What follows belongs to an exercise in optimizing a design on an open flow for small area and a short achievable clock period; a production flow would make more cautious choices. Only simulation tests tie the RTL to the original design; equivalence was not proved. Not every run is shown, and edits may drop behaviour that the tests do not exercise. The flow treats the clock pin as an ideal source, which a real chip does not have.

$ cat flow/design.v
module pe_mac #(
  parameter int WA       = 16,
  parameter int WB       = 16,
  parameter int ACCW     = 40,
  parameter int MULT_LAT = 1,
  parameter int ADD_LAT  = 0
) (
  input  logic                    clk,
  input  logic                    rst_n,
  input  logic                    in_valid,
  output logic                    in_ready,
  input  logic signed [WA-1:0]    a_in,
  input  logic signed [WB-1:0]    b_in,
  input  logic signed [ACCW-1:0]  psum_in,
  output logic                    out_valid,
  input  logic                    out_ready,
  output logic signed [WA-1:0]    a_out,
  output logic signed [WB-1:0]    b_out,
  output logic signed [ACCW-1:0]  psum_out
);
  logic        acc;
  logic [15:0] A, B;
  logic [39:0] P;           
  logic [39:0] S;
  logic [3:0]  V;
  logic [39:0] psum_off;
  assign in_ready = out_ready;
  assign acc      = in_valid & out_ready;
  assign psum_off = {psum_in[39:31] - 9'd1, psum_in[30:0]};
  always_ff @(posedge clk) begin
    if (!rst_n) begin
      A <= '0;
      B <= '0;
      P <= 40'hFF80000000;
    end else if (acc) begin
      A <= a_in;
      B <= b_in;
      P <= psum_off;
    end
  end
  logic bo0;
  logic bt0;
  logic bn0;
  logic pp0_0;
  logic pp0_1;
  logic pp0_2;
  logic pp0_3;
  logic pp0_4;
  logic pp0_5;
  logic pp0_6;
  logic pp0_7;
  logic pp0_8;
  logic pp0_9;
  logic pp0_10;
  logic pp0_11;
  logic pp0_12;
  logic pp0_13;
  logic pp0_14;
  logic pp0_15;
  logic pp0_16;
  logic ns0;
  logic bo1;
  logic bt1;
  logic bn1;
  logic pp1_0;
  logic pp1_1;
  logic pp1_2;
  logic pp1_3;
  logic pp1_4;
  logic pp1_5;
  logic pp1_6;
  logic pp1_7;
  logic pp1_8;
  logic pp1_9;
  logic pp1_10;
  logic pp1_11;
  logic pp1_12;
  logic pp1_13;
  logic pp1_14;
  logic pp1_15;
  logic pp1_16;
  logic ns1;
  logic bo2;
  logic bt2;
  logic bn2;
  logic pp2_0;
  logic pp2_1;
  logic pp2_2;
  logic pp2_3;
  logic pp2_4;
  logic pp2_5;
  logic pp2_6;
  logic pp2_7;
  logic pp2_8;
  logic pp2_9;
  logic pp2_10;
  logic pp2_11;
  logic pp2_12;
  logic pp2_13;
  logic pp2_14;
  logic pp2_15;
  logic pp2_16;
  logic ns2;
  logic bo3;
  logic bt3;
  logic bn3;
  logic pp3_0;
  logic pp3_1;
  logic pp3_2;
  logic pp3_3;
  logic pp3_4;
  logic pp3_5;
  logic pp3_6;
  logic pp3_7;
  logic pp3_8;
  logic pp3_9;
  logic pp3_10;
  logic pp3_11;
  logic pp3_12;
  logic pp3_13;
  logic pp3_14;
  logic pp3_15;
  logic pp3_16;
  logic ns3;
  logic bo4;
  logic bt4;
  logic bn4;
  logic pp4_0;
  logic pp4_1;
  logic pp4_2;
  logic pp4_3;
  logic pp4_4;
  logic pp4_5;
  logic pp4_6;
  logic pp4_7;
  logic pp4_8;
  logic pp4_9;
  logic pp4_10;
  logic pp4_11;
  logic pp4_12;
  logic pp4_13;
  logic pp4_14;
  logic pp4_15;
  logic pp4_16;
  logic ns4;
  logic bo5;
  logic bt5;
  logic bn5;
  logic pp5_0;
  logic pp5_1;
  logic pp5_2;
  logic pp5_3;
  logic pp5_4;
  logic pp5_5;
  logic pp5_6;
  logic pp5_7;
  logic pp5_8;
  logic pp5_9;
  logic pp5_10;
  logic pp5_11;
  logic pp5_12;
  logic pp5_13;
  logic pp5_14;
  logic pp5_15;
  logic pp5_16;
  logic ns5;
  logic bo6;
  logic bt6;
  logic bn6;
  logic pp6_0;
  logic pp6_1;
  logic pp6_2;
  logic pp6_3;
  logic pp6_4;
  logic pp6_5;
  logic pp6_6;
  logic pp6_7;
  logic pp6_8;
  logic pp6_9;
  logic pp6_10;
  logic pp6_11;
  logic pp6_12;
  logic pp6_13;
  logic pp6_14;
  logic pp6_15;
  logic pp6_16;
  logic ns6;
  logic bo7;
  logic bt7;
  logic bn7;
  logic pp7_0;
  logic pp7_1;
  logic pp7_2;
  logic pp7_3;
  logic pp7_4;
  logic pp7_5;
  logic pp7_6;
  logic pp7_7;
  logic pp7_8;
  logic pp7_9;
  logic pp7_10;
  logic pp7_11;
  logic pp7_12;
  logic pp7_13;
  logic pp7_14;
  logic pp7_15;
  logic pp7_16;
  logic ns7;
  logic hs0;
  logic hc0;
  logic hs1;
  logic hc1;
  logic fs2;
  logic fc2;
  logic hs3;
  logic hc3;
  logic fs4;
  logic fc4;
  logic hs5;
  logic hc5;
  logic fs6;
  logic fc6;
  logic fs7;
  logic fc7;
  logic hs8;
  logic hc8;
  logic fs9;
  logic fc9;
  logic fs10;
  logic fc10;
  logic hs11;
  logic hc11;
  logic fs12;
  logic fc12;
  logic fs13;
  logic fc13;
  logic hs14;
  logic hc14;
  logic fs15;
  logic fc15;
  logic fs16;
  logic fc16;
  logic hs17;
  logic hc17;
  logic fs18;
  logic fc18;
  logic fs19;
  logic fc19;
  logic hs20;
  logic hc20;
  logic fs21;
  logic fc21;
  logic fs22;
  logic fc22;
  logic fs23;
  logic fc23;
  logic hs24;
  logic hc24;
  logic hs25;
  logic hc25;
  logic hs26;
  logic hc26;
  logic fs27;
  logic fc27;
  logic hs28;
  logic hc28;
  logic fs29;
  logic fc29;
  logic hs30;
  logic hc30;
  logic fs31;
  logic fc31;
  logic fs32;
  logic fc32;
  logic fs33;
  logic fc33;
  logic fs34;
  logic fc34;
  logic fs35;
  logic fc35;
  logic fs36;
  logic fc36;
  logic fs37;
  logic fc37;
  logic fs38;
  logic fc38;
  logic fs39;
  logic fc39;
  logic fs40;
  logic fc40;
  logic fs41;
  logic fc41;
  logic fs42;
  logic fc42;
  logic fs43;
  logic fc43;
  logic fs44;
  logic fc44;
  logic fs45;
  logic fc45;
  logic fs46;
  logic fc46;
  logic fs47;
  logic fc47;
  logic fs48;
  logic fc48;
  logic fs49;
  logic fc49;
  logic fs50;
  logic fc50;
  logic fs51;
  logic fc51;
  logic fs52;
  logic fc52;
  logic fs53;
  logic fc53;
  logic fs54;
  logic fc54;
  logic fs55;
  logic fc55;
  logic fs56;
  logic fc56;
  logic fs57;
  logic fc57;
  logic hs58;
  logic hc58;
  logic fs59;
  logic fc59;
  logic hs60;
  logic hc60;
  logic hs61;
  logic hc61;
  logic hs62;
  logic hc62;
  logic fs63;
  logic fc63;
  logic fs64;
  logic fc64;
  logic fs65;
  logic fc65;
  logic fs66;
  logic fc66;
  logic fs67;
  logic fc67;
  logic fs68;
  logic fc68;
  logic fs69;
  logic fc69;
  logic fs70;
  logic fc70;
  logic fs71;
  logic fc71;
  logic fs72;
  logic fc72;
  logic fs73;
  logic fc73;
  logic fs74;
  logic fc74;
  logic fs75;
  logic fc75;
  logic fs76;
  logic fc76;
  logic fs77;
  logic fc77;
  logic fs78;
  logic fc78;
  logic fs79;
  logic fc79;
  logic fs80;
  logic fc80;
  logic fs81;
  logic fc81;
  logic fs82;
  logic fc82;
  logic fs83;
  logic fc83;
  logic hs84;
  logic hc84;
  logic hs85;
  logic hc85;
  logic hs86;
  logic hc86;
  logic fs87;
  logic fc87;
  logic fs88;
  logic fc88;
  logic fs89;
  logic fc89;
  logic fs90;
  logic fc90;
  logic fs91;
  logic fc91;
  logic fs92;
  logic fc92;
  logic fs93;
  logic fc93;
  logic fs94;
  logic fc94;
  logic fs95;
  logic fc95;
  logic fs96;
  logic fc96;
  logic fs97;
  logic fc97;
  logic fs98;
  logic fc98;
  logic fs99;
  logic fc99;
  logic fs100;
  logic fc100;
  logic fs101;
  logic fc101;
  logic fs102;
  logic fc102;
  logic fs103;
  logic fc103;
  logic fs104;
  logic fc104;
  logic fs105;
  logic fc105;
  logic fs106;
  logic fc106;
  logic fs107;
  logic fc107;
  logic fs108;
  logic fc108;
  logic fs109;
  logic fc109;
  logic fs110;
  logic fc110;
  logic fs111;
  logic fc111;
  logic hs112;
  logic hc112;
  assign bo0 = B[0] ^ 1'b0;
  assign bt0 = (B[1] & ~B[0] & ~1'b0) | (~B[1] & B[0] & 1'b0);
  assign bn0 = B[1];
  assign pp0_0 = (bo0 & A[0]) ^ bn0;
  assign pp0_1 = ((bo0 & A[1]) | (bt0 & A[0])) ^ bn0;
  assign pp0_2 = ((bo0 & A[2]) | (bt0 & A[1])) ^ bn0;
  assign pp0_3 = ((bo0 & A[3]) | (bt0 & A[2])) ^ bn0;
  assign pp0_4 = ((bo0 & A[4]) | (bt0 & A[3])) ^ bn0;
  assign pp0_5 = ((bo0 & A[5]) | (bt0 & A[4])) ^ bn0;
  assign pp0_6 = ((bo0 & A[6]) | (bt0 & A[5])) ^ bn0;
  assign pp0_7 = ((bo0 & A[7]) | (bt0 & A[6])) ^ bn0;
  assign pp0_8 = ((bo0 & A[8]) | (bt0 & A[7])) ^ bn0;
  assign pp0_9 = ((bo0 & A[9]) | (bt0 & A[8])) ^ bn0;
  assign pp0_10 = ((bo0 & A[10]) | (bt0 & A[9])) ^ bn0;
  assign pp0_11 = ((bo0 & A[11]) | (bt0 & A[10])) ^ bn0;
  assign pp0_12 = ((bo0 & A[12]) | (bt0 & A[11])) ^ bn0;
  assign pp0_13 = ((bo0 & A[13]) | (bt0 & A[12])) ^ bn0;
  assign pp0_14 = ((bo0 & A[14]) | (bt0 & A[13])) ^ bn0;
  assign pp0_15 = ((bo0 & A[15]) | (bt0 & A[14])) ^ bn0;
  assign pp0_16 = ((bo0 & A[15]) | (bt0 & A[15])) ^ bn0;
  assign ns0 = ~pp0_16;
  assign bo1 = B[2] ^ B[1];
  assign bt1 = (B[3] & ~B[2] & ~B[1]) | (~B[3] & B[2] & B[1]);
  assign bn1 = B[3];
  assign pp1_0 = (bo1 & A[0]) ^ bn1;
  assign pp1_1 = ((bo1 & A[1]) | (bt1 & A[0])) ^ bn1;
  assign pp1_2 = ((bo1 & A[2]) | (bt1 & A[1])) ^ bn1;
  assign pp1_3 = ((bo1 & A[3]) | (bt1 & A[2])) ^ bn1;
  assign pp1_4 = ((bo1 & A[4]) | (bt1 & A[3])) ^ bn1;
  assign pp1_5 = ((bo1 & A[5]) | (bt1 & A[4])) ^ bn1;
  assign pp1_6 = ((bo1 & A[6]) | (bt1 & A[5])) ^ bn1;
  assign pp1_7 = ((bo1 & A[7]) | (bt1 & A[6])) ^ bn1;
  assign pp1_8 = ((bo1 & A[8]) | (bt1 & A[7])) ^ bn1;
  assign pp1_9 = ((bo1 & A[9]) | (bt1 & A[8])) ^ bn1;
  assign pp1_10 = ((bo1 & A[10]) | (bt1 & A[9])) ^ bn1;
  assign pp1_11 = ((bo1 & A[11]) | (bt1 & A[10])) ^ bn1;
  assign pp1_12 = ((bo1 & A[12]) | (bt1 & A[11])) ^ bn1;
  assign pp1_13 = ((bo1 & A[13]) | (bt1 & A[12])) ^ bn1;
  assign pp1_14 = ((bo1 & A[14]) | (bt1 & A[13])) ^ bn1;
  assign pp1_15 = ((bo1 & A[15]) | (bt1 & A[14])) ^ bn1;
  assign pp1_16 = ((bo1 & A[15]) | (bt1 & A[15])) ^ bn1;
  assign ns1 = ~pp1_16;
  assign bo2 = B[4] ^ B[3];
  assign bt2 = (B[5] & ~B[4] & ~B[3]) | (~B[5] & B[4] & B[3]);
  assign bn2 = B[5];
  assign pp2_0 = (bo2 & A[0]) ^ bn2;
  assign pp2_1 = ((bo2 & A[1]) | (bt2 & A[0])) ^ bn2;
  assign pp2_2 = ((bo2 & A[2]) | (bt2 & A[1])) ^ bn2;
  assign pp2_3 = ((bo2 & A[3]) | (bt2 & A[2])) ^ bn2;
  assign pp2_4 = ((bo2 & A[4]) | (bt2 & A[3])) ^ bn2;
  assign pp2_5 = ((bo2 & A[5]) | (bt2 & A[4])) ^ bn2;
  assign pp2_6 = ((bo2 & A[6]) | (bt2 & A[5])) ^ bn2;
  assign pp2_7 = ((bo2 & A[7]) | (bt2 & A[6])) ^ bn2;
  assign pp2_8 = ((bo2 & A[8]) | (bt2 & A[7])) ^ bn2;
  assign pp2_9 = ((bo2 & A[9]) | (bt2 & A[8])) ^ bn2;
  assign pp2_10 = ((bo2 & A[10]) | (bt2 & A[9])) ^ bn2;
  assign pp2_11 = ((bo2 & A[11]) | (bt2 & A[10])) ^ bn2;
  assign pp2_12 = ((bo2 & A[12]) | (bt2 & A[11])) ^ bn2;
  assign pp2_13 = ((bo2 & A[13]) | (bt2 & A[12])) ^ bn2;
  assign pp2_14 = ((bo2 & A[14]) | (bt2 & A[13])) ^ bn2;
  assign pp2_15 = ((bo2 & A[15]) | (bt2 & A[14])) ^ bn2;
  assign pp2_16 = ((bo2 & A[15]) | (bt2 & A[15])) ^ bn2;
  assign ns2 = ~pp2_16;
  assign bo3 = B[6] ^ B[5];
  assign bt3 = (B[7] & ~B[6] & ~B[5]) | (~B[7] & B[6] & B[5]);
  assign bn3 = B[7];
  assign pp3_0 = (bo3 & A[0]) ^ bn3;
  assign pp3_1 = ((bo3 & A[1]) | (bt3 & A[0])) ^ bn3;
  assign pp3_2 = ((bo3 & A[2]) | (bt3 & A[1])) ^ bn3;
  assign pp3_3 = ((bo3 & A[3]) | (bt3 & A[2])) ^ bn3;
  assign pp3_4 = ((bo3 & A[4]) | (bt3 & A[3])) ^ bn3;
  assign pp3_5 = ((bo3 & A[5]) | (bt3 & A[4])) ^ bn3;
  assign pp3_6 = ((bo3 & A[6]) | (bt3 & A[5])) ^ bn3;
  assign pp3_7 = ((bo3 & A[7]) | (bt3 & A[6])) ^ bn3;
  assign pp3_8 = ((bo3 & A[8]) | (bt3 & A[7])) ^ bn3;
  assign pp3_9 = ((bo3 & A[9]) | (bt3 & A[8])) ^ bn3;
  assign pp3_10 = ((bo3 & A[10]) | (bt3 & A[9])) ^ bn3;
  assign pp3_11 = ((bo3 & A[11]) | (bt3 & A[10])) ^ bn3;
  assign pp3_12 = ((bo3 & A[12]) | (bt3 & A[11])) ^ bn3;
  assign pp3_13 = ((bo3 & A[13]) | (bt3 & A[12])) ^ bn3;
  assign pp3_14 = ((bo3 & A[14]) | (bt3 & A[13])) ^ bn3;
  assign pp3_15 = ((bo3 & A[15]) | (bt3 & A[14])) ^ bn3;
  assign pp3_16 = ((bo3 & A[15]) | (bt3 & A[15])) ^ bn3;
  assign ns3 = ~pp3_16;
  assign bo4 = B[8] ^ B[7];
  assign bt4 = (B[9] & ~B[8] & ~B[7]) | (~B[9] & B[8] & B[7]);
  assign bn4 = B[9];
  assign pp4_0 = (bo4 & A[0]) ^ bn4;
  assign pp4_1 = ((bo4 & A[1]) | (bt4 & A[0])) ^ bn4;
  assign pp4_2 = ((bo4 & A[2]) | (bt4 & A[1])) ^ bn4;
  assign pp4_3 = ((bo4 & A[3]) | (bt4 & A[2])) ^ bn4;
  assign pp4_4 = ((bo4 & A[4]) | (bt4 & A[3])) ^ bn4;
  assign pp4_5 = ((bo4 & A[5]) | (bt4 & A[4])) ^ bn4;
  assign pp4_6 = ((bo4 & A[6]) | (bt4 & A[5])) ^ bn4;
  assign pp4_7 = ((bo4 & A[7]) | (bt4 & A[6])) ^ bn4;
  assign pp4_8 = ((bo4 & A[8]) | (bt4 & A[7])) ^ bn4;
  assign pp4_9 = ((bo4 & A[9]) | (bt4 & A[8])) ^ bn4;
  assign pp4_10 = ((bo4 & A[10]) | (bt4 & A[9])) ^ bn4;
  assign pp4_11 = ((bo4 & A[11]) | (bt4 & A[10])) ^ bn4;
  assign pp4_12 = ((bo4 & A[12]) | (bt4 & A[11])) ^ bn4;
  assign pp4_13 = ((bo4 & A[13]) | (bt4 & A[12])) ^ bn4;
  assign pp4_14 = ((bo4 & A[14]) | (bt4 & A[13])) ^ bn4;
  assign pp4_15 = ((bo4 & A[15]) | (bt4 & A[14])) ^ bn4;
  assign pp4_16 = ((bo4 & A[15]) | (bt4 & A[15])) ^ bn4;
  assign ns4 = ~pp4_16;
  assign bo5 = B[10] ^ B[9];
  assign bt5 = (B[11] & ~B[10] & ~B[9]) | (~B[11] & B[10] & B[9]);
  assign bn5 = B[11];
  assign pp5_0 = (bo5 & A[0]) ^ bn5;
  assign pp5_1 = ((bo5 & A[1]) | (bt5 & A[0])) ^ bn5;
  assign pp5_2 = ((bo5 & A[2]) | (bt5 & A[1])) ^ bn5;
  assign pp5_3 = ((bo5 & A[3]) | (bt5 & A[2])) ^ bn5;
  assign pp5_4 = ((bo5 & A[4]) | (bt5 & A[3])) ^ bn5;
  assign pp5_5 = ((bo5 & A[5]) | (bt5 & A[4])) ^ bn5;
  assign pp5_6 = ((bo5 & A[6]) | (bt5 & A[5])) ^ bn5;
  assign pp5_7 = ((bo5 & A[7]) | (bt5 & A[6])) ^ bn5;
  assign pp5_8 = ((bo5 & A[8]) | (bt5 & A[7])) ^ bn5;
  assign pp5_9 = ((bo5 & A[9]) | (bt5 & A[8])) ^ bn5;
  assign pp5_10 = ((bo5 & A[10]) | (bt5 & A[9])) ^ bn5;
  assign pp5_11 = ((bo5 & A[11]) | (bt5 & A[10])) ^ bn5;
  assign pp5_12 = ((bo5 & A[12]) | (bt5 & A[11])) ^ bn5;
  assign pp5_13 = ((bo5 & A[13]) | (bt5 & A[12])) ^ bn5;
  assign pp5_14 = ((bo5 & A[14]) | (bt5 & A[13])) ^ bn5;
  assign pp5_15 = ((bo5 & A[15]) | (bt5 & A[14])) ^ bn5;
  assign pp5_16 = ((bo5 & A[15]) | (bt5 & A[15])) ^ bn5;
  assign ns5 = ~pp5_16;
  assign bo6 = B[12] ^ B[11];
  assign bt6 = (B[13] & ~B[12] & ~B[11]) | (~B[13] & B[12] & B[11]);
  assign bn6 = B[13];
  assign pp6_0 = (bo6 & A[0]) ^ bn6;
  assign pp6_1 = ((bo6 & A[1]) | (bt6 & A[0])) ^ bn6;
  assign pp6_2 = ((bo6 & A[2]) | (bt6 & A[1])) ^ bn6;
  assign pp6_3 = ((bo6 & A[3]) | (bt6 & A[2])) ^ bn6;
  assign pp6_4 = ((bo6 & A[4]) | (bt6 & A[3])) ^ bn6;
  assign pp6_5 = ((bo6 & A[5]) | (bt6 & A[4])) ^ bn6;
  assign pp6_6 = ((bo6 & A[6]) | (bt6 & A[5])) ^ bn6;
  assign pp6_7 = ((bo6 & A[7]) | (bt6 & A[6])) ^ bn6;
  assign pp6_8 = ((bo6 & A[8]) | (bt6 & A[7])) ^ bn6;
  assign pp6_9 = ((bo6 & A[9]) | (bt6 & A[8])) ^ bn6;
  assign pp6_10 = ((bo6 & A[10]) | (bt6 & A[9])) ^ bn6;
  assign pp6_11 = ((bo6 & A[11]) | (bt6 & A[10])) ^ bn6;
  assign pp6_12 = ((bo6 & A[12]) | (bt6 & A[11])) ^ bn6;
  assign pp6_13 = ((bo6 & A[13]) | (bt6 & A[12])) ^ bn6;
  assign pp6_14 = ((bo6 & A[14]) | (bt6 & A[13])) ^ bn6;
  assign pp6_15 = ((bo6 & A[15]) | (bt6 & A[14])) ^ bn6;
  assign pp6_16 = ((bo6 & A[15]) | (bt6 & A[15])) ^ bn6;
  assign ns6 = ~pp6_16;
  assign bo7 = B[14] ^ B[13];
  assign bt7 = (B[15] & ~B[14] & ~B[13]) | (~B[15] & B[14] & B[13]);
  assign bn7 = B[15];
  assign pp7_0 = (bo7 & A[0]) ^ bn7;
  assign pp7_1 = ((bo7 & A[1]) | (bt7 & A[0])) ^ bn7;
  assign pp7_2 = ((bo7 & A[2]) | (bt7 & A[1])) ^ bn7;
  assign pp7_3 = ((bo7 & A[3]) | (bt7 & A[2])) ^ bn7;
  assign pp7_4 = ((bo7 & A[4]) | (bt7 & A[3])) ^ bn7;
  assign pp7_5 = ((bo7 & A[5]) | (bt7 & A[4])) ^ bn7;
  assign pp7_6 = ((bo7 & A[6]) | (bt7 & A[5])) ^ bn7;
  assign pp7_7 = ((bo7 & A[7]) | (bt7 & A[6])) ^ bn7;
  assign pp7_8 = ((bo7 & A[8]) | (bt7 & A[7])) ^ bn7;
  assign pp7_9 = ((bo7 & A[9]) | (bt7 & A[8])) ^ bn7;
  assign pp7_10 = ((bo7 & A[10]) | (bt7 & A[9])) ^ bn7;
  assign pp7_11 = ((bo7 & A[11]) | (bt7 & A[10])) ^ bn7;
  assign pp7_12 = ((bo7 & A[12]) | (bt7 & A[11])) ^ bn7;
  assign pp7_13 = ((bo7 & A[13]) | (bt7 & A[12])) ^ bn7;
  assign pp7_14 = ((bo7 & A[14]) | (bt7 & A[13])) ^ bn7;
  assign pp7_15 = ((bo7 & A[15]) | (bt7 & A[14])) ^ bn7;
  assign pp7_16 = ((bo7 & A[15]) | (bt7 & A[15])) ^ bn7;
  assign ns7 = ~pp7_16;
  assign hs0 = pp0_10 ^ pp1_8;
  assign hc0 = pp0_10 & pp1_8;
  assign hs1 = pp0_11 ^ pp1_9;
  assign hc1 = pp0_11 & pp1_9;
  assign fs2 = pp0_12 ^ pp1_10 ^ pp2_8;
  assign fc2 = (pp0_12 & pp1_10) | (pp0_12 & pp2_8) | (pp1_10 & pp2_8);
  assign hs3 = pp3_6 ^ pp4_4;
  assign hc3 = pp3_6 & pp4_4;
  assign fs4 = pp0_13 ^ pp1_11 ^ pp2_9;
  assign fc4 = (pp0_13 & pp1_11) | (pp0_13 & pp2_9) | (pp1_11 & pp2_9);
  assign hs5 = pp3_7 ^ pp4_5;
  assign hc5 = pp3_7 & pp4_5;
  assign fs6 = pp0_14 ^ pp1_12 ^ pp2_10;
  assign fc6 = (pp0_14 & pp1_12) | (pp0_14 & pp2_10) | (pp1_12 & pp2_10);
  assign fs7 = pp3_8 ^ pp4_6 ^ pp5_4;
  assign fc7 = (pp3_8 & pp4_6) | (pp3_8 & pp5_4) | (pp4_6 & pp5_4);
  assign hs8 = pp6_2 ^ pp7_0;
  assign hc8 = pp6_2 & pp7_0;
  assign fs9 = pp0_15 ^ pp1_13 ^ pp2_11;
  assign fc9 = (pp0_15 & pp1_13) | (pp0_15 & pp2_11) | (pp1_13 & pp2_11);
  assign fs10 = pp3_9 ^ pp4_7 ^ pp5_5;
  assign fc10 = (pp3_9 & pp4_7) | (pp3_9 & pp5_5) | (pp4_7 & pp5_5);
  assign hs11 = pp6_3 ^ pp7_1;
  assign hc11 = pp6_3 & pp7_1;
  assign fs12 = pp0_16 ^ pp1_14 ^ pp2_12;
  assign fc12 = (pp0_16 & pp1_14) | (pp0_16 & pp2_12) | (pp1_14 & pp2_12);
  assign fs13 = pp3_10 ^ pp4_8 ^ pp5_6;
  assign fc13 = (pp3_10 & pp4_8) | (pp3_10 & pp5_6) | (pp4_8 & pp5_6);
  assign hs14 = pp6_4 ^ pp7_2;
  assign hc14 = pp6_4 & pp7_2;
  assign fs15 = pp0_16 ^ pp1_15 ^ pp2_13;
  assign fc15 = (pp0_16 & pp1_15) | (pp0_16 & pp2_13) | (pp1_15 & pp2_13);
  assign fs16 = pp3_11 ^ pp4_9 ^ pp5_7;
  assign fc16 = (pp3_11 & pp4_9) | (pp3_11 & pp5_7) | (pp4_9 & pp5_7);
  assign hs17 = pp6_5 ^ pp7_3;
  assign hc17 = pp6_5 & pp7_3;
  assign fs18 = ns0 ^ ns1 ^ pp2_14;
  assign fc18 = (ns0 & ns1) | (ns0 & pp2_14) | (ns1 & pp2_14);
  assign fs19 = pp3_12 ^ pp4_10 ^ pp5_8;
  assign fc19 = (pp3_12 & pp4_10) | (pp3_12 & pp5_8) | (pp4_10 & pp5_8);
  assign hs20 = pp6_6 ^ pp7_4;
  assign hc20 = pp6_6 & pp7_4;
  assign fs21 = pp2_15 ^ pp3_13 ^ pp4_11;
  assign fc21 = (pp2_15 & pp3_13) | (pp2_15 & pp4_11) | (pp3_13 & pp4_11);
  assign fs22 = pp5_9 ^ pp6_7 ^ pp7_5;
  assign fc22 = (pp5_9 & pp6_7) | (pp5_9 & pp7_5) | (pp6_7 & pp7_5);
  assign fs23 = ns2 ^ pp3_14 ^ pp4_12;
  assign fc23 = (ns2 & pp3_14) | (ns2 & pp4_12) | (pp3_14 & pp4_12);
  assign hs24 = pp3_15 ^ pp4_13;
  assign hc24 = pp3_15 & pp4_13;
  assign hs25 = pp0_6 ^ pp1_4;
  assign hc25 = pp0_6 & pp1_4;
  assign hs26 = pp0_7 ^ pp1_5;
  assign hc26 = pp0_7 & pp1_5;
  assign fs27 = pp0_8 ^ pp1_6 ^ pp2_4;
  assign fc27 = (pp0_8 & pp1_6) | (pp0_8 & pp2_4) | (pp1_6 & pp2_4);
  assign hs28 = pp3_2 ^ pp4_0;
  assign hc28 = pp3_2 & pp4_0;
  assign fs29 = pp0_9 ^ pp1_7 ^ pp2_5;
  assign fc29 = (pp0_9 & pp1_7) | (pp0_9 & pp2_5) | (pp1_7 & pp2_5);
  assign hs30 = pp3_3 ^ pp4_1;
  assign hc30 = pp3_3 & pp4_1;
  assign fs31 = pp2_6 ^ pp3_4 ^ pp4_2;
  assign fc31 = (pp2_6 & pp3_4) | (pp2_6 & pp4_2) | (pp3_4 & pp4_2);
  assign fs32 = pp5_0 ^ bn5 ^ hs0;
  assign fc32 = (pp5_0 & bn5) | (pp5_0 & hs0) | (bn5 & hs0);
  assign fs33 = pp2_7 ^ pp3_5 ^ pp4_3;
  assign fc33 = (pp2_7 & pp3_5) | (pp2_7 & pp4_3) | (pp3_5 & pp4_3);
  assign fs34 = pp5_1 ^ hs1 ^ hc0;
  assign fc34 = (pp5_1 & hs1) | (pp5_1 & hc0) | (hs1 & hc0);
  assign fs35 = pp5_2 ^ pp6_0 ^ bn6;
  assign fc35 = (pp5_2 & pp6_0) | (pp5_2 & bn6) | (pp6_0 & bn6);
  assign fs36 = fs2 ^ hs3 ^ hc1;
  assign fc36 = (fs2 & hs3) | (fs2 & hc1) | (hs3 & hc1);
  assign fs37 = pp5_3 ^ pp6_1 ^ fs4;
  assign fc37 = (pp5_3 & pp6_1) | (pp5_3 & fs4) | (pp6_1 & fs4);
  assign fs38 = hs5 ^ fc2 ^ hc3;
  assign fc38 = (hs5 & fc2) | (hs5 & hc3) | (fc2 & hc3);
  assign fs39 = bn7 ^ fs6 ^ fs7;
  assign fc39 = (bn7 & fs6) | (bn7 & fs7) | (fs6 & fs7);
  assign fs40 = hs8 ^ fc4 ^ hc5;
  assign fc40 = (hs8 & fc4) | (hs8 & hc5) | (fc4 & hc5);
  assign fs41 = fs9 ^ fs10 ^ hs11;
  assign fc41 = (fs9 & fs10) | (fs9 & hs11) | (fs10 & hs11);
  assign fs42 = fc6 ^ fc7 ^ hc8;
  assign fc42 = (fc6 & fc7) | (fc6 & hc8) | (fc7 & hc8);
  assign fs43 = fs12 ^ fs13 ^ hs14;
  assign fc43 = (fs12 & fs13) | (fs12 & hs14) | (fs13 & hs14);
  assign fs44 = fc9 ^ fc10 ^ hc11;
  assign fc44 = (fc9 & fc10) | (fc9 & hc11) | (fc10 & hc11);
  assign fs45 = fs15 ^ fs16 ^ hs17;
  assign fc45 = (fs15 & fs16) | (fs15 & hs17) | (fs16 & hs17);
  assign fs46 = fc12 ^ fc13 ^ hc14;
  assign fc46 = (fc12 & fc13) | (fc12 & hc14) | (fc13 & hc14);
  assign fs47 = fs18 ^ fs19 ^ hs20;
  assign fc47 = (fs18 & fs19) | (fs18 & hs20) | (fs19 & hs20);
  assign fs48 = fc15 ^ fc16 ^ hc17;
  assign fc48 = (fc15 & fc16) | (fc15 & hc17) | (fc16 & hc17);
  assign fs49 = 1'b1 ^ fs21 ^ fs22;
  assign fc49 = (1'b1 & fs21) | (1'b1 & fs22) | (fs21 & fs22);
  assign fs50 = fc18 ^ fc19 ^ hc20;
  assign fc50 = (fc18 & fc19) | (fc18 & hc20) | (fc19 & hc20);
  assign fs51 = pp5_10 ^ pp6_8 ^ pp7_6;
  assign fc51 = (pp5_10 & pp6_8) | (pp5_10 & pp7_6) | (pp6_8 & pp7_6);
  assign fs52 = fs23 ^ fc21 ^ fc22;
  assign fc52 = (fs23 & fc21) | (fs23 & fc22) | (fc21 & fc22);
  assign fs53 = pp5_11 ^ pp6_9 ^ pp7_7;
  assign fc53 = (pp5_11 & pp6_9) | (pp5_11 & pp7_7) | (pp6_9 & pp7_7);
  assign fs54 = 1'b1 ^ hs24 ^ fc23;
  assign fc54 = (1'b1 & hs24) | (1'b1 & fc23) | (hs24 & fc23);
  assign fs55 = ns3 ^ pp4_14 ^ pp5_12;
  assign fc55 = (ns3 & pp4_14) | (ns3 & pp5_12) | (pp4_14 & pp5_12);
  assign fs56 = pp6_10 ^ pp7_8 ^ hc24;
  assign fc56 = (pp6_10 & pp7_8) | (pp6_10 & hc24) | (pp7_8 & hc24);
  assign fs57 = pp4_15 ^ pp5_13 ^ pp6_11;
  assign fc57 = (pp4_15 & pp5_13) | (pp4_15 & pp6_11) | (pp5_13 & pp6_11);
  assign hs58 = pp7_9 ^ 1'b1;
  assign hc58 = pp7_9 & 1'b1;
  assign fs59 = ns4 ^ pp5_14 ^ pp6_12;
  assign fc59 = (ns4 & pp5_14) | (ns4 & pp6_12) | (pp5_14 & pp6_12);
  assign hs60 = pp5_15 ^ pp6_13;
  assign hc60 = pp5_15 & pp6_13;
  assign hs61 = pp0_4 ^ pp1_2;
  assign hc61 = pp0_4 & pp1_2;
  assign hs62 = pp0_5 ^ pp1_3;
  assign hc62 = pp0_5 & pp1_3;
  assign fs63 = pp2_2 ^ pp3_0 ^ bn3;
  assign fc63 = (pp2_2 & pp3_0) | (pp2_2 & bn3) | (pp3_0 & bn3);
  assign fs64 = pp2_3 ^ pp3_1 ^ hs26;
  assign fc64 = (pp2_3 & pp3_1) | (pp2_3 & hs26) | (pp3_1 & hs26);
  assign fs65 = bn4 ^ fs27 ^ hs28;
  assign fc65 = (bn4 & fs27) | (bn4 & hs28) | (fs27 & hs28);
  assign fs66 = fs29 ^ hs30 ^ fc27;
  assign fc66 = (fs29 & hs30) | (fs29 & fc27) | (hs30 & fc27);
  assign fs67 = fs31 ^ fs32 ^ fc29;
  assign fc67 = (fs31 & fs32) | (fs31 & fc29) | (fs32 & fc29);
  assign fs68 = fs33 ^ fs34 ^ fc31;
  assign fc68 = (fs33 & fs34) | (fs33 & fc31) | (fs34 & fc31);
  assign fs69 = fs35 ^ fs36 ^ fc33;
  assign fc69 = (fs35 & fs36) | (fs35 & fc33) | (fs36 & fc33);
  assign fs70 = fs37 ^ fs38 ^ fc35;
  assign fc70 = (fs37 & fs38) | (fs37 & fc35) | (fs38 & fc35);
  assign fs71 = fs39 ^ fs40 ^ fc37;
  assign fc71 = (fs39 & fs40) | (fs39 & fc37) | (fs40 & fc37);
  assign fs72 = fs41 ^ fs42 ^ fc39;
  assign fc72 = (fs41 & fs42) | (fs41 & fc39) | (fs42 & fc39);
  assign fs73 = fs43 ^ fs44 ^ fc41;
  assign fc73 = (fs43 & fs44) | (fs43 & fc41) | (fs44 & fc41);
  assign fs74 = fs45 ^ fs46 ^ fc43;
  assign fc74 = (fs45 & fs46) | (fs45 & fc43) | (fs46 & fc43);
  assign fs75 = fs47 ^ fs48 ^ fc45;
  assign fc75 = (fs47 & fs48) | (fs47 & fc45) | (fs48 & fc45);
  assign fs76 = fs49 ^ fs50 ^ fc47;
  assign fc76 = (fs49 & fs50) | (fs49 & fc47) | (fs50 & fc47);
  assign fs77 = fs51 ^ fs52 ^ fc49;
  assign fc77 = (fs51 & fs52) | (fs51 & fc49) | (fs52 & fc49);
  assign fs78 = fs53 ^ fs54 ^ fc51;
  assign fc78 = (fs53 & fs54) | (fs53 & fc51) | (fs54 & fc51);
  assign fs79 = fs55 ^ fs56 ^ fc53;
  assign fc79 = (fs55 & fs56) | (fs55 & fc53) | (fs56 & fc53);
  assign fs80 = fs57 ^ hs58 ^ fc55;
  assign fc80 = (fs57 & hs58) | (fs57 & fc55) | (hs58 & fc55);
  assign fs81 = pp7_10 ^ fs59 ^ fc57;
  assign fc81 = (pp7_10 & fs59) | (pp7_10 & fc57) | (fs59 & fc57);
  assign fs82 = pp7_11 ^ 1'b1 ^ hs60;
  assign fc82 = (pp7_11 & 1'b1) | (pp7_11 & hs60) | (1'b1 & hs60);
  assign fs83 = ns5 ^ pp6_14 ^ pp7_12;
  assign fc83 = (ns5 & pp6_14) | (ns5 & pp7_12) | (pp6_14 & pp7_12);
  assign hs84 = pp6_15 ^ pp7_13;
  assign hc84 = pp6_15 & pp7_13;
  assign hs85 = pp0_2 ^ pp1_0;
  assign hc85 = pp0_2 & pp1_0;
  assign hs86 = pp0_3 ^ pp1_1;
  assign hc86 = pp0_3 & pp1_1;
  assign fs87 = pp2_0 ^ bn2 ^ hs61;
  assign fc87 = (pp2_0 & bn2) | (pp2_0 & hs61) | (bn2 & hs61);
  assign fs88 = pp2_1 ^ hs62 ^ hc61;
  assign fc88 = (pp2_1 & hs62) | (pp2_1 & hc61) | (hs62 & hc61);
  assign fs89 = hs25 ^ fs63 ^ hc62;
  assign fc89 = (hs25 & fs63) | (hs25 & hc62) | (fs63 & hc62);
  assign fs90 = hc25 ^ fs64 ^ fc63;
  assign fc90 = (hc25 & fs64) | (hc25 & fc63) | (fs64 & fc63);
  assign fs91 = hc26 ^ fs65 ^ fc64;
  assign fc91 = (hc26 & fs65) | (hc26 & fc64) | (fs65 & fc64);
  assign fs92 = hc28 ^ fs66 ^ fc65;
  assign fc92 = (hc28 & fs66) | (hc28 & fc65) | (fs66 & fc65);
  assign fs93 = hc30 ^ fs67 ^ fc66;
  assign fc93 = (hc30 & fs67) | (hc30 & fc66) | (fs67 & fc66);
  assign fs94 = fc32 ^ fs68 ^ fc67;
  assign fc94 = (fc32 & fs68) | (fc32 & fc67) | (fs68 & fc67);
  assign fs95 = fc34 ^ fs69 ^ fc68;
  assign fc95 = (fc34 & fs69) | (fc34 & fc68) | (fs69 & fc68);
  assign fs96 = fc36 ^ fs70 ^ fc69;
  assign fc96 = (fc36 & fs70) | (fc36 & fc69) | (fs70 & fc69);
  assign fs97 = fc38 ^ fs71 ^ fc70;
  assign fc97 = (fc38 & fs71) | (fc38 & fc70) | (fs71 & fc70);
  assign fs98 = fc40 ^ fs72 ^ fc71;
  assign fc98 = (fc40 & fs72) | (fc40 & fc71) | (fs72 & fc71);
  assign fs99 = fc42 ^ fs73 ^ fc72;
  assign fc99 = (fc42 & fs73) | (fc42 & fc72) | (fs73 & fc72);
  assign fs100 = fc44 ^ fs74 ^ fc73;
  assign fc100 = (fc44 & fs74) | (fc44 & fc73) | (fs74 & fc73);
  assign fs101 = fc46 ^ fs75 ^ fc74;
  assign fc101 = (fc46 & fs75) | (fc46 & fc74) | (fs75 & fc74);
  assign fs102 = fc48 ^ fs76 ^ fc75;
  assign fc102 = (fc48 & fs76) | (fc48 & fc75) | (fs76 & fc75);
  assign fs103 = fc50 ^ fs77 ^ fc76;
  assign fc103 = (fc50 & fs77) | (fc50 & fc76) | (fs77 & fc76);
  assign fs104 = fc52 ^ fs78 ^ fc77;
  assign fc104 = (fc52 & fs78) | (fc52 & fc77) | (fs78 & fc77);
  assign fs105 = fc54 ^ fs79 ^ fc78;
  assign fc105 = (fc54 & fs79) | (fc54 & fc78) | (fs79 & fc78);
  assign fs106 = fc56 ^ fs80 ^ fc79;
  assign fc106 = (fc56 & fs80) | (fc56 & fc79) | (fs80 & fc79);
  assign fs107 = hc58 ^ fs81 ^ fc80;
  assign fc107 = (hc58 & fs81) | (hc58 & fc80) | (fs81 & fc80);
  assign fs108 = fc59 ^ fs82 ^ fc81;
  assign fc108 = (fc59 & fs82) | (fc59 & fc81) | (fs82 & fc81);
  assign fs109 = hc60 ^ fs83 ^ fc82;
  assign fc109 = (hc60 & fs83) | (hc60 & fc82) | (fs83 & fc82);
  assign fs110 = 1'b1 ^ hs84 ^ fc83;
  assign fc110 = (1'b1 & hs84) | (1'b1 & fc83) | (hs84 & fc83);
  assign fs111 = ns6 ^ pp7_14 ^ hc84;
  assign fc111 = (ns6 & pp7_14) | (ns6 & hc84) | (pp7_14 & hc84);
  assign hs112 = pp7_15 ^ 1'b1;
  assign hc112 = pp7_15 & 1'b1;
  logic [31:0] ms_d, mc_d, Ms, Mc;
  assign ms_d[0] = pp0_0;
  assign ms_d[1] = pp0_1;
  assign ms_d[2] = bn1;
  assign ms_d[3] = hs86;
  assign ms_d[4] = fs87;
  assign ms_d[5] = fs88;
  assign ms_d[6] = fs89;
  assign ms_d[7] = fs90;
  assign ms_d[8] = fs91;
  assign ms_d[9] = fs92;
  assign ms_d[10] = fs93;
  assign ms_d[11] = fs94;
  assign ms_d[12] = fs95;
  assign ms_d[13] = fs96;
  assign ms_d[14] = fs97;
  assign ms_d[15] = fs98;
  assign ms_d[16] = fs99;
  assign ms_d[17] = fs100;
  assign ms_d[18] = fs101;
  assign ms_d[19] = fs102;
  assign ms_d[20] = fs103;
  assign ms_d[21] = fs104;
  assign ms_d[22] = fs105;
  assign ms_d[23] = fs106;
  assign ms_d[24] = fs107;
  assign ms_d[25] = fs108;
  assign ms_d[26] = fs109;
  assign ms_d[27] = fs110;
  assign ms_d[28] = fs111;
  assign ms_d[29] = hs112;
  assign ms_d[30] = ns7;
  assign ms_d[31] = 1'b0;
  assign mc_d[0] = bn0;
  assign mc_d[1] = 1'b0;
  assign mc_d[2] = hs85;
  assign mc_d[3] = hc85;
  assign mc_d[4] = hc86;
  assign mc_d[5] = fc87;
  assign mc_d[6] = fc88;
  assign mc_d[7] = fc89;
  assign mc_d[8] = fc90;
  assign mc_d[9] = fc91;
  assign mc_d[10] = fc92;
  assign mc_d[11] = fc93;
  assign mc_d[12] = fc94;
  assign mc_d[13] = fc95;
  assign mc_d[14] = fc96;
  assign mc_d[15] = fc97;
  assign mc_d[16] = fc98;
  assign mc_d[17] = fc99;
  assign mc_d[18] = fc100;
  assign mc_d[19] = fc101;
  assign mc_d[20] = fc102;
  assign mc_d[21] = fc103;
  assign mc_d[22] = fc104;
  assign mc_d[23] = fc105;
  assign mc_d[24] = fc106;
  assign mc_d[25] = fc107;
  assign mc_d[26] = fc108;
  assign mc_d[27] = fc109;
  assign mc_d[28] = fc110;
  assign mc_d[29] = fc111;
  assign mc_d[30] = hc112;
  assign mc_d[31] = 1'b0;
  always_ff @(posedge clk) begin
    Ms <= ms_d;
    Mc <= mc_d;
  end
  logic rq, sclr;
  always_ff @(posedge clk) rq <= ~rst_n;
  assign sclr = ~rst_n | rq;
  logic [31:0] cs_s, cs_c;
  assign cs_s = P[31:0] ^ Ms ^ Mc;
  assign cs_c = (P[31:0] & Ms) | (P[31:0] & Mc) | (Ms & Mc);
  logic [39:0] xx, yy, sum;
  assign xx = {P[39:32], cs_s};
  assign yy = {7'd0, cs_c, 1'b0};
  logic [39:0] a_g0, a_p0;
  assign a_g0 = xx & yy;
  assign a_p0 = xx ^ yy;
  logic a_G0, a_P0;
  assign a_G0 = a_g0[1] | (a_p0[1] & a_g0[0]);
  assign a_P0 = a_p0[1] & a_p0[0];
  logic a_G1, a_P1;
  assign a_G1 = a_g0[3] | (a_p0[3] & a_g0[2]);
  assign a_P1 = a_p0[3] & a_p0[2];
  logic a_G2, a_P2;
  assign a_G2 = a_g0[5] | (a_p0[5] & a_g0[4]);
  assign a_P2 = a_p0[5] & a_p0[4];
  logic a_G3, a_P3;
  assign a_G3 = a_g0[7] | (a_p0[7] & a_g0[6]);
  assign a_P3 = a_p0[7] & a_p0[6];
  logic a_G4, a_P4;
  assign a_G4 = a_g0[9] | (a_p0[9] & a_g0[8]);
  assign a_P4 = a_p0[9] & a_p0[8];
  logic a_G5, a_P5;
  assign a_G5 = a_g0[11] | (a_p0[11] & a_g0[10]);
  assign a_P5 = a_p0[11] & a_p0[10];
  logic a_G6, a_P6;
  assign a_G6 = a_g0[13] | (a_p0[13] & a_g0[12]);
  assign a_P6 = a_p0[13] & a_p0[12];
  logic a_G7, a_P7;
  assign a_G7 = a_g0[15] | (a_p0[15] & a_g0[14]);
  assign a_P7 = a_p0[15] & a_p0[14];
  logic a_G8, a_P8;
  assign a_G8 = a_g0[17] | (a_p0[17] & a_g0[16]);
  assign a_P8 = a_p0[17] & a_p0[16];
  logic a_G9, a_P9;
  assign a_G9 = a_g0[19] | (a_p0[19] & a_g0[18]);
  assign a_P9 = a_p0[19] & a_p0[18];
  logic a_G10, a_P10;
  assign a_G10 = a_g0[21] | (a_p0[21] & a_g0[20]);
  assign a_P10 = a_p0[21] & a_p0[20];
  logic a_G11, a_P11;
  assign a_G11 = a_g0[23] | (a_p0[23] & a_g0[22]);
  assign a_P11 = a_p0[23] & a_p0[22];
  logic a_G12, a_P12;
  assign a_G12 = a_g0[25] | (a_p0[25] & a_g0[24]);
  assign a_P12 = a_p0[25] & a_p0[24];
  logic a_G13, a_P13;
  assign a_G13 = a_g0[27] | (a_p0[27] & a_g0[26]);
  assign a_P13 = a_p0[27] & a_p0[26];
  logic a_G14, a_P14;
  assign a_G14 = a_g0[29] | (a_p0[29] & a_g0[28]);
  assign a_P14 = a_p0[29] & a_p0[28];
  logic a_G15, a_P15;
  assign a_G15 = a_g0[31] | (a_p0[31] & a_g0[30]);
  assign a_P15 = a_p0[31] & a_p0[30];
  logic a_G16, a_P16;
  assign a_G16 = a_g0[33] | (a_p0[33] & a_g0[32]);
  assign a_P16 = a_p0[33] & a_p0[32];
  logic a_G17, a_P17;
  assign a_G17 = a_g0[35] | (a_p0[35] & a_g0[34]);
  assign a_P17 = a_p0[35] & a_p0[34];
  logic a_G18, a_P18;
  assign a_G18 = a_g0[37] | (a_p0[37] & a_g0[36]);
  assign a_P18 = a_p0[37] & a_p0[36];
  logic a_G19, a_P19;
  assign a_G19 = a_g0[39] | (a_p0[39] & a_g0[38]);
  assign a_P19 = a_p0[39] & a_p0[38];
  logic a_G20, a_P20;
  assign a_G20 = a_g0[2] | (a_p0[2] & a_G0);
  assign a_P20 = a_p0[2] & a_P0;
  logic a_G21, a_P21;
  assign a_G21 = a_G1 | (a_P1 & a_G0);
  assign a_P21 = a_P1 & a_P0;
  logic a_G22, a_P22;
  assign a_G22 = a_g0[6] | (a_p0[6] & a_G2);
  assign a_P22 = a_p0[6] & a_P2;
  logic a_G23, a_P23;
  assign a_G23 = a_G3 | (a_P3 & a_G2);
  assign a_P23 = a_P3 & a_P2;
  logic a_G24, a_P24;
  assign a_G24 = a_g0[10] | (a_p0[10] & a_G4);
  assign a_P24 = a_p0[10] & a_P4;
  logic a_G25, a_P25;
  assign a_G25 = a_G5 | (a_P5 & a_G4);
  assign a_P25 = a_P5 & a_P4;
  logic a_G26, a_P26;
  assign a_G26 = a_g0[14] | (a_p0[14] & a_G6);
  assign a_P26 = a_p0[14] & a_P6;
  logic a_G27, a_P27;
  assign a_G27 = a_G7 | (a_P7 & a_G6);
  assign a_P27 = a_P7 & a_P6;
  logic a_G28, a_P28;
  assign a_G28 = a_g0[18] | (a_p0[18] & a_G8);
  assign a_P28 = a_p0[18] & a_P8;
  logic a_G29, a_P29;
  assign a_G29 = a_G9 | (a_P9 & a_G8);
  assign a_P29 = a_P9 & a_P8;
  logic a_G30, a_P30;
  assign a_G30 = a_g0[22] | (a_p0[22] & a_G10);
  assign a_P30 = a_p0[22] & a_P10;
  logic a_G31, a_P31;
  assign a_G31 = a_G11 | (a_P11 & a_G10);
  assign a_P31 = a_P11 & a_P10;
  logic a_G32, a_P32;
  assign a_G32 = a_g0[26] | (a_p0[26] & a_G12);
  assign a_P32 = a_p0[26] & a_P12;
  logic a_G33, a_P33;
  assign a_G33 = a_G13 | (a_P13 & a_G12);
  assign a_P33 = a_P13 & a_P12;
  logic a_G34, a_P34;
  assign a_G34 = a_g0[30] | (a_p0[30] & a_G14);
  assign a_P34 = a_p0[30] & a_P14;
  logic a_G35, a_P35;
  assign a_G35 = a_G15 | (a_P15 & a_G14);
  assign a_P35 = a_P15 & a_P14;
  logic a_G36, a_P36;
  assign a_G36 = a_g0[34] | (a_p0[34] & a_G16);
  assign a_P36 = a_p0[34] & a_P16;
  logic a_G37, a_P37;
  assign a_G37 = a_G17 | (a_P17 & a_G16);
  assign a_P37 = a_P17 & a_P16;
  logic a_G38, a_P38;
  assign a_G38 = a_g0[38] | (a_p0[38] & a_G18);
  assign a_P38 = a_p0[38] & a_P18;
  logic a_G39, a_P39;
  assign a_G39 = a_G19 | (a_P19 & a_G18);
  assign a_P39 = a_P19 & a_P18;
  logic a_G40, a_P40;
  assign a_G40 = a_g0[4] | (a_p0[4] & a_G21);
  assign a_P40 = a_p0[4] & a_P21;
  logic a_G41, a_P41;
  assign a_G41 = a_G2 | (a_P2 & a_G21);
  assign a_P41 = a_P2 & a_P21;
  logic a_G42, a_P42;
  assign a_G42 = a_G22 | (a_P22 & a_G21);
  assign a_P42 = a_P22 & a_P21;
  logic a_G43, a_P43;
  assign a_G43 = a_G23 | (a_P23 & a_G21);
  assign a_P43 = a_P23 & a_P21;
  logic a_G44, a_P44;
  assign a_G44 = a_g0[12] | (a_p0[12] & a_G25);
  assign a_P44 = a_p0[12] & a_P25;
  logic a_G45, a_P45;
  assign a_G45 = a_G6 | (a_P6 & a_G25);
  assign a_P45 = a_P6 & a_P25;
  logic a_G46, a_P46;
  assign a_G46 = a_G26 | (a_P26 & a_G25);
  assign a_P46 = a_P26 & a_P25;
  logic a_G47, a_P47;
  assign a_G47 = a_G27 | (a_P27 & a_G25);
  assign a_P47 = a_P27 & a_P25;
  logic a_G48, a_P48;
  assign a_G48 = a_g0[20] | (a_p0[20] & a_G29);
  assign a_P48 = a_p0[20] & a_P29;
  logic a_G49, a_P49;
  assign a_G49 = a_G10 | (a_P10 & a_G29);
  assign a_P49 = a_P10 & a_P29;
  logic a_G50, a_P50;
  assign a_G50 = a_G30 | (a_P30 & a_G29);
  assign a_P50 = a_P30 & a_P29;
  logic a_G51, a_P51;
  assign a_G51 = a_G31 | (a_P31 & a_G29);
  assign a_P51 = a_P31 & a_P29;
  logic a_G52, a_P52;
  assign a_G52 = a_g0[28] | (a_p0[28] & a_G33);
  assign a_P52 = a_p0[28] & a_P33;
  logic a_G53, a_P53;
  assign a_G53 = a_G14 | (a_P14 & a_G33);
  assign a_P53 = a_P14 & a_P33;
  logic a_G54, a_P54;
  assign a_G54 = a_G34 | (a_P34 & a_G33);
  assign a_P54 = a_P34 & a_P33;
  logic a_G55, a_P55;
  assign a_G55 = a_G35 | (a_P35 & a_G33);
  assign a_P55 = a_P35 & a_P33;
  logic a_G56, a_P56;
  assign a_G56 = a_g0[36] | (a_p0[36] & a_G37);
  assign a_P56 = a_p0[36] & a_P37;
  logic a_G57, a_P57;
  assign a_G57 = a_G18 | (a_P18 & a_G37);
  assign a_P57 = a_P18 & a_P37;
  logic a_G58, a_P58;
  assign a_G58 = a_G38 | (a_P38 & a_G37);
  assign a_P58 = a_P38 & a_P37;
  logic a_G59, a_P59;
  assign a_G59 = a_G39 | (a_P39 & a_G37);
  assign a_P59 = a_P39 & a_P37;
  logic a_G60, a_P60;
  assign a_G60 = a_g0[8] | (a_p0[8] & a_G43);
  assign a_P60 = a_p0[8] & a_P43;
  logic a_G61, a_P61;
  assign a_G61 = a_G4 | (a_P4 & a_G43);
  assign a_P61 = a_P4 & a_P43;
  logic a_G62, a_P62;
  assign a_G62 = a_G24 | (a_P24 & a_G43);
  assign a_P62 = a_P24 & a_P43;
  logic a_G63, a_P63;
  assign a_G63 = a_G25 | (a_P25 & a_G43);
  assign a_P63 = a_P25 & a_P43;
  logic a_G64, a_P64;
  assign a_G64 = a_G44 | (a_P44 & a_G43);
  assign a_P64 = a_P44 & a_P43;
  logic a_G65, a_P65;
  assign a_G65 = a_G45 | (a_P45 & a_G43);
  assign a_P65 = a_P45 & a_P43;
  logic a_G66, a_P66;
  assign a_G66 = a_G46 | (a_P46 & a_G43);
  assign a_P66 = a_P46 & a_P43;
  logic a_G67, a_P67;
  assign a_G67 = a_G47 | (a_P47 & a_G43);
  assign a_P67 = a_P47 & a_P43;
  logic a_G68, a_P68;
  assign a_G68 = a_g0[24] | (a_p0[24] & a_G51);
  assign a_P68 = a_p0[24] & a_P51;
  logic a_G69, a_P69;
  assign a_G69 = a_G12 | (a_P12 & a_G51);
  assign a_P69 = a_P12 & a_P51;
  logic a_G70, a_P70;
  assign a_G70 = a_G32 | (a_P32 & a_G51);
  assign a_P70 = a_P32 & a_P51;
  logic a_G71, a_P71;
  assign a_G71 = a_G33 | (a_P33 & a_G51);
  assign a_P71 = a_P33 & a_P51;
  logic a_G72, a_P72;
  assign a_G72 = a_G52 | (a_P52 & a_G51);
  assign a_P72 = a_P52 & a_P51;
  logic a_G73, a_P73;
  assign a_G73 = a_G53 | (a_P53 & a_G51);
  assign a_P73 = a_P53 & a_P51;
  logic a_G74, a_P74;
  assign a_G74 = a_G54 | (a_P54 & a_G51);
  assign a_P74 = a_P54 & a_P51;
  logic a_G75, a_P75;
  assign a_G75 = a_G55 | (a_P55 & a_G51);
  assign a_P75 = a_P55 & a_P51;
  logic a_G76, a_P76;
  assign a_G76 = a_g0[16] | (a_p0[16] & a_G67);
  assign a_P76 = a_p0[16] & a_P67;
  logic a_G77, a_P77;
  assign a_G77 = a_G8 | (a_P8 & a_G67);
  assign a_P77 = a_P8 & a_P67;
  logic a_G78, a_P78;
  assign a_G78 = a_G28 | (a_P28 & a_G67);
  assign a_P78 = a_P28 & a_P67;
  logic a_G79, a_P79;
  assign a_G79 = a_G29 | (a_P29 & a_G67);
  assign a_P79 = a_P29 & a_P67;
  logic a_G80, a_P80;
  assign a_G80 = a_G48 | (a_P48 & a_G67);
  assign a_P80 = a_P48 & a_P67;
  logic a_G81, a_P81;
  assign a_G81 = a_G49 | (a_P49 & a_G67);
  assign a_P81 = a_P49 & a_P67;
  logic a_G82, a_P82;
  assign a_G82 = a_G50 | (a_P50 & a_G67);
  assign a_P82 = a_P50 & a_P67;
  logic a_G83, a_P83;
  assign a_G83 = a_G51 | (a_P51 & a_G67);
  assign a_P83 = a_P51 & a_P67;
  logic a_G84, a_P84;
  assign a_G84 = a_G68 | (a_P68 & a_G67);
  assign a_P84 = a_P68 & a_P67;
  logic a_G85, a_P85;
  assign a_G85 = a_G69 | (a_P69 & a_G67);
  assign a_P85 = a_P69 & a_P67;
  logic a_G86, a_P86;
  assign a_G86 = a_G70 | (a_P70 & a_G67);
  assign a_P86 = a_P70 & a_P67;
  logic a_G87, a_P87;
  assign a_G87 = a_G71 | (a_P71 & a_G67);
  assign a_P87 = a_P71 & a_P67;
  logic a_G88, a_P88;
  assign a_G88 = a_G72 | (a_P72 & a_G67);
  assign a_P88 = a_P72 & a_P67;
  logic a_G89, a_P89;
  assign a_G89 = a_G73 | (a_P73 & a_G67);
  assign a_P89 = a_P73 & a_P67;
  logic a_G90, a_P90;
  assign a_G90 = a_G74 | (a_P74 & a_G67);
  assign a_P90 = a_P74 & a_P67;
  logic a_G91, a_P91;
  assign a_G91 = a_G75 | (a_P75 & a_G67);
  assign a_P91 = a_P75 & a_P67;
  logic a_G92, a_P92;
  assign a_G92 = a_g0[32] | (a_p0[32] & a_G91);
  assign a_P92 = a_p0[32] & a_P91;
  logic a_G93, a_P93;
  assign a_G93 = a_G16 | (a_P16 & a_G91);
  assign a_P93 = a_P16 & a_P91;
  logic a_G94, a_P94;
  assign a_G94 = a_G36 | (a_P36 & a_G91);
  assign a_P94 = a_P36 & a_P91;
  logic a_G95, a_P95;
  assign a_G95 = a_G37 | (a_P37 & a_G91);
  assign a_P95 = a_P37 & a_P91;
  logic a_G96, a_P96;
  assign a_G96 = a_G56 | (a_P56 & a_G91);
  assign a_P96 = a_P56 & a_P91;
  logic a_G97, a_P97;
  assign a_G97 = a_G57 | (a_P57 & a_G91);
  assign a_P97 = a_P57 & a_P91;
  logic a_G98, a_P98;
  assign a_G98 = a_G58 | (a_P58 & a_G91);
  assign a_P98 = a_P58 & a_P91;
  logic a_G99, a_P99;
  assign a_G99 = a_G59 | (a_P59 & a_G91);
  assign a_P99 = a_P59 & a_P91;
  logic [39:0] a_cc;
  assign a_cc[0] = 1'b0;
  assign a_cc[1] = a_g0[0];
  assign a_cc[2] = a_G0;
  assign a_cc[3] = a_G20;
  assign a_cc[4] = a_G21;
  assign a_cc[5] = a_G40;
  assign a_cc[6] = a_G41;
  assign a_cc[7] = a_G42;
  assign a_cc[8] = a_G43;
  assign a_cc[9] = a_G60;
  assign a_cc[10] = a_G61;
  assign a_cc[11] = a_G62;
  assign a_cc[12] = a_G63;
  assign a_cc[13] = a_G64;
  assign a_cc[14] = a_G65;
  assign a_cc[15] = a_G66;
  assign a_cc[16] = a_G67;
  assign a_cc[17] = a_G76;
  assign a_cc[18] = a_G77;
  assign a_cc[19] = a_G78;
  assign a_cc[20] = a_G79;
  assign a_cc[21] = a_G80;
  assign a_cc[22] = a_G81;
  assign a_cc[23] = a_G82;
  assign a_cc[24] = a_G83;
  assign a_cc[25] = a_G84;
  assign a_cc[26] = a_G85;
  assign a_cc[27] = a_G86;
  assign a_cc[28] = a_G87;
  assign a_cc[29] = a_G88;
  assign a_cc[30] = a_G89;
  assign a_cc[31] = a_G90;
  assign a_cc[32] = a_G91;
  assign a_cc[33] = a_G92;
  assign a_cc[34] = a_G93;
  assign a_cc[35] = a_G94;
  assign a_cc[36] = a_G95;
  assign a_cc[37] = a_G96;
  assign a_cc[38] = a_G97;
  assign a_cc[39] = a_G98;
  assign sum = a_p0 ^ a_cc;
  always_ff @(posedge clk) begin
    S <= sum & {40{~sclr}};
    if (!rst_n) V <= '0;
    else        V <= {V[2:0], acc};
  end
  assign a_out     = A;
  assign b_out     = B;
  assign psum_out  = S;
  assign out_valid = V[3];
endmodule
$ cat flow/flow/run.sh
#!/bin/bash
# Own flow: the standard layout, with the port buffers made of the
# smallest buffer cell (sky130_fd_sc_hd__buf_1) instead of the default.
set -euo pipefail
export BUFFER_PORTS_ARGS="-buffer_cell sky130_fd_sc_hd__buf_1"
bash standard.sh > standard.log 2>&1
$ cat flow/standard.sh
#!/bin/bash
# synth_recipe.tcl (not shown) runs the flow's synth.tcl, then flattens the netlist and writes it again
# the make line also repeats each setting of config.mk as NAME=value (left out here)
make -C /OpenROAD-flow-scripts/flow DESIGN_CONFIG=/design/flow/config.mk WORK_HOME=/design/flow/orfs CLKGATE_MAP_FILE= SYNTH_SCRIPT=/design/flow/synth_recipe.tcl "${@:-finish}"
$ cat flow/config.mk
export PLATFORM = sky130hd
export DESIGN_NAME = pe_mac
export DESIGN_NICKNAME = pe_mac
export VERILOG_FILES = /design/flow/design.v
export SDC_FILE = /design/flow/constraint.sdc
export NUM_CORES = 4
export LEC_CHECK = 0
export ABC_AREA = 1
export CAP_MARGIN = 20
export CORE_MARGIN = 2
export CORE_UTILIZATION = 40
export SETUP_SLACK_MARGIN = 3.0
export SLEW_MARGIN = 20
export TNS_END_PERCENT = 5
$ cat flow/constraint.sdc
create_clock -name core_clock -period 6.0 [get_ports {clk}]
set_input_delay 1.2000 -clock core_clock [delete_from_list [all_inputs] [get_ports {clk}]]
set_output_delay 1.2000 -clock core_clock [all_outputs]
set_load 0.01 [all_outputs]
Run 1, clock distribution:
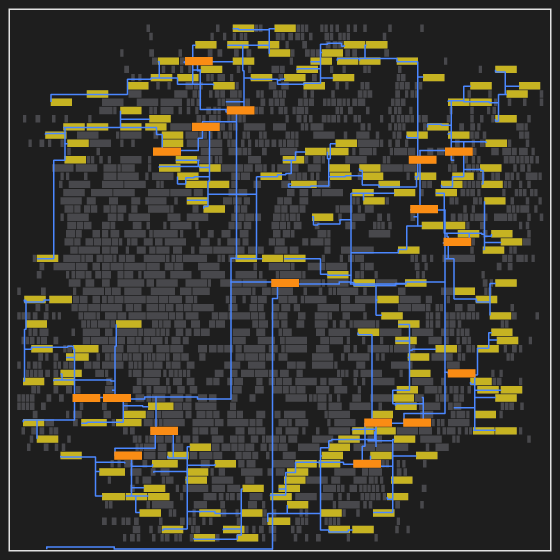
clock drivers -> orange  # count 17
flip-flops -> yellow  # count 178
clock wires -> blue  # length 2530 um
flops lie = spread over the die
Worst-Skew Late Latency: 0.46 ns
Setup Skew: 0.01369 ns

Run 1, cells colored by class:
Bar = 50 um. Fill, decap, tap and diode cells in gray.
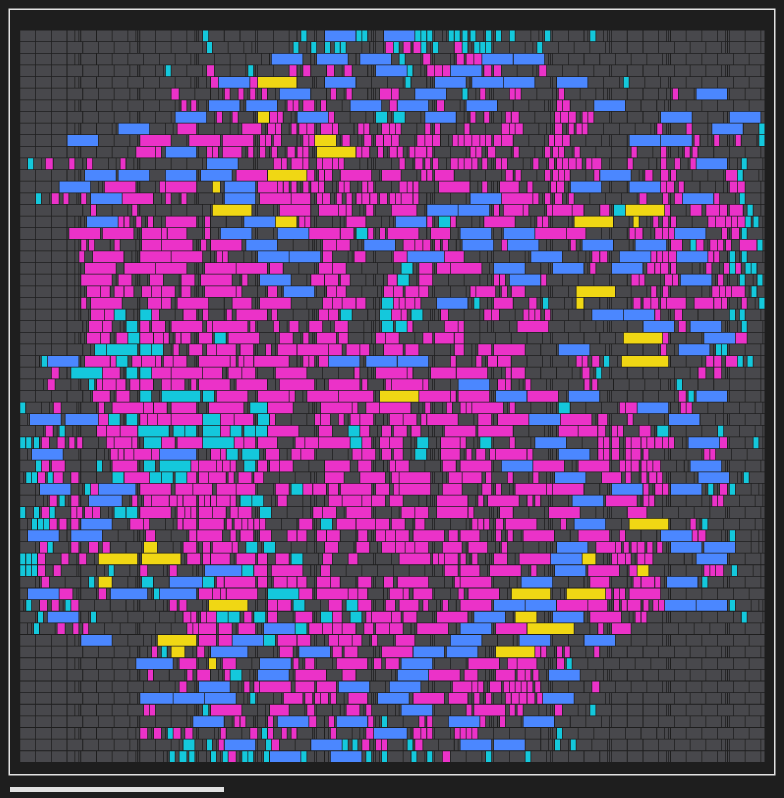
sequential cells -> blue  # cells 178, share of their area 25%
clock drivers and dummy loads -> yellow  # cells 32, share of their area 4.2%
remaining buffers and delay cells -> cyan  # cells 233, share of their area 9.2%
combinational and other logic -> magenta  # cells 1185, share of their area 61%
Final Core Density: 49.16%
# rows: 63
Seq area share: 24.51%

Run 1, close-up of the layout:
Bar = 10 um. Region (32, 122) to (57, 147) um. Cells in gray, sequential cells in the stronger gray; small squares are vias.
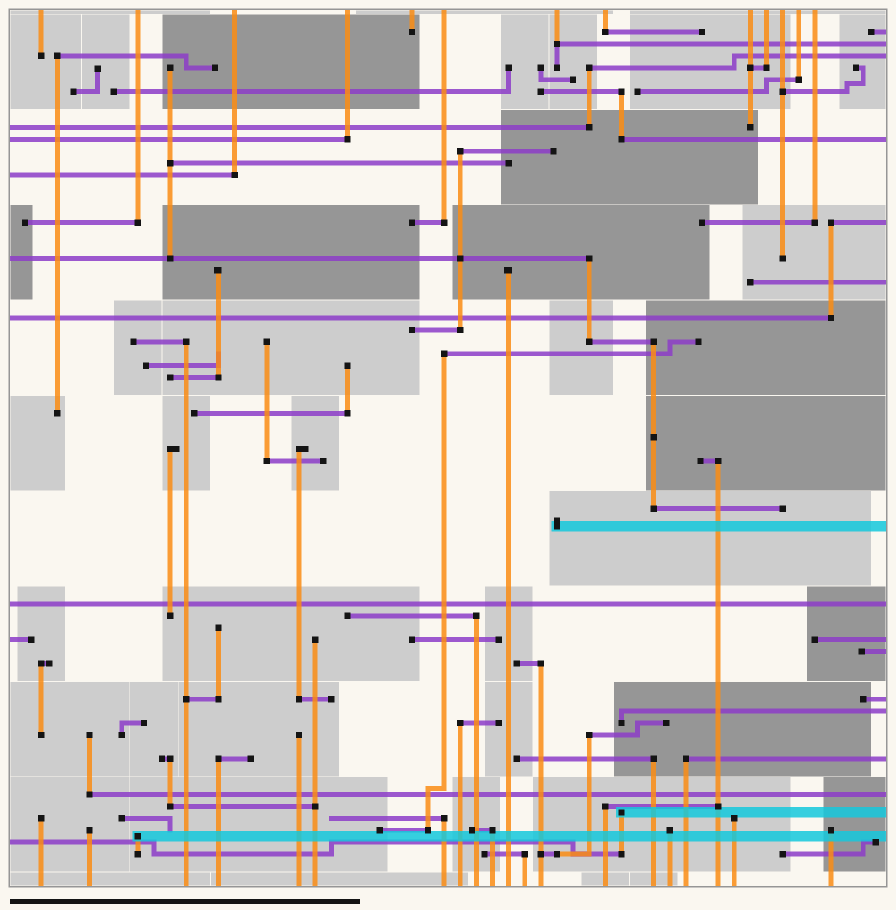
metal 2 -> orange
metal 1 -> purple
metal 3 -> cyan
sequential cells in the window = 7
cells with their middle in the window = 30
most frequent = inv_1 (10), dfxtp_1 (7), fa_1 (5)
netlist names of flops here include = Ms (4), Mc (3)

Run 1, the routed nets:
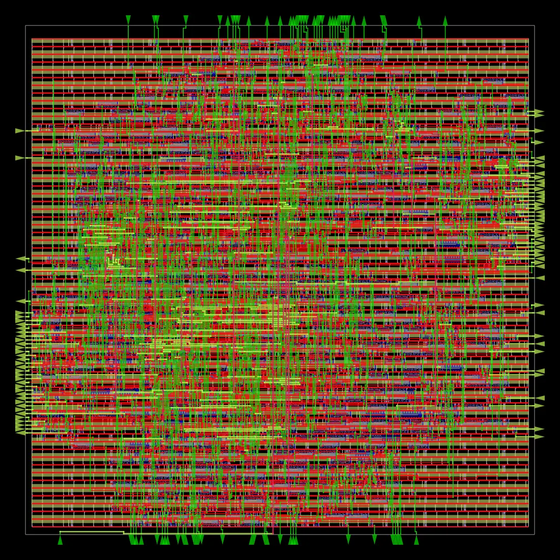
routed len/inst: 16.94 um
GRT Total Usage: 22.09%
Met1 Routed Length: 15700 um
Vias: 10220
drt total wl: 34180 um

==> out/qor.yml, run 1 <==
run_status: "timing/DRC/antenna clean"
grt_max_degree: 55
use_met2_pct: 34.87
postCtsSetupRepairBufs: 53
met1_usage_pct: 30.60
synth-main-ff-cell: "dfxtp_1"
async_reset_ff_share_pct: 0
worst_slew_pin_slew_ns: 1.002
drc: 0
multi_input_area_share_pct: 53.41
fin_setup_tns_ns: 0
clk_share_pct: 4.055
fin_area_sq_mm: 0.01469
core_sq_mm: 0.02987
fmax_mhz: 292.3
slew_headroom_pct: 33.09
cts_buffers: 17
busiest_layer: "met2"
grt_pass1_vias: 9976
finalSetupViolations: 0
dpl_cell_area_sq_mm: 0.01301
pre_cts_slack_ns: 1.733
h-tree-depth: 4
hold_viol: 0
grt_util_met3_pct: 3.456
hold_path_depth: 2
dp_hpwl_um: 23870
cts-root-buf: "clkbuf_16"
cts_resized: 72
slew_violations: 0
reg2reg_to: "Ms[20]"
fp.dieArea_sq_mm: 0.03196
first_iter_violations: 781
n_fill_cell: 2885
seq_cell_count: 178
wl_met3_um: 2117
largest_cell_class: "multi-input gates"
min_path_type: "reg -> reg"
fin_nets: 1863
nonClkBufAreaFrac_pct: 8.869
grt_setup_unrepaired: "yes"
multi_input_area_sq_mm: 0.007844
taps: 390
initial_utilization_pct: 40.90
netlist_area_sq_mm: 0.01222
clock_sinks: 178
num-multi-input-gates: 978
drive_gt1_share_pct: 14.13
avgSynthCellArea_sq_um: 8.439
synth_edf_count: 0
crit_fanout: 5
synth.distinct_cells: 38
n_antenna_cell: 0
crit_start: "B[7]"
crit_path_end: "Ms[20]"
firstDrtPassIters: 5
period_needed_ns: 3.421
antenna_found_initial: 0
rr_startpoint: "B[7]"
final.clkbuf_count: 21
post-route-period-util_pct: 57.02
nonClockInverterCount: 207
netlist.area_leader.share_pct: 29.16
cp-end-kind: "flop"
regArea_sq_mm: 0.003600
area_growth_pct: 20.19
rr_worst_depth: 13
ys_seq_area_share_pct: 29.16
path_clk_slew_ns: 0.07
cts_hold_buf: 0
cts_tree: "built"
crit_type: "reg -> reg"
syn_nets: 1696
dieWidth_um: 178.8
yosysWarnings: 1
placed_cells: 1909
grt_pass1_wl_um: 53730
drv_cap: 0
synth_area_leader_cell: "dfxtp_1"
ant_nets: 0
min_from: "V[0]"
setup_slack_ns: 2.579
netlist_top_cells_count: "186 x inv_1, 178 x dfxtp_1, 154 x nand2_1"
rrSetupSlack_ns: 2.58
critPathLaunchType: "flop"
synth_cells: 1448
io_pins: 150
hold_end: "V[1]"
place_congestion: 0.9204
portBuffers: 149
buffers: 233
wl_met2_um: 15510
gr-total-overflow: 0
clock_path_buffers: 2
final_cells: 2018
arrival_ns: 3.82
top_layer_used: "met4"
ys_seq_elements: 178
crit_required_ns: 6.40
vias_per_cell: 5.066
holdWs_ns: 0.4144
synthTopCellsByArea: "dfxtp_1 29%, fa_1 19%, xor2_1 9.7%"
post-synth-top-count-cell: "inv_1"
die_h_um: 178.8
## run 1: cells by family after synthesis
logic type	after synthesis	synth area share, %
buf+inv	292	9.861
flops	178	29.16
compound gates	309	14.49
fa+ha+maj	172	24.62
xor+xnor	139	9.963
simple gates	358	11.91
## run 1: critical path, cell delays in order, from the launching register on
cell and delay [ns]:
dfxtp_4 0.41, clkinvlp_4 0.16, nand2_2 0.11, o21ai_4 0.08, buf_6 0.12, buf_4 0.12
o22ai_2 0.10, xor2_1 0.23, fa_1 0.45, inv_1 0.08, fa_1 0.44, fa_1 0.50
inv_1 0.06, fa_1 0.52
## run 1: flip-flops by register name (all words and copies together) (netlist names)
signal	count
B	16
P	40
Ms	31
S	40
A	16
Mc	30
rq	1
V	4
## run 1: cells in the final DEF, fill, tap and decap left out, drive strengths merged, types with 2 or more instances in the layout
cell type    n
clkbuf      23
nand3       38
nand2      164
fa         114
nor2       145
buf        231
or2          2
a21boi       5
a31oi        2
a21oi       82
ha          58
o211ai       3
dfxtp      178
xnor2        4
bufinv       2
clkinv      16
inv        192
nand4        2
o21ai       92
xor2       135
nor3         5
clkinvlp     8
o22ai      119
a211oi       2
o21bai       3
==> run 2, diff against run 1 <==
--- a/flow/design.v
+++ b/flow/design.v
@@ -600,230 +600,123 @@
   assign pp7_15 = ((bo7 & A[15]) | (bt7 & A[14])) ^ bn7;
   assign pp7_16 = ((bo7 & A[15]) | (bt7 & A[15])) ^ bn7;
   assign ns7 = ~pp7_16;
-  assign hs0 = pp0_10 ^ pp1_8;
-  assign hc0 = pp0_10 & pp1_8;
-  assign hs1 = pp0_11 ^ pp1_9;
-  assign hc1 = pp0_11 & pp1_9;
-  assign fs2 = pp0_12 ^ pp1_10 ^ pp2_8;
-  assign fc2 = (pp0_12 & pp1_10) | (pp0_12 & pp2_8) | (pp1_10 & pp2_8);
-  assign hs3 = pp3_6 ^ pp4_4;
-  assign hc3 = pp3_6 & pp4_4;
-  assign fs4 = pp0_13 ^ pp1_11 ^ pp2_9;
-  assign fc4 = (pp0_13 & pp1_11) | (pp0_13 & pp2_9) | (pp1_11 & pp2_9);
-  assign hs5 = pp3_7 ^ pp4_5;
-  assign hc5 = pp3_7 & pp4_5;
-  assign fs6 = pp0_14 ^ pp1_12 ^ pp2_10;
-  assign fc6 = (pp0_14 & pp1_12) | (pp0_14 & pp2_10) | (pp1_12 & pp2_10);
-  assign fs7 = pp3_8 ^ pp4_6 ^ pp5_4;
-  assign fc7 = (pp3_8 & pp4_6) | (pp3_8 & pp5_4) | (pp4_6 & pp5_4);
-  assign hs8 = pp6_2 ^ pp7_0;
-  assign hc8 = pp6_2 & pp7_0;
-  assign fs9 = pp0_15 ^ pp1_13 ^ pp2_11;
-  assign fc9 = (pp0_15 & pp1_13) | (pp0_15 & pp2_11) | (pp1_13 & pp2_11);
-  assign fs10 = pp3_9 ^ pp4_7 ^ pp5_5;
-  assign fc10 = (pp3_9 & pp4_7) | (pp3_9 & pp5_5) | (pp4_7 & pp5_5);
-  assign hs11 = pp6_3 ^ pp7_1;
-  assign hc11 = pp6_3 & pp7_1;
-  assign fs12 = pp0_16 ^ pp1_14 ^ pp2_12;
-  assign fc12 = (pp0_16 & pp1_14) | (pp0_16 & pp2_12) | (pp1_14 & pp2_12);
-  assign fs13 = pp3_10 ^ pp4_8 ^ pp5_6;
-  assign fc13 = (pp3_10 & pp4_8) | (pp3_10 & pp5_6) | (pp4_8 & pp5_6);
-  assign hs14 = pp6_4 ^ pp7_2;
-  assign hc14 = pp6_4 & pp7_2;
-  assign fs15 = pp0_16 ^ pp1_15 ^ pp2_13;
-  assign fc15 = (pp0_16 & pp1_15) | (pp0_16 & pp2_13) | (pp1_15 & pp2_13);
-  assign fs16 = pp3_11 ^ pp4_9 ^ pp5_7;
-  assign fc16 = (pp3_11 & pp4_9) | (pp3_11 & pp5_7) | (pp4_9 & pp5_7);
-  assign hs17 = pp6_5 ^ pp7_3;
-  assign hc17 = pp6_5 & pp7_3;
-  assign fs18 = ns0 ^ ns1 ^ pp2_14;
-  assign fc18 = (ns0 & ns1) | (ns0 & pp2_14) | (ns1 & pp2_14);
-  assign fs19 = pp3_12 ^ pp4_10 ^ pp5_8;
-  assign fc19 = (pp3_12 & pp4_10) | (pp3_12 & pp5_8) | (pp4_10 & pp5_8);
-  assign hs20 = pp6_6 ^ pp7_4;
-  assign hc20 = pp6_6 & pp7_4;
-  assign fs21 = pp2_15 ^ pp3_13 ^ pp4_11;
-  assign fc21 = (pp2_15 & pp3_13) | (pp2_15 & pp4_11) | (pp3_13 & pp4_11);
-  assign fs22 = pp5_9 ^ pp6_7 ^ pp7_5;
-  assign fc22 = (pp5_9 & pp6_7) | (pp5_9 & pp7_5) | (pp6_7 & pp7_5);
-  assign fs23 = ns2 ^ pp3_14 ^ pp4_12;
-  assign fc23 = (ns2 & pp3_14) | (ns2 & pp4_12) | (pp3_14 & pp4_12);
-  assign hs24 = pp3_15 ^ pp4_13;
-  assign hc24 = pp3_15 & pp4_13;
-  assign hs25 = pp0_6 ^ pp1_4;
-  assign hc25 = pp0_6 & pp1_4;
-  assign hs26 = pp0_7 ^ pp1_5;
-  assign hc26 = pp0_7 & pp1_5;
-  assign fs27 = pp0_8 ^ pp1_6 ^ pp2_4;
-  assign fc27 = (pp0_8 & pp1_6) | (pp0_8 & pp2_4) | (pp1_6 & pp2_4);
-  assign hs28 = pp3_2 ^ pp4_0;
-  assign hc28 = pp3_2 & pp4_0;
-  assign fs29 = pp0_9 ^ pp1_7 ^ pp2_5;
-  assign fc29 = (pp0_9 & pp1_7) | (pp0_9 & pp2_5) | (pp1_7 & pp2_5);
-  assign hs30 = pp3_3 ^ pp4_1;
-  assign hc30 = pp3_3 & pp4_1;
-  assign fs31 = pp2_6 ^ pp3_4 ^ pp4_2;
-  assign fc31 = (pp2_6 & pp3_4) | (pp2_6 & pp4_2) | (pp3_4 & pp4_2);
-  assign fs32 = pp5_0 ^ bn5 ^ hs0;
-  assign fc32 = (pp5_0 & bn5) | (pp5_0 & hs0) | (bn5 & hs0);
-  assign fs33 = pp2_7 ^ pp3_5 ^ pp4_3;
-  assign fc33 = (pp2_7 & pp3_5) | (pp2_7 & pp4_3) | (pp3_5 & pp4_3);
-  assign fs34 = pp5_1 ^ hs1 ^ hc0;
-  assign fc34 = (pp5_1 & hs1) | (pp5_1 & hc0) | (hs1 & hc0);
-  assign fs35 = pp5_2 ^ pp6_0 ^ bn6;
-  assign fc35 = (pp5_2 & pp6_0) | (pp5_2 & bn6) | (pp6_0 & bn6);
-  assign fs36 = fs2 ^ hs3 ^ hc1;
-  assign fc36 = (fs2 & hs3) | (fs2 & hc1) | (hs3 & hc1);
-  assign fs37 = pp5_3 ^ pp6_1 ^ fs4;
-  assign fc37 = (pp5_3 & pp6_1) | (pp5_3 & fs4) | (pp6_1 & fs4);
-  assign fs38 = hs5 ^ fc2 ^ hc3;
-  assign fc38 = (hs5 & fc2) | (hs5 & hc3) | (fc2 & hc3);
-  assign fs39 = bn7 ^ fs6 ^ fs7;
-  assign fc39 = (bn7 & fs6) | (bn7 & fs7) | (fs6 & fs7);
-  assign fs40 = hs8 ^ fc4 ^ hc5;
-  assign fc40 = (hs8 & fc4) | (hs8 & hc5) | (fc4 & hc5);
-  assign fs41 = fs9 ^ fs10 ^ hs11;
-  assign fc41 = (fs9 & fs10) | (fs9 & hs11) | (fs10 & hs11);
-  assign fs42 = fc6 ^ fc7 ^ hc8;
-  assign fc42 = (fc6 & fc7) | (fc6 & hc8) | (fc7 & hc8);
-  assign fs43 = fs12 ^ fs13 ^ hs14;
-  assign fc43 = (fs12 & fs13) | (fs12 & hs14) | (fs13 & hs14);
-  assign fs44 = fc9 ^ fc10 ^ hc11;
-  assign fc44 = (fc9 & fc10) | (fc9 & hc11) | (fc10 & hc11);
-  assign fs45 = fs15 ^ fs16 ^ hs17;
-  assign fc45 = (fs15 & fs16) | (fs15 & hs17) | (fs16 & hs17);
-  assign fs46 = fc12 ^ fc13 ^ hc14;
-  assign fc46 = (fc12 & fc13) | (fc12 & hc14) | (fc13 & hc14);
-  assign fs47 = fs18 ^ fs19 ^ hs20;
-  assign fc47 = (fs18 & fs19) | (fs18 & hs20) | (fs19 & hs20);
-  assign fs48 = fc15 ^ fc16 ^ hc17;
-  assign fc48 = (fc15 & fc16) | (fc15 & hc17) | (fc16 & hc17);
+  pe_ha u_ha0 (.a(pp0_10), .b(pp1_8), .s(hs0), .co(hc0));
+  pe_ha u_ha1 (.a(pp0_11), .b(pp1_9), .s(hs1), .co(hc1));
+  pe_fa u_fa2 (.a(pp0_12), .b(pp1_10), .c(pp2_8), .s(fs2), .co(fc2));
+  pe_ha u_ha3 (.a(pp3_6), .b(pp4_4), .s(hs3), .co(hc3));
+  pe_fa u_fa4 (.a(pp0_13), .b(pp1_11), .c(pp2_9), .s(fs4), .co(fc4));
+  pe_ha u_ha5 (.a(pp3_7), .b(pp4_5), .s(hs5), .co(hc5));
+  pe_fa u_fa6 (.a(pp0_14), .b(pp1_12), .c(pp2_10), .s(fs6), .co(fc6));
+  pe_fa u_fa7 (.a(pp3_8), .b(pp4_6), .c(pp5_4), .s(fs7), .co(fc7));
+  pe_ha u_ha8 (.a(pp6_2), .b(pp7_0), .s(hs8), .co(hc8));
+  pe_fa u_fa9 (.a(pp0_15), .b(pp1_13), .c(pp2_11), .s(fs9), .co(fc9));
+  pe_fa u_fa10 (.a(pp3_9), .b(pp4_7), .c(pp5_5), .s(fs10), .co(fc10));
+  pe_ha u_ha11 (.a(pp6_3), .b(pp7_1), .s(hs11), .co(hc11));
+  pe_fa u_fa12 (.a(pp0_16), .b(pp1_14), .c(pp2_12), .s(fs12), .co(fc12));
+  pe_fa u_fa13 (.a(pp3_10), .b(pp4_8), .c(pp5_6), .s(fs13), .co(fc13));
+  pe_ha u_ha14 (.a(pp6_4), .b(pp7_2), .s(hs14), .co(hc14));
+  pe_fa u_fa15 (.a(pp0_16), .b(pp1_15), .c(pp2_13), .s(fs15), .co(fc15));
+  pe_fa u_fa16 (.a(pp3_11), .b(pp4_9), .c(pp5_7), .s(fs16), .co(fc16));
+  pe_ha u_ha17 (.a(pp6_5), .b(pp7_3), .s(hs17), .co(hc17));
+  pe_fa u_fa18 (.a(ns0), .b(ns1), .c(pp2_14), .s(fs18), .co(fc18));
+  pe_fa u_fa19 (.a(pp3_12), .b(pp4_10), .c(pp5_8), .s(fs19), .co(fc19));
+  pe_ha u_ha20 (.a(pp6_6), .b(pp7_4), .s(hs20), .co(hc20));
+  pe_fa u_fa21 (.a(pp2_15), .b(pp3_13), .c(pp4_11), .s(fs21), .co(fc21));
+  pe_fa u_fa22 (.a(pp5_9), .b(pp6_7), .c(pp7_5), .s(fs22), .co(fc22));
+  pe_fa u_fa23 (.a(ns2), .b(pp3_14), .c(pp4_12), .s(fs23), .co(fc23));
+  pe_ha u_ha24 (.a(pp3_15), .b(pp4_13), .s(hs24), .co(hc24));
+  pe_ha u_ha25 (.a(pp0_6), .b(pp1_4), .s(hs25), .co(hc25));
+  pe_ha u_ha26 (.a(pp0_7), .b(pp1_5), .s(hs26), .co(hc26));
+  pe_fa u_fa27 (.a(pp0_8), .b(pp1_6), .c(pp2_4), .s(fs27), .co(fc27));
+  pe_ha u_ha28 (.a(pp3_2), .b(pp4_0), .s(hs28), .co(hc28));
+  pe_fa u_fa29 (.a(pp0_9), .b(pp1_7), .c(pp2_5), .s(fs29), .co(fc29));
+  pe_ha u_ha30 (.a(pp3_3), .b(pp4_1), .s(hs30), .co(hc30));
+  pe_fa u_fa31 (.a(pp2_6), .b(pp3_4), .c(pp4_2), .s(fs31), .co(fc31));
+  pe_fa u_fa32 (.a(pp5_0), .b(bn5), .c(hs0), .s(fs32), .co(fc32));
+  pe_fa u_fa33 (.a(pp2_7), .b(pp3_5), .c(pp4_3), .s(fs33), .co(fc33));
+  pe_fa u_fa34 (.a(pp5_1), .b(hs1), .c(hc0), .s(fs34), .co(fc34));
+  pe_fa u_fa35 (.a(pp5_2), .b(pp6_0), .c(bn6), .s(fs35), .co(fc35));
+  pe_fa u_fa36 (.a(fs2), .b(hs3), .c(hc1), .s(fs36), .co(fc36));
+  pe_fa u_fa37 (.a(pp5_3), .b(pp6_1), .c(fs4), .s(fs37), .co(fc37));
+  pe_fa u_fa38 (.a(hs5), .b(fc2), .c(hc3), .s(fs38), .co(fc38));
+  pe_fa u_fa39 (.a(bn7), .b(fs6), .c(fs7), .s(fs39), .co(fc39));
+  pe_fa u_fa40 (.a(hs8), .b(fc4), .c(hc5), .s(fs40), .co(fc40));
+  pe_fa u_fa41 (.a(fs9), .b(fs10), .c(hs11), .s(fs41), .co(fc41));
+  pe_fa u_fa42 (.a(fc6), .b(fc7), .c(hc8), .s(fs42), .co(fc42));
+  pe_fa u_fa43 (.a(fs12), .b(fs13), .c(hs14), .s(fs43), .co(fc43));
+  pe_fa u_fa44 (.a(fc9), .b(fc10), .c(hc11), .s(fs44), .co(fc44));
+  pe_fa u_fa45 (.a(fs15), .b(fs16), .c(hs17), .s(fs45), .co(fc45));
+  pe_fa u_fa46 (.a(fc12), .b(fc13), .c(hc14), .s(fs46), .co(fc46));
+  pe_fa u_fa47 (.a(fs18), .b(fs19), .c(hs20), .s(fs47), .co(fc47));
+  pe_fa u_fa48 (.a(fc15), .b(fc16), .c(hc17), .s(fs48), .co(fc48));
   assign fs49 = 1'b1 ^ fs21 ^ fs22;
   assign fc49 = (1'b1 & fs21) | (1'b1 & fs22) | (fs21 & fs22);
-  assign fs50 = fc18 ^ fc19 ^ hc20;
-  assign fc50 = (fc18 & fc19) | (fc18 & hc20) | (fc19 & hc20);
-  assign fs51 = pp5_10 ^ pp6_8 ^ pp7_6;
-  assign fc51 = (pp5_10 & pp6_8) | (pp5_10 & pp7_6) | (pp6_8 & pp7_6);
-  assign fs52 = fs23 ^ fc21 ^ fc22;
-  assign fc52 = (fs23 & fc21) | (fs23 & fc22) | (fc21 & fc22);
-  assign fs53 = pp5_11 ^ pp6_9 ^ pp7_7;
-  assign fc53 = (pp5_11 & pp6_9) | (pp5_11 & pp7_7) | (pp6_9 & pp7_7);
+  pe_fa u_fa50 (.a(fc18), .b(fc19), .c(hc20), .s(fs50), .co(fc50));
+  pe_fa u_fa51 (.a(pp5_10), .b(pp6_8), .c(pp7_6), .s(fs51), .co(fc51));
+  pe_fa u_fa52 (.a(fs23), .b(fc21), .c(fc22), .s(fs52), .co(fc52));
+  pe_fa u_fa53 (.a(pp5_11), .b(pp6_9), .c(pp7_7), .s(fs53), .co(fc53));
   assign fs54 = 1'b1 ^ hs24 ^ fc23;
   assign fc54 = (1'b1 & hs24) | (1'b1 & fc23) | (hs24 & fc23);
-  assign fs55 = ns3 ^ pp4_14 ^ pp5_12;
-  assign fc55 = (ns3 & pp4_14) | (ns3 & pp5_12) | (pp4_14 & pp5_12);
-  assign fs56 = pp6_10 ^ pp7_8 ^ hc24;
-  assign fc56 = (pp6_10 & pp7_8) | (pp6_10 & hc24) | (pp7_8 & hc24);
-  assign fs57 = pp4_15 ^ pp5_13 ^ pp6_11;
-  assign fc57 = (pp4_15 & pp5_13) | (pp4_15 & pp6_11) | (pp5_13 & pp6_11);
+  pe_fa u_fa55 (.a(ns3), .b(pp4_14), .c(pp5_12), .s(fs55), .co(fc55));
+  pe_fa u_fa56 (.a(pp6_10), .b(pp7_8), .c(hc24), .s(fs56), .co(fc56));
+  pe_fa u_fa57 (.a(pp4_15), .b(pp5_13), .c(pp6_11), .s(fs57), .co(fc57));
   assign hs58 = pp7_9 ^ 1'b1;
   assign hc58 = pp7_9 & 1'b1;
-  assign fs59 = ns4 ^ pp5_14 ^ pp6_12;
-  assign fc59 = (ns4 & pp5_14) | (ns4 & pp6_12) | (pp5_14 & pp6_12);
-  assign hs60 = pp5_15 ^ pp6_13;
-  assign hc60 = pp5_15 & pp6_13;
-  assign hs61 = pp0_4 ^ pp1_2;
-  assign hc61 = pp0_4 & pp1_2;
-  assign hs62 = pp0_5 ^ pp1_3;
-  assign hc62 = pp0_5 & pp1_3;
-  assign fs63 = pp2_2 ^ pp3_0 ^ bn3;
-  assign fc63 = (pp2_2 & pp3_0) | (pp2_2 & bn3) | (pp3_0 & bn3);
-  assign fs64 = pp2_3 ^ pp3_1 ^ hs26;
-  assign fc64 = (pp2_3 & pp3_1) | (pp2_3 & hs26) | (pp3_1 & hs26);
-  assign fs65 = bn4 ^ fs27 ^ hs28;
-  assign fc65 = (bn4 & fs27) | (bn4 & hs28) | (fs27 & hs28);
-  assign fs66 = fs29 ^ hs30 ^ fc27;
-  assign fc66 = (fs29 & hs30) | (fs29 & fc27) | (hs30 & fc27);
-  assign fs67 = fs31 ^ fs32 ^ fc29;
-  assign fc67 = (fs31 & fs32) | (fs31 & fc29) | (fs32 & fc29);
-  assign fs68 = fs33 ^ fs34 ^ fc31;
-  assign fc68 = (fs33 & fs34) | (fs33 & fc31) | (fs34 & fc31);
-  assign fs69 = fs35 ^ fs36 ^ fc33;
-  assign fc69 = (fs35 & fs36) | (fs35 & fc33) | (fs36 & fc33);
-  assign fs70 = fs37 ^ fs38 ^ fc35;
-  assign fc70 = (fs37 & fs38) | (fs37 & fc35) | (fs38 & fc35);
-  assign fs71 = fs39 ^ fs40 ^ fc37;
-  assign fc71 = (fs39 & fs40) | (fs39 & fc37) | (fs40 & fc37);
-  assign fs72 = fs41 ^ fs42 ^ fc39;
-  assign fc72 = (fs41 & fs42) | (fs41 & fc39) | (fs42 & fc39);
-  assign fs73 = fs43 ^ fs44 ^ fc41;
-  assign fc73 = (fs43 & fs44) | (fs43 & fc41) | (fs44 & fc41);
-  assign fs74 = fs45 ^ fs46 ^ fc43;
-  assign fc74 = (fs45 & fs46) | (fs45 & fc43) | (fs46 & fc43);
-  assign fs75 = fs47 ^ fs48 ^ fc45;
-  assign fc75 = (fs47 & fs48) | (fs47 & fc45) | (fs48 & fc45);
-  assign fs76 = fs49 ^ fs50 ^ fc47;
-  assign fc76 = (fs49 & fs50) | (fs49 & fc47) | (fs50 & fc47);
-  assign fs77 = fs51 ^ fs52 ^ fc49;
-  assign fc77 = (fs51 & fs52) | (fs51 & fc49) | (fs52 & fc49);
-  assign fs78 = fs53 ^ fs54 ^ fc51;
-  assign fc78 = (fs53 & fs54) | (fs53 & fc51) | (fs54 & fc51);
-  assign fs79 = fs55 ^ fs56 ^ fc53;
-  assign fc79 = (fs55 & fs56) | (fs55 & fc53) | (fs56 & fc53);
-  assign fs80 = fs57 ^ hs58 ^ fc55;
-  assign fc80 = (fs57 & hs58) | (fs57 & fc55) | (hs58 & fc55);
-  assign fs81 = pp7_10 ^ fs59 ^ fc57;
-  assign fc81 = (pp7_10 & fs59) | (pp7_10 & fc57) | (fs59 & fc57);
+  pe_fa u_fa59 (.a(ns4), .b(pp5_14), .c(pp6_12), .s(fs59), .co(fc59));
+  pe_ha u_ha60 (.a(pp5_15), .b(pp6_13), .s(hs60), .co(hc60));
+  pe_ha u_ha61 (.a(pp0_4), .b(pp1_2), .s(hs61), .co(hc61));
+  pe_ha u_ha62 (.a(pp0_5), .b(pp1_3), .s(hs62), .co(hc62));
+  pe_fa u_fa63 (.a(pp2_2), .b(pp3_0), .c(bn3), .s(fs63), .co(fc63));
+  pe_fa u_fa64 (.a(pp2_3), .b(pp3_1), .c(hs26), .s(fs64), .co(fc64));
+  pe_fa u_fa65 (.a(bn4), .b(fs27), .c(hs28), .s(fs65), .co(fc65));
+  pe_fa u_fa66 (.a(fs29), .b(hs30), .c(fc27), .s(fs66), .co(fc66));
+  pe_fa u_fa67 (.a(fs31), .b(fs32), .c(fc29), .s(fs67), .co(fc67));
+  pe_fa u_fa68 (.a(fs33), .b(fs34), .c(fc31), .s(fs68), .co(fc68));
+  pe_fa u_fa69 (.a(fs35), .b(fs36), .c(fc33), .s(fs69), .co(fc69));
+  pe_fa u_fa70 (.a(fs37), .b(fs38), .c(fc35), .s(fs70), .co(fc70));
+  pe_fa u_fa71 (.a(fs39), .b(fs40), .c(fc37), .s(fs71), .co(fc71));
+  pe_fa u_fa72 (.a(fs41), .b(fs42), .c(fc39), .s(fs72), .co(fc72));
+  pe_fa u_fa73 (.a(fs43), .b(fs44), .c(fc41), .s(fs73), .co(fc73));
+  pe_fa u_fa74 (.a(fs45), .b(fs46), .c(fc43), .s(fs74), .co(fc74));
+  pe_fa u_fa75 (.a(fs47), .b(fs48), .c(fc45), .s(fs75), .co(fc75));
+  pe_fa u_fa76 (.a(fs49), .b(fs50), .c(fc47), .s(fs76), .co(fc76));
+  pe_fa u_fa77 (.a(fs51), .b(fs52), .c(fc49), .s(fs77), .co(fc77));
+  pe_fa u_fa78 (.a(fs53), .b(fs54), .c(fc51), .s(fs78), .co(fc78));
+  pe_fa u_fa79 (.a(fs55), .b(fs56), .c(fc53), .s(fs79), .co(fc79));
+  pe_fa u_fa80 (.a(fs57), .b(hs58), .c(fc55), .s(fs80), .co(fc80));
+  pe_fa u_fa81 (.a(pp7_10), .b(fs59), .c(fc57), .s(fs81), .co(fc81));
   assign fs82 = pp7_11 ^ 1'b1 ^ hs60;
   assign fc82 = (pp7_11 & 1'b1) | (pp7_11 & hs60) | (1'b1 & hs60);
-  assign fs83 = ns5 ^ pp6_14 ^ pp7_12;
-  assign fc83 = (ns5 & pp6_14) | (ns5 & pp7_12) | (pp6_14 & pp7_12);
-  assign hs84 = pp6_15 ^ pp7_13;
-  assign hc84 = pp6_15 & pp7_13;
-  assign hs85 = pp0_2 ^ pp1_0;
-  assign hc85 = pp0_2 & pp1_0;
-  assign hs86 = pp0_3 ^ pp1_1;
-  assign hc86 = pp0_3 & pp1_1;
-  assign fs87 = pp2_0 ^ bn2 ^ hs61;
-  assign fc87 = (pp2_0 & bn2) | (pp2_0 & hs61) | (bn2 & hs61);
-  assign fs88 = pp2_1 ^ hs62 ^ hc61;
-  assign fc88 = (pp2_1 & hs62) | (pp2_1 & hc61) | (hs62 & hc61);
-  assign fs89 = hs25 ^ fs63 ^ hc62;
-  assign fc89 = (hs25 & fs63) | (hs25 & hc62) | (fs63 & hc62);
-  assign fs90 = hc25 ^ fs64 ^ fc63;
-  assign fc90 = (hc25 & fs64) | (hc25 & fc63) | (fs64 & fc63);
-  assign fs91 = hc26 ^ fs65 ^ fc64;
-  assign fc91 = (hc26 & fs65) | (hc26 & fc64) | (fs65 & fc64);
-  assign fs92 = hc28 ^ fs66 ^ fc65;
-  assign fc92 = (hc28 & fs66) | (hc28 & fc65) | (fs66 & fc65);
-  assign fs93 = hc30 ^ fs67 ^ fc66;
-  assign fc93 = (hc30 & fs67) | (hc30 & fc66) | (fs67 & fc66);
-  assign fs94 = fc32 ^ fs68 ^ fc67;
-  assign fc94 = (fc32 & fs68) | (fc32 & fc67) | (fs68 & fc67);
-  assign fs95 = fc34 ^ fs69 ^ fc68;
-  assign fc95 = (fc34 & fs69) | (fc34 & fc68) | (fs69 & fc68);
-  assign fs96 = fc36 ^ fs70 ^ fc69;
-  assign fc96 = (fc36 & fs70) | (fc36 & fc69) | (fs70 & fc69);
-  assign fs97 = fc38 ^ fs71 ^ fc70;
-  assign fc97 = (fc38 & fs71) | (fc38 & fc70) | (fs71 & fc70);
-  assign fs98 = fc40 ^ fs72 ^ fc71;
-  assign fc98 = (fc40 & fs72) | (fc40 & fc71) | (fs72 & fc71);
-  assign fs99 = fc42 ^ fs73 ^ fc72;
-  assign fc99 = (fc42 & fs73) | (fc42 & fc72) | (fs73 & fc72);
-  assign fs100 = fc44 ^ fs74 ^ fc73;
-  assign fc100 = (fc44 & fs74) | (fc44 & fc73) | (fs74 & fc73);
-  assign fs101 = fc46 ^ fs75 ^ fc74;
-  assign fc101 = (fc46 & fs75) | (fc46 & fc74) | (fs75 & fc74);
-  assign fs102 = fc48 ^ fs76 ^ fc75;
-  assign fc102 = (fc48 & fs76) | (fc48 & fc75) | (fs76 & fc75);
-  assign fs103 = fc50 ^ fs77 ^ fc76;
-  assign fc103 = (fc50 & fs77) | (fc50 & fc76) | (fs77 & fc76);
-  assign fs104 = fc52 ^ fs78 ^ fc77;
-  assign fc104 = (fc52 & fs78) | (fc52 & fc77) | (fs78 & fc77);
-  assign fs105 = fc54 ^ fs79 ^ fc78;
-  assign fc105 = (fc54 & fs79) | (fc54 & fc78) | (fs79 & fc78);
-  assign fs106 = fc56 ^ fs80 ^ fc79;
-  assign fc106 = (fc56 & fs80) | (fc56 & fc79) | (fs80 & fc79);
-  assign fs107 = hc58 ^ fs81 ^ fc80;
-  assign fc107 = (hc58 & fs81) | (hc58 & fc80) | (fs81 & fc80);
-  assign fs108 = fc59 ^ fs82 ^ fc81;
-  assign fc108 = (fc59 & fs82) | (fc59 & fc81) | (fs82 & fc81);
-  assign fs109 = hc60 ^ fs83 ^ fc82;
-  assign fc109 = (hc60 & fs83) | (hc60 & fc82) | (fs83 & fc82);
+  pe_fa u_fa83 (.a(ns5), .b(pp6_14), .c(pp7_12), .s(fs83), .co(fc83));
+  pe_ha u_ha84 (.a(pp6_15), .b(pp7_13), .s(hs84), .co(hc84));
+  pe_ha u_ha85 (.a(pp0_2), .b(pp1_0), .s(hs85), .co(hc85));
+  pe_ha u_ha86 (.a(pp0_3), .b(pp1_1), .s(hs86), .co(hc86));
+  pe_fa u_fa87 (.a(pp2_0), .b(bn2), .c(hs61), .s(fs87), .co(fc87));
+  pe_fa u_fa88 (.a(pp2_1), .b(hs62), .c(hc61), .s(fs88), .co(fc88));
+  pe_fa u_fa89 (.a(hs25), .b(fs63), .c(hc62), .s(fs89), .co(fc89));
+  pe_fa u_fa90 (.a(hc25), .b(fs64), .c(fc63), .s(fs90), .co(fc90));
+  pe_fa u_fa91 (.a(hc26), .b(fs65), .c(fc64), .s(fs91), .co(fc91));
+  pe_fa u_fa92 (.a(hc28), .b(fs66), .c(fc65), .s(fs92), .co(fc92));
+  pe_fa u_fa93 (.a(hc30), .b(fs67), .c(fc66), .s(fs93), .co(fc93));
+  pe_fa u_fa94 (.a(fc32), .b(fs68), .c(fc67), .s(fs94), .co(fc94));
+  pe_fa u_fa95 (.a(fc34), .b(fs69), .c(fc68), .s(fs95), .co(fc95));
+  pe_fa u_fa96 (.a(fc36), .b(fs70), .c(fc69), .s(fs96), .co(fc96));
+  pe_fa u_fa97 (.a(fc38), .b(fs71), .c(fc70), .s(fs97), .co(fc97));
+  pe_fa u_fa98 (.a(fc40), .b(fs72), .c(fc71), .s(fs98), .co(fc98));
+  pe_fa u_fa99 (.a(fc42), .b(fs73), .c(fc72), .s(fs99), .co(fc99));
+  pe_fa u_fa100 (.a(fc44), .b(fs74), .c(fc73), .s(fs100), .co(fc100));
+  pe_fa u_fa101 (.a(fc46), .b(fs75), .c(fc74), .s(fs101), .co(fc101));
+  pe_fa u_fa102 (.a(fc48), .b(fs76), .c(fc75), .s(fs102), .co(fc102));
+  pe_fa u_fa103 (.a(fc50), .b(fs77), .c(fc76), .s(fs103), .co(fc103));
+  pe_fa u_fa104 (.a(fc52), .b(fs78), .c(fc77), .s(fs104), .co(fc104));
+  pe_fa u_fa105 (.a(fc54), .b(fs79), .c(fc78), .s(fs105), .co(fc105));
+  pe_fa u_fa106 (.a(fc56), .b(fs80), .c(fc79), .s(fs106), .co(fc106));
+  pe_fa u_fa107 (.a(hc58), .b(fs81), .c(fc80), .s(fs107), .co(fc107));
+  pe_fa u_fa108 (.a(fc59), .b(fs82), .c(fc81), .s(fs108), .co(fc108));
+  pe_fa u_fa109 (.a(hc60), .b(fs83), .c(fc82), .s(fs109), .co(fc109));
   assign fs110 = 1'b1 ^ hs84 ^ fc83;
   assign fc110 = (1'b1 & hs84) | (1'b1 & fc83) | (hs84 & fc83);
-  assign fs111 = ns6 ^ pp7_14 ^ hc84;
-  assign fc111 = (ns6 & pp7_14) | (ns6 & hc84) | (pp7_14 & hc84);
+  pe_fa u_fa111 (.a(ns6), .b(pp7_14), .c(hc84), .s(fs111), .co(fc111));
   assign hs112 = pp7_15 ^ 1'b1;
   assign hc112 = pp7_15 & 1'b1;
   logic [31:0] ms_d, mc_d, Ms, Mc;
@@ -1259,3 +1152,11 @@
   assign psum_out  = S;
   assign out_valid = V[3];
 endmodule
+module pe_fa (input logic a, input logic b, input logic c, output logic s, output logic co);
+  assign s  = a ^ b ^ c;
+  assign co = (a & b) | (a & c) | (b & c);
+endmodule
+module pe_ha (input logic a, input logic b, output logic s, output logic co);
+  assign s  = a ^ b;
+  assign co = a & b;
+endmodule
==> flow/flow/run.sh (replaced) <==
#!/bin/bash
# Own flow: the standard layout (standard.sh, unchanged synthesis) with
#  - the port buffers made of the smallest buffer cell (buf_1), and
#  - useful skew for the internal M registers (flow/skew.tcl, run as the
#    PRE_CTS_TCL hook: it wraps clock_tree_synthesis and delays the clock of
#    Ms/Mc, which have no path from an input or to an output).
set -euo pipefail
here=$(pwd)
export BUFFER_PORTS_ARGS="-buffer_cell sky130_fd_sc_hd__buf_1"
export PRE_CTS_TCL="$here/flow/skew.tcl"

export SKEW_CELLS="clkbuf_2 clkbuf_2 clkbuf_4"
bash standard.sh > standard.log 2>&1
==> flow/flow/skew.tcl (new file) <==
# Useful skew for the register-to-register paths A,B -> M -> S: the clock of
# the M registers (Ms, Mc), whose D and Q pins connect only to other
# registers through logic, is delayed by a chain of clock buffers after CTS,
# so the multiply stage borrows time from the accumulate stage.
rename clock_tree_synthesis my_cts_orig
proc clock_tree_synthesis {args} {
  my_cts_orig {*}$args
  # buffer cells of the delay chain, from the tree's leaf net to the registers
  set cells [expr {[info exists ::env(SKEW_CELLS)] ? $::env(SKEW_CELLS) : "clkbuf_2 clkbuf_4"}]
  set groups [dict create]
  foreach inst [get_cells -quiet {Ms[* Mc[*}] {
    set pin [get_pins -of_objects $inst -filter "name==CLK"]
    set net [get_nets -of_objects $pin]
    dict lappend groups [get_full_name $net] [list $pin [sta::sta_to_db_inst $inst]]
  }
  set block [ord::get_db_block]
  set k 0
  dict for {netname items} $groups {
    set xs 0; set ys 0; set pins {}
    foreach it $items {
      lappend pins [lindex $it 0]
      set bb [[lindex $it 1] getBBox]
      set xs [expr {$xs + (([$bb xMin] + [$bb xMax]) / 2)}]; set ys [expr {$ys + (([$bb yMin] + [$bb yMax]) / 2)}]
    }
    set n [llength $pins]
    set dbu [$block getDbUnitsPerMicron]
    set loc [list [expr {$xs / $n / double($dbu)}] [expr {$ys / $n / double($dbu)}]]
    set cur $netname
    # a stronger last buffer for a large group keeps the clock pin slew low
    set big [expr {[info exists ::env(SKEW_BIG)] ? $::env(SKEW_BIG) : 6}]
    set chain $cells
    if {$n > $big} { set chain [lreplace $chain end end clkbuf_8] }
    set s 0
    foreach cell $chain {
      insert_buffer -buffer_cell sky130_fd_sc_hd__$cell -net $cur -load_pins $pins -location $loc \
        -buffer_name skewbuf_${k}_$s -net_name skewnet_${k}_$s
      incr s
      set cur [get_full_name [get_nets -of_objects [lindex $pins 0]]]
    }
    puts "skew: $n M register clock pins of $netname behind $chain"
    incr k
  }
}
--- a/flow/config.mk
+++ b/flow/config.mk
@@ -11,4 +11,5 @@
 export CORE_UTILIZATION = 40
 export SETUP_SLACK_MARGIN = 3.0
 export SLEW_MARGIN = 20
-export TNS_END_PERCENT = 5
+export SYNTH_HIERARCHICAL = 1
+export SYNTH_MINIMUM_KEEP_SIZE = 0
==> run 2 against run 1 <==
Clock skew rose by 0.34 ns. Still clean on timing, DRC and antenna. Worst setup slack better by 0.46 ns. Wire length shrank 5.1%. Critical path depth down 4. Cell count is 2.6% lower. Synthesized cell count down 5.7%.
==> out/qor.yml, run 2 <==
run_status: "timing/DRC/antenna clean"  # unchanged
async_reset_ff_share_pct: 0  # unchanged
grt_pass1_vias: 9664  # was 9976
min_path_type: "reg -> reg"  # unchanged
fin_nets: 1818  # was 1863
synth-main-ff-cell: "dfxtp_1"  # unchanged
ys_seq_elements: 178  # unchanged
use_met2_pct: 32.41  # was 34.87%
rr_startpoint: "B[1]"  # was B[7]
avgSynthCellArea_sq_um: 8.846  # was 8.439 sq um
synth_area_leader_cell: "dfxtp_1"  # unchanged
cts_tree: "built"  # unchanged
slew_headroom_pct: 56.15  # was 33.09%
cp_common_cell: "fa_1"  # unchanged
io_pins: 150  # unchanged
drive_gt1_share_pct: 17.64  # was 14.13%
wire_per_inst_um: 16.51  # was 16.94 um
dieWidth_um: 177.7  # was 178.8 um
area_growth_pct: 21.29  # was 20.19%
wl_met3_um: 2033  # was 2117 um
top_regs: "P x40, S x40, Ms x31"  # unchanged
cp-end-kind: "flop"  # unchanged
multi_input_area_share_pct: 54.11  # was 53.41%
firstDrtPassIters: 7  # was 5
critPathLaunchType: "flop"  # unchanged
drc: 0  # unchanged
vias_per_cell: 5.090  # was 5.066
crit_required_ns: 6.64  # was 6.40 ns
post-route-period-util_pct: 49.42  # was 57.02%
largest_cell_class: "multi-input gates"  # unchanged
crit_type: "reg -> reg"  # unchanged
reg2reg_to: "Ms[16]"  # was Ms[20]
n_fill_cell: 2839  # was 2885
netlist_area_sq_mm: 0.01208  # was 0.01222 sq mm
cp_slowest_cell: "fa_1"  # unchanged
synth_cells: 1365  # was 1448
finalSetupViolations: 0  # unchanged
ys_seq_area_share_pct: 29.51  # was 29.16%
post-synth-top-count-cell: "dfxtp_1"  # was inv_1
slew_violations: 0  # unchanged
busiest_layer: "met2"  # unchanged
crit_start: "B[1]"  # was B[7]
fp.dieArea_sq_mm: 0.03159  # was 0.03196 sq mm
grt_util_met3_pct: 4.135  # was 3.456%
rr_worst_depth: 9  # was 13
yosysWarnings: 7  # was 1
crit_fanout: 11  # was 5
netlist.area_leader.share_pct: 29.51  # was 29.16%
met1_usage_pct: 28.29  # was 30.60%
synthTopCellsByArea: "dfxtp_1 30%, fa_1 20%, xor2_1 8.5%"  # was dfxtp_1 29%, fa_1 19%, xor2_1 9.7%
hold_path_depth: 2  # unchanged
path_clk_slew_ns: 0.07  # about the same
wl_met2_um: 14850  # was 15510 um
cts_hold_buf: 0  # unchanged
hold_end: "Ms[0]"  # was V[1]
multi_input_area_sq_mm: 0.007925  # was 0.007844 sq mm
arrival_ns: 3.61  # was 3.82 ns
taps: 390  # unchanged
grt_max_degree: 71  # was 55
clock_sinks: 178  # unchanged
crit_path_end: "Ms[16]"  # was Ms[20]
synth_edf_count: 0  # unchanged
nonClockInverterCount: 130  # was 207
rrSetupSlack_ns: 3.03  # was 2.58 ns
gr-total-overflow: 0  # unchanged
netlist_top_cells_count: "178 x dfxtp_1, 162 x nor2_1, 135 x nand2_1"  # was 186 x inv_1, 178 x dfxtp_1, 154 x nand2_1
num-multi-input-gates: 974  # was 978
drt-met1-wl_um: 15040  # was 15700 um
cts_buffers: 17  # unchanged
ant_nets: 0  # unchanged
portBuffers: 149  # unchanged
hold_viol: 0  # unchanged
synth.distinct_cells: 40  # was 38
n_antenna_cell: 0  # unchanged
rows: 63  # unchanged
top_layer_used: "met4"  # unchanged
drv_cap: 0  # unchanged
die_h_um: 177.7  # was 178.8 um
final_cell_mix: "161 x dfxtp_1, 155 x nor2_1, 148 x buf_1"  # was 177 x inv_1, 165 x dfxtp_1, 148 x buf_1
initial_utilization_pct: 40.63  # was 40.90%
critPathBufInv: 0  # was 5
worst_slew_pin_slew_ns: 0.6570  # was 1.002 ns
seq_cell_count: 178  # unchanged
first_iter_violations: 639  # was 781
dp_hpwl_um: 22290  # was 23870 um
syn_nets: 1620  # was 1696
place_congestion: 0.8489  # was 0.9204
num_vias: 10010  # was 10220
drt-total-wl_um: 32450  # was 34180 um
grt_pass1_wl_um: 50540  # was 53730 um
fmax_mhz: 337.2  # was 292.3 MHz
regArea_sq_mm: 0.003610  # was 0.003600 sq mm
antenna_found_initial: 0  # unchanged
final_common_cell: "dfxtp_1"  # was inv_1
min_from: "A[0]"  # was V[0]
grt.total_usage_pct: 20.64  # was 22.09%
worstPathCellList: "nand2_1 -> nand2_2 -> o21ai_4 -> o22ai_1 -> xor2_1 -> fa_1 -> fa_1 -> fa_1 -> fa_1"  # was clkinvlp_4 -> nand2_2 -> o21ai_4 -> buf_6 -> buf_4 -> o22ai_2 -> xor2_1 -> fa_1 -> inv_1 -> fa_1 -> fa_1 -> inv_1 -> fa_1
max_stage_delay_ns: 0.58  # was 0.52 ns
grt_setup_unrepaired: "yes"  # unchanged
cp_top_family: "adder cells"  # unchanged
path_depth: 9  # was 13
-- run 2: logic make-up (layout without fill, tap and decap cells) --
group	count (synthesis)	after routing	share of synthesized area, %
compound gates	317	317	15.13
xor+xnor	122	122	8.849
fa+ha+maj	179	179	26.07
buf+inv	213	424	7.740
flops	178	178	29.51
simple gates	356	356	12.70
-- run 2: metrics by stage --
| step | cells | setup WS, ns | cell area [sq um] | utilization [%] | hold slack [ns] |
|---|---|---|---|---|---|
| finish | 1966 | 3.035 | 14650 | 49.29 | 0.1930 |
| global route | 1966 | 2.955 | 14650 | 49.29 | 0.1957 |
| CTS | 1930 | 2.997 | 14210 | 47.80 | 0.1978 |
| detailed placement | 1821 | 1.875 | 12890 | 43.39 | 0.3974 |
| global placement | 1821 | 1.960 | 12890 | 43.39 | 0.3926 |
| floorplan | 1365 | 2.873 | 12350 | - | 0.3517 |
-- run 2: modules after synthesis (local to each module, per instance) --
module  cell area [sq um]  cells
pe_fa               20.02      1
pe_ha               12.51      1
pe_mac              10080   1258
-- run 2: repair_timing --
item / CTS / global route
gates cloned: 2 / 2
setup endpoints to repair: 33 / 22
buffers inserted: 39 / 33
endpoints found under the hold margin: 0 / 0
pin swaps: 9 / 10
resized for setup: 28 / 27
Run 2, clock distribution:
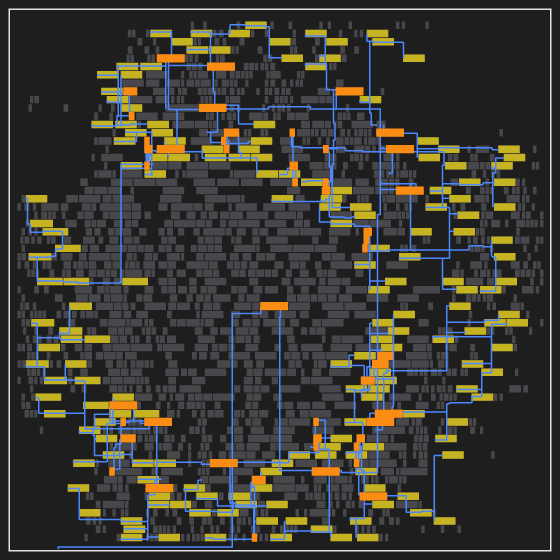
Setup Skew: 0.3514 ns
Worst-Skew Late Latency: 0.77 ns

Run 2, cells colored by class:
Bar = 50 um. Fill, decap, tap and diode cells in gray.
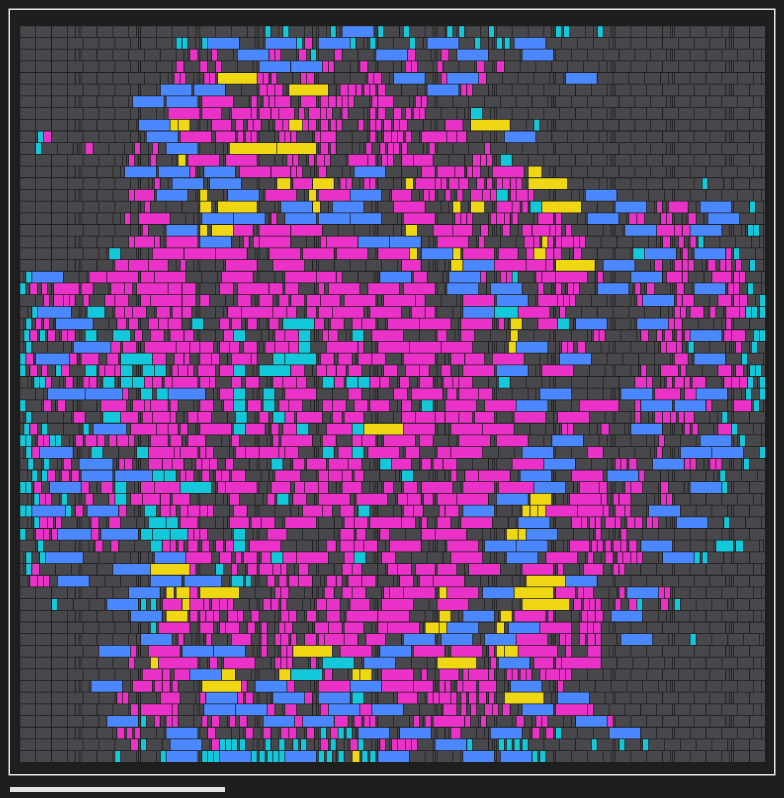
combinational and other logic -> magenta  # cells 1104, share of their area 60%
clock drivers and dummy loads -> yellow  # cells 68, share of their area 5.8%
remaining buffers and delay cells -> cyan  # cells 226, share of their area 8.9%
sequential cells -> blue  # cells 178, share of their area 25%
Core Box Area: 0.02972 sq mm
cell area after layout: 0.01465 sq mm
Final Core Density: 49.29%
Seq area share: 24.65%

Run 2, critical path on the layout:
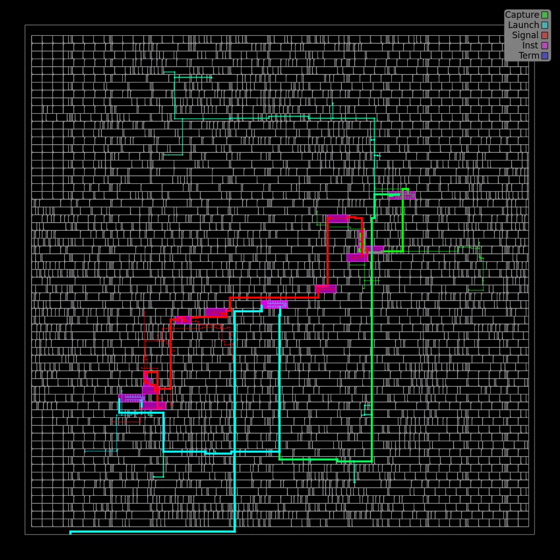
Setup TNS Final: 0 ns
final setup margin: 3.035 ns
min Tclk post-route: 2.965 ns

==> run 3, diff against run 2 <==
--- a/flow/flow/run.sh
+++ b/flow/flow/run.sh
@@ -9,5 +9,5 @@
 export BUFFER_PORTS_ARGS="-buffer_cell sky130_fd_sc_hd__buf_1"
 export PRE_CTS_TCL="$here/flow/skew.tcl"
 
-export SKEW_CELLS="clkbuf_2 clkbuf_2 clkbuf_4"
+export SKEW_CELLS="clkbuf_2 clkbuf_2 clkbuf_2 clkbuf_4"
 bash standard.sh > standard.log 2>&1
Run 3, critical path on the layout:
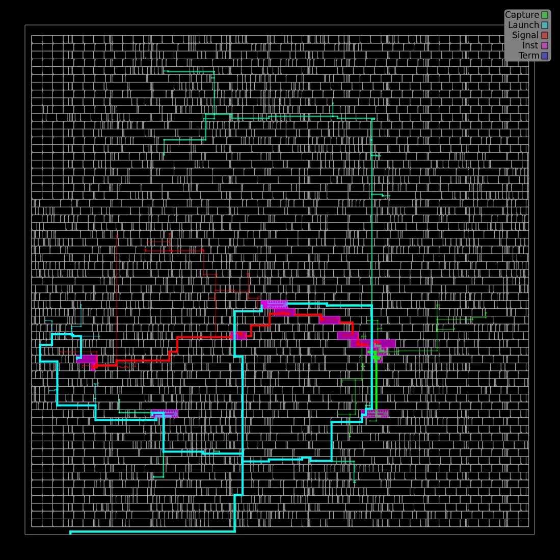
Final Core Density: 48.71%
non-filler instance count after layout: 1956
min Tclk post-route: 2.937 ns
final setup margin: 3.063 ns

Run 3, close-up of the layout:
Bar = 10 um. Region (32, 121) to (57, 146) um. Cells in gray, sequential cells in the stronger gray; small squares are vias.
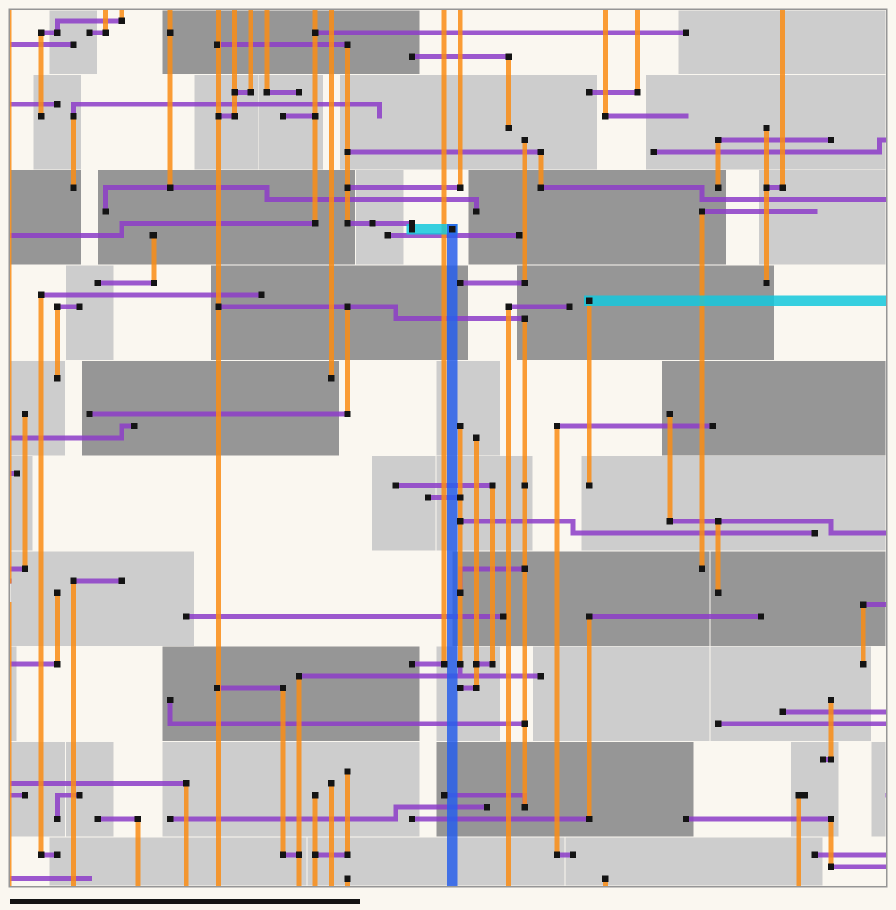
metal 1 -> purple
metal 3 -> cyan
metal 4 -> blue
metal 2 -> orange
cells with their middle in the window = 34
most frequent = dfxtp_1 (11), fa_1 (7), clkbuf_2 (5)
netlist names of flops here include = Ms (6), Mc (5)
sequential cells in the window = 11

Run 3, sequential cells colored by netlist name:
Bar = 50 um. Other sequential cells in the stronger gray, the rest of the logic in the fainter gray.
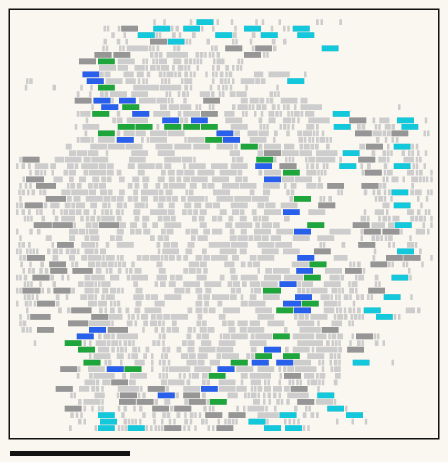
S -> cyan  # placed flops 40
Mc -> blue  # placed flops 30
Ms -> green  # placed flops 31
storage element area: 0.003607 sq mm
Seq area share: 24.92%

==> run 3 against run 2 <==
Still clean. Synthesized cell count is the same. Critical path depth shrank 2. Sequential share of layout area grew 0.27 points. Die area is the same. Cell count down 0.51%. Worst hold slack lost 0.091 ns. Via count fell by 0.22%. Largest cell class unchanged.
==> out/qor.yml, run 3 <==
run_status: "timing/DRC/antenna clean"  # unchanged
worstPathCellList: "inv_1 -> o22ai_1 -> xor2_1 -> fa_1 -> fa_1 -> fa_1 -> fa_2"  # was nand2_1 -> nand2_2 -> o21ai_4 -> o22ai_1 -> xor2_1 -> fa_1 -> fa_1 -> fa_1 -> fa_1
hold_end: "Ms[0]"  # unchanged
min_from: "A[0]"  # unchanged
reg2reg_to: "Ms[13]"  # was Ms[16]
die_h_um: 177.7  # unchanged
wire_per_inst_um: 16.49  # was 16.51 um
rr_startpoint: "A[10]"  # was B[1]
crit_start: "A[10]"  # was B[1]
rrSetupSlack_ns: 3.06  # was 3.03 ns
final_cell_mix: "161 x dfxtp_1, 155 x nor2_1, 148 x buf_1"  # unchanged
n_antenna_cell: 0  # unchanged
synth_cells: 1365  # unchanged
dp_hpwl_um: 22290  # unchanged
clk_latency_ns: 0.86  # was 0.77 ns
synth_top_family_by_area: "adder cells"  # unchanged
io_pins: 150  # unchanged
synth_edf_count: 0  # unchanged
crit_type: "reg -> reg"  # unchanged
async_reset_ff_share_pct: 0  # unchanged
area_growth_pct: 19.87  # was 21.29%
antenna_found_initial: 0  # unchanged
hold_viol: 0  # unchanged
ant_nets: 0  # unchanged
rows: 63  # unchanged
netlist_top_cells_count: "178 x dfxtp_1, 162 x nor2_1, 135 x nand2_1"  # unchanged
drv_cap: 0  # unchanged
cp_slowest_cell: "fa_1"  # unchanged
cp-end-kind: "flop"  # unchanged
min_path_type: "reg -> reg"  # unchanged
synth_simple_gate_area_share_pct: 12.70  # unchanged
gr-total-overflow: 0  # unchanged
cts_hold_buf: 0  # unchanged
place_congestion: 0.8489  # unchanged
grt_pass1_wl_um: 50290  # was 50540 um
netlist.area_leader.share_pct: 29.51  # unchanged
synth_area_leader_cell: "dfxtp_1"  # unchanged
synth_adder_area_share_pct: 26.07  # unchanged
post-route-period-util_pct: 48.95  # was 49.42%
clock_sinks: 178  # unchanged
skew_ns: 0.4340  # was 0.3514 ns
max_stage_delay_ns: 0.54  # was 0.58 ns
fin_nets: 1808  # was 1818
synth.mux.area_fraction_pct: 0  # unchanged
avgSynthCellArea_sq_um: 8.846  # unchanged
first_iter_violations: 608  # was 639
vias_per_cell: 5.105  # was 5.090
grt_setup_unrepaired: "no"  # was yes
cp_common_cell: "fa_1"  # unchanged
synth-main-ff-cell: "dfxtp_1"  # unchanged
slew_headroom_pct: 55.95  # was 56.15%
critPathLaunchType: "flop"  # unchanged
fp.dieArea_sq_mm: 0.03159  # unchanged
post-synth-top-count-cell: "dfxtp_1"  # unchanged
finalSetupViolations: 0  # unchanged
worst_slew_pin_slew_ns: 0.6600  # was 0.6570 ns
fin_setup_tns_ns: 0  # unchanged
synthTopCellsByArea: "dfxtp_1 30%, fa_1 20%, xor2_1 8.5%"  # unchanged
initial_utilization_pct: 40.63  # unchanged
final_common_cell: "dfxtp_1"  # unchanged
grt.total_usage_pct: 20.49  # was 20.64%
grt_pass1_vias: 9708  # was 9664
synth-compound-area-share_pct: 15.13  # unchanged
firstDrtPassIters: 5  # was 7
num_vias: 9985  # was 10010
path_clk_slew_ns: 0.07  # about the same
top_regs: "P x40, S x40, Ms x31"  # unchanged
ys_seq_area_share_pct: 29.51  # unchanged
placed_cells: 1821  # unchanged
arrival_ns: 3.71  # was 3.61 ns
dieWidth_um: 177.7  # unchanged
core_sq_mm: 0.02972  # unchanged
crit_path_end: "Ms[13]"  # was Ms[16]
drive_gt1_share_pct: 16.60  # was 17.64%
critPathBufInv: 1  # was 0
syn_nets: 1620  # unchanged
synth_xor_area_share_pct: 8.849  # unchanged
fmax_mhz: 340.5  # was 337.2 MHz
grt_max_degree: 71  # unchanged
rr_worst_depth: 7  # was 9
cts_buffers: 17  # unchanged
drt-total-wl_um: 32260  # was 32450 um
drc: 0  # unchanged
synth.distinct_cells: 40  # unchanged
yosysWarnings: 7  # unchanged
portBuffers: 149  # unchanged
crit_required_ns: 6.78  # was 6.64 ns
cp_top_family: "adder cells"  # unchanged
hold_path_depth: 2  # unchanged
==> run 3: repair_timing <==
item	CTS	global route
gates cloned	2	0
buffers inserted	26	26
endpoints found under the setup margin	33	22
pin swaps	8	12
resized for setup	24	24
==> run 3: through the flow <==
step	setup slack [ns]	instance area [sq um]
6_report	3.063	14480
5_1_grt	2.978	14480
4_1_cts	3.029	14120
3_5_place_dp	1.875	12890
3_3_place_gp	1.960	12890
2_1_floorplan	2.873	12350
==> run 3: cell type report, clock buffers not listed <==
type	count	area, sq um	share of cell area [%]
clock inverter	13	150.1	1.037
timing repair inverter	2	10.01	0.06915
sequential	178	3607	24.92
multi-input combinational	974	7909	54.64
timing repair buffer	206	1076	7.434
inverter	126	503.0	3.475
tap	390	488.0	3.371
==> run 3: layer usage <==
layer	vias to the layer above	track usage, %	share of wire [%]
li1	4848	-	-
met3	29	3.792	6.1
met2	327	32.35	46
met1	4781	28.35	46
met5	-	0	0
met4	0	6.557	1.3
==> run 4, diff against run 3 <==
--- a/flow/config.mk
+++ b/flow/config.mk
@@ -9,7 +9,7 @@
 export CAP_MARGIN = 20
 export CORE_MARGIN = 2
 export CORE_UTILIZATION = 40
-export SETUP_SLACK_MARGIN = 3.0
+export SETUP_SLACK_MARGIN = 3.3
 export SLEW_MARGIN = 20
 export SYNTH_HIERARCHICAL = 1
 export SYNTH_MINIMUM_KEEP_SIZE = 0
==> run 4 against run 3 <==
Still clean on timing, DRC and antenna. Sequential share of layout area fell by 2.9 points. Cell area is 14% higher. Critical path depth is 2 higher. Clock skew rose by 0.013 ns. First-iteration DRC count is 30% higher. Die area is the same. Worst setup slack better by 0.023 ns. Critical path type unchanged. Largest cell class unchanged.
==> out/qor.yml, run 4 <==
drt-met1-wl_um: 15680  # was 14930 um
clock_sinks: 178  # unchanged
initial_utilization_pct: 40.63  # unchanged
synth.distinct_cells: 40  # unchanged
syn_nets: 1620  # unchanged
drv_cap: 0  # unchanged
fmax_mhz: 343.2  # was 340.5 MHz
crit_required_ns: 6.71  # was 6.78 ns
fin_setup_tns_ns: 0  # unchanged
synth-compound-area-share_pct: 15.13  # unchanged
synthTopCellsByArea: "dfxtp_1 30%, fa_1 20%, xor2_1 8.5%"  # unchanged
finalSetupViolations: 0  # unchanged
busiest_layer: "met2"  # unchanged
placed_cells: 1822  # was 1821
path_clk_slew_ns: 0.08  # was 0.07 ns
synth-main-ff-cell: "dfxtp_1"  # unchanged
async_reset_ff_share_pct: 0  # unchanged
final_cell_mix: "146 x dfxtp_1, 146 x buf_1, 145 x nor2_1"  # was 161 x dfxtp_1, 155 x nor2_1, 148 x buf_1
holdWs_ns: 0.1001  # was 0.1016 ns
synth_cells: 1365  # unchanged
vias_per_cell: 5.222  # was 5.105
dieWidth_um: 177.7  # unchanged
avgSynthCellArea_sq_um: 8.846  # unchanged
netlist.area_leader.share_pct: 29.51  # unchanged
critPathLaunchType: "flop"  # unchanged
dp_hpwl_um: 22230  # was 22290 um
cts_resized: 113  # was 24
cts_buffers: 17  # unchanged
postCtsSetupRepairBufs: 90  # was 26
ys_seq_area_share_pct: 29.51  # unchanged
run_status: "timing/DRC/antenna clean"  # unchanged
drc: 0  # unchanged
n_antenna_cell: 0  # unchanged
crit_type: "reg -> reg"  # unchanged
synth_area_leader_cell: "dfxtp_1"  # unchanged
synth_top_family_by_area: "adder cells"  # unchanged
gr-total-overflow: 0  # unchanged
cts_tree: "built"  # unchanged
antenna_found_initial: 0  # unchanged
grt_setup_unrepaired: "yes"  # was no
cts_hold_buf: 0  # unchanged
post-synth-top-count-cell: "dfxtp_1"  # unchanged
fin_nets: 1905  # was 1808
die_h_um: 177.7  # unchanged
grt_max_degree: 78  # was 71
slew_violations: 0  # unchanged
setup_slack_ns: 3.086  # was 3.063 ns
ant_nets: 0  # unchanged
met1_usage_pct: 30.03  # was 28.35%
arrival_ns: 3.63  # was 3.71 ns
synth.mux.area_fraction_pct: 0  # unchanged
drive_gt1_share_pct: 33.31  # was 16.60%
grt_util_met3_pct: 3.620  # was 3.792%
synth_xor_area_share_pct: 8.849  # unchanged
netlist_area_sq_mm: 0.01208  # unchanged
run 4: cell counts after synthesis:
Identical to the previous run, type by type.
run 4: final timing paths:
path	start	cells after the start	end	slack [ns]
max	B[3]	9	Ms[16]	3.09
min	A[0]	2	Ms[0]	0.10
max reg2reg	B[3]	9	Ms[16]	3.09
min reg2reg	A[0]	2	Ms[0]	0.10
run 4: cell type report, clock buffers not listed:
cell class	count	area, sq um
multi-input cells	975	8979
inverters	126	550.5
repair buffers	299	1993
flip-flops and latches	178	3646
fillers	2587	13150
repair inverters	5	32.53
well taps	390	488.0
clock inverters	14	130.1
run 4: critical path, cell delays in order (launching register included):
cell and delay [ns]:
dfxtp_4 0.43, inv_6 0.05, o21ai_4 0.24, buf_4 0.18, o22ai_2 0.08, xor2_2 0.26, fa_1 0.50, fa_2 0.59
fa_1 0.42, fa_1 0.43
Run 4, the routed nets:
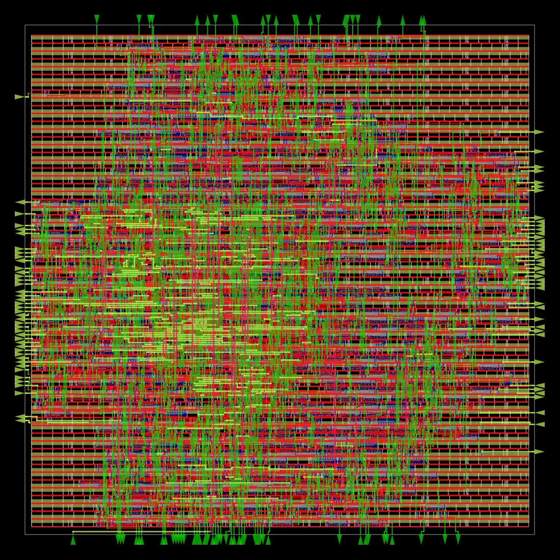
DR WL met2: 16930 um
WL met3: 2546 um
drt total wl: 36370 um
Vias: 10720
GRT Total Usage: 21.89%

Run 4, cells colored by class:
Bar = 50 um. Fill, decap, tap and diode cells in gray.
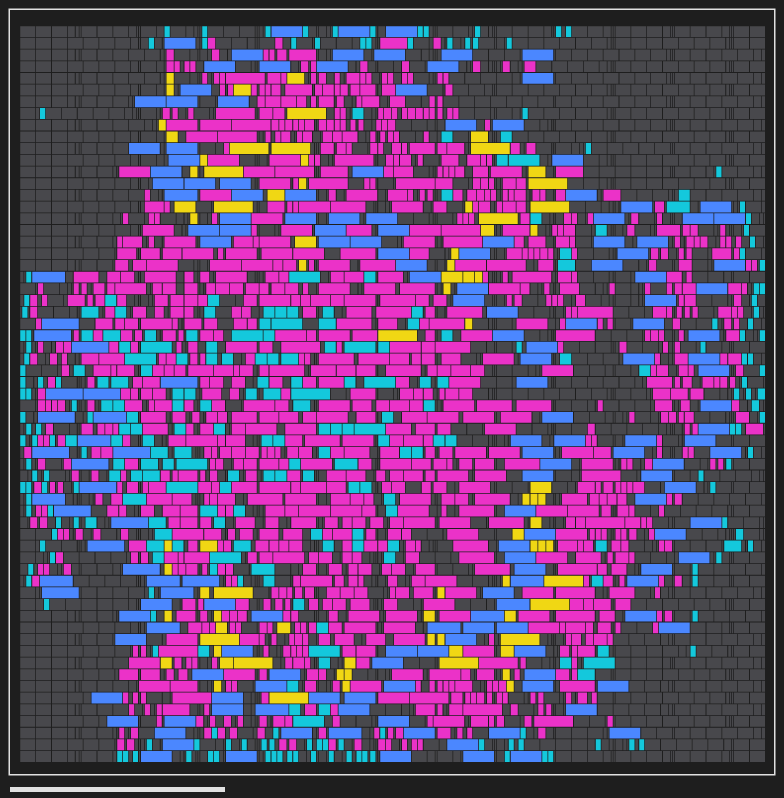
clock drivers and dummy loads -> yellow  # cells 80, share of their area 5.4%
remaining buffers and delay cells -> cyan  # cells 299, share of their area 12%
sequential cells -> blue  # cells 178, share of their area 23%
combinational and other logic -> magenta  # cells 1106, share of their area 59%
cell area after layout: 0.01656 sq mm
Final Core Density: 55.74%
Seq area share: 22.01%

Run 4, clock distribution:
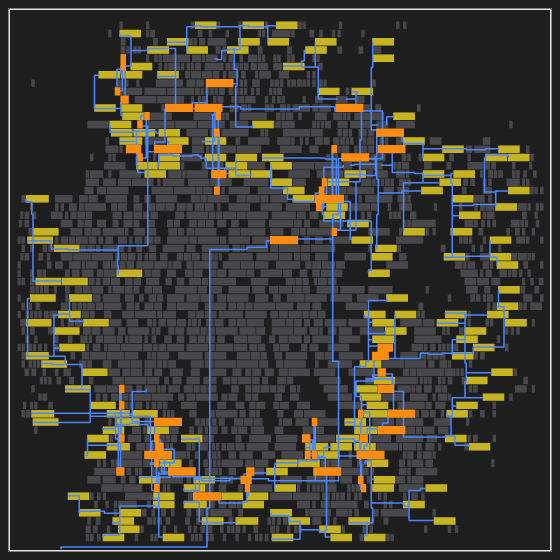
clock wires -> blue  # length 3100 um
flip-flops -> yellow  # count 178
clock drivers -> orange  # count 65
flops lie = spread over the die
routed clock nets = 66
Setup Skew: 0.4467 ns
Worst-Skew Late Latency: 0.86 ns

==> run 5, diff against run 4 <==
--- a/flow/design.v
+++ b/flow/design.v
@@ -41,6 +41,22 @@
   logic bo0;
   logic bt0;
   logic bn0;
+  logic ax0_0;
+  logic ax0_1;
+  logic ax0_2;
+  logic ax0_3;
+  logic ax0_4;
+  logic ax0_5;
+  logic ax0_6;
+  logic ax0_7;
+  logic ax0_8;
+  logic ax0_9;
+  logic ax0_10;
+  logic ax0_11;
+  logic ax0_12;
+  logic ax0_13;
+  logic ax0_14;
+  logic ax0_15;
   logic pp0_0;
   logic pp0_1;
   logic pp0_2;
@@ -62,6 +78,22 @@
   logic bo1;
   logic bt1;
   logic bn1;
+  logic ax1_0;
+  logic ax1_1;
+  logic ax1_2;
+  logic ax1_3;
+  logic ax1_4;
+  logic ax1_5;
+  logic ax1_6;
+  logic ax1_7;
+  logic ax1_8;
+  logic ax1_9;
+  logic ax1_10;
+  logic ax1_11;
+  logic ax1_12;
+  logic ax1_13;
+  logic ax1_14;
+  logic ax1_15;
   logic pp1_0;
   logic pp1_1;
   logic pp1_2;
@@ -83,6 +115,22 @@
   logic bo2;
   logic bt2;
   logic bn2;
+  logic ax2_0;
+  logic ax2_1;
+  logic ax2_2;
+  logic ax2_3;
+  logic ax2_4;
+  logic ax2_5;
+  logic ax2_6;
+  logic ax2_7;
+  logic ax2_8;
+  logic ax2_9;
+  logic ax2_10;
+  logic ax2_11;
+  logic ax2_12;
+  logic ax2_13;
+  logic ax2_14;
+  logic ax2_15;
   logic pp2_0;
   logic pp2_1;
   logic pp2_2;
@@ -104,6 +152,22 @@
   logic bo3;
   logic bt3;
   logic bn3;
+  logic ax3_0;
+  logic ax3_1;
+  logic ax3_2;
+  logic ax3_3;
+  logic ax3_4;
+  logic ax3_5;
+  logic ax3_6;
+  logic ax3_7;
+  logic ax3_8;
+  logic ax3_9;
+  logic ax3_10;
+  logic ax3_11;
+  logic ax3_12;
+  logic ax3_13;
+  logic ax3_14;
+  logic ax3_15;
   logic pp3_0;
   logic pp3_1;
   logic pp3_2;
@@ -125,6 +189,22 @@
   logic bo4;
   logic bt4;
   logic bn4;
+  logic ax4_0;
+  logic ax4_1;
+  logic ax4_2;
+  logic ax4_3;
+  logic ax4_4;
+  logic ax4_5;
+  logic ax4_6;
+  logic ax4_7;
+  logic ax4_8;
+  logic ax4_9;
+  logic ax4_10;
+  logic ax4_11;
+  logic ax4_12;
+  logic ax4_13;
+  logic ax4_14;
+  logic ax4_15;
   logic pp4_0;
   logic pp4_1;
   logic pp4_2;
@@ -146,6 +226,22 @@
   logic bo5;
   logic bt5;
   logic bn5;
+  logic ax5_0;
+  logic ax5_1;
+  logic ax5_2;
+  logic ax5_3;
+  logic ax5_4;
+  logic ax5_5;
+  logic ax5_6;
+  logic ax5_7;
+  logic ax5_8;
+  logic ax5_9;
+  logic ax5_10;
+  logic ax5_11;
+  logic ax5_12;
+  logic ax5_13;
+  logic ax5_14;
+  logic ax5_15;
   logic pp5_0;
   logic pp5_1;
   logic pp5_2;
@@ -167,6 +263,22 @@
   logic bo6;
   logic bt6;
   logic bn6;
+  logic ax6_0;
+  logic ax6_1;
+  logic ax6_2;
+  logic ax6_3;
+  logic ax6_4;
+  logic ax6_5;
+  logic ax6_6;
+  logic ax6_7;
+  logic ax6_8;
+  logic ax6_9;
+  logic ax6_10;
+  logic ax6_11;
+  logic ax6_12;
+  logic ax6_13;
+  logic ax6_14;
+  logic ax6_15;
   logic pp6_0;
   logic pp6_1;
   logic pp6_2;
@@ -188,6 +300,22 @@
   logic bo7;
   logic bt7;
   logic bn7;
+  logic ax7_0;
+  logic ax7_1;
+  logic ax7_2;
+  logic ax7_3;
+  logic ax7_4;
+  logic ax7_5;
+  logic ax7_6;
+  logic ax7_7;
+  logic ax7_8;
+  logic ax7_9;
+  logic ax7_10;
+  logic ax7_11;
+  logic ax7_12;
+  logic ax7_13;
+  logic ax7_14;
+  logic ax7_15;
   logic pp7_0;
   logic pp7_1;
   logic pp7_2;
@@ -434,171 +562,299 @@
   logic hc112;
   assign bo0 = B[0] ^ 1'b0;
   assign bt0 = (B[1] & ~B[0] & ~1'b0) | (~B[1] & B[0] & 1'b0);
-  assign bn0 = B[1];
-  assign pp0_0 = (bo0 & A[0]) ^ bn0;
-  assign pp0_1 = ((bo0 & A[1]) | (bt0 & A[0])) ^ bn0;
-  assign pp0_2 = ((bo0 & A[2]) | (bt0 & A[1])) ^ bn0;
-  assign pp0_3 = ((bo0 & A[3]) | (bt0 & A[2])) ^ bn0;
-  assign pp0_4 = ((bo0 & A[4]) | (bt0 & A[3])) ^ bn0;
-  assign pp0_5 = ((bo0 & A[5]) | (bt0 & A[4])) ^ bn0;
-  assign pp0_6 = ((bo0 & A[6]) | (bt0 & A[5])) ^ bn0;
-  assign pp0_7 = ((bo0 & A[7]) | (bt0 & A[6])) ^ bn0;
-  assign pp0_8 = ((bo0 & A[8]) | (bt0 & A[7])) ^ bn0;
-  assign pp0_9 = ((bo0 & A[9]) | (bt0 & A[8])) ^ bn0;
-  assign pp0_10 = ((bo0 & A[10]) | (bt0 & A[9])) ^ bn0;
-  assign pp0_11 = ((bo0 & A[11]) | (bt0 & A[10])) ^ bn0;
-  assign pp0_12 = ((bo0 & A[12]) | (bt0 & A[11])) ^ bn0;
-  assign pp0_13 = ((bo0 & A[13]) | (bt0 & A[12])) ^ bn0;
-  assign pp0_14 = ((bo0 & A[14]) | (bt0 & A[13])) ^ bn0;
-  assign pp0_15 = ((bo0 & A[15]) | (bt0 & A[14])) ^ bn0;
-  assign pp0_16 = ((bo0 & A[15]) | (bt0 & A[15])) ^ bn0;
+  assign bn0 = B[1] & ~(B[0] & 1'b0);
+  assign ax0_0 = A[0] ^ B[1];
+  assign ax0_1 = A[1] ^ B[1];
+  assign ax0_2 = A[2] ^ B[1];
+  assign ax0_3 = A[3] ^ B[1];
+  assign ax0_4 = A[4] ^ B[1];
+  assign ax0_5 = A[5] ^ B[1];
+  assign ax0_6 = A[6] ^ B[1];
+  assign ax0_7 = A[7] ^ B[1];
+  assign ax0_8 = A[8] ^ B[1];
+  assign ax0_9 = A[9] ^ B[1];
+  assign ax0_10 = A[10] ^ B[1];
+  assign ax0_11 = A[11] ^ B[1];
+  assign ax0_12 = A[12] ^ B[1];
+  assign ax0_13 = A[13] ^ B[1];
+  assign ax0_14 = A[14] ^ B[1];
+  assign ax0_15 = A[15] ^ B[1];
+  assign pp0_0 = (bo0 & ax0_0) | (bt0 & B[1]);
+  assign pp0_1 = (bo0 & ax0_1) | (bt0 & ax0_0);
+  assign pp0_2 = (bo0 & ax0_2) | (bt0 & ax0_1);
+  assign pp0_3 = (bo0 & ax0_3) | (bt0 & ax0_2);
+  assign pp0_4 = (bo0 & ax0_4) | (bt0 & ax0_3);
+  assign pp0_5 = (bo0 & ax0_5) | (bt0 & ax0_4);
+  assign pp0_6 = (bo0 & ax0_6) | (bt0 & ax0_5);
+  assign pp0_7 = (bo0 & ax0_7) | (bt0 & ax0_6);
+  assign pp0_8 = (bo0 & ax0_8) | (bt0 & ax0_7);
+  assign pp0_9 = (bo0 & ax0_9) | (bt0 & ax0_8);
+  assign pp0_10 = (bo0 & ax0_10) | (bt0 & ax0_9);
+  assign pp0_11 = (bo0 & ax0_11) | (bt0 & ax0_10);
+  assign pp0_12 = (bo0 & ax0_12) | (bt0 & ax0_11);
+  assign pp0_13 = (bo0 & ax0_13) | (bt0 & ax0_12);
+  assign pp0_14 = (bo0 & ax0_14) | (bt0 & ax0_13);
+  assign pp0_15 = (bo0 & ax0_15) | (bt0 & ax0_14);
+  assign pp0_16 = (bo0 & ax0_15) | (bt0 & ax0_15);
   assign ns0 = ~pp0_16;
   assign bo1 = B[2] ^ B[1];
   assign bt1 = (B[3] & ~B[2] & ~B[1]) | (~B[3] & B[2] & B[1]);
-  assign bn1 = B[3];
-  assign pp1_0 = (bo1 & A[0]) ^ bn1;
-  assign pp1_1 = ((bo1 & A[1]) | (bt1 & A[0])) ^ bn1;
-  assign pp1_2 = ((bo1 & A[2]) | (bt1 & A[1])) ^ bn1;
-  assign pp1_3 = ((bo1 & A[3]) | (bt1 & A[2])) ^ bn1;
-  assign pp1_4 = ((bo1 & A[4]) | (bt1 & A[3])) ^ bn1;
-  assign pp1_5 = ((bo1 & A[5]) | (bt1 & A[4])) ^ bn1;
-  assign pp1_6 = ((bo1 & A[6]) | (bt1 & A[5])) ^ bn1;
-  assign pp1_7 = ((bo1 & A[7]) | (bt1 & A[6])) ^ bn1;
-  assign pp1_8 = ((bo1 & A[8]) | (bt1 & A[7])) ^ bn1;
-  assign pp1_9 = ((bo1 & A[9]) | (bt1 & A[8])) ^ bn1;
-  assign pp1_10 = ((bo1 & A[10]) | (bt1 & A[9])) ^ bn1;
-  assign pp1_11 = ((bo1 & A[11]) | (bt1 & A[10])) ^ bn1;
-  assign pp1_12 = ((bo1 & A[12]) | (bt1 & A[11])) ^ bn1;
-  assign pp1_13 = ((bo1 & A[13]) | (bt1 & A[12])) ^ bn1;
-  assign pp1_14 = ((bo1 & A[14]) | (bt1 & A[13])) ^ bn1;
-  assign pp1_15 = ((bo1 & A[15]) | (bt1 & A[14])) ^ bn1;
-  assign pp1_16 = ((bo1 & A[15]) | (bt1 & A[15])) ^ bn1;
+  assign bn1 = B[3] & ~(B[2] & B[1]);
+  assign ax1_0 = A[0] ^ B[3];
+  assign ax1_1 = A[1] ^ B[3];
+  assign ax1_2 = A[2] ^ B[3];
+  assign ax1_3 = A[3] ^ B[3];
+  assign ax1_4 = A[4] ^ B[3];
+  assign ax1_5 = A[5] ^ B[3];
+  assign ax1_6 = A[6] ^ B[3];
+  assign ax1_7 = A[7] ^ B[3];
+  assign ax1_8 = A[8] ^ B[3];
+  assign ax1_9 = A[9] ^ B[3];
+  assign ax1_10 = A[10] ^ B[3];
+  assign ax1_11 = A[11] ^ B[3];
+  assign ax1_12 = A[12] ^ B[3];
+  assign ax1_13 = A[13] ^ B[3];
+  assign ax1_14 = A[14] ^ B[3];
+  assign ax1_15 = A[15] ^ B[3];
+  assign pp1_0 = (bo1 & ax1_0) | (bt1 & B[3]);
+  assign pp1_1 = (bo1 & ax1_1) | (bt1 & ax1_0);
+  assign pp1_2 = (bo1 & ax1_2) | (bt1 & ax1_1);
+  assign pp1_3 = (bo1 & ax1_3) | (bt1 & ax1_2);
+  assign pp1_4 = (bo1 & ax1_4) | (bt1 & ax1_3);
+  assign pp1_5 = (bo1 & ax1_5) | (bt1 & ax1_4);
+  assign pp1_6 = (bo1 & ax1_6) | (bt1 & ax1_5);
+  assign pp1_7 = (bo1 & ax1_7) | (bt1 & ax1_6);
+  assign pp1_8 = (bo1 & ax1_8) | (bt1 & ax1_7);
+  assign pp1_9 = (bo1 & ax1_9) | (bt1 & ax1_8);
+  assign pp1_10 = (bo1 & ax1_10) | (bt1 & ax1_9);
+  assign pp1_11 = (bo1 & ax1_11) | (bt1 & ax1_10);
+  assign pp1_12 = (bo1 & ax1_12) | (bt1 & ax1_11);
+  assign pp1_13 = (bo1 & ax1_13) | (bt1 & ax1_12);
+  assign pp1_14 = (bo1 & ax1_14) | (bt1 & ax1_13);
+  assign pp1_15 = (bo1 & ax1_15) | (bt1 & ax1_14);
+  assign pp1_16 = (bo1 & ax1_15) | (bt1 & ax1_15);
   assign ns1 = ~pp1_16;
   assign bo2 = B[4] ^ B[3];
   assign bt2 = (B[5] & ~B[4] & ~B[3]) | (~B[5] & B[4] & B[3]);
-  assign bn2 = B[5];
-  assign pp2_0 = (bo2 & A[0]) ^ bn2;
-  assign pp2_1 = ((bo2 & A[1]) | (bt2 & A[0])) ^ bn2;
-  assign pp2_2 = ((bo2 & A[2]) | (bt2 & A[1])) ^ bn2;
-  assign pp2_3 = ((bo2 & A[3]) | (bt2 & A[2])) ^ bn2;
-  assign pp2_4 = ((bo2 & A[4]) | (bt2 & A[3])) ^ bn2;
-  assign pp2_5 = ((bo2 & A[5]) | (bt2 & A[4])) ^ bn2;
-  assign pp2_6 = ((bo2 & A[6]) | (bt2 & A[5])) ^ bn2;
-  assign pp2_7 = ((bo2 & A[7]) | (bt2 & A[6])) ^ bn2;
-  assign pp2_8 = ((bo2 & A[8]) | (bt2 & A[7])) ^ bn2;
-  assign pp2_9 = ((bo2 & A[9]) | (bt2 & A[8])) ^ bn2;
-  assign pp2_10 = ((bo2 & A[10]) | (bt2 & A[9])) ^ bn2;
-  assign pp2_11 = ((bo2 & A[11]) | (bt2 & A[10])) ^ bn2;
-  assign pp2_12 = ((bo2 & A[12]) | (bt2 & A[11])) ^ bn2;
-  assign pp2_13 = ((bo2 & A[13]) | (bt2 & A[12])) ^ bn2;
-  assign pp2_14 = ((bo2 & A[14]) | (bt2 & A[13])) ^ bn2;
-  assign pp2_15 = ((bo2 & A[15]) | (bt2 & A[14])) ^ bn2;
-  assign pp2_16 = ((bo2 & A[15]) | (bt2 & A[15])) ^ bn2;
+  assign bn2 = B[5] & ~(B[4] & B[3]);
+  assign ax2_0 = A[0] ^ B[5];
+  assign ax2_1 = A[1] ^ B[5];
+  assign ax2_2 = A[2] ^ B[5];
+  assign ax2_3 = A[3] ^ B[5];
+  assign ax2_4 = A[4] ^ B[5];
+  assign ax2_5 = A[5] ^ B[5];
+  assign ax2_6 = A[6] ^ B[5];
+  assign ax2_7 = A[7] ^ B[5];
+  assign ax2_8 = A[8] ^ B[5];
+  assign ax2_9 = A[9] ^ B[5];
+  assign ax2_10 = A[10] ^ B[5];
+  assign ax2_11 = A[11] ^ B[5];
+  assign ax2_12 = A[12] ^ B[5];
+  assign ax2_13 = A[13] ^ B[5];
+  assign ax2_14 = A[14] ^ B[5];
+  assign ax2_15 = A[15] ^ B[5];
+  assign pp2_0 = (bo2 & ax2_0) | (bt2 & B[5]);
+  assign pp2_1 = (bo2 & ax2_1) | (bt2 & ax2_0);
+  assign pp2_2 = (bo2 & ax2_2) | (bt2 & ax2_1);
+  assign pp2_3 = (bo2 & ax2_3) | (bt2 & ax2_2);
+  assign pp2_4 = (bo2 & ax2_4) | (bt2 & ax2_3);
+  assign pp2_5 = (bo2 & ax2_5) | (bt2 & ax2_4);
+  assign pp2_6 = (bo2 & ax2_6) | (bt2 & ax2_5);
+  assign pp2_7 = (bo2 & ax2_7) | (bt2 & ax2_6);
+  assign pp2_8 = (bo2 & ax2_8) | (bt2 & ax2_7);
+  assign pp2_9 = (bo2 & ax2_9) | (bt2 & ax2_8);
+  assign pp2_10 = (bo2 & ax2_10) | (bt2 & ax2_9);
+  assign pp2_11 = (bo2 & ax2_11) | (bt2 & ax2_10);
+  assign pp2_12 = (bo2 & ax2_12) | (bt2 & ax2_11);
+  assign pp2_13 = (bo2 & ax2_13) | (bt2 & ax2_12);
+  assign pp2_14 = (bo2 & ax2_14) | (bt2 & ax2_13);
+  assign pp2_15 = (bo2 & ax2_15) | (bt2 & ax2_14);
+  assign pp2_16 = (bo2 & ax2_15) | (bt2 & ax2_15);
   assign ns2 = ~pp2_16;
   assign bo3 = B[6] ^ B[5];
   assign bt3 = (B[7] & ~B[6] & ~B[5]) | (~B[7] & B[6] & B[5]);
-  assign bn3 = B[7];
-  assign pp3_0 = (bo3 & A[0]) ^ bn3;
-  assign pp3_1 = ((bo3 & A[1]) | (bt3 & A[0])) ^ bn3;
-  assign pp3_2 = ((bo3 & A[2]) | (bt3 & A[1])) ^ bn3;
-  assign pp3_3 = ((bo3 & A[3]) | (bt3 & A[2])) ^ bn3;
-  assign pp3_4 = ((bo3 & A[4]) | (bt3 & A[3])) ^ bn3;
-  assign pp3_5 = ((bo3 & A[5]) | (bt3 & A[4])) ^ bn3;
-  assign pp3_6 = ((bo3 & A[6]) | (bt3 & A[5])) ^ bn3;
-  assign pp3_7 = ((bo3 & A[7]) | (bt3 & A[6])) ^ bn3;
-  assign pp3_8 = ((bo3 & A[8]) | (bt3 & A[7])) ^ bn3;
-  assign pp3_9 = ((bo3 & A[9]) | (bt3 & A[8])) ^ bn3;
-  assign pp3_10 = ((bo3 & A[10]) | (bt3 & A[9])) ^ bn3;
-  assign pp3_11 = ((bo3 & A[11]) | (bt3 & A[10])) ^ bn3;
-  assign pp3_12 = ((bo3 & A[12]) | (bt3 & A[11])) ^ bn3;
-  assign pp3_13 = ((bo3 & A[13]) | (bt3 & A[12])) ^ bn3;
-  assign pp3_14 = ((bo3 & A[14]) | (bt3 & A[13])) ^ bn3;
-  assign pp3_15 = ((bo3 & A[15]) | (bt3 & A[14])) ^ bn3;
-  assign pp3_16 = ((bo3 & A[15]) | (bt3 & A[15])) ^ bn3;
+  assign bn3 = B[7] & ~(B[6] & B[5]);
+  assign ax3_0 = A[0] ^ B[7];
+  assign ax3_1 = A[1] ^ B[7];
+  assign ax3_2 = A[2] ^ B[7];
+  assign ax3_3 = A[3] ^ B[7];
+  assign ax3_4 = A[4] ^ B[7];
+  assign ax3_5 = A[5] ^ B[7];
+  assign ax3_6 = A[6] ^ B[7];
+  assign ax3_7 = A[7] ^ B[7];
+  assign ax3_8 = A[8] ^ B[7];
+  assign ax3_9 = A[9] ^ B[7];
+  assign ax3_10 = A[10] ^ B[7];
+  assign ax3_11 = A[11] ^ B[7];
+  assign ax3_12 = A[12] ^ B[7];
+  assign ax3_13 = A[13] ^ B[7];
+  assign ax3_14 = A[14] ^ B[7];
+  assign ax3_15 = A[15] ^ B[7];
+  assign pp3_0 = (bo3 & ax3_0) | (bt3 & B[7]);
+  assign pp3_1 = (bo3 & ax3_1) | (bt3 & ax3_0);
+  assign pp3_2 = (bo3 & ax3_2) | (bt3 & ax3_1);
+  assign pp3_3 = (bo3 & ax3_3) | (bt3 & ax3_2);
+  assign pp3_4 = (bo3 & ax3_4) | (bt3 & ax3_3);
+  assign pp3_5 = (bo3 & ax3_5) | (bt3 & ax3_4);
+  assign pp3_6 = (bo3 & ax3_6) | (bt3 & ax3_5);
+  assign pp3_7 = (bo3 & ax3_7) | (bt3 & ax3_6);
+  assign pp3_8 = (bo3 & ax3_8) | (bt3 & ax3_7);
+  assign pp3_9 = (bo3 & ax3_9) | (bt3 & ax3_8);
+  assign pp3_10 = (bo3 & ax3_10) | (bt3 & ax3_9);
+  assign pp3_11 = (bo3 & ax3_11) | (bt3 & ax3_10);
+  assign pp3_12 = (bo3 & ax3_12) | (bt3 & ax3_11);
+  assign pp3_13 = (bo3 & ax3_13) | (bt3 & ax3_12);
+  assign pp3_14 = (bo3 & ax3_14) | (bt3 & ax3_13);
+  assign pp3_15 = (bo3 & ax3_15) | (bt3 & ax3_14);
+  assign pp3_16 = (bo3 & ax3_15) | (bt3 & ax3_15);
   assign ns3 = ~pp3_16;
   assign bo4 = B[8] ^ B[7];
   assign bt4 = (B[9] & ~B[8] & ~B[7]) | (~B[9] & B[8] & B[7]);
-  assign bn4 = B[9];
-  assign pp4_0 = (bo4 & A[0]) ^ bn4;
-  assign pp4_1 = ((bo4 & A[1]) | (bt4 & A[0])) ^ bn4;
-  assign pp4_2 = ((bo4 & A[2]) | (bt4 & A[1])) ^ bn4;
-  assign pp4_3 = ((bo4 & A[3]) | (bt4 & A[2])) ^ bn4;
-  assign pp4_4 = ((bo4 & A[4]) | (bt4 & A[3])) ^ bn4;
-  assign pp4_5 = ((bo4 & A[5]) | (bt4 & A[4])) ^ bn4;
-  assign pp4_6 = ((bo4 & A[6]) | (bt4 & A[5])) ^ bn4;
-  assign pp4_7 = ((bo4 & A[7]) | (bt4 & A[6])) ^ bn4;
-  assign pp4_8 = ((bo4 & A[8]) | (bt4 & A[7])) ^ bn4;
-  assign pp4_9 = ((bo4 & A[9]) | (bt4 & A[8])) ^ bn4;
-  assign pp4_10 = ((bo4 & A[10]) | (bt4 & A[9])) ^ bn4;
-  assign pp4_11 = ((bo4 & A[11]) | (bt4 & A[10])) ^ bn4;
-  assign pp4_12 = ((bo4 & A[12]) | (bt4 & A[11])) ^ bn4;
-  assign pp4_13 = ((bo4 & A[13]) | (bt4 & A[12])) ^ bn4;
-  assign pp4_14 = ((bo4 & A[14]) | (bt4 & A[13])) ^ bn4;
-  assign pp4_15 = ((bo4 & A[15]) | (bt4 & A[14])) ^ bn4;
-  assign pp4_16 = ((bo4 & A[15]) | (bt4 & A[15])) ^ bn4;
+  assign bn4 = B[9] & ~(B[8] & B[7]);
+  assign ax4_0 = A[0] ^ B[9];
+  assign ax4_1 = A[1] ^ B[9];
+  assign ax4_2 = A[2] ^ B[9];
+  assign ax4_3 = A[3] ^ B[9];
+  assign ax4_4 = A[4] ^ B[9];
+  assign ax4_5 = A[5] ^ B[9];
+  assign ax4_6 = A[6] ^ B[9];
+  assign ax4_7 = A[7] ^ B[9];
+  assign ax4_8 = A[8] ^ B[9];
+  assign ax4_9 = A[9] ^ B[9];
+  assign ax4_10 = A[10] ^ B[9];
+  assign ax4_11 = A[11] ^ B[9];
+  assign ax4_12 = A[12] ^ B[9];
+  assign ax4_13 = A[13] ^ B[9];
+  assign ax4_14 = A[14] ^ B[9];
+  assign ax4_15 = A[15] ^ B[9];
+  assign pp4_0 = (bo4 & ax4_0) | (bt4 & B[9]);
+  assign pp4_1 = (bo4 & ax4_1) | (bt4 & ax4_0);
+  assign pp4_2 = (bo4 & ax4_2) | (bt4 & ax4_1);
+  assign pp4_3 = (bo4 & ax4_3) | (bt4 & ax4_2);
+  assign pp4_4 = (bo4 & ax4_4) | (bt4 & ax4_3);
+  assign pp4_5 = (bo4 & ax4_5) | (bt4 & ax4_4);
+  assign pp4_6 = (bo4 & ax4_6) | (bt4 & ax4_5);
+  assign pp4_7 = (bo4 & ax4_7) | (bt4 & ax4_6);
+  assign pp4_8 = (bo4 & ax4_8) | (bt4 & ax4_7);
+  assign pp4_9 = (bo4 & ax4_9) | (bt4 & ax4_8);
+  assign pp4_10 = (bo4 & ax4_10) | (bt4 & ax4_9);
+  assign pp4_11 = (bo4 & ax4_11) | (bt4 & ax4_10);
+  assign pp4_12 = (bo4 & ax4_12) | (bt4 & ax4_11);
+  assign pp4_13 = (bo4 & ax4_13) | (bt4 & ax4_12);
+  assign pp4_14 = (bo4 & ax4_14) | (bt4 & ax4_13);
+  assign pp4_15 = (bo4 & ax4_15) | (bt4 & ax4_14);
+  assign pp4_16 = (bo4 & ax4_15) | (bt4 & ax4_15);
   assign ns4 = ~pp4_16;
   assign bo5 = B[10] ^ B[9];
   assign bt5 = (B[11] & ~B[10] & ~B[9]) | (~B[11] & B[10] & B[9]);
-  assign bn5 = B[11];
-  assign pp5_0 = (bo5 & A[0]) ^ bn5;
-  assign pp5_1 = ((bo5 & A[1]) | (bt5 & A[0])) ^ bn5;
-  assign pp5_2 = ((bo5 & A[2]) | (bt5 & A[1])) ^ bn5;
-  assign pp5_3 = ((bo5 & A[3]) | (bt5 & A[2])) ^ bn5;
-  assign pp5_4 = ((bo5 & A[4]) | (bt5 & A[3])) ^ bn5;
-  assign pp5_5 = ((bo5 & A[5]) | (bt5 & A[4])) ^ bn5;
-  assign pp5_6 = ((bo5 & A[6]) | (bt5 & A[5])) ^ bn5;
-  assign pp5_7 = ((bo5 & A[7]) | (bt5 & A[6])) ^ bn5;
-  assign pp5_8 = ((bo5 & A[8]) | (bt5 & A[7])) ^ bn5;
-  assign pp5_9 = ((bo5 & A[9]) | (bt5 & A[8])) ^ bn5;
-  assign pp5_10 = ((bo5 & A[10]) | (bt5 & A[9])) ^ bn5;
-  assign pp5_11 = ((bo5 & A[11]) | (bt5 & A[10])) ^ bn5;
-  assign pp5_12 = ((bo5 & A[12]) | (bt5 & A[11])) ^ bn5;
-  assign pp5_13 = ((bo5 & A[13]) | (bt5 & A[12])) ^ bn5;
-  assign pp5_14 = ((bo5 & A[14]) | (bt5 & A[13])) ^ bn5;
-  assign pp5_15 = ((bo5 & A[15]) | (bt5 & A[14])) ^ bn5;
-  assign pp5_16 = ((bo5 & A[15]) | (bt5 & A[15])) ^ bn5;
+  assign bn5 = B[11] & ~(B[10] & B[9]);
+  assign ax5_0 = A[0] ^ B[11];
+  assign ax5_1 = A[1] ^ B[11];
+  assign ax5_2 = A[2] ^ B[11];
+  assign ax5_3 = A[3] ^ B[11];
+  assign ax5_4 = A[4] ^ B[11];
+  assign ax5_5 = A[5] ^ B[11];
+  assign ax5_6 = A[6] ^ B[11];
+  assign ax5_7 = A[7] ^ B[11];
+  assign ax5_8 = A[8] ^ B[11];
+  assign ax5_9 = A[9] ^ B[11];
+  assign ax5_10 = A[10] ^ B[11];
+  assign ax5_11 = A[11] ^ B[11];
+  assign ax5_12 = A[12] ^ B[11];
+  assign ax5_13 = A[13] ^ B[11];
+  assign ax5_14 = A[14] ^ B[11];
+  assign ax5_15 = A[15] ^ B[11];
+  assign pp5_0 = (bo5 & ax5_0) | (bt5 & B[11]);
+  assign pp5_1 = (bo5 & ax5_1) | (bt5 & ax5_0);
+  assign pp5_2 = (bo5 & ax5_2) | (bt5 & ax5_1);
+  assign pp5_3 = (bo5 & ax5_3) | (bt5 & ax5_2);
+  assign pp5_4 = (bo5 & ax5_4) | (bt5 & ax5_3);
+  assign pp5_5 = (bo5 & ax5_5) | (bt5 & ax5_4);
+  assign pp5_6 = (bo5 & ax5_6) | (bt5 & ax5_5);
+  assign pp5_7 = (bo5 & ax5_7) | (bt5 & ax5_6);
+  assign pp5_8 = (bo5 & ax5_8) | (bt5 & ax5_7);
+  assign pp5_9 = (bo5 & ax5_9) | (bt5 & ax5_8);
+  assign pp5_10 = (bo5 & ax5_10) | (bt5 & ax5_9);
+  assign pp5_11 = (bo5 & ax5_11) | (bt5 & ax5_10);
+  assign pp5_12 = (bo5 & ax5_12) | (bt5 & ax5_11);
+  assign pp5_13 = (bo5 & ax5_13) | (bt5 & ax5_12);
+  assign pp5_14 = (bo5 & ax5_14) | (bt5 & ax5_13);
+  assign pp5_15 = (bo5 & ax5_15) | (bt5 & ax5_14);
+  assign pp5_16 = (bo5 & ax5_15) | (bt5 & ax5_15);
   assign ns5 = ~pp5_16;
   assign bo6 = B[12] ^ B[11];
   assign bt6 = (B[13] & ~B[12] & ~B[11]) | (~B[13] & B[12] & B[11]);
-  assign bn6 = B[13];
-  assign pp6_0 = (bo6 & A[0]) ^ bn6;
-  assign pp6_1 = ((bo6 & A[1]) | (bt6 & A[0])) ^ bn6;
-  assign pp6_2 = ((bo6 & A[2]) | (bt6 & A[1])) ^ bn6;
-  assign pp6_3 = ((bo6 & A[3]) | (bt6 & A[2])) ^ bn6;
-  assign pp6_4 = ((bo6 & A[4]) | (bt6 & A[3])) ^ bn6;
-  assign pp6_5 = ((bo6 & A[5]) | (bt6 & A[4])) ^ bn6;
-  assign pp6_6 = ((bo6 & A[6]) | (bt6 & A[5])) ^ bn6;
-  assign pp6_7 = ((bo6 & A[7]) | (bt6 & A[6])) ^ bn6;
-  assign pp6_8 = ((bo6 & A[8]) | (bt6 & A[7])) ^ bn6;
-  assign pp6_9 = ((bo6 & A[9]) | (bt6 & A[8])) ^ bn6;
-  assign pp6_10 = ((bo6 & A[10]) | (bt6 & A[9])) ^ bn6;
-  assign pp6_11 = ((bo6 & A[11]) | (bt6 & A[10])) ^ bn6;
-  assign pp6_12 = ((bo6 & A[12]) | (bt6 & A[11])) ^ bn6;
-  assign pp6_13 = ((bo6 & A[13]) | (bt6 & A[12])) ^ bn6;
-  assign pp6_14 = ((bo6 & A[14]) | (bt6 & A[13])) ^ bn6;
-  assign pp6_15 = ((bo6 & A[15]) | (bt6 & A[14])) ^ bn6;
-  assign pp6_16 = ((bo6 & A[15]) | (bt6 & A[15])) ^ bn6;
+  assign bn6 = B[13] & ~(B[12] & B[11]);
+  assign ax6_0 = A[0] ^ B[13];
+  assign ax6_1 = A[1] ^ B[13];
+  assign ax6_2 = A[2] ^ B[13];
+  assign ax6_3 = A[3] ^ B[13];
+  assign ax6_4 = A[4] ^ B[13];
+  assign ax6_5 = A[5] ^ B[13];
+  assign ax6_6 = A[6] ^ B[13];
+  assign ax6_7 = A[7] ^ B[13];
+  assign ax6_8 = A[8] ^ B[13];
+  assign ax6_9 = A[9] ^ B[13];
+  assign ax6_10 = A[10] ^ B[13];
+  assign ax6_11 = A[11] ^ B[13];
+  assign ax6_12 = A[12] ^ B[13];
+  assign ax6_13 = A[13] ^ B[13];
+  assign ax6_14 = A[14] ^ B[13];
+  assign ax6_15 = A[15] ^ B[13];
+  assign pp6_0 = (bo6 & ax6_0) | (bt6 & B[13]);
+  assign pp6_1 = (bo6 & ax6_1) | (bt6 & ax6_0);
+  assign pp6_2 = (bo6 & ax6_2) | (bt6 & ax6_1);
+  assign pp6_3 = (bo6 & ax6_3) | (bt6 & ax6_2);
+  assign pp6_4 = (bo6 & ax6_4) | (bt6 & ax6_3);
+  assign pp6_5 = (bo6 & ax6_5) | (bt6 & ax6_4);
+  assign pp6_6 = (bo6 & ax6_6) | (bt6 & ax6_5);
+  assign pp6_7 = (bo6 & ax6_7) | (bt6 & ax6_6);
+  assign pp6_8 = (bo6 & ax6_8) | (bt6 & ax6_7);
+  assign pp6_9 = (bo6 & ax6_9) | (bt6 & ax6_8);
+  assign pp6_10 = (bo6 & ax6_10) | (bt6 & ax6_9);
+  assign pp6_11 = (bo6 & ax6_11) | (bt6 & ax6_10);
+  assign pp6_12 = (bo6 & ax6_12) | (bt6 & ax6_11);
+  assign pp6_13 = (bo6 & ax6_13) | (bt6 & ax6_12);
+  assign pp6_14 = (bo6 & ax6_14) | (bt6 & ax6_13);
+  assign pp6_15 = (bo6 & ax6_15) | (bt6 & ax6_14);
+  assign pp6_16 = (bo6 & ax6_15) | (bt6 & ax6_15);
   assign ns6 = ~pp6_16;
   assign bo7 = B[14] ^ B[13];
   assign bt7 = (B[15] & ~B[14] & ~B[13]) | (~B[15] & B[14] & B[13]);
-  assign bn7 = B[15];
-  assign pp7_0 = (bo7 & A[0]) ^ bn7;
-  assign pp7_1 = ((bo7 & A[1]) | (bt7 & A[0])) ^ bn7;
-  assign pp7_2 = ((bo7 & A[2]) | (bt7 & A[1])) ^ bn7;
-  assign pp7_3 = ((bo7 & A[3]) | (bt7 & A[2])) ^ bn7;
-  assign pp7_4 = ((bo7 & A[4]) | (bt7 & A[3])) ^ bn7;
-  assign pp7_5 = ((bo7 & A[5]) | (bt7 & A[4])) ^ bn7;
-  assign pp7_6 = ((bo7 & A[6]) | (bt7 & A[5])) ^ bn7;
-  assign pp7_7 = ((bo7 & A[7]) | (bt7 & A[6])) ^ bn7;
-  assign pp7_8 = ((bo7 & A[8]) | (bt7 & A[7])) ^ bn7;
-  assign pp7_9 = ((bo7 & A[9]) | (bt7 & A[8])) ^ bn7;
-  assign pp7_10 = ((bo7 & A[10]) | (bt7 & A[9])) ^ bn7;
-  assign pp7_11 = ((bo7 & A[11]) | (bt7 & A[10])) ^ bn7;
-  assign pp7_12 = ((bo7 & A[12]) | (bt7 & A[11])) ^ bn7;
-  assign pp7_13 = ((bo7 & A[13]) | (bt7 & A[12])) ^ bn7;
-  assign pp7_14 = ((bo7 & A[14]) | (bt7 & A[13])) ^ bn7;
-  assign pp7_15 = ((bo7 & A[15]) | (bt7 & A[14])) ^ bn7;
-  assign pp7_16 = ((bo7 & A[15]) | (bt7 & A[15])) ^ bn7;
+  assign bn7 = B[15] & ~(B[14] & B[13]);
+  assign ax7_0 = A[0] ^ B[15];
+  assign ax7_1 = A[1] ^ B[15];
+  assign ax7_2 = A[2] ^ B[15];
+  assign ax7_3 = A[3] ^ B[15];
+  assign ax7_4 = A[4] ^ B[15];
+  assign ax7_5 = A[5] ^ B[15];
+  assign ax7_6 = A[6] ^ B[15];
+  assign ax7_7 = A[7] ^ B[15];
+  assign ax7_8 = A[8] ^ B[15];
+  assign ax7_9 = A[9] ^ B[15];
+  assign ax7_10 = A[10] ^ B[15];
+  assign ax7_11 = A[11] ^ B[15];
+  assign ax7_12 = A[12] ^ B[15];
+  assign ax7_13 = A[13] ^ B[15];
+  assign ax7_14 = A[14] ^ B[15];
+  assign ax7_15 = A[15] ^ B[15];
+  assign pp7_0 = (bo7 & ax7_0) | (bt7 & B[15]);
+  assign pp7_1 = (bo7 & ax7_1) | (bt7 & ax7_0);
+  assign pp7_2 = (bo7 & ax7_2) | (bt7 & ax7_1);
+  assign pp7_3 = (bo7 & ax7_3) | (bt7 & ax7_2);
+  assign pp7_4 = (bo7 & ax7_4) | (bt7 & ax7_3);
+  assign pp7_5 = (bo7 & ax7_5) | (bt7 & ax7_4);
+  assign pp7_6 = (bo7 & ax7_6) | (bt7 & ax7_5);
+  assign pp7_7 = (bo7 & ax7_7) | (bt7 & ax7_6);
+  assign pp7_8 = (bo7 & ax7_8) | (bt7 & ax7_7);
+  assign pp7_9 = (bo7 & ax7_9) | (bt7 & ax7_8);
+  assign pp7_10 = (bo7 & ax7_10) | (bt7 & ax7_9);
+  assign pp7_11 = (bo7 & ax7_11) | (bt7 & ax7_10);
+  assign pp7_12 = (bo7 & ax7_12) | (bt7 & ax7_11);
+  assign pp7_13 = (bo7 & ax7_13) | (bt7 & ax7_12);
+  assign pp7_14 = (bo7 & ax7_14) | (bt7 & ax7_13);
+  assign pp7_15 = (bo7 & ax7_15) | (bt7 & ax7_14);
+  assign pp7_16 = (bo7 & ax7_15) | (bt7 & ax7_15);
   assign ns7 = ~pp7_16;
   pe_ha u_ha0 (.a(pp0_10), .b(pp1_8), .s(hs0), .co(hc0));
   pe_ha u_ha1 (.a(pp0_11), .b(pp1_9), .s(hs1), .co(hc1));
--- a/flow/config.mk
+++ b/flow/config.mk
@@ -9,7 +9,7 @@
 export CAP_MARGIN = 20
 export CORE_MARGIN = 2
 export CORE_UTILIZATION = 40
-export SETUP_SLACK_MARGIN = 3.3
+export SETUP_SLACK_MARGIN = 3.0
 export SLEW_MARGIN = 20
 export SYNTH_HIERARCHICAL = 1
 export SYNTH_MINIMUM_KEEP_SIZE = 0
Run 5, the routed nets:
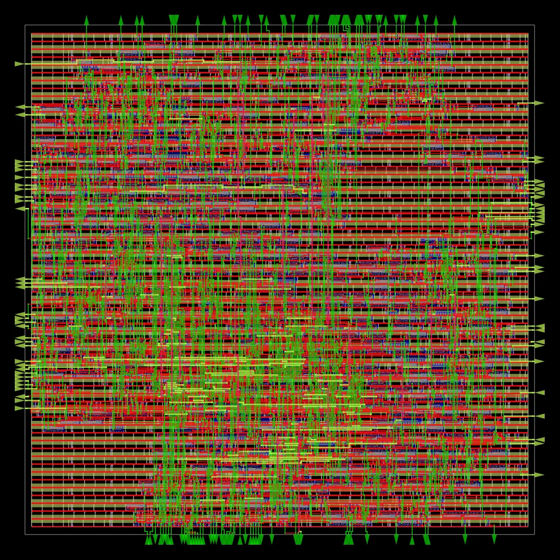
Vias: 9609
WL met3: 1436 um
GRT Total Usage: 20.85%
Met1 Routed Length: 14070 um

Run 5, clock distribution:
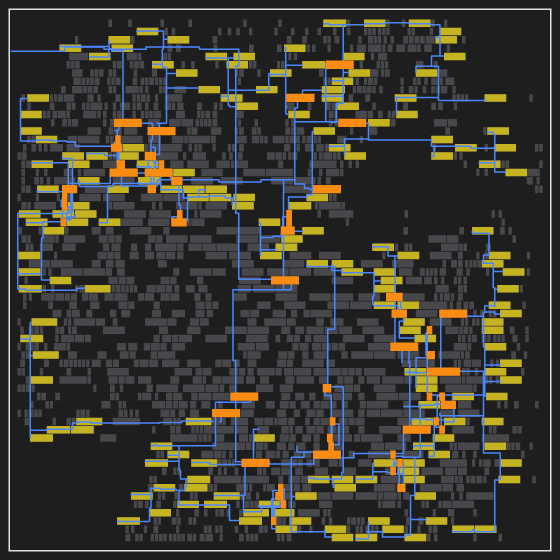
flip-flops -> yellow  # count 178
clock drivers -> orange  # count 61
clock wires -> blue  # length 2900 um
routed clock nets = 62
flops lie = spread over the die
Setup Skew: 0.4573 ns

==> run 5 against run 4 <==
Highest routed layer unchanged. Die area is 0.76% lower. Synthesized cell count shrank 1.7%. Cell count is 7.3% lower. Critical path type unchanged. Still clean.
==> out/qor.yml, run 5 <==
run_status: "timing/DRC/antenna clean"  # unchanged
dpl_cell_area_sq_mm: 0.01298  # was 0.01293 sq mm
crit_type: "reg -> reg"  # unchanged
busiest_layer: "met2"  # unchanged
dp_hpwl_um: 23220  # was 22230 um
worstPathCellList: "xnor2_1 -> o22ai_2 -> fa_1 -> fa_1 -> fa_1 -> fa_1"  # was inv_6 -> o21ai_4 -> buf_4 -> o22ai_2 -> xor2_2 -> fa_1 -> fa_2 -> fa_1 -> fa_1
top_regs: "P x40, S x40, Ms x31"  # unchanged
period_needed_ns: 2.946  # was 2.914 ns
critPathLaunchType: "flop"  # unchanged
arrival_ns: 3.65  # was 3.63 ns
dieWidth_um: 177.1  # was 177.7 um
synth_xor_area_share_pct: 9.942  # was 8.849%
multi_input_area_sq_mm: 0.008085  # was 0.008979 sq mm
async_reset_ff_share_pct: 0  # unchanged
finalSetupViolations: 0  # unchanged
avgSynthCellArea_sq_um: 8.928  # was 8.846 sq um
post-route-period-util_pct: 49.10  # was 48.57%
synth-main-ff-cell: "dfxtp_1"  # unchanged
cp-end-kind: "flop"  # unchanged
largest_cell_class: "multi-input gates"  # unchanged
synthTopCellsByArea: "dfxtp_1 30%, fa_1 20%, xnor2_1 9.2%"  # was dfxtp_1 30%, fa_1 20%, xor2_1 8.5%
netlist_top_cells_count: "187 x nor2_1, 178 x dfxtp_1, 126 x xnor2_1"  # was 178 x dfxtp_1, 162 x nor2_1, 135 x nand2_1
synth_cells: 1342  # was 1365
wire_per_inst_um: 16.58  # was 17.72 um
syn_nets: 1604  # was 1620
cts_buffers: 17  # unchanged
slew_violations: 0  # unchanged
post-synth-top-count-cell: "nor2_1"  # was dfxtp_1
core_sq_mm: 0.02956  # was 0.02972 sq mm
synth-compound-area-share_pct: 13.38  # was 15.13%
synth_top_family_by_area: "adder cells"  # unchanged
clk_latency_ns: 0.88  # was 0.86 ns
drc: 0  # unchanged
drive_gt1_share_pct: 15.73  # was 33.31%
top_layer_used: "met4"  # unchanged
ys_seq_area_share_pct: 29.74  # was 29.51%
cp_common_cell: "fa_1"  # unchanged
ys_seq_elements: 178  # unchanged
n_antenna_cell: 0  # unchanged
worst_slew_pin_slew_ns: 0.8044  # was 0.7361 ns
gr-total-overflow: 0  # unchanged
fin_setup_tns_ns: 0  # unchanged
grt_pass1_wl_um: 50190  # was 53870 um
taps: 390  # unchanged
cts_tree: "built"  # unchanged
setup_slack_ns: 3.054  # was 3.086 ns
hold_path_depth: 2  # unchanged
path_clk_slew_ns: 0.07  # was 0.08 ns
crit_required_ns: 6.70  # was 6.71 ns
netlist_area_sq_mm: 0.01198  # was 0.01208 sq mm
cp_top_family: "adder cells"  # unchanged
min_path_type: "reg -> reg"  # unchanged
fin_nets: 1763  # was 1905
place_congestion: 0.8975  # was 0.8915
portBuffers: 149  # unchanged
met1_usage_pct: 26.53  # was 30.03%
yosysWarnings: 7  # unchanged
seq_cell_count: 178  # unchanged
initial_utilization_pct: 40.53  # was 40.63%
drv_cap: 0  # unchanged
synth_edf_count: 0  # unchanged
fmax_mhz: 339.4  # was 343.2 MHz
n_fill_cell: 2848  # was 2587
synth.distinct_cells: 43  # was 40
cts_resized: 11  # was 113
num-multi-input-gates: 971  # was 975
multi_input_area_share_pct: 56.52  # was 54.20%
ant_nets: 0  # unchanged
die_h_um: 177.1  # was 177.7 um
holdWs_ns: 0.1971  # was 0.1001 ns
crit_fanout: 11  # was 6
first_iter_violations: 589  # was 788
placed_cells: 1809  # was 1822
slew_headroom_pct: 46.30  # was 50.92%
grt_pass1_vias: 9784  # was 10390
grt_util_met3_pct: 3.845  # was 3.620%
drt-total-wl_um: 31540  # was 36370 um
cts_hold_buf: 0  # unchanged
io_pins: 150  # unchanged
antenna_found_initial: 0  # unchanged
critPathBufInv: 0  # was 2
firstDrtPassIters: 7  # unchanged
synth_area_leader_cell: "dfxtp_1"  # unchanged
grt_max_degree: 84  # was 78
final_cells: 1903  # was 2053
fp.dieArea_sq_mm: 0.03135  # was 0.03159 sq mm
regArea_sq_mm: 0.003616  # was 0.003646 sq mm
max_stage_delay_ns: 0.84  # was 0.59 ns
utilization_pct: 48.39  # was 55.74%
nonClockInverterCount: 116  # was 131
netlist.area_leader.share_pct: 29.74  # was 29.51%
grt_setup_unrepaired: "no"  # was yes
hold_viol: 0  # unchanged
rr_worst_depth: 6  # was 9
rows: 63  # unchanged
pre_cts_slack_ns: 2.266  # was 1.935 ns
area_growth_pct: 19.39  # was 37.18%
synth.mux.area_fraction_pct: 0  # unchanged
cp_slowest_cell: "dfxtp_1"  # was fa_2
synth_adder_area_share_pct: 27.01  # was 26.07%
synth_simple_gate_area_share_pct: 13.22  # was 12.70%
vias_per_cell: 5.049  # was 5.222
clock_sinks: 178  # unchanged
postCtsSetupRepairBufs: 5  # was 90
wl_met2_um: 15300  # was 16930 um
path_depth: 6  # was 9
final_cell_mix: "184 x nor2_1, 152 x dfxtp_1, 148 x buf_1"  # was 146 x dfxtp_1, 146 x buf_1, 145 x nor2_1
use_met2_pct: 35.31  # was 34.72%
final_common_cell: "nor2_1"
Run 5, cells colored by class:
Bar = 50 um. Fill, decap, tap and diode cells in gray.
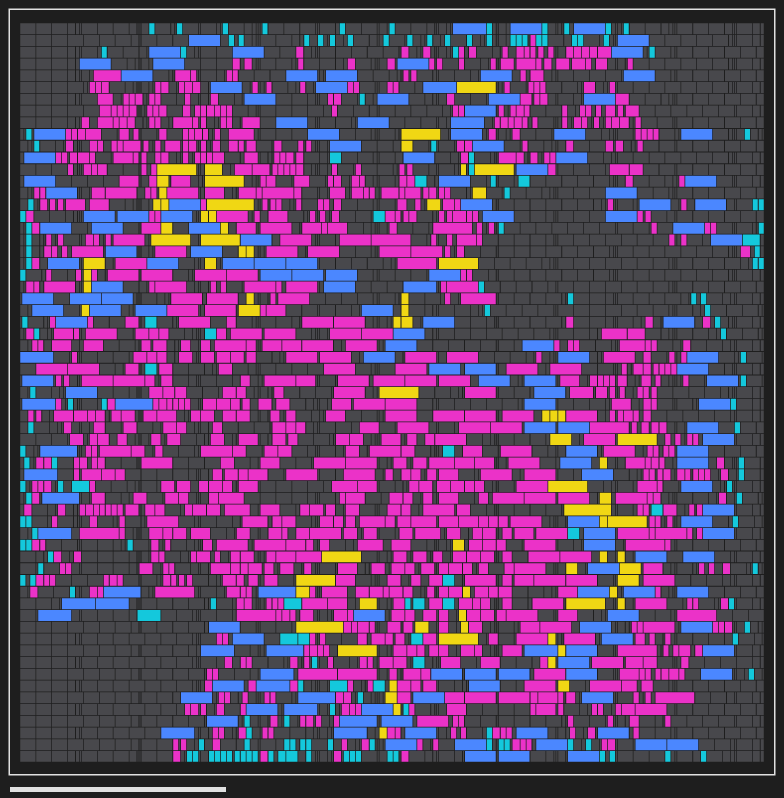
sequential cells -> blue  # cells 178, share of their area 26%
remaining buffers and delay cells -> cyan  # cells 173, share of their area 5.6%
clock drivers and dummy loads -> yellow  # cells 75, share of their area 6.4%
combinational and other logic -> magenta  # cells 1087, share of their area 62%
cell area after layout: 0.01431 sq mm
Seq area share: 25.28%

-- run 5: cell count changes after synthesis, moves of 8 or more --
cell | previous run | this run
clkbuf_1 | 40 | 31
buf_2 | 20 | 32
a21oi_1 | 87 | 51
o21ai_0 | 90 | 98
xor2_1 | 117 | 10
nand2_1 | 135 | 122
nor2_1 | 162 | 187
xnor2_1 | 5 | 126
buf_1 | 1 | 9
buf_4 | 25 | 3
-- run 5: worst reg2reg max path: stages, from the launching register on --
cell	delay, ns
dfxtp_1	0.84
xnor2_1	0.28
o22ai_2	0.14
fa_1	0.56
fa_1	0.45
fa_1	0.51
fa_1	0.41
-- run 5: Yosys stat by module (local to each module, per instance) --
module  copies in the design  cell area, sq um
pe_mac                     1              9990
pe_fa                     87             20.02
pe_ha                     20             12.51
-- run 5: worst paths after layout --
| check | endpoint | slack, ns | startpoint |
|---|---|---|---|
| worst max-delay path | Ms[14] | 3.05 | A[5] |
| worst max register to register | Ms[14] | 3.05 | A[5] |
| worst min register to register | Ms[2] | 0.20 | B[3] |
| worst min-delay path | Ms[2] | 0.20 | B[3] |
==> run 6, diff against run 5 <==
--- a/flow/config.mk
+++ b/flow/config.mk
@@ -9,6 +9,7 @@
 export CAP_MARGIN = 20
 export CORE_MARGIN = 2
 export CORE_UTILIZATION = 40
+export CTS_BUF_LIST = sky130_fd_sc_hd__clkbuf_8
 export SETUP_SLACK_MARGIN = 3.0
 export SLEW_MARGIN = 20
 export SYNTH_HIERARCHICAL = 1
==> run 6 against run 5 <==
Still clean on timing, DRC and antenna. First-iteration DRC count down 4.9%. Die area is the same. Flip-flop and latch count stayed put. Clock skew fell by 0.014 ns. Critical path depth stayed put. Cell count grew 0.16%. Via count is 0.10% higher.
==> out/qor.yml, run 6 <==
fmax_mhz: 339.1  # was 339.4 MHz
clk_latency_ns: 0.89  # was 0.88 ns
slew_headroom_pct: 41.76  # was 46.30%
grt_max_degree: 84  # unchanged
synth_xor_area_share_pct: 9.942  # unchanged
grt_pass1_vias: 9657  # was 9784
cts_buffers: 17  # unchanged
crit_type: "reg -> reg"  # unchanged
antenna_found_initial: 0  # unchanged
synth_cells: 1342  # unchanged
place_congestion: 0.8975  # unchanged
ys_seq_area_share_pct: 29.74  # unchanged
cts_tree: "built"  # unchanged
dp_hpwl_um: 23220  # unchanged
yosysWarnings: 7  # unchanged
multi_input_area_sq_mm: 0.008015  # was 0.008085 sq mm
finalSetupViolations: 0  # unchanged
reg2reg_to: "Ms[14]"  # unchanged
critPathBufInv: 0  # unchanged
final_cells: 1906  # was 1903
synth_top_family_by_area: "adder cells"  # unchanged
critPathLaunchType: "flop"  # unchanged
crit_fanout: 11  # unchanged
rrSetupSlack_ns: 3.05  # about the same
synthTopCellsByArea: "dfxtp_1 30%, fa_1 20%, xnor2_1 9.2%"  # unchanged
firstDrtPassIters: 6  # was 7
first_iter_violations: 560  # was 589
synth_simple_gate_area_share_pct: 13.22  # unchanged
rr_startpoint: "A[5]"  # unchanged
top_regs: "P x40, S x40, Ms x31"  # unchanged
wire_per_inst_um: 16.40  # was 16.58 um
arrival_ns: 3.68  # was 3.65 ns
n_fill_cell: 2863  # was 2848
initial_utilization_pct: 40.53  # unchanged
crit_path_end: "Ms[14]"  # unchanged
rows: 63  # unchanged
post-route-period-util_pct: 49.15  # was 49.10%
netlist_top_cells_count: "187 x nor2_1, 178 x dfxtp_1, 126 x xnor2_1"  # unchanged
drive_gt1_share_pct: 15.04  # was 15.73%
synth-compound-area-share_pct: 13.38  # unchanged
gr-total-overflow: 0  # unchanged
period_needed_ns: 2.949  # was 2.946 ns
die_h_um: 177.1  # unchanged
num_vias: 9619  # was 9609
slew_violations: 0  # unchanged
fin_setup_tns_ns: 0  # unchanged
vias_per_cell: 5.047  # was 5.049
synth_adder_area_share_pct: 27.01  # unchanged
hold_path_depth: 2  # unchanged
cp_top_family: "adder cells"  # unchanged
core_sq_mm: 0.02956  # unchanged
drt-total-wl_um: 31250  # was 31540 um
avgSynthCellArea_sq_um: 8.928  # unchanged
cp_common_cell: "fa_1"  # unchanged
run_status: "timing/DRC/antenna clean"  # unchanged
synth-main-ff-cell: "dfxtp_1"  # unchanged
synth.mux.area_fraction_pct: 0  # unchanged
drc: 0  # unchanged
pre_cts_slack_ns: 2.266  # unchanged
drv_cap: 0  # unchanged
netlist_area_sq_mm: 0.01198  # unchanged
worstPathCellList: "xnor2_1 -> o22ai_2 -> fa_1 -> fa_1 -> fa_1 -> fa_1"  # unchanged
area_growth_pct: 17.39  # was 19.39%
fin_nets: 1766  # was 1763
placed_cells: 1809  # unchanged
grt_pass1_wl_um: 49940  # was 50190 um
worst_slew_pin_slew_ns: 0.8737  # was 0.8044 ns
crit_start: "A[5]"  # unchanged
async_reset_ff_share_pct: 0  # unchanged
synth_area_leader_cell: "dfxtp_1"  # unchanged
ys_seq_elements: 178  # unchanged
path_depth: 6  # unchanged
portBuffers: 149  # unchanged
holdWs_ns: 0.1925  # was 0.1971 ns
hold_end: "Ms[2]"  # unchanged
synth.distinct_cells: 43  # unchanged
rr_worst_depth: 6  # unchanged
ant_nets: 0  # unchanged
dieWidth_um: 177.1  # unchanged
regArea_sq_mm: 0.003615  # was 0.003616 sq mm
==> run 6: cell counts after synthesis <==
Identical to the previous run, type by type.
==> run 6: what timing repair did <==
action	4_1_cts	5_1_grt
setup endpoints to repair	25	36
gates resized for setup	15	39
gates cloned	0	1
pin swaps	1	4
buffers inserted	5	16
==> run 6: modules after synthesis, one instance, submodules excluded <==
module	times used	cells	area (sq um)
pe_fa	87	1	20.02
pe_mac	1	1235	9990
pe_ha	20	1	12.51
==> run 6: final cells by class, clock buffers not listed <==
| cell class | instances | area share [%] |
|---|---|---|
| clock inverters | 13 | 1.237 |
| inverters | 115 | 3.256 |
| flip-flops and latches | 178 | 25.70 |
| multi-input cells | 971 | 56.99 |
| repair inverters | 1 | 0.03558 |
| well taps | 390 | 3.469 |
| repair buffers | 176 | 5.613 |
==> run 6: layer usage <==
| metal | GRT usage [%] | wire length [um] | up-vias |
|---|---|---|---|
| met5 | 0 | 0 | - |
| met1 | 26.54 | 13750 | 4567 |
| li1 | - | - | 4735 |
| met4 | 6.543 | 542 | 0 |
| met3 | 3.694 | 1645 | 40 |
| met2 | 35.47 | 15310 | 277 |
Run 6, cells colored by class:
Bar = 50 um. Fill, decap, tap and diode cells in gray.
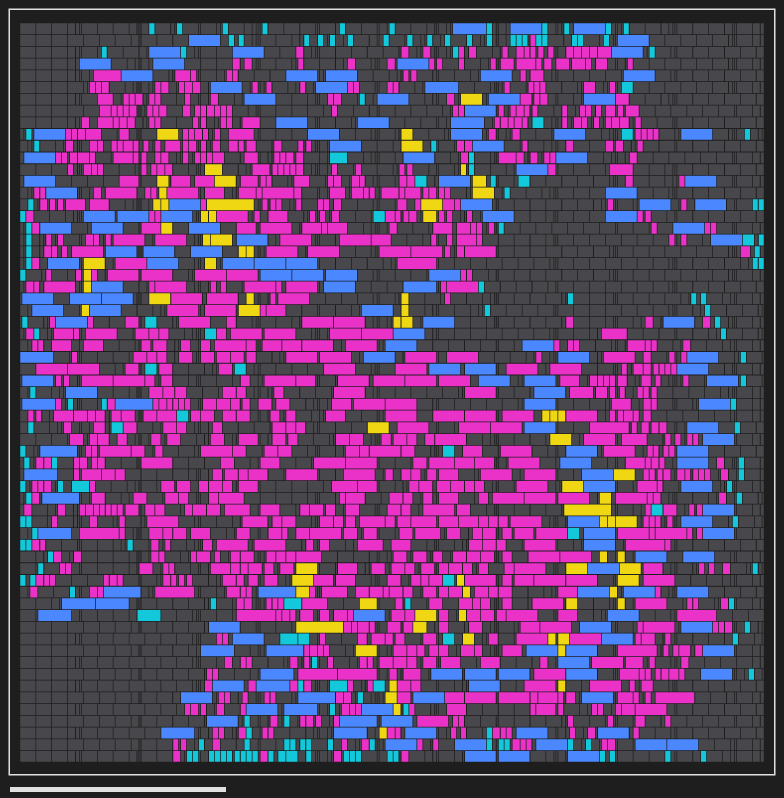
sequential cells -> blue  # cells 178, share of their area 27%
clock drivers and dummy loads -> yellow  # cells 75, share of their area 5.1%
combinational and other logic -> magenta  # cells 1087, share of their area 62%
remaining buffers and delay cells -> cyan  # cells 176, share of their area 5.8%
Seq area share: 25.70%
cell area after layout: 0.01406 sq mm
Final Core Density: 47.58%

Run 6, close-up of the layout:
Bar = 10 um. Region (32, 120) to (57, 145) um. Cells in gray, sequential cells in the stronger gray; small squares are vias.
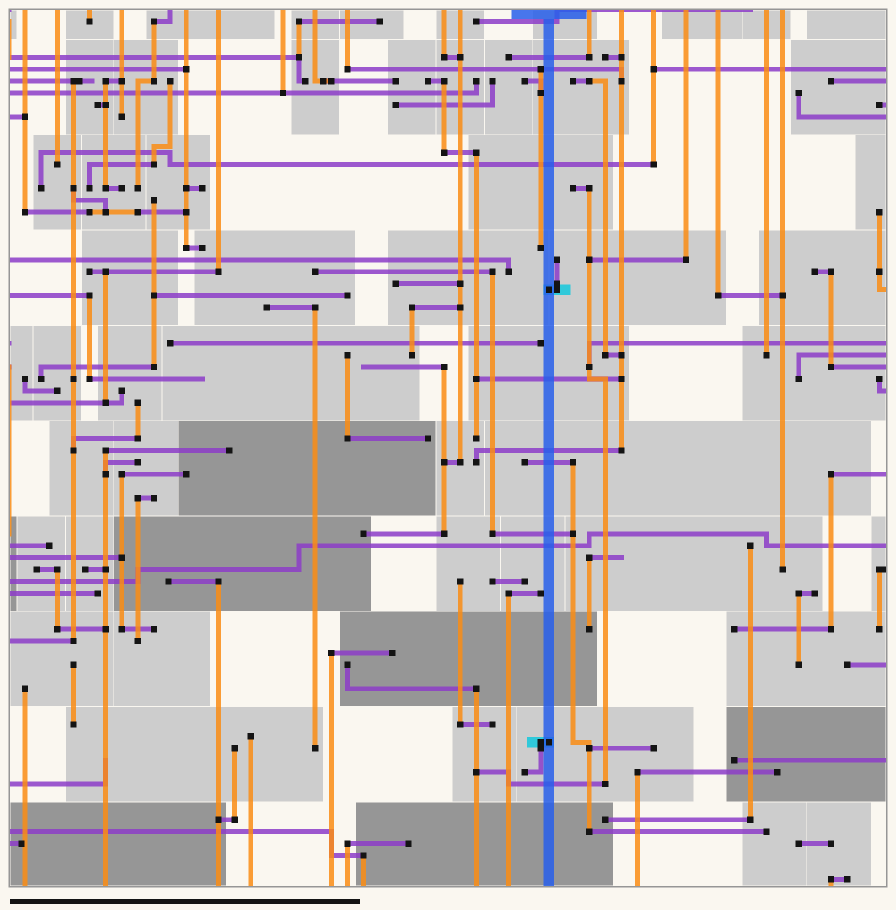
metal 4 -> blue
metal 1 -> purple
metal 3 -> cyan
metal 2 -> orange
cells with their middle in the window = 45
most frequent = clkbuf_2 (8), dfxtp_1 (6), ha_1 (5)
sequential cells in the window = 6
netlist names of flops here include = Ms (4), Mc (2)

Run 6, the routed nets:
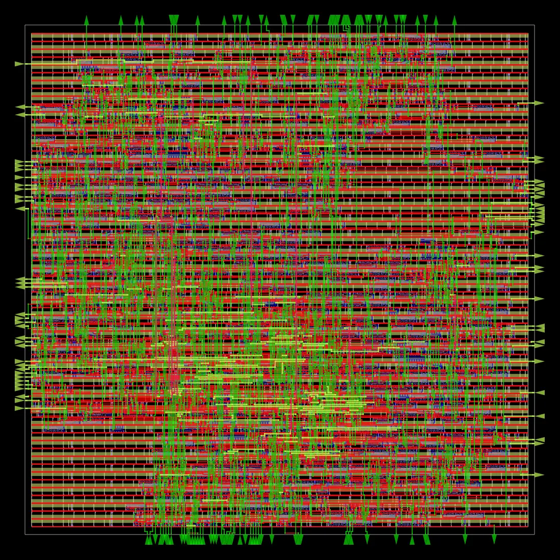
WL met3: 1645 um
DR WL met2: 15310 um
top layer in use: met4

==> run 7, diff against run 6 <==
--- a/flow/config.mk
+++ b/flow/config.mk
@@ -8,7 +8,7 @@
 export ABC_AREA = 1
 export CAP_MARGIN = 20
 export CORE_MARGIN = 2
-export CORE_UTILIZATION = 40
+export CORE_UTILIZATION = 55
 export CTS_BUF_LIST = sky130_fd_sc_hd__clkbuf_8
 export SETUP_SLACK_MARGIN = 3.0
 export SLEW_MARGIN = 20
==> run 7 against run 6 <==
Still clean on timing, DRC and antenna. Register-to-register slack worse by 0.02 ns. Wire length is 3.6% lower. Via count hardly changed. Worst setup slack worse by 0.019 ns. Largest cell class unchanged. Highest routed layer unchanged.
==> out/qor.yml, run 7 <==
worst_slew_pin_slew_ns: 0.8577  # was 0.8737 ns
post-synth-top-count-cell: "nor2_1"  # unchanged
vias_per_cell: 5.366  # was 5.047
hold_path_depth: 2  # unchanged
dp_hpwl_um: 22000  # was 23220 um
clock_sinks: 178  # unchanged
synth_cells: 1342  # unchanged
fin_area_sq_mm: 0.01387  # was 0.01406 sq mm
pre_cts_slack_ns: 2.293  # was 2.266 ns
rrSetupSlack_ns: 3.03  # was 3.05 ns
hold_viol: 0  # unchanged
portBuffers: 149  # unchanged
final_common_cell: "nor2_1"  # unchanged
synth_edf_count: 0  # unchanged
yosysWarnings: 7  # unchanged
placed_cells: 1692  # was 1809
run_status: "timing/DRC/antenna clean"  # unchanged
skew_ns: 0.4579  # was 0.4438 ns
initial_utilization_pct: 56.46  # was 40.53%
dieWidth_um: 151.6  # was 177.1 um
grt_pass1_wl_um: 47330  # was 49940 um
multi_input_area_share_pct: 57.48  # was 56.99%
dpl_cell_area_sq_mm: 0.01282  # was 0.01298 sq mm
rr_worst_depth: 6  # unchanged
grt_setup_unrepaired: "yes"  # unchanged
ant_nets: 0  # unchanged
nonClockInverterCount: 116  # unchanged
fin_nets: 1767  # was 1766
area_growth_pct: 15.79  # was 17.39%
arrival_ns: 3.71  # was 3.68 ns
crit_fanout: 11  # unchanged
hold_end: "Ms[2]"  # unchanged
cp-end-kind: "flop"  # unchanged
ys_seq_area_share_pct: 29.74  # unchanged
met1_usage_pct: 37.35  # was 26.54%
clk_latency_ns: 0.91  # was 0.89 ns
top_regs: "P x40, S x40, Ms x31"  # unchanged
rows: 53  # was 63
drive_gt1_share_pct: 14.82  # was 15.04%
gr-total-overflow: 0  # unchanged
async_reset_ff_share_pct: 0  # unchanged
synthTopCellsByArea: "dfxtp_1 30%, fa_1 20%, xnor2_1 9.2%"  # unchanged
drc: 0  # unchanged
fin_setup_tns_ns: 0  # unchanged
fmax_mhz: 337.0  # was 339.1 MHz
grt.total_usage_pct: 27.03  # was 20.74%
drt-met1-wl_um: 13950  # was 13750 um
setup_slack_ns: 3.033  # was 3.051 ns
seq_cell_count: 178  # unchanged
n_fill_cell: 1867  # was 2863
avgSynthCellArea_sq_um: 8.928  # unchanged
min_from: "B[3]"  # unchanged
post-route-period-util_pct: 49.46  # was 49.15%
crit_path_end: "Ms[20]"  # was Ms[14]
grt_pass1_vias: 9254  # was 9657
rr_startpoint: "A[14]"  # was A[5]
seq_share_pct: 26.04  # was 25.70%
cts_buffers: 17  # unchanged
n_antenna_cell: 0  # unchanged
busiest_layer: "met2"  # unchanged
final_cell_mix: "185 x nor2_1, 155 x dfxtp_1, 148 x buf_1"  # was 184 x nor2_1, 153 x dfxtp_1, 148 x buf_1
min_path_type: "reg -> reg"  # unchanged
num-multi-input-gates: 971  # unchanged
io_pins: 150  # unchanged
netlist.area_leader.share_pct: 29.74  # unchanged
crit_type: "reg -> reg"  # unchanged
slew_headroom_pct: 42.74  # was 41.76%
first_iter_violations: 661  # was 560
top_layer_used: "met4"  # unchanged
path_clk_slew_ns: 0.11  # was 0.10 ns
final_cells: 1793  # was 1906
holdWs_ns: 0.1940  # was 0.1925 ns
place_congestion: 0.9088  # was 0.8975
antenna_found_initial: 0  # unchanged
use_met2_pct: 43.82  # was 35.47%
core_sq_mm: 0.02122  # was 0.02956 sq mm
synth-main-ff-cell: "dfxtp_1"  # unchanged
drv_cap: 0  # unchanged
ys_seq_elements: 178  # unchanged
netlist_top_cells_count: "187 x nor2_1, 178 x dfxtp_1, 126 x xnor2_1"  # unchanged
crit_start: "A[14]"  # was A[5]
slew_violations: 0  # unchanged
multi_input_area_sq_mm: 0.007974  # was 0.008015 sq mm
grt_max_degree: 69  # was 84
netlist_area_sq_mm: 0.01198  # unchanged
critPathLaunchType: "flop"  # unchanged
reg2reg_to: "Ms[20]"  # was Ms[14]
period_needed_ns: 2.967  # was 2.949 ns
largest_cell_class: "multi-input gates"  # unchanged
cts_tree: "built"  # unchanged
syn_nets: 1604  # unchanged
die_h_um: 151.6  # was 177.1 um
finalSetupViolations: 0  # unchanged
grt_util_met3_pct: 4.162  # was 3.694%
drt-total-wl_um: 30120  # was 31250 um
fp.dieArea_sq_mm: 0.02298  # was 0.03135 sq mm
crit_required_ns: 6.75  # was 6.73 ns
synth_area_leader_cell: "dfxtp_1"  # unchanged
firstDrtPassIters: 5  # was 6
taps: 275  # was 390
synth.distinct_cells: 43  # unchanged
-- run 7: cell types whose count changed in the layout (fill, tap and decap cells not counted), sizes merged --
cell and change:
inv +3, bufinv -2, clkinv +2, clkinvlp -2
buf +1
-- run 7: timing repair --
item                                    in CTS  in global routing
pin swaps                                    2                  5
buffers inserted                             7                 17
resized for setup                           15                 27
hold buffers                                 0                  0
endpoints found under the setup margin      25                 39
cloned                                       0                  1
-- run 7: worst max-delay path, stage by stage, from the launching register on --
cell and delay (ns):
dfxtp_1 0.80, xnor2_1 0.18, o22ai_1 0.24, fa_1 0.53, fa_1 0.59, fa_1 0.44, fa_1 0.45
-- run 7: kinds of logic after synthesis --
group                    share of synthesized area [%]
buffers and inverters                            6.715
AO/OA/AOI/OAI                                    13.38
XOR/XNOR                                         9.942
adder cells (fa/ha/maj)                          27.00
flip-flops                                       29.74
AND/OR/NAND/NOR                                  13.22
-- run 7: Yosys stat by module, one instance, submodules excluded --
module  cells  times used  flip-flops and latches  cell area, sq um
pe_ha       1          20                       0             12.51
pe_fa       1          87                       0             20.02
pe_mac   1235           1                     178              9990
Run 7, close-up of the layout:
Bar = 10 um. Region (25, 101) to (50, 126) um. Cells in gray, sequential cells in the stronger gray; small squares are vias.
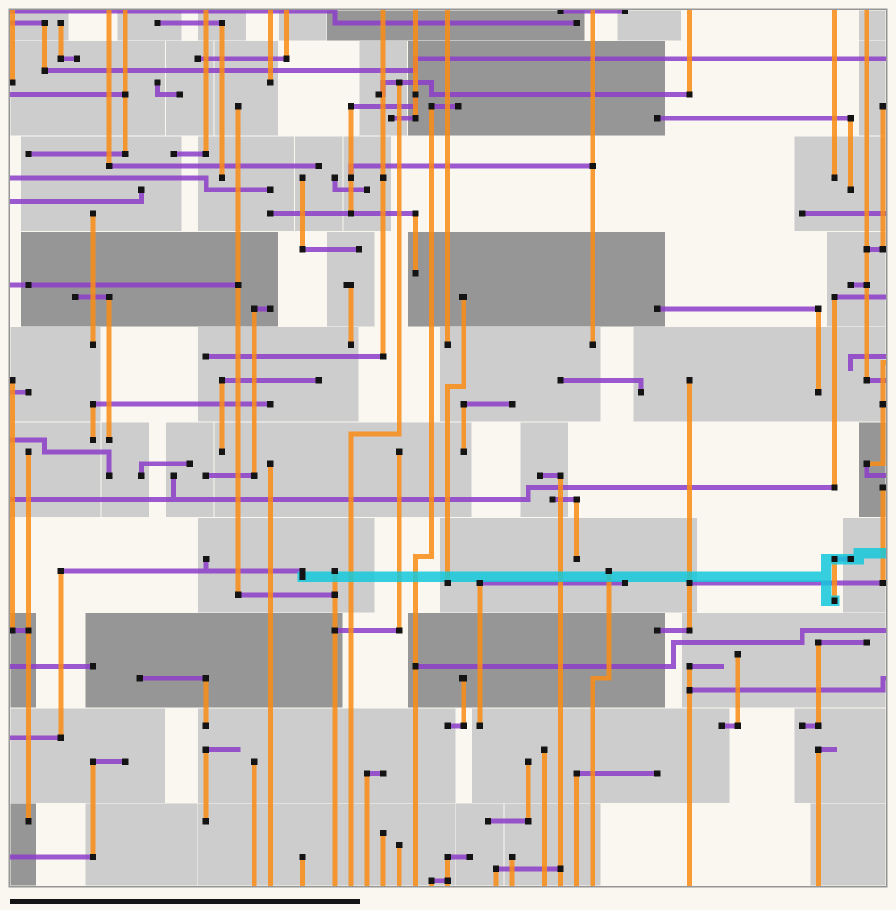
metal 2 -> orange
metal 3 -> cyan
metal 1 -> purple
most frequent = fa_1 (7), dfxtp_1 (5), inv_1 (5)
sequential cells in the window = 5
netlist names of flops here include = Mc (2), Ms (2)
cells with their middle in the window = 33

Run 7, sequential cells colored by netlist name:
Bar = 50 um. Other sequential cells in the stronger gray, the rest of the logic in the fainter gray.
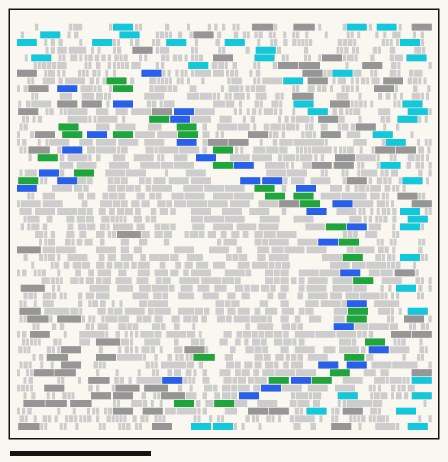
S -> cyan  # placed flops 40, where spread over the die
Ms -> green  # placed flops 31
Mc -> blue  # placed flops 30, where spread over the die
Final Core Density: 65.38%
storage element area: 0.003612 sq mm

Run 7, the routed nets:
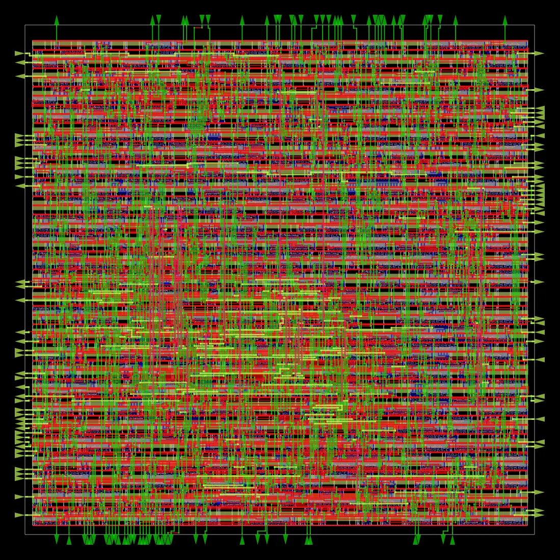
routed len/inst: 16.80 um
Vias: 9622
WL met3: 1541 um
DR WL met2: 13800 um

==> run 8, diff against run 7 <==
--- a/flow/config.mk
+++ b/flow/config.mk
@@ -8,9 +8,9 @@
 export ABC_AREA = 1
 export CAP_MARGIN = 20
 export CORE_MARGIN = 2
-export CORE_UTILIZATION = 55
+export CORE_UTILIZATION = 40
 export CTS_BUF_LIST = sky130_fd_sc_hd__clkbuf_8
-export SETUP_SLACK_MARGIN = 3.0
+export SETUP_SLACK_MARGIN = 2.85
 export SLEW_MARGIN = 20
 export SYNTH_HIERARCHICAL = 1
 export SYNTH_MINIMUM_KEEP_SIZE = 0
==> run 8 against run 7 <==
Worst hold slack improved by 0.0047 ns. Flip-flop and latch count did not move. Clock skew fell by 0.014 ns.
==> out/qor.yml, run 8 <==
run_status: "timing/DRC/antenna clean"  # unchanged
ys_seq_area_share_pct: 29.74  # unchanged
wl_met2_um: 15790  # was 13800 um
worst_slew_pin_slew_ns: 0.8905  # was 0.8577 ns
async_reset_ff_share_pct: 0  # unchanged
cts_tree: "built"  # unchanged
synth_area_leader_cell: "dfxtp_1"  # unchanged
netlist.area_leader.share_pct: 29.74  # unchanged
top_regs: "P x40, S x40, Ms x31"  # unchanged
slew_violations: 0  # unchanged
crit_type: "reg -> reg"  # unchanged
path_clk_slew_ns: 0.10  # was 0.11 ns
synthTopCellsByArea: "dfxtp_1 30%, fa_1 20%, xnor2_1 9.2%"  # unchanged
hold_viol: 0  # unchanged
ant_nets: 0  # unchanged
taps: 390  # was 275
use_met2_pct: 35.62  # was 43.82%
rows: 63  # was 53
post-synth-top-count-cell: "nor2_1"  # unchanged
pre_cts_slack_ns: 1.967  # was 2.293 ns
vias_per_cell: 5.106  # was 5.366
gr-total-overflow: 0  # unchanged
final_cell_mix: "186 x nor2_1, 165 x dfxtp_1, 148 x buf_1"  # was 185 x nor2_1, 155 x dfxtp_1, 148 x buf_1
hold_path_depth: 2  # unchanged
skew_ns: 0.4437  # was 0.4579 ns
drt-total-wl_um: 32340  # was 30120 um
grt_pass1_wl_um: 50180  # was 47330 um
post-route-period-util_pct: 51.94  # was 49.46%
cp_top_family: "adder cells"  # unchanged
grt_pass1_vias: 9529  # was 9254
drive_gt1_share_pct: 11.32  # was 14.82%
rrSetupSlack_ns: 2.88  # was 3.03 ns
avgSynthCellArea_sq_um: 8.928  # unchanged
rr_worst_depth: 6  # unchanged
drc: 0  # unchanged
portBuffers: 149  # unchanged
dp_hpwl_um: 23590  # was 22000 um
synth-main-ff-cell: "dfxtp_1"  # unchanged
dpl_cell_area_sq_mm: 0.01273  # was 0.01282 sq mm
regArea_sq_mm: 0.003597  # was 0.003612 sq mm
netlist_area_sq_mm: 0.01198  # unchanged
n_antenna_cell: 1  # was 0
slew_headroom_pct: 40.55  # was 42.74%
die_h_um: 177.1  # was 151.6 um
seq_cell_count: 178  # unchanged
fin_nets: 1770  # was 1767
met1_usage_pct: 26.74  # was 37.35%
cp_common_cell: "fa_1"  # unchanged
critPathLaunchType: "flop"  # unchanged
worstPathCellList: "xnor2_1 -> o22ai_1 -> fa_1 -> fa_1 -> fa_1 -> fa_1"  # unchanged
cts_hold_buf: 0  # unchanged
area_growth_pct: 14.58  # was 15.79%
largest_cell_class: "multi-input gates"  # unchanged
wire_per_inst_um: 16.93  # was 16.80 um
first_iter_violations: 721  # was 661
clock_sinks: 178  # unchanged
ys_seq_elements: 178  # unchanged
placed_cells: 1811  # was 1692
yosysWarnings: 7  # unchanged
n_fill_cell: 2911  # was 1867
min_path_type: "reg -> reg"  # unchanged
num_vias: 9752  # was 9622
busiest_layer: "met2"  # unchanged
final_common_cell: "nor2_1"  # unchanged
io_pins: 150  # unchanged
crit_fanout: 11  # unchanged
grt_util_met3_pct: 4.274  # was 4.162%
fp.dieArea_sq_mm: 0.03135  # was 0.02298 sq mm
grt.total_usage_pct: 21.05  # was 27.03%
num-multi-input-gates: 971  # unchanged
antenna_found_initial: 1  # was 0
firstDrtPassIters: 5  # unchanged
synth.distinct_cells: 43  # unchanged
syn_nets: 1604  # unchanged
place_congestion: 0.9225  # was 0.9088
path_depth: 6  # unchanged
synth_edf_count: 0  # unchanged
cp-end-kind: "flop"  # unchanged
initial_utilization_pct: 40.53  # was 56.46%
fin_setup_tns_ns: 0  # unchanged
wl_met3_um: 1824  # was 1541 um
drt-met1-wl_um: 13950  # about the same
grt_max_degree: 84  # was 69
cp_slowest_cell: "dfxtp_1"  # unchanged
grt_setup_unrepaired: "yes"  # unchanged
[run 8: changes by cell type in the layout (fill, tap and decap cells not counted), moves of 5 or more]
| cell | before | now |
|---|---|---|
| buf_4 | 20 | 26 |
| dfxtp_1 | 155 | 165 |
| dfxtp_2 | 15 | 6 |
| ha_1 | 56 | 61 |
| ha_4 | 9 | 3 |
| inv_2 | 11 | 3 |
| o22ai_1 | 98 | 111 |
| o22ai_2 | 14 | 1 |
| xnor2_1 | 114 | 126 |
| xnor2_2 | 12 | 0 |
[run 8: worst paths after layout]
path / start / end
setup / recovery: A[8] / Ms[17]
hold / removal: B[2] / Ms[2]
setup reg to reg: A[8] / Ms[17]
hold reg to reg: B[2] / Ms[2]
[run 8: logic make-up after synthesis]
family,after synthesis,synth area share [%]
flops,178,29.74
xor+xnor,136,9.942
simple gates,369,13.22
compound gates,280,13.38
buf+inv,193,6.715
fa+ha+maj,186,27.00
[run 8: timing repair]
action                     4_1_cts  5_1_grt
buffers inserted                 3       20
pin swaps                        0        4
setup endpoints to repair       27       22
resized for setup               15       20
gates cloned                     0        1
Run 8, critical path on the layout:
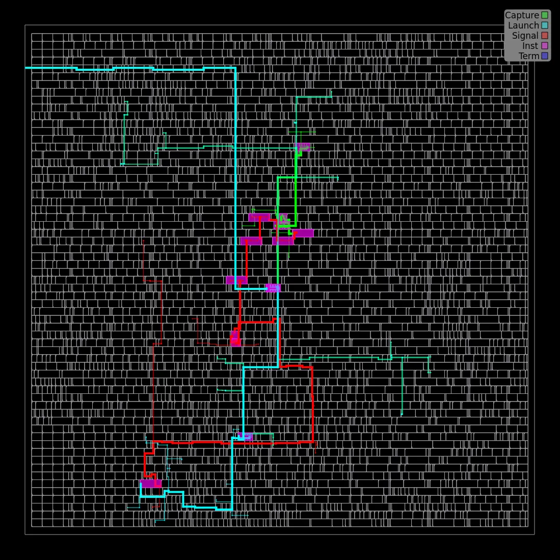
non-filler instance count after layout: 1910
min Tclk post-route: 3.116 ns

Run 8, clock distribution:
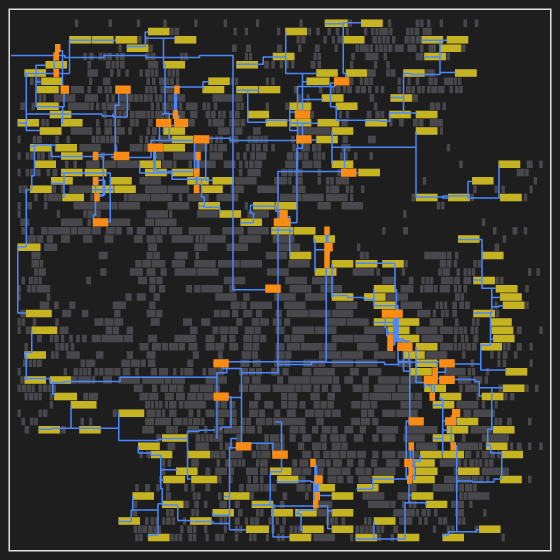
clock wires -> blue  # length 2910 um
flip-flops -> yellow  # count 178
clock drivers -> orange  # count 61
flops lie = spread over the die
routed clock nets = 62
Worst-Skew Late Latency: 0.89 ns

Run 8, cells colored by class:
Bar = 50 um. Fill, decap, tap and diode cells in gray.
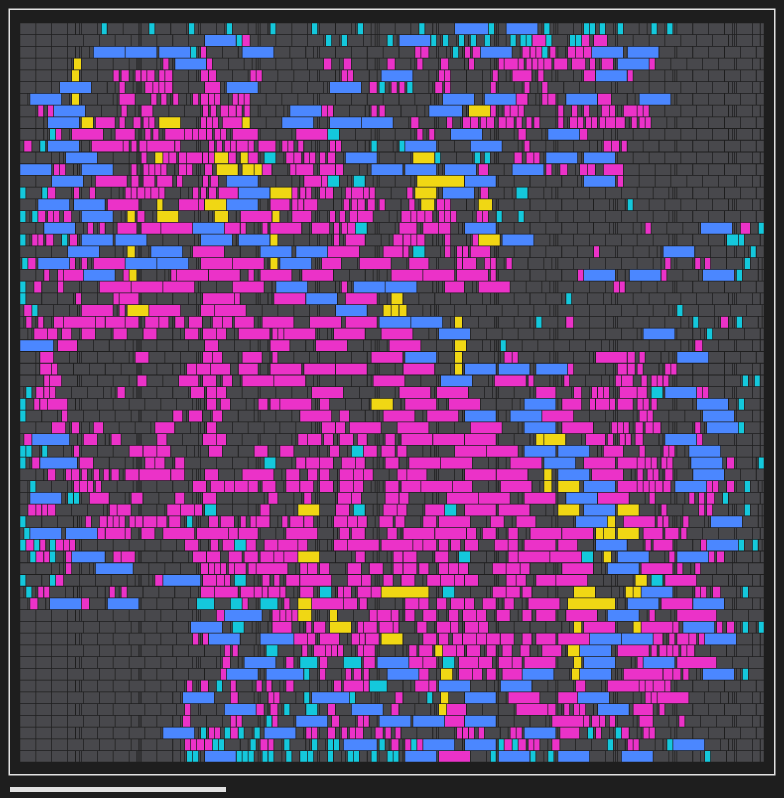
clock drivers and dummy loads -> yellow  # cells 74, share of their area 5.1%
remaining buffers and delay cells -> cyan  # cells 180, share of their area 6.1%
sequential cells -> blue  # cells 178, share of their area 27%
combinational and other logic -> magenta  # cells 1087, share of their area 62%
Seq area share: 26.20%
Final Core Density: 46.44%
Core Box Area: 0.02956 sq mm

Run 8, sequential cells colored by netlist name:
Bar = 50 um. Other sequential cells in the stronger gray, the rest of the logic in the fainter gray.
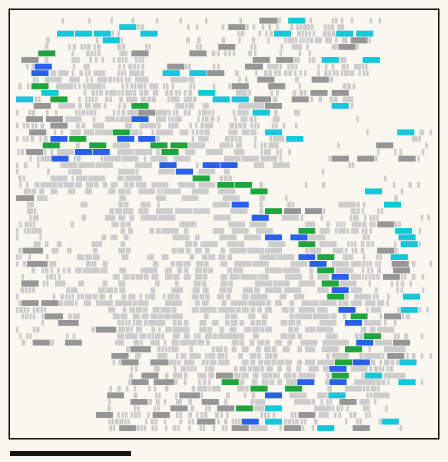

==> run 9, diff against run 8 <==
--- a/flow/flow/run.sh
+++ b/flow/flow/run.sh
@@ -9,5 +9,6 @@
 export BUFFER_PORTS_ARGS="-buffer_cell sky130_fd_sc_hd__buf_1"
 export PRE_CTS_TCL="$here/flow/skew.tcl"
 
-export SKEW_CELLS="clkbuf_2 clkbuf_2 clkbuf_2 clkbuf_4"
+export SKEW_CELLS="clkdlybuf4s25_1 clkbuf_4"
+export CTS_ARGS="-sink_clustering_enable -repair_clock_nets -buf_list sky130_fd_sc_hd__clkbuf_8 -dont_use_dummy_load"
 bash standard.sh > standard.log 2>&1
--- a/flow/config.mk
+++ b/flow/config.mk
@@ -8,9 +8,9 @@
 export ABC_AREA = 1
 export CAP_MARGIN = 20
 export CORE_MARGIN = 2
-export CORE_UTILIZATION = 40
+export CORE_UTILIZATION = 55
 export CTS_BUF_LIST = sky130_fd_sc_hd__clkbuf_8
-export SETUP_SLACK_MARGIN = 2.85
+export SETUP_SLACK_MARGIN = 3.1
 export SLEW_MARGIN = 20
 export SYNTH_HIERARCHICAL = 1
 export SYNTH_MINIMUM_KEEP_SIZE = 0
Run 9, sequential cells colored by netlist name:
Bar = 50 um. Other sequential cells in the stronger gray, the rest of the logic in the fainter gray.
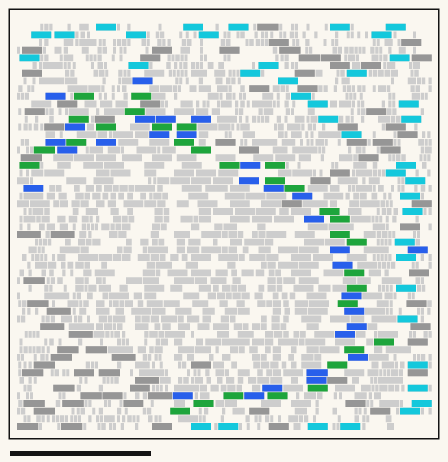
storage element area: 0.003620 sq mm
Seq area share: 26.10%
Final Core Density: 65.36%

Run 9, critical path on the layout:
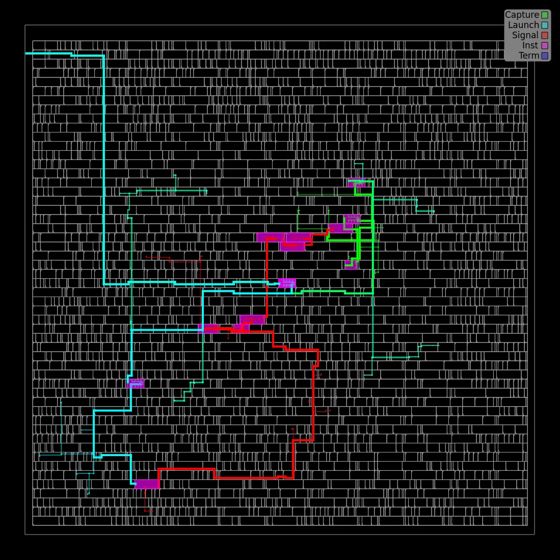
min Tclk post-route: 2.866 ns
non-filler instance count after layout: 1756

Run 9, close-up of the layout:
Bar = 10 um. Region (25, 101) to (50, 126) um. Cells in gray, sequential cells in the stronger gray; small squares are vias.
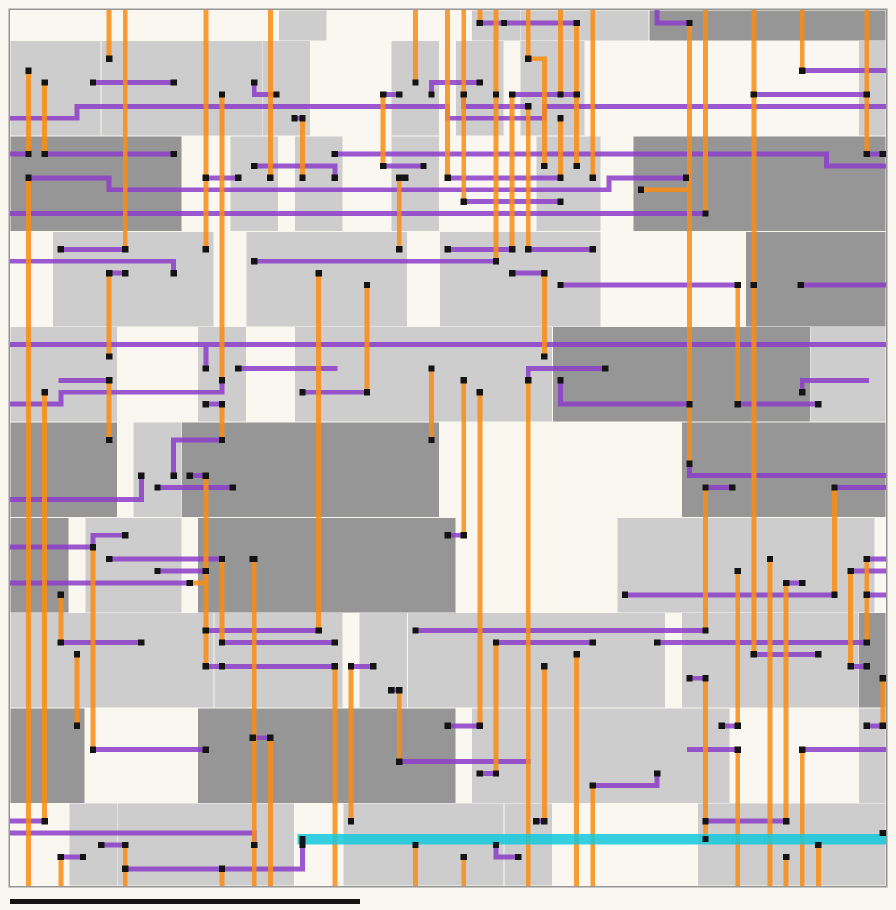
metal 1 -> purple
metal 3 -> cyan
metal 2 -> orange
sequential cells in the window = 8
cells with their middle in the window = 36
netlist names of flops here include = Ms (4), Mc (2), P (2)
most frequent = dfxtp_1 (8), fa_1 (6)

==> run 9 against run 8 <==
Worst setup slack better by 0.25 ns. Cell area grew 1.0%. Register-to-register slack improved by 0.25 ns. Via count is 1.7% lower. Still clean on timing, DRC and antenna. Maximum frequency increased by 8.7%.
==> out/qor.yml, run 9 <==
finalSetupViolations: 0  # unchanged
cp-end-kind: "flop"  # unchanged
core_sq_mm: 0.02122  # was 0.02956 sq mm
async_reset_ff_share_pct: 0  # unchanged
io_pins: 150  # unchanged
drive_gt1_share_pct: 14.04  # was 11.32%
cts_buffers: 17  # unchanged
first_iter_violations: 650  # was 721
cts_resized: 19  # was 15
syn_nets: 1604  # unchanged
place_congestion: 0.8886  # was 0.9225
worst_slew_pin_slew_ns: 0.8212  # was 0.8905 ns
netlist_top_cells_count: "187 x nor2_1, 178 x dfxtp_1, 126 x xnor2_1"  # unchanged
die_h_um: 151.6  # was 177.1 um
clk_latency_ns: 0.85  # was 0.89 ns
cp_top_family: "adder cells"  # unchanged
top_layer_used: "met4"  # unchanged
grt_setup_unrepaired: "yes"  # unchanged
fin_nets: 1745  # was 1770
avgSynthCellArea_sq_um: 8.928  # unchanged
grt_max_degree: 84  # unchanged
hold_viol: 0  # unchanged
rrSetupSlack_ns: 3.13  # was 2.88 ns
grt_util_met3_pct: 4.251  # was 4.274%
slew_headroom_pct: 45.18  # was 40.55%
min_path_type: "reg -> reg"  # unchanged
netlist.area_leader.share_pct: 29.74  # unchanged
drc: 0  # unchanged
post-synth-top-count-cell: "nor2_1"  # unchanged
fmax_mhz: 349.0  # was 320.9 MHz
postCtsSetupRepairBufs: 10  # was 3
rr_startpoint: "A[6]"  # was A[8]
gr-total-overflow: 0  # unchanged
use_met2_pct: 43.94  # was 35.62%
slew_violations: 0  # unchanged
hold_path_depth: 2  # unchanged
synth_area_leader_cell: "dfxtp_1"  # unchanged
arrival_ns: 3.59  # was 3.85 ns
min_from: "B[3]"  # was B[2]
firstDrtPassIters: 5  # unchanged
dpl_cell_area_sq_mm: 0.01293  # was 0.01273 sq mm
worstPathCellList: "xnor2_2 -> o22ai_2 -> fa_1 -> fa_2 -> fa_1 -> fa_1"  # was xnor2_1 -> o22ai_1 -> fa_1 -> fa_1 -> fa_1 -> fa_1
netlist_area_sq_mm: 0.01198  # unchanged
synth-main-ff-cell: "dfxtp_1"  # unchanged
fin_setup_tns_ns: 0  # unchanged
grt_pass1_vias: 9230  # was 9529
crit_path_end: "Ms[16]"  # was Ms[17]
synth.distinct_cells: 43  # unchanged
fin_area_sq_mm: 0.01387  # was 0.01373 sq mm
num_vias: 9584  # was 9752
clock_sinks: 178  # unchanged
n_antenna_cell: 0  # was 1
vias_per_cell: 5.458  # was 5.106
ys_seq_area_share_pct: 29.74  # unchanged
post-route-period-util_pct: 47.76  # was 51.94%
skew_ns: 0.4309  # was 0.4437 ns
final_common_cell: "nor2_1"  # unchanged
ys_seq_elements: 178  # unchanged
path_depth: 6  # unchanged
cts_hold_buf: 0  # unchanged
reg2reg_to: "Ms[16]"  # was Ms[17]
hold_end: "Ms[2]"  # unchanged
rows: 53  # was 63
wl_met2_um: 13870  # was 15790 um
fp.dieArea_sq_mm: 0.02298  # was 0.03135 sq mm
dp_hpwl_um: 21990  # was 23590 um
cp_common_cell: "fa_1"  # unchanged
drv_cap: 0  # unchanged
cts_tree: "built"  # unchanged
placed_cells: 1693  # was 1811
initial_utilization_pct: 56.46  # was 40.53%
crit_start: "A[6]"  # was A[8]
synth_edf_count: 0  # unchanged
wire_per_inst_um: 17.05  # was 16.93 um
wl_met3_um: 1637  # was 1824 um
drt-met1-wl_um: 13620  # was 13950 um
grt.total_usage_pct: 27.17  # was 21.05%
antenna_found_initial: 0  # was 1
met1_usage_pct: 37.40  # was 26.74%
crit_fanout: 11  # unchanged
dieWidth_um: 151.6  # was 177.1 um
synth_cells: 1342  # unchanged
path_clk_slew_ns: 0.07  # was 0.10 ns
top_regs: "P x40, S x40, Ms x31"  # unchanged
drt-total-wl_um: 29940  # was 32340 um
ant_nets: 0  # unchanged
grt_pass1_wl_um: 47550  # was 50180 um
critPathBufInv: 0  # unchanged
max_stage_delay_ns: 0.85  # was 0.92 ns
yosysWarnings: 7  # unchanged
area_growth_pct: 15.76  # was 14.58%
rr_worst_depth: 6  # unchanged
critPathLaunchType: "flop"  # unchanged
busiest_layer: "met2"  # unchanged
run_status: "timing/DRC/antenna clean"  # unchanged
final_cell_mix: "184 x nor2_1, 149 x dfxtp_1, 148 x buf_1"  # was 186 x nor2_1, 165 x dfxtp_1, 148 x buf_1
crit_required_ns: 6.73  # was 6.74 ns
cp_slowest_cell: "dfxtp_1"  # unchanged
synthTopCellsByArea: "dfxtp_1 30%, fa_1 20%, xnor2_1 9.2%"  # unchanged
crit_type: "reg -> reg"  # unchanged
portBuffers: 149  # unchanged
-- run 9: kinds of logic after synthesis --
family                   count (synthesis)  synth area share, %
AND/OR/NAND/NOR                        369                13.22
buffers and inverters                  193                6.715
XOR/XNOR                               136                9.942
AO/OA/AOI/OAI                          280                13.38
adder cells (fa/ha/maj)                186                27.00
flip-flops                             178                29.74
-- run 9: Yosys stat by module (local to each module, per instance) --
module | flops+latches | copies in the design | cells
pe_ha | 0 | 20 | 1
pe_fa | 0 | 87 | 1
pe_mac | 178 | 1 | 1235
-- run 9: per-stage QoR --
stage               worst slack (ns)  hold WS (ns)
floorplan                      2.990        0.3905
global placement               2.367        0.3927
detailed placement             2.255        0.3960
CTS                            3.114        0.2293
global route                   3.059        0.1754
finish                         3.134        0.1717
-- run 9: area by class of cell, clock buffers not listed --
class | count | area [sq um]
Multi-Input combinational cell | 971 | 8177
Tap cell | 275 | 344.1
Timing Repair Buffer | 178 | 815.8
Fill cell | 1851 | 7351
Sequential cell | 178 | 3620
Inverter | 115 | 455.4
==> run 10, diff against run 9 <==
--- a/flow/config.mk
+++ b/flow/config.mk
@@ -10,7 +10,8 @@
 export CORE_MARGIN = 2
 export CORE_UTILIZATION = 55
 export CTS_BUF_LIST = sky130_fd_sc_hd__clkbuf_8
-export SETUP_SLACK_MARGIN = 3.1
+export SETUP_SLACK_MARGIN = 3.15
 export SLEW_MARGIN = 20
 export SYNTH_HIERARCHICAL = 1
 export SYNTH_MINIMUM_KEEP_SIZE = 0
+export TNS_END_PERCENT = 20
==> run 10 against run 9 <==
Critical endpoint is now S[17]. Highest routed layer unchanged. Largest cell class unchanged. Register-to-register slack worse by 0.04 ns. Maximum frequency down 1.4%. Flip-flop and latch count stayed put. Still clean on timing, DRC and antenna.
==> out/qor.yml, run 10 <==
hold_viol: 0  # unchanged
met1_usage_pct: 37.07  # was 37.40%
min_path_type: "reg -> reg"  # unchanged
postCtsSetupRepairBufs: 13  # was 10
ys_seq_area_share_pct: 29.74  # unchanged
holdWs_ns: 0.1597  # was 0.1717 ns
synth_edf_count: 0  # unchanged
min_from: "B[3]"  # unchanged
grt_pass1_vias: 9241  # was 9230
cp-end-kind: "flop"  # unchanged
antenna_found_initial: 0  # unchanged
run_status: "timing/DRC/antenna clean"  # unchanged
critPathLaunchType: "flop"  # unchanged
num_vias: 9540  # was 9584
rr_startpoint: "Ms[11]"  # was A[6]
cts_hold_buf: 0  # unchanged
dp_hpwl_um: 22060  # was 21990 um
slew_headroom_pct: 48.97  # was 45.18%
rr_worst_depth: 12  # was 6
place_congestion: 0.9001  # was 0.8886
arrival_ns: 3.25  # was 3.59 ns
final_common_cell: "nor2_1"  # unchanged
synth.distinct_cells: 43  # unchanged
clock_sinks: 178  # unchanged
clk_latency_ns: 0.89  # was 0.85 ns
die_h_um: 151.6  # unchanged
gr-total-overflow: 0  # unchanged
drc: 0  # unchanged
cts_buffers: 17  # unchanged
post-synth-top-count-cell: "nor2_1"  # unchanged
grt_pass1_wl_um: 47320  # was 47550 um
top_layer_used: "met4"  # unchanged
slew_violations: 0  # unchanged
firstDrtPassIters: 5  # unchanged
crit_required_ns: 6.34  # was 6.73 ns
drive_gt1_share_pct: 13.98  # was 14.04%
top_regs: "P x40, S x40, Ms x31"  # unchanged
grt_util_met3_pct: 4.341  # was 4.251%
area_growth_pct: 15.69  # was 15.76%
grt_setup_unrepaired: "yes"  # unchanged
yosysWarnings: 7  # unchanged
synthTopCellsByArea: "dfxtp_1 30%, fa_1 20%, xnor2_1 9.2%"  # unchanged
crit_type: "reg -> reg"  # unchanged
synth_area_leader_cell: "dfxtp_1"  # unchanged
netlist_area_sq_mm: 0.01198  # unchanged
cts_resized: 26  # was 19
wl_met2_um: 14020  # was 13870 um
reg2reg_to: "S[17]"  # was Ms[16]
hold_end: "Ms[2]"  # unchanged
rows: 53  # unchanged
async_reset_ff_share_pct: 0  # unchanged
path_clk_slew_ns: 0.08  # was 0.07 ns
first_iter_violations: 669  # was 650
wire_per_inst_um: 17.28  # was 17.05 um
synth-main-ff-cell: "dfxtp_1"  # unchanged
portBuffers: 149  # unchanged
n_fill_cell: 1893  # was 1851
fmax_mhz: 344.0  # was 349.0 MHz
rrSetupSlack_ns: 3.09  # was 3.13 ns
use_met2_pct: 44.16  # was 43.94%
drt-met1-wl_um: 13870  # was 13620 um
grt_max_degree: 84  # unchanged
placed_cells: 1692  # was 1693
pre_cts_slack_ns: 2.275  # was 2.255 ns
drt-total-wl_um: 30460  # was 29940 um
finalSetupViolations: 0  # unchanged
ant_nets: 0  # unchanged
synth_cells: 1342  # unchanged
crit_start: "Ms[11]"  # was A[6]
dpl_cell_area_sq_mm: 0.01286  # was 0.01293 sq mm
cts_tree: "built"  # unchanged
fin_nets: 1752  # was 1745
vias_per_cell: 5.411  # was 5.458
post-route-period-util_pct: 48.44  # was 47.76%
io_pins: 150  # unchanged
netlist_top_cells_count: "187 x nor2_1, 178 x dfxtp_1, 126 x xnor2_1"  # unchanged
syn_nets: 1604  # unchanged
grt.total_usage_pct: 27.17  # about the same
worst_slew_pin_slew_ns: 0.7644  # was 0.8212 ns
dieWidth_um: 151.6  # unchanged
wl_met3_um: 1631  # was 1637 um
ys_seq_elements: 178  # unchanged
fin_setup_tns_ns: 0  # unchanged
initial_utilization_pct: 56.46  # unchanged
crit_path_end: "S[17]"  # was Ms[16]
final_cell_mix: "185 x nor2_1, 151 x dfxtp_1, 148 x buf_1"  # was 184 x nor2_1, 149 x dfxtp_1, 148 x buf_1
skew_ns: 0.4659  # was 0.4309 ns
crit_fanout: 3  # was 11
hold_path_depth: 2  # unchanged
drv_cap: 0  # unchanged
netlist.area_leader.share_pct: 29.74  # unchanged
busiest_layer: "met2"  # unchanged
fp.dieArea_sq_mm: 0.02298  # unchanged
n_antenna_cell: 0  # unchanged
avgSynthCellArea_sq_um: 8.928  # unchanged
==> run 10: critical path: stages, from the launching register on <==
cell     delay [ns]
dfxtp_1        0.31
fa_1           0.49
ha_4           0.31
nand2_1        0.05
inv_1          0.08
nand2_2        0.10
nor3_4         0.16
nand2_4        0.09
nand2_8        0.08
inv_1          0.06
fa_1           0.44
xor2_1         0.14
nor2_1         0.05
==> run 10: area by class of cell, clock buffers not listed <==
class / count / area (sq um) / area share, %
Inverter: 115 / 473.0 / 3.412
Sequential cell: 178 / 3617 / 26.10
Tap cell: 275 / 344.1 / 2.482
Timing Repair Buffer: 182 / 854.6 / 6.165
Timing Repair inverter: 1 / 7.507 / 0.05416
Multi-Input combinational cell: 971 / 8095 / 58.40
==> run 10: kinds of logic after synthesis <==
family / count (synthesis) / synth area share (%)
compound gates: 280 / 13.38
xor+xnor: 136 / 9.942
fa+ha+maj: 186 / 27.00
buf+inv: 193 / 6.715
flops: 178 / 29.74
simple gates: 369 / 13.22
==> run 10: per-module statistics from Yosys (local to each module, per instance) <==
module | cell area (sq um) | flip-flops and latches
pe_fa | 20.02 | 0
pe_mac | 9990 | 178
pe_ha | 12.51 | 0
Run 10, critical path on the layout:
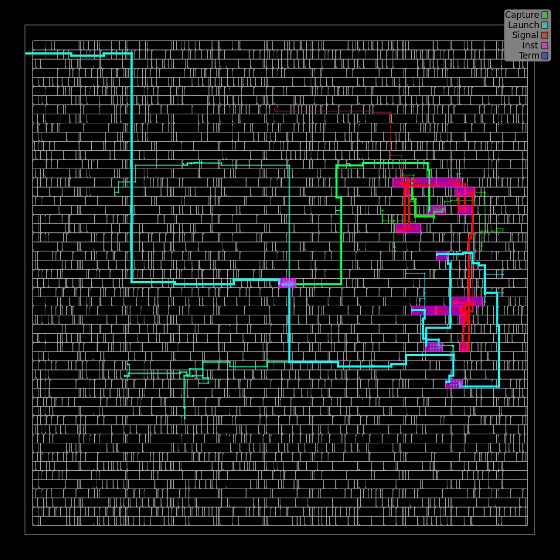
non-filler instance count after layout: 1763
final setup margin: 3.093 ns
min Tclk post-route: 2.907 ns

Run 10, cells colored by class:
Bar = 50 um. Fill, decap, tap and diode cells in gray.
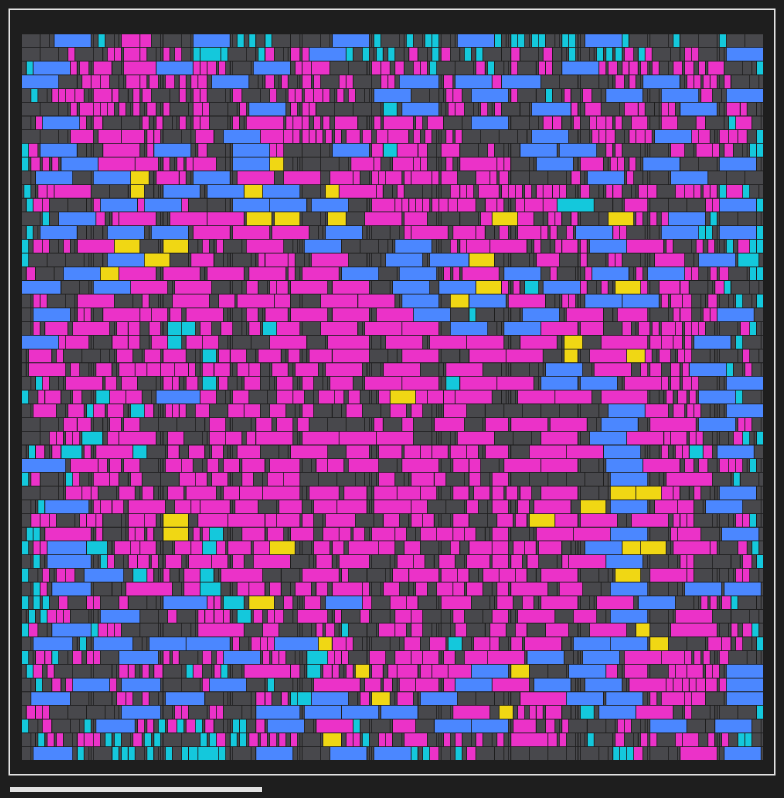
clock drivers -> yellow  # cells 41, share of their area 3.5%
sequential cells -> blue  # cells 178, share of their area 27%
combinational and other logic -> magenta  # cells 1087, share of their area 63%
remaining buffers and delay cells -> cyan  # cells 182, share of their area 6.3%
cell area after layout: 0.01386 sq mm
Final Core Density: 65.32%
Core Box Area: 0.02122 sq mm

Run 10, sequential cells colored by netlist name:
Bar = 50 um. Other sequential cells in the stronger gray, the rest of the logic in the fainter gray.
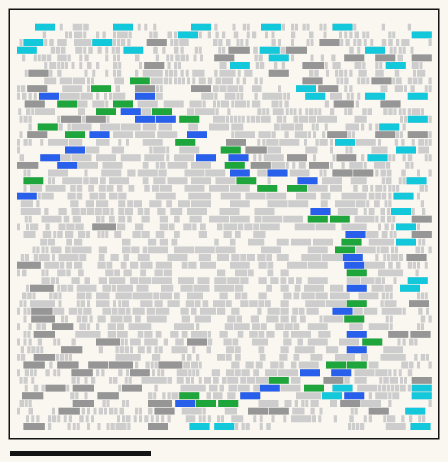
Ms -> green  # placed flops 31, where spread over the die
Mc -> blue  # placed flops 30, where spread over the die
S -> cyan  # placed flops 40, where spread over the die
not colored = 77
Seq area share: 26.10%
storage element area: 0.003617 sq mm

==> run 11, diff against run 10 <==
--- a/flow/config.mk
+++ b/flow/config.mk
@@ -10,8 +10,7 @@
 export CORE_MARGIN = 2
 export CORE_UTILIZATION = 55
 export CTS_BUF_LIST = sky130_fd_sc_hd__clkbuf_8
-export SETUP_SLACK_MARGIN = 3.15
+export SETUP_SLACK_MARGIN = 3.0
 export SLEW_MARGIN = 20
 export SYNTH_HIERARCHICAL = 1
 export SYNTH_MINIMUM_KEEP_SIZE = 0
-export TNS_END_PERCENT = 20
==> run 11 against run 10 <==
Via count shrank 0.97%. First-iteration DRC count grew 9.6%. Largest cell class unchanged.
==> out/qor.yml, run 11 <==
multi_input_area_share_pct: 58.57  # was 58.40%
rrSetupSlack_ns: 3.05  # was 3.09 ns
cts_resized: 13  # was 26
nonClockInverterCount: 116  # unchanged
run_status: "timing/DRC/antenna clean"  # unchanged
grt.total_usage_pct: 26.88  # was 27.17%
grt_setup_unrepaired: "yes"  # unchanged
busiest_layer: "met2"  # unchanged
rr_startpoint: "B[5]"  # was Ms[11]
ant_nets: 0  # unchanged
place_congestion: 0.9088  # was 0.9001
fin_setup_tns_ns: 0  # unchanged
crit_fanout: 15  # was 3
critPathLaunchType: "flop"  # unchanged
io_pins: 150  # unchanged
grt_pass1_vias: 9069  # was 9241
regArea_sq_mm: 0.003615  # was 0.003617 sq mm
reg2reg_to: "Ms[20]"  # was S[17]
grt_util_met3_pct: 4.042  # was 4.341%
vias_per_cell: 5.389  # was 5.411
path_clk_slew_ns: 0.07  # was 0.08 ns
min_path_type: "reg -> reg"  # unchanged
num_vias: 9447  # was 9540
crit_path_end: "Ms[20]"  # was S[17]
max_stage_delay_ns: 0.59  # was 0.49 ns
drv_cap: 0  # unchanged
first_iter_violations: 733  # was 669
worst_slew_pin_slew_ns: 0.8531  # was 0.7644 ns
dp_hpwl_um: 22000  # was 22060 um
cp-end-kind: "flop"  # unchanged
core_sq_mm: 0.02122  # unchanged
synthTopCellsByArea: "dfxtp_1 30%, fa_1 20%, xnor2_1 9.2%"  # unchanged
cp_slowest_cell: "fa_1"  # unchanged
post-synth-top-count-cell: "nor2_1"  # unchanged
arrival_ns: 3.63  # was 3.25 ns
cp_top_family: "adder cells"  # unchanged
synth_area_leader_cell: "dfxtp_1"  # unchanged
hold_viol: 0  # unchanged
ys_seq_elements: 178  # unchanged
antenna_found_initial: 0  # unchanged
n_fill_cell: 1877  # was 1893
fmax_mhz: 339.1  # was 344.0 MHz
area_growth_pct: 13.60  # was 15.69%
top_regs: "P x40, S x40, Ms x31"  # unchanged
grt_pass1_wl_um: 46910  # was 47320 um
firstDrtPassIters: 5  # unchanged
gr-total-overflow: 0  # unchanged
crit_start: "B[5]"  # was Ms[11]
postCtsSetupRepairBufs: 9  # was 13
use_met2_pct: 43.85  # was 44.16%
cts_tree: "built"  # unchanged
portBuffers: 149  # unchanged
netlist_top_cells_count: "187 x nor2_1, 178 x dfxtp_1, 126 x xnor2_1"  # unchanged
netlist.area_leader.share_pct: 29.74  # unchanged
synth_edf_count: 0  # unchanged
post-route-period-util_pct: 49.15  # was 48.44%
syn_nets: 1604  # unchanged
drive_gt1_share_pct: 11.91  # was 13.98%
rr_worst_depth: 9  # was 12
grt_max_degree: 69  # was 84
async_reset_ff_share_pct: 0  # unchanged
seq_share_pct: 26.56  # was 26.10%
synth-main-ff-cell: "dfxtp_1"  # unchanged
final_common_cell: "nor2_1"  # unchanged
cts_hold_buf: 0  # unchanged
cts_buffers: 17  # unchanged
clock_sinks: 178  # unchanged
dieWidth_um: 151.6  # unchanged
yosysWarnings: 7  # unchanged
min_from: "B[3]"  # unchanged
slew_headroom_pct: 43.04  # was 48.97%
drt-total-wl_um: 29890  # was 30460 um
slew_violations: 0  # unchanged
hold_end: "Ms[2]"  # unchanged
met1_usage_pct: 37.20  # was 37.07%
cp_common_cell: "fa_1"
synth.distinct_cells: 43  # unchanged
critPathBufInv: 1  # was 2
synth_cells: 1342  # unchanged
initial_utilization_pct: 56.46  # unchanged
num-multi-input-gates: 971  # unchanged
fin_nets: 1742  # was 1752
worstPathCellList: "nor2_1 -> nand2_1 -> nand2_1 -> inv_2 -> o22ai_1 -> fa_1 -> fa_1 -> fa_1 -> fa_1"  # was fa_1 -> ha_4 -> nand2_1 -> inv_1 -> nand2_2 -> nor3_4 -> nand2_4 -> nand2_8 -> inv_1 -> fa_1 -> xor2_1 -> nor2_1
taps: 275  # unchanged
seq_cell_count: 178  # unchanged
hold_path_depth: 2  # unchanged
n_antenna_cell: 0  # unchanged
wire_per_inst_um: 17.05  # was 17.28 um
crit_required_ns: 6.68  # was 6.34 ns
ys_seq_area_share_pct: 29.74  # unchanged
placed_cells: 1692  # unchanged
die_h_um: 151.6  # unchanged
multi_input_area_sq_mm: 0.007971  # was 0.008095 sq mm
avgSynthCellArea_sq_um: 8.928  # unchanged
netlist_area_sq_mm: 0.01198  # unchanged
crit_type: "reg -> reg"  # unchanged
[run 11: cell counts after synthesis]
Identical to the previous run, type by type.
[run 11: Yosys stat by module, one instance, submodules excluded]
module	cell area (sq um)	times used
pe_mac	9990	1
pe_fa	20.02	87
pe_ha	12.51	20
[run 11: through the flow]
stage | worst slack [ns] | hold WS [ns] | util (%) | instance area, sq um
after floorplan | 2.990 | 0.3905 | - | 12440
after global placement | 2.370 | 0.3943 | 60.42 | 12820
after detailed placement | 2.293 | 0.4022 | 60.42 | 12820
after CTS | 2.986 | 0.2209 | 63.08 | 13390
after global routing | 2.945 | 0.2229 | 64.14 | 13610
final | 3.051 | 0.2286 | 64.14 | 13610
[run 11: cells by family after synthesis]
group	after synthesis	synth area share (%)
xor gates and xnor gates	136	9.942
adders and majority gates	186	27.00
AOI/OAI and AO/OA	280	13.38
DFF	178	29.74
and+or+nand+nor	369	13.22
buffers and inverters	193	6.715
[run 11: per-layer routing]
metal  wire length, um  vias up
met5                 0        -
met4               713        0
met3              1516       38
met2             13730      285
met1             13930     4459
li1                  -     4665
Run 11, cells colored by class:
Bar = 50 um. Fill, decap, tap and diode cells in gray.
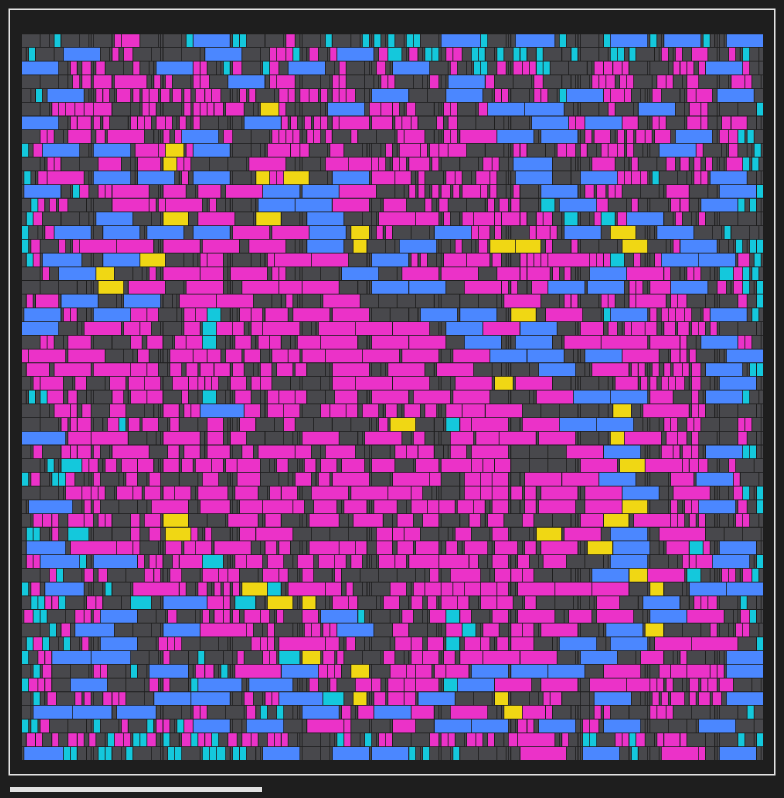
sequential cells -> blue  # cells 178, share of their area 27%
remaining buffers and delay cells -> cyan  # cells 174, share of their area 5.8%
clock drivers -> yellow  # cells 39, share of their area 3.4%
combinational and other logic -> magenta  # cells 1087, share of their area 64%
# rows: 53
cell area after layout: 0.01361 sq mm
Final Core Density: 64.14%

Run 11, clock distribution:
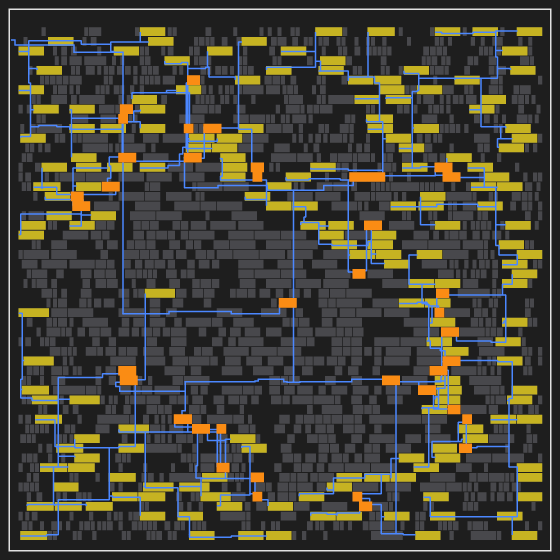
Worst-Skew Late Latency: 0.85 ns
Setup Skew: 0.4421 ns

Run 11, critical path on the layout:
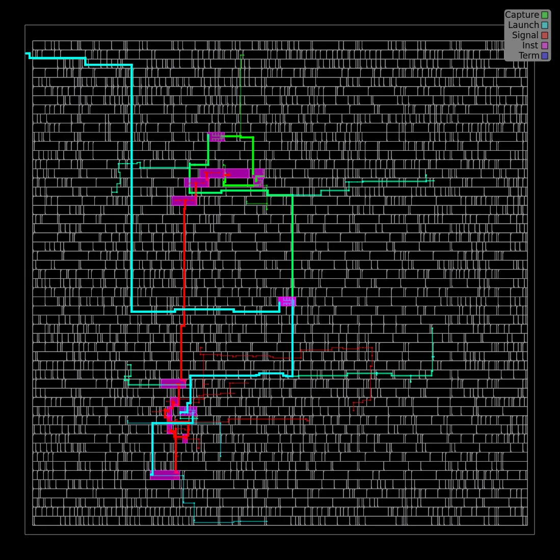
non-filler instance count after layout: 1753
min Tclk post-route: 2.949 ns
final setup margin: 3.051 ns

==> run 12: too many edits to list; what changed since run 11 <==
flow/design.v: 1418 -> 1418 lines; modules unchanged: 2
  pe_mac: edited, 1410 -> 1410 lines
==> run 12 against run 11 <==
Still clean. Clock skew shrank 0.018 ns. First-iteration DRC count shrank 15%. Wire length grew 5.2%. Worst hold slack lost 0.079 ns. Largest cell class unchanged. Area after synthesis shrank 0.43%. Die area shrank 0.42%.
==> out/qor.yml, run 12 <==
run_status: "timing/DRC/antenna clean"  # unchanged
crit_fanout: 12  # was 15
netlist_area_sq_mm: 0.01193  # was 0.01198 sq mm
fin_setup_tns_ns: 0  # unchanged
initial_utilization_pct: 56.40  # was 56.46%
ys_seq_area_share_pct: 29.87  # was 29.74%
syn_nets: 1588  # was 1604
grt.total_usage_pct: 28.31  # was 26.88%
rr_worst_depth: 7  # was 9
slew_violations: 0  # unchanged
synth_simple_gate_area_share_pct: 13.04  # was 13.22%
top_regs: "P x40, S x40, Ms x31"  # unchanged
critPathLaunchType: "flop"  # unchanged
min_path_type: "reg -> reg"  # unchanged
crit_type: "reg -> reg"  # unchanged
cts_buffers: 17  # unchanged
firstDrtPassIters: 5  # unchanged
synth-compound-area-share_pct: 13.65  # was 13.38%
grt_max_degree: 83  # was 69
rr_startpoint: "B[2]"  # was B[5]
synth_adder_area_share_pct: 27.04  # was 27.01%
synth_cells: 1328  # was 1342
dpl_cell_area_sq_mm: 0.01252  # was 0.01282 sq mm
synth-main-ff-cell: "dfxtp_1"  # unchanged
drt-total-wl_um: 31450  # was 29890 um
max_stage_delay_ns: 0.51  # was 0.59 ns
grt_setup_unrepaired: "yes"  # unchanged
reg2reg_to: "Ms[13]"  # was Ms[20]
dp_hpwl_um: 23220  # was 22000 um
netlist_top_cells_count: "188 x nor2_1, 178 x dfxtp_1, 130 x xnor2_1"  # was 187 x nor2_1, 178 x dfxtp_1, 126 x xnor2_1
slew_headroom_pct: 42.09  # was 43.04%
synth_top_family_by_area: "adder cells"  # unchanged
vias_per_cell: 5.355  # was 5.389
dieWidth_um: 151.3  # was 151.6 um
portBuffers: 149  # unchanged
cp-end-kind: "flop"  # unchanged
crit_required_ns: 6.69  # was 6.68 ns
pre_cts_slack_ns: 2.045  # was 2.293 ns
antenna_found_initial: 0  # unchanged
wl_met3_um: 2191  # was 1516 um
ys_seq_elements: 178  # unchanged
drc: 0  # unchanged
min_from: "B[1]"  # was B[3]
rrSetupSlack_ns: 3.06  # was 3.05 ns
cts_tree: "built"  # unchanged
crit_path_end: "Ms[13]"  # was Ms[20]
async_reset_ff_share_pct: 0  # unchanged
fp.dieArea_sq_mm: 0.02289  # was 0.02298 sq mm
finalSetupViolations: 0  # unchanged
synth.mux.area_fraction_pct: 0  # unchanged
grt_pass1_vias: 9070  # was 9069
die_h_um: 151.3  # was 151.6 um
final_cell_mix: "185 x nor2_1, 163 x dfxtp_1, 148 x buf_1"  # was 186 x nor2_1, 153 x dfxtp_1, 148 x buf_1
yosysWarnings: 7  # unchanged
grt_pass1_wl_um: 48870  # was 46910 um
rows: 53  # unchanged
busiest_layer: "met1"  # was met2
placed_cells: 1679  # was 1692
place_congestion: 0.9302  # was 0.9088
num_vias: 9420  # was 9447
crit_start: "B[2]"  # was B[5]
met1_usage_pct: 42.17  # was 37.20%
holdWs_ns: 0.1497  # was 0.2286 ns
period_needed_ns: 2.935  # was 2.949 ns
io_pins: 150  # unchanged
synth.distinct_cells: 40  # was 43
hold_end: "Ms[0]"  # was Ms[2]
post-route-period-util_pct: 48.92  # was 49.15%
fin_nets: 1746  # was 1742
cp_common_cell: "fa_1"  # unchanged
grt_util_met3_pct: 5.000  # was 4.042%
fmax_mhz: 340.7  # was 339.1 MHz
wl_met2_um: 13370  # was 13730 um
arrival_ns: 3.62  # was 3.63 ns
hold_path_depth: 0  # was 2
avgSynthCellArea_sq_um: 8.984  # was 8.928 sq um
synthTopCellsByArea: "dfxtp_1 30%, fa_1 21%, xnor2_1 9.5%"  # was dfxtp_1 30%, fa_1 20%, xnor2_1 9.2%
drv_cap: 0  # unchanged
gr-total-overflow: 0  # unchanged
cp_slowest_cell: "fa_1"  # unchanged
area_growth_pct: 14.28  # was 13.60%
top_layer_used: "met4"  # unchanged
n_antenna_cell: 0  # unchanged
first_iter_violations: 626  # was 733
post-synth-top-count-cell: "nor2_1"  # unchanged
netlist.area_leader.share_pct: 29.87  # was 29.74%
drive_gt1_share_pct: 11.66  # was 11.91%
ant_nets: 0  # unchanged
path_clk_slew_ns: 0.08  # was 0.07 ns
setup_slack_ns: 3.065  # was 3.051 ns
clock_sinks: 178  # unchanged
final_cells: 1759  # was 1753
use_met2_pct: 41.74  # was 43.85%
synth_edf_count: 0  # unchanged
synth_area_leader_cell: "dfxtp_1"  # unchanged
final_common_cell: "nor2_1"  # unchanged
worstPathCellList: "ha_1 -> clkinvlp_4 -> o22ai_1 -> fa_1 -> fa_1 -> fa_1 -> fa_1"  # was nor2_1 -> nand2_1 -> nand2_1 -> inv_2 -> o22ai_1 -> fa_1 -> fa_1 -> fa_1 -> fa_1
hold_viol: 0  # unchanged
worst_slew_pin_slew_ns: 0.8675  # was 0.8531 ns
cts_hold_buf: 0  # unchanged
synth_xor_area_share_pct: 9.911  # was 9.942%
run 12: worst max-delay path: cells and delay by family, from the launching register on:
kind,cells,cell delay (ns)
compound gates,1,0.30
buf+inv,1,0.25
fa+ha+maj,5,2.19
flops,1,0.43
run 12: per-module statistics from Yosys (local to each module, per instance):
module	flops+latches	cells	copies in the design
pe_fa	0	1	89
pe_ha	0	1	18
pe_mac	178	1221	1
run 12: repair_timing:
item	4_1_cts	5_1_grt
setup endpoints to repair	42	32
gates resized for setup	27	49
hold endpoints to repair	0	0
gates cloned	0	2
setup buffers	5	30
pin swaps	0	7
run 12: area by class of cell, clock buffers not listed:
cell class	instances	area, sq um
fillers	1908	7520
repair buffers	189	895.9
inverters	107	459.2
well taps	275	344.1
flip-flops and latches	178	3602
repair inverters	2	12.51
multi-input cells	965	7834
Run 12, the routed nets:
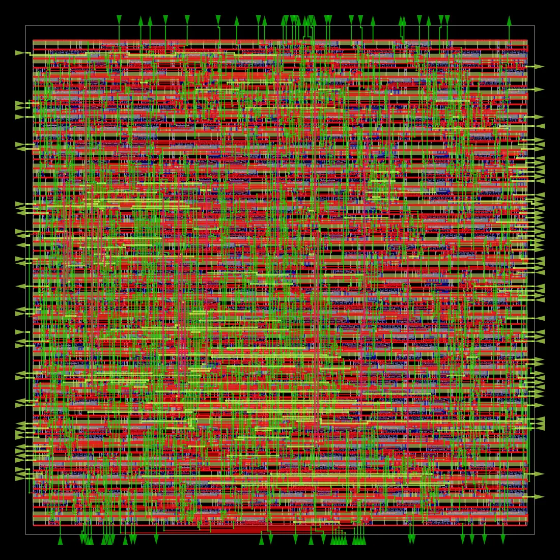
Met1 Routed Length: 15000 um
routed len/inst: 17.88 um

Run 12, cells colored by class:
Bar = 50 um. Fill, decap, tap and diode cells in gray.
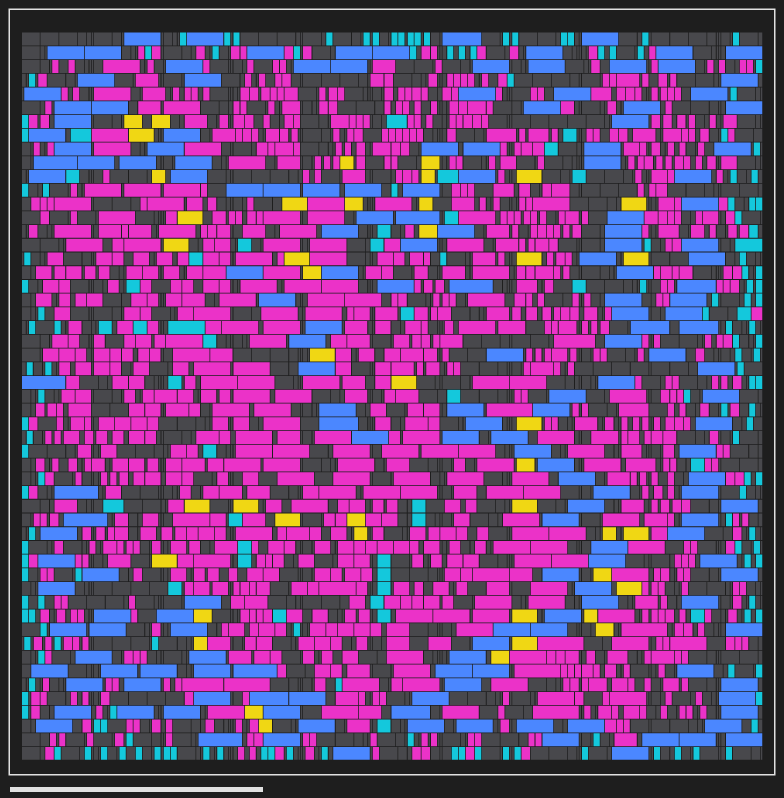
remaining buffers and delay cells -> cyan  # cells 189, share of their area 6.7%
sequential cells -> blue  # cells 178, share of their area 27%
clock drivers -> yellow  # cells 43, share of their area 3.7%
combinational and other logic -> magenta  # cells 1074, share of their area 62%
Final Core Density: 64.45%
Seq area share: 26.42%
Core Box Area: 0.02115 sq mm
cell area after layout: 0.01363 sq mm

Run 12, clock distribution:
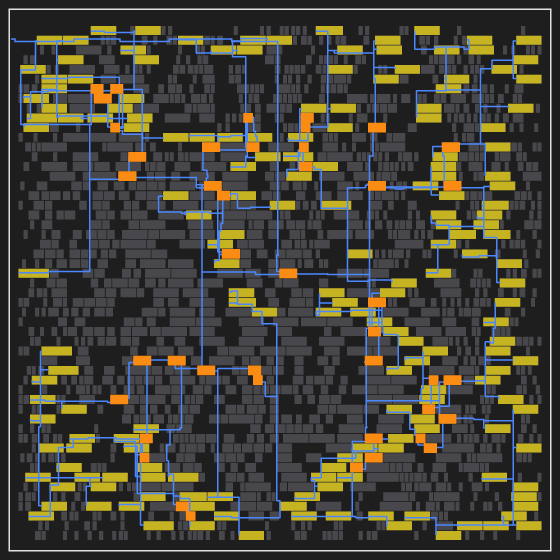
Setup Skew: 0.4238 ns
Worst-Skew Late Latency: 0.84 ns

==> afterwards: timing with drivers on the ports <==
Ports are ideal in the flow. The routed layouts listed here were re-timed in OpenROAD. Step 1 assumes that a clkbuf_16 drives the clock port and a buf_2 every other input. Step 2, shift: input delay + t, output delay - t, t = (earliest + latest rising clock arrival at the registers) / 2. This alone moves slack from input paths to output paths. Slacks: ideal ports / drivers / drivers and shift; pairs: ideal ports / drivers.
| run | shift t [ns] | slack for setup (ns) | worst setup path at the end | clock arrival spread, ns | cell pins on the clock port's net |
|---|---|---|---|---|---|
| run 1 | 0.497 | 2.579 / 2.579 / 2.579 | register to register | 0.014 / 0.014 | 1 |
| run 2 | 0.648 | 3.035 / 3.035 / 2.718 | input to register | 0.352 / 0.352 | 1 |
| run 3 | 0.686 | 3.063 / 3.063 / 2.685 | input to register | 0.441 / 0.441 | 1 |
| run 4 | 0.696 | 3.086 / 3.086 / 2.674 | input to register | 0.457 / 0.457 | 1 |
| run 5 | 0.700 | 3.054 / 3.054 / 2.648 | input to register | 0.462 / 0.462 | 1 |
| run 6 | 0.714 | 3.051 / 3.051 / 2.521 | input to register | 0.453 / 0.453 | 1 |
| run 7 | 0.720 | 3.033 / 3.033 / 2.599 | input to register | 0.469 / 0.469 | 1 |
| run 8 | 0.713 | 2.884 / 2.884 / 2.474 | input to register | 0.460 / 0.460 | 1 |
| run 9 | 0.682 | 3.134 / 3.134 / 2.724 | input to register | 0.431 / 0.431 | 1 |
| run 10 | 0.706 | 3.093 / 3.093 / 2.654 | input to register | 0.466 / 0.466 | 1 |
| run 11 | 0.677 | 3.051 / 3.051 / 2.614 | input to register | 0.442 / 0.443 | 1 |
| run 12 | 0.671 | 3.065 / 3.065 / 2.562 | input to register | 0.447 / 0.446 | 1 |
Clock arrivals are far apart in 11 of these runs, so t is only a midpoint there and step 2 fits no single register. The setup slack of run 6, which loses most, moves by 0.000 ns with the drivers and by -0.530 ns with both steps.
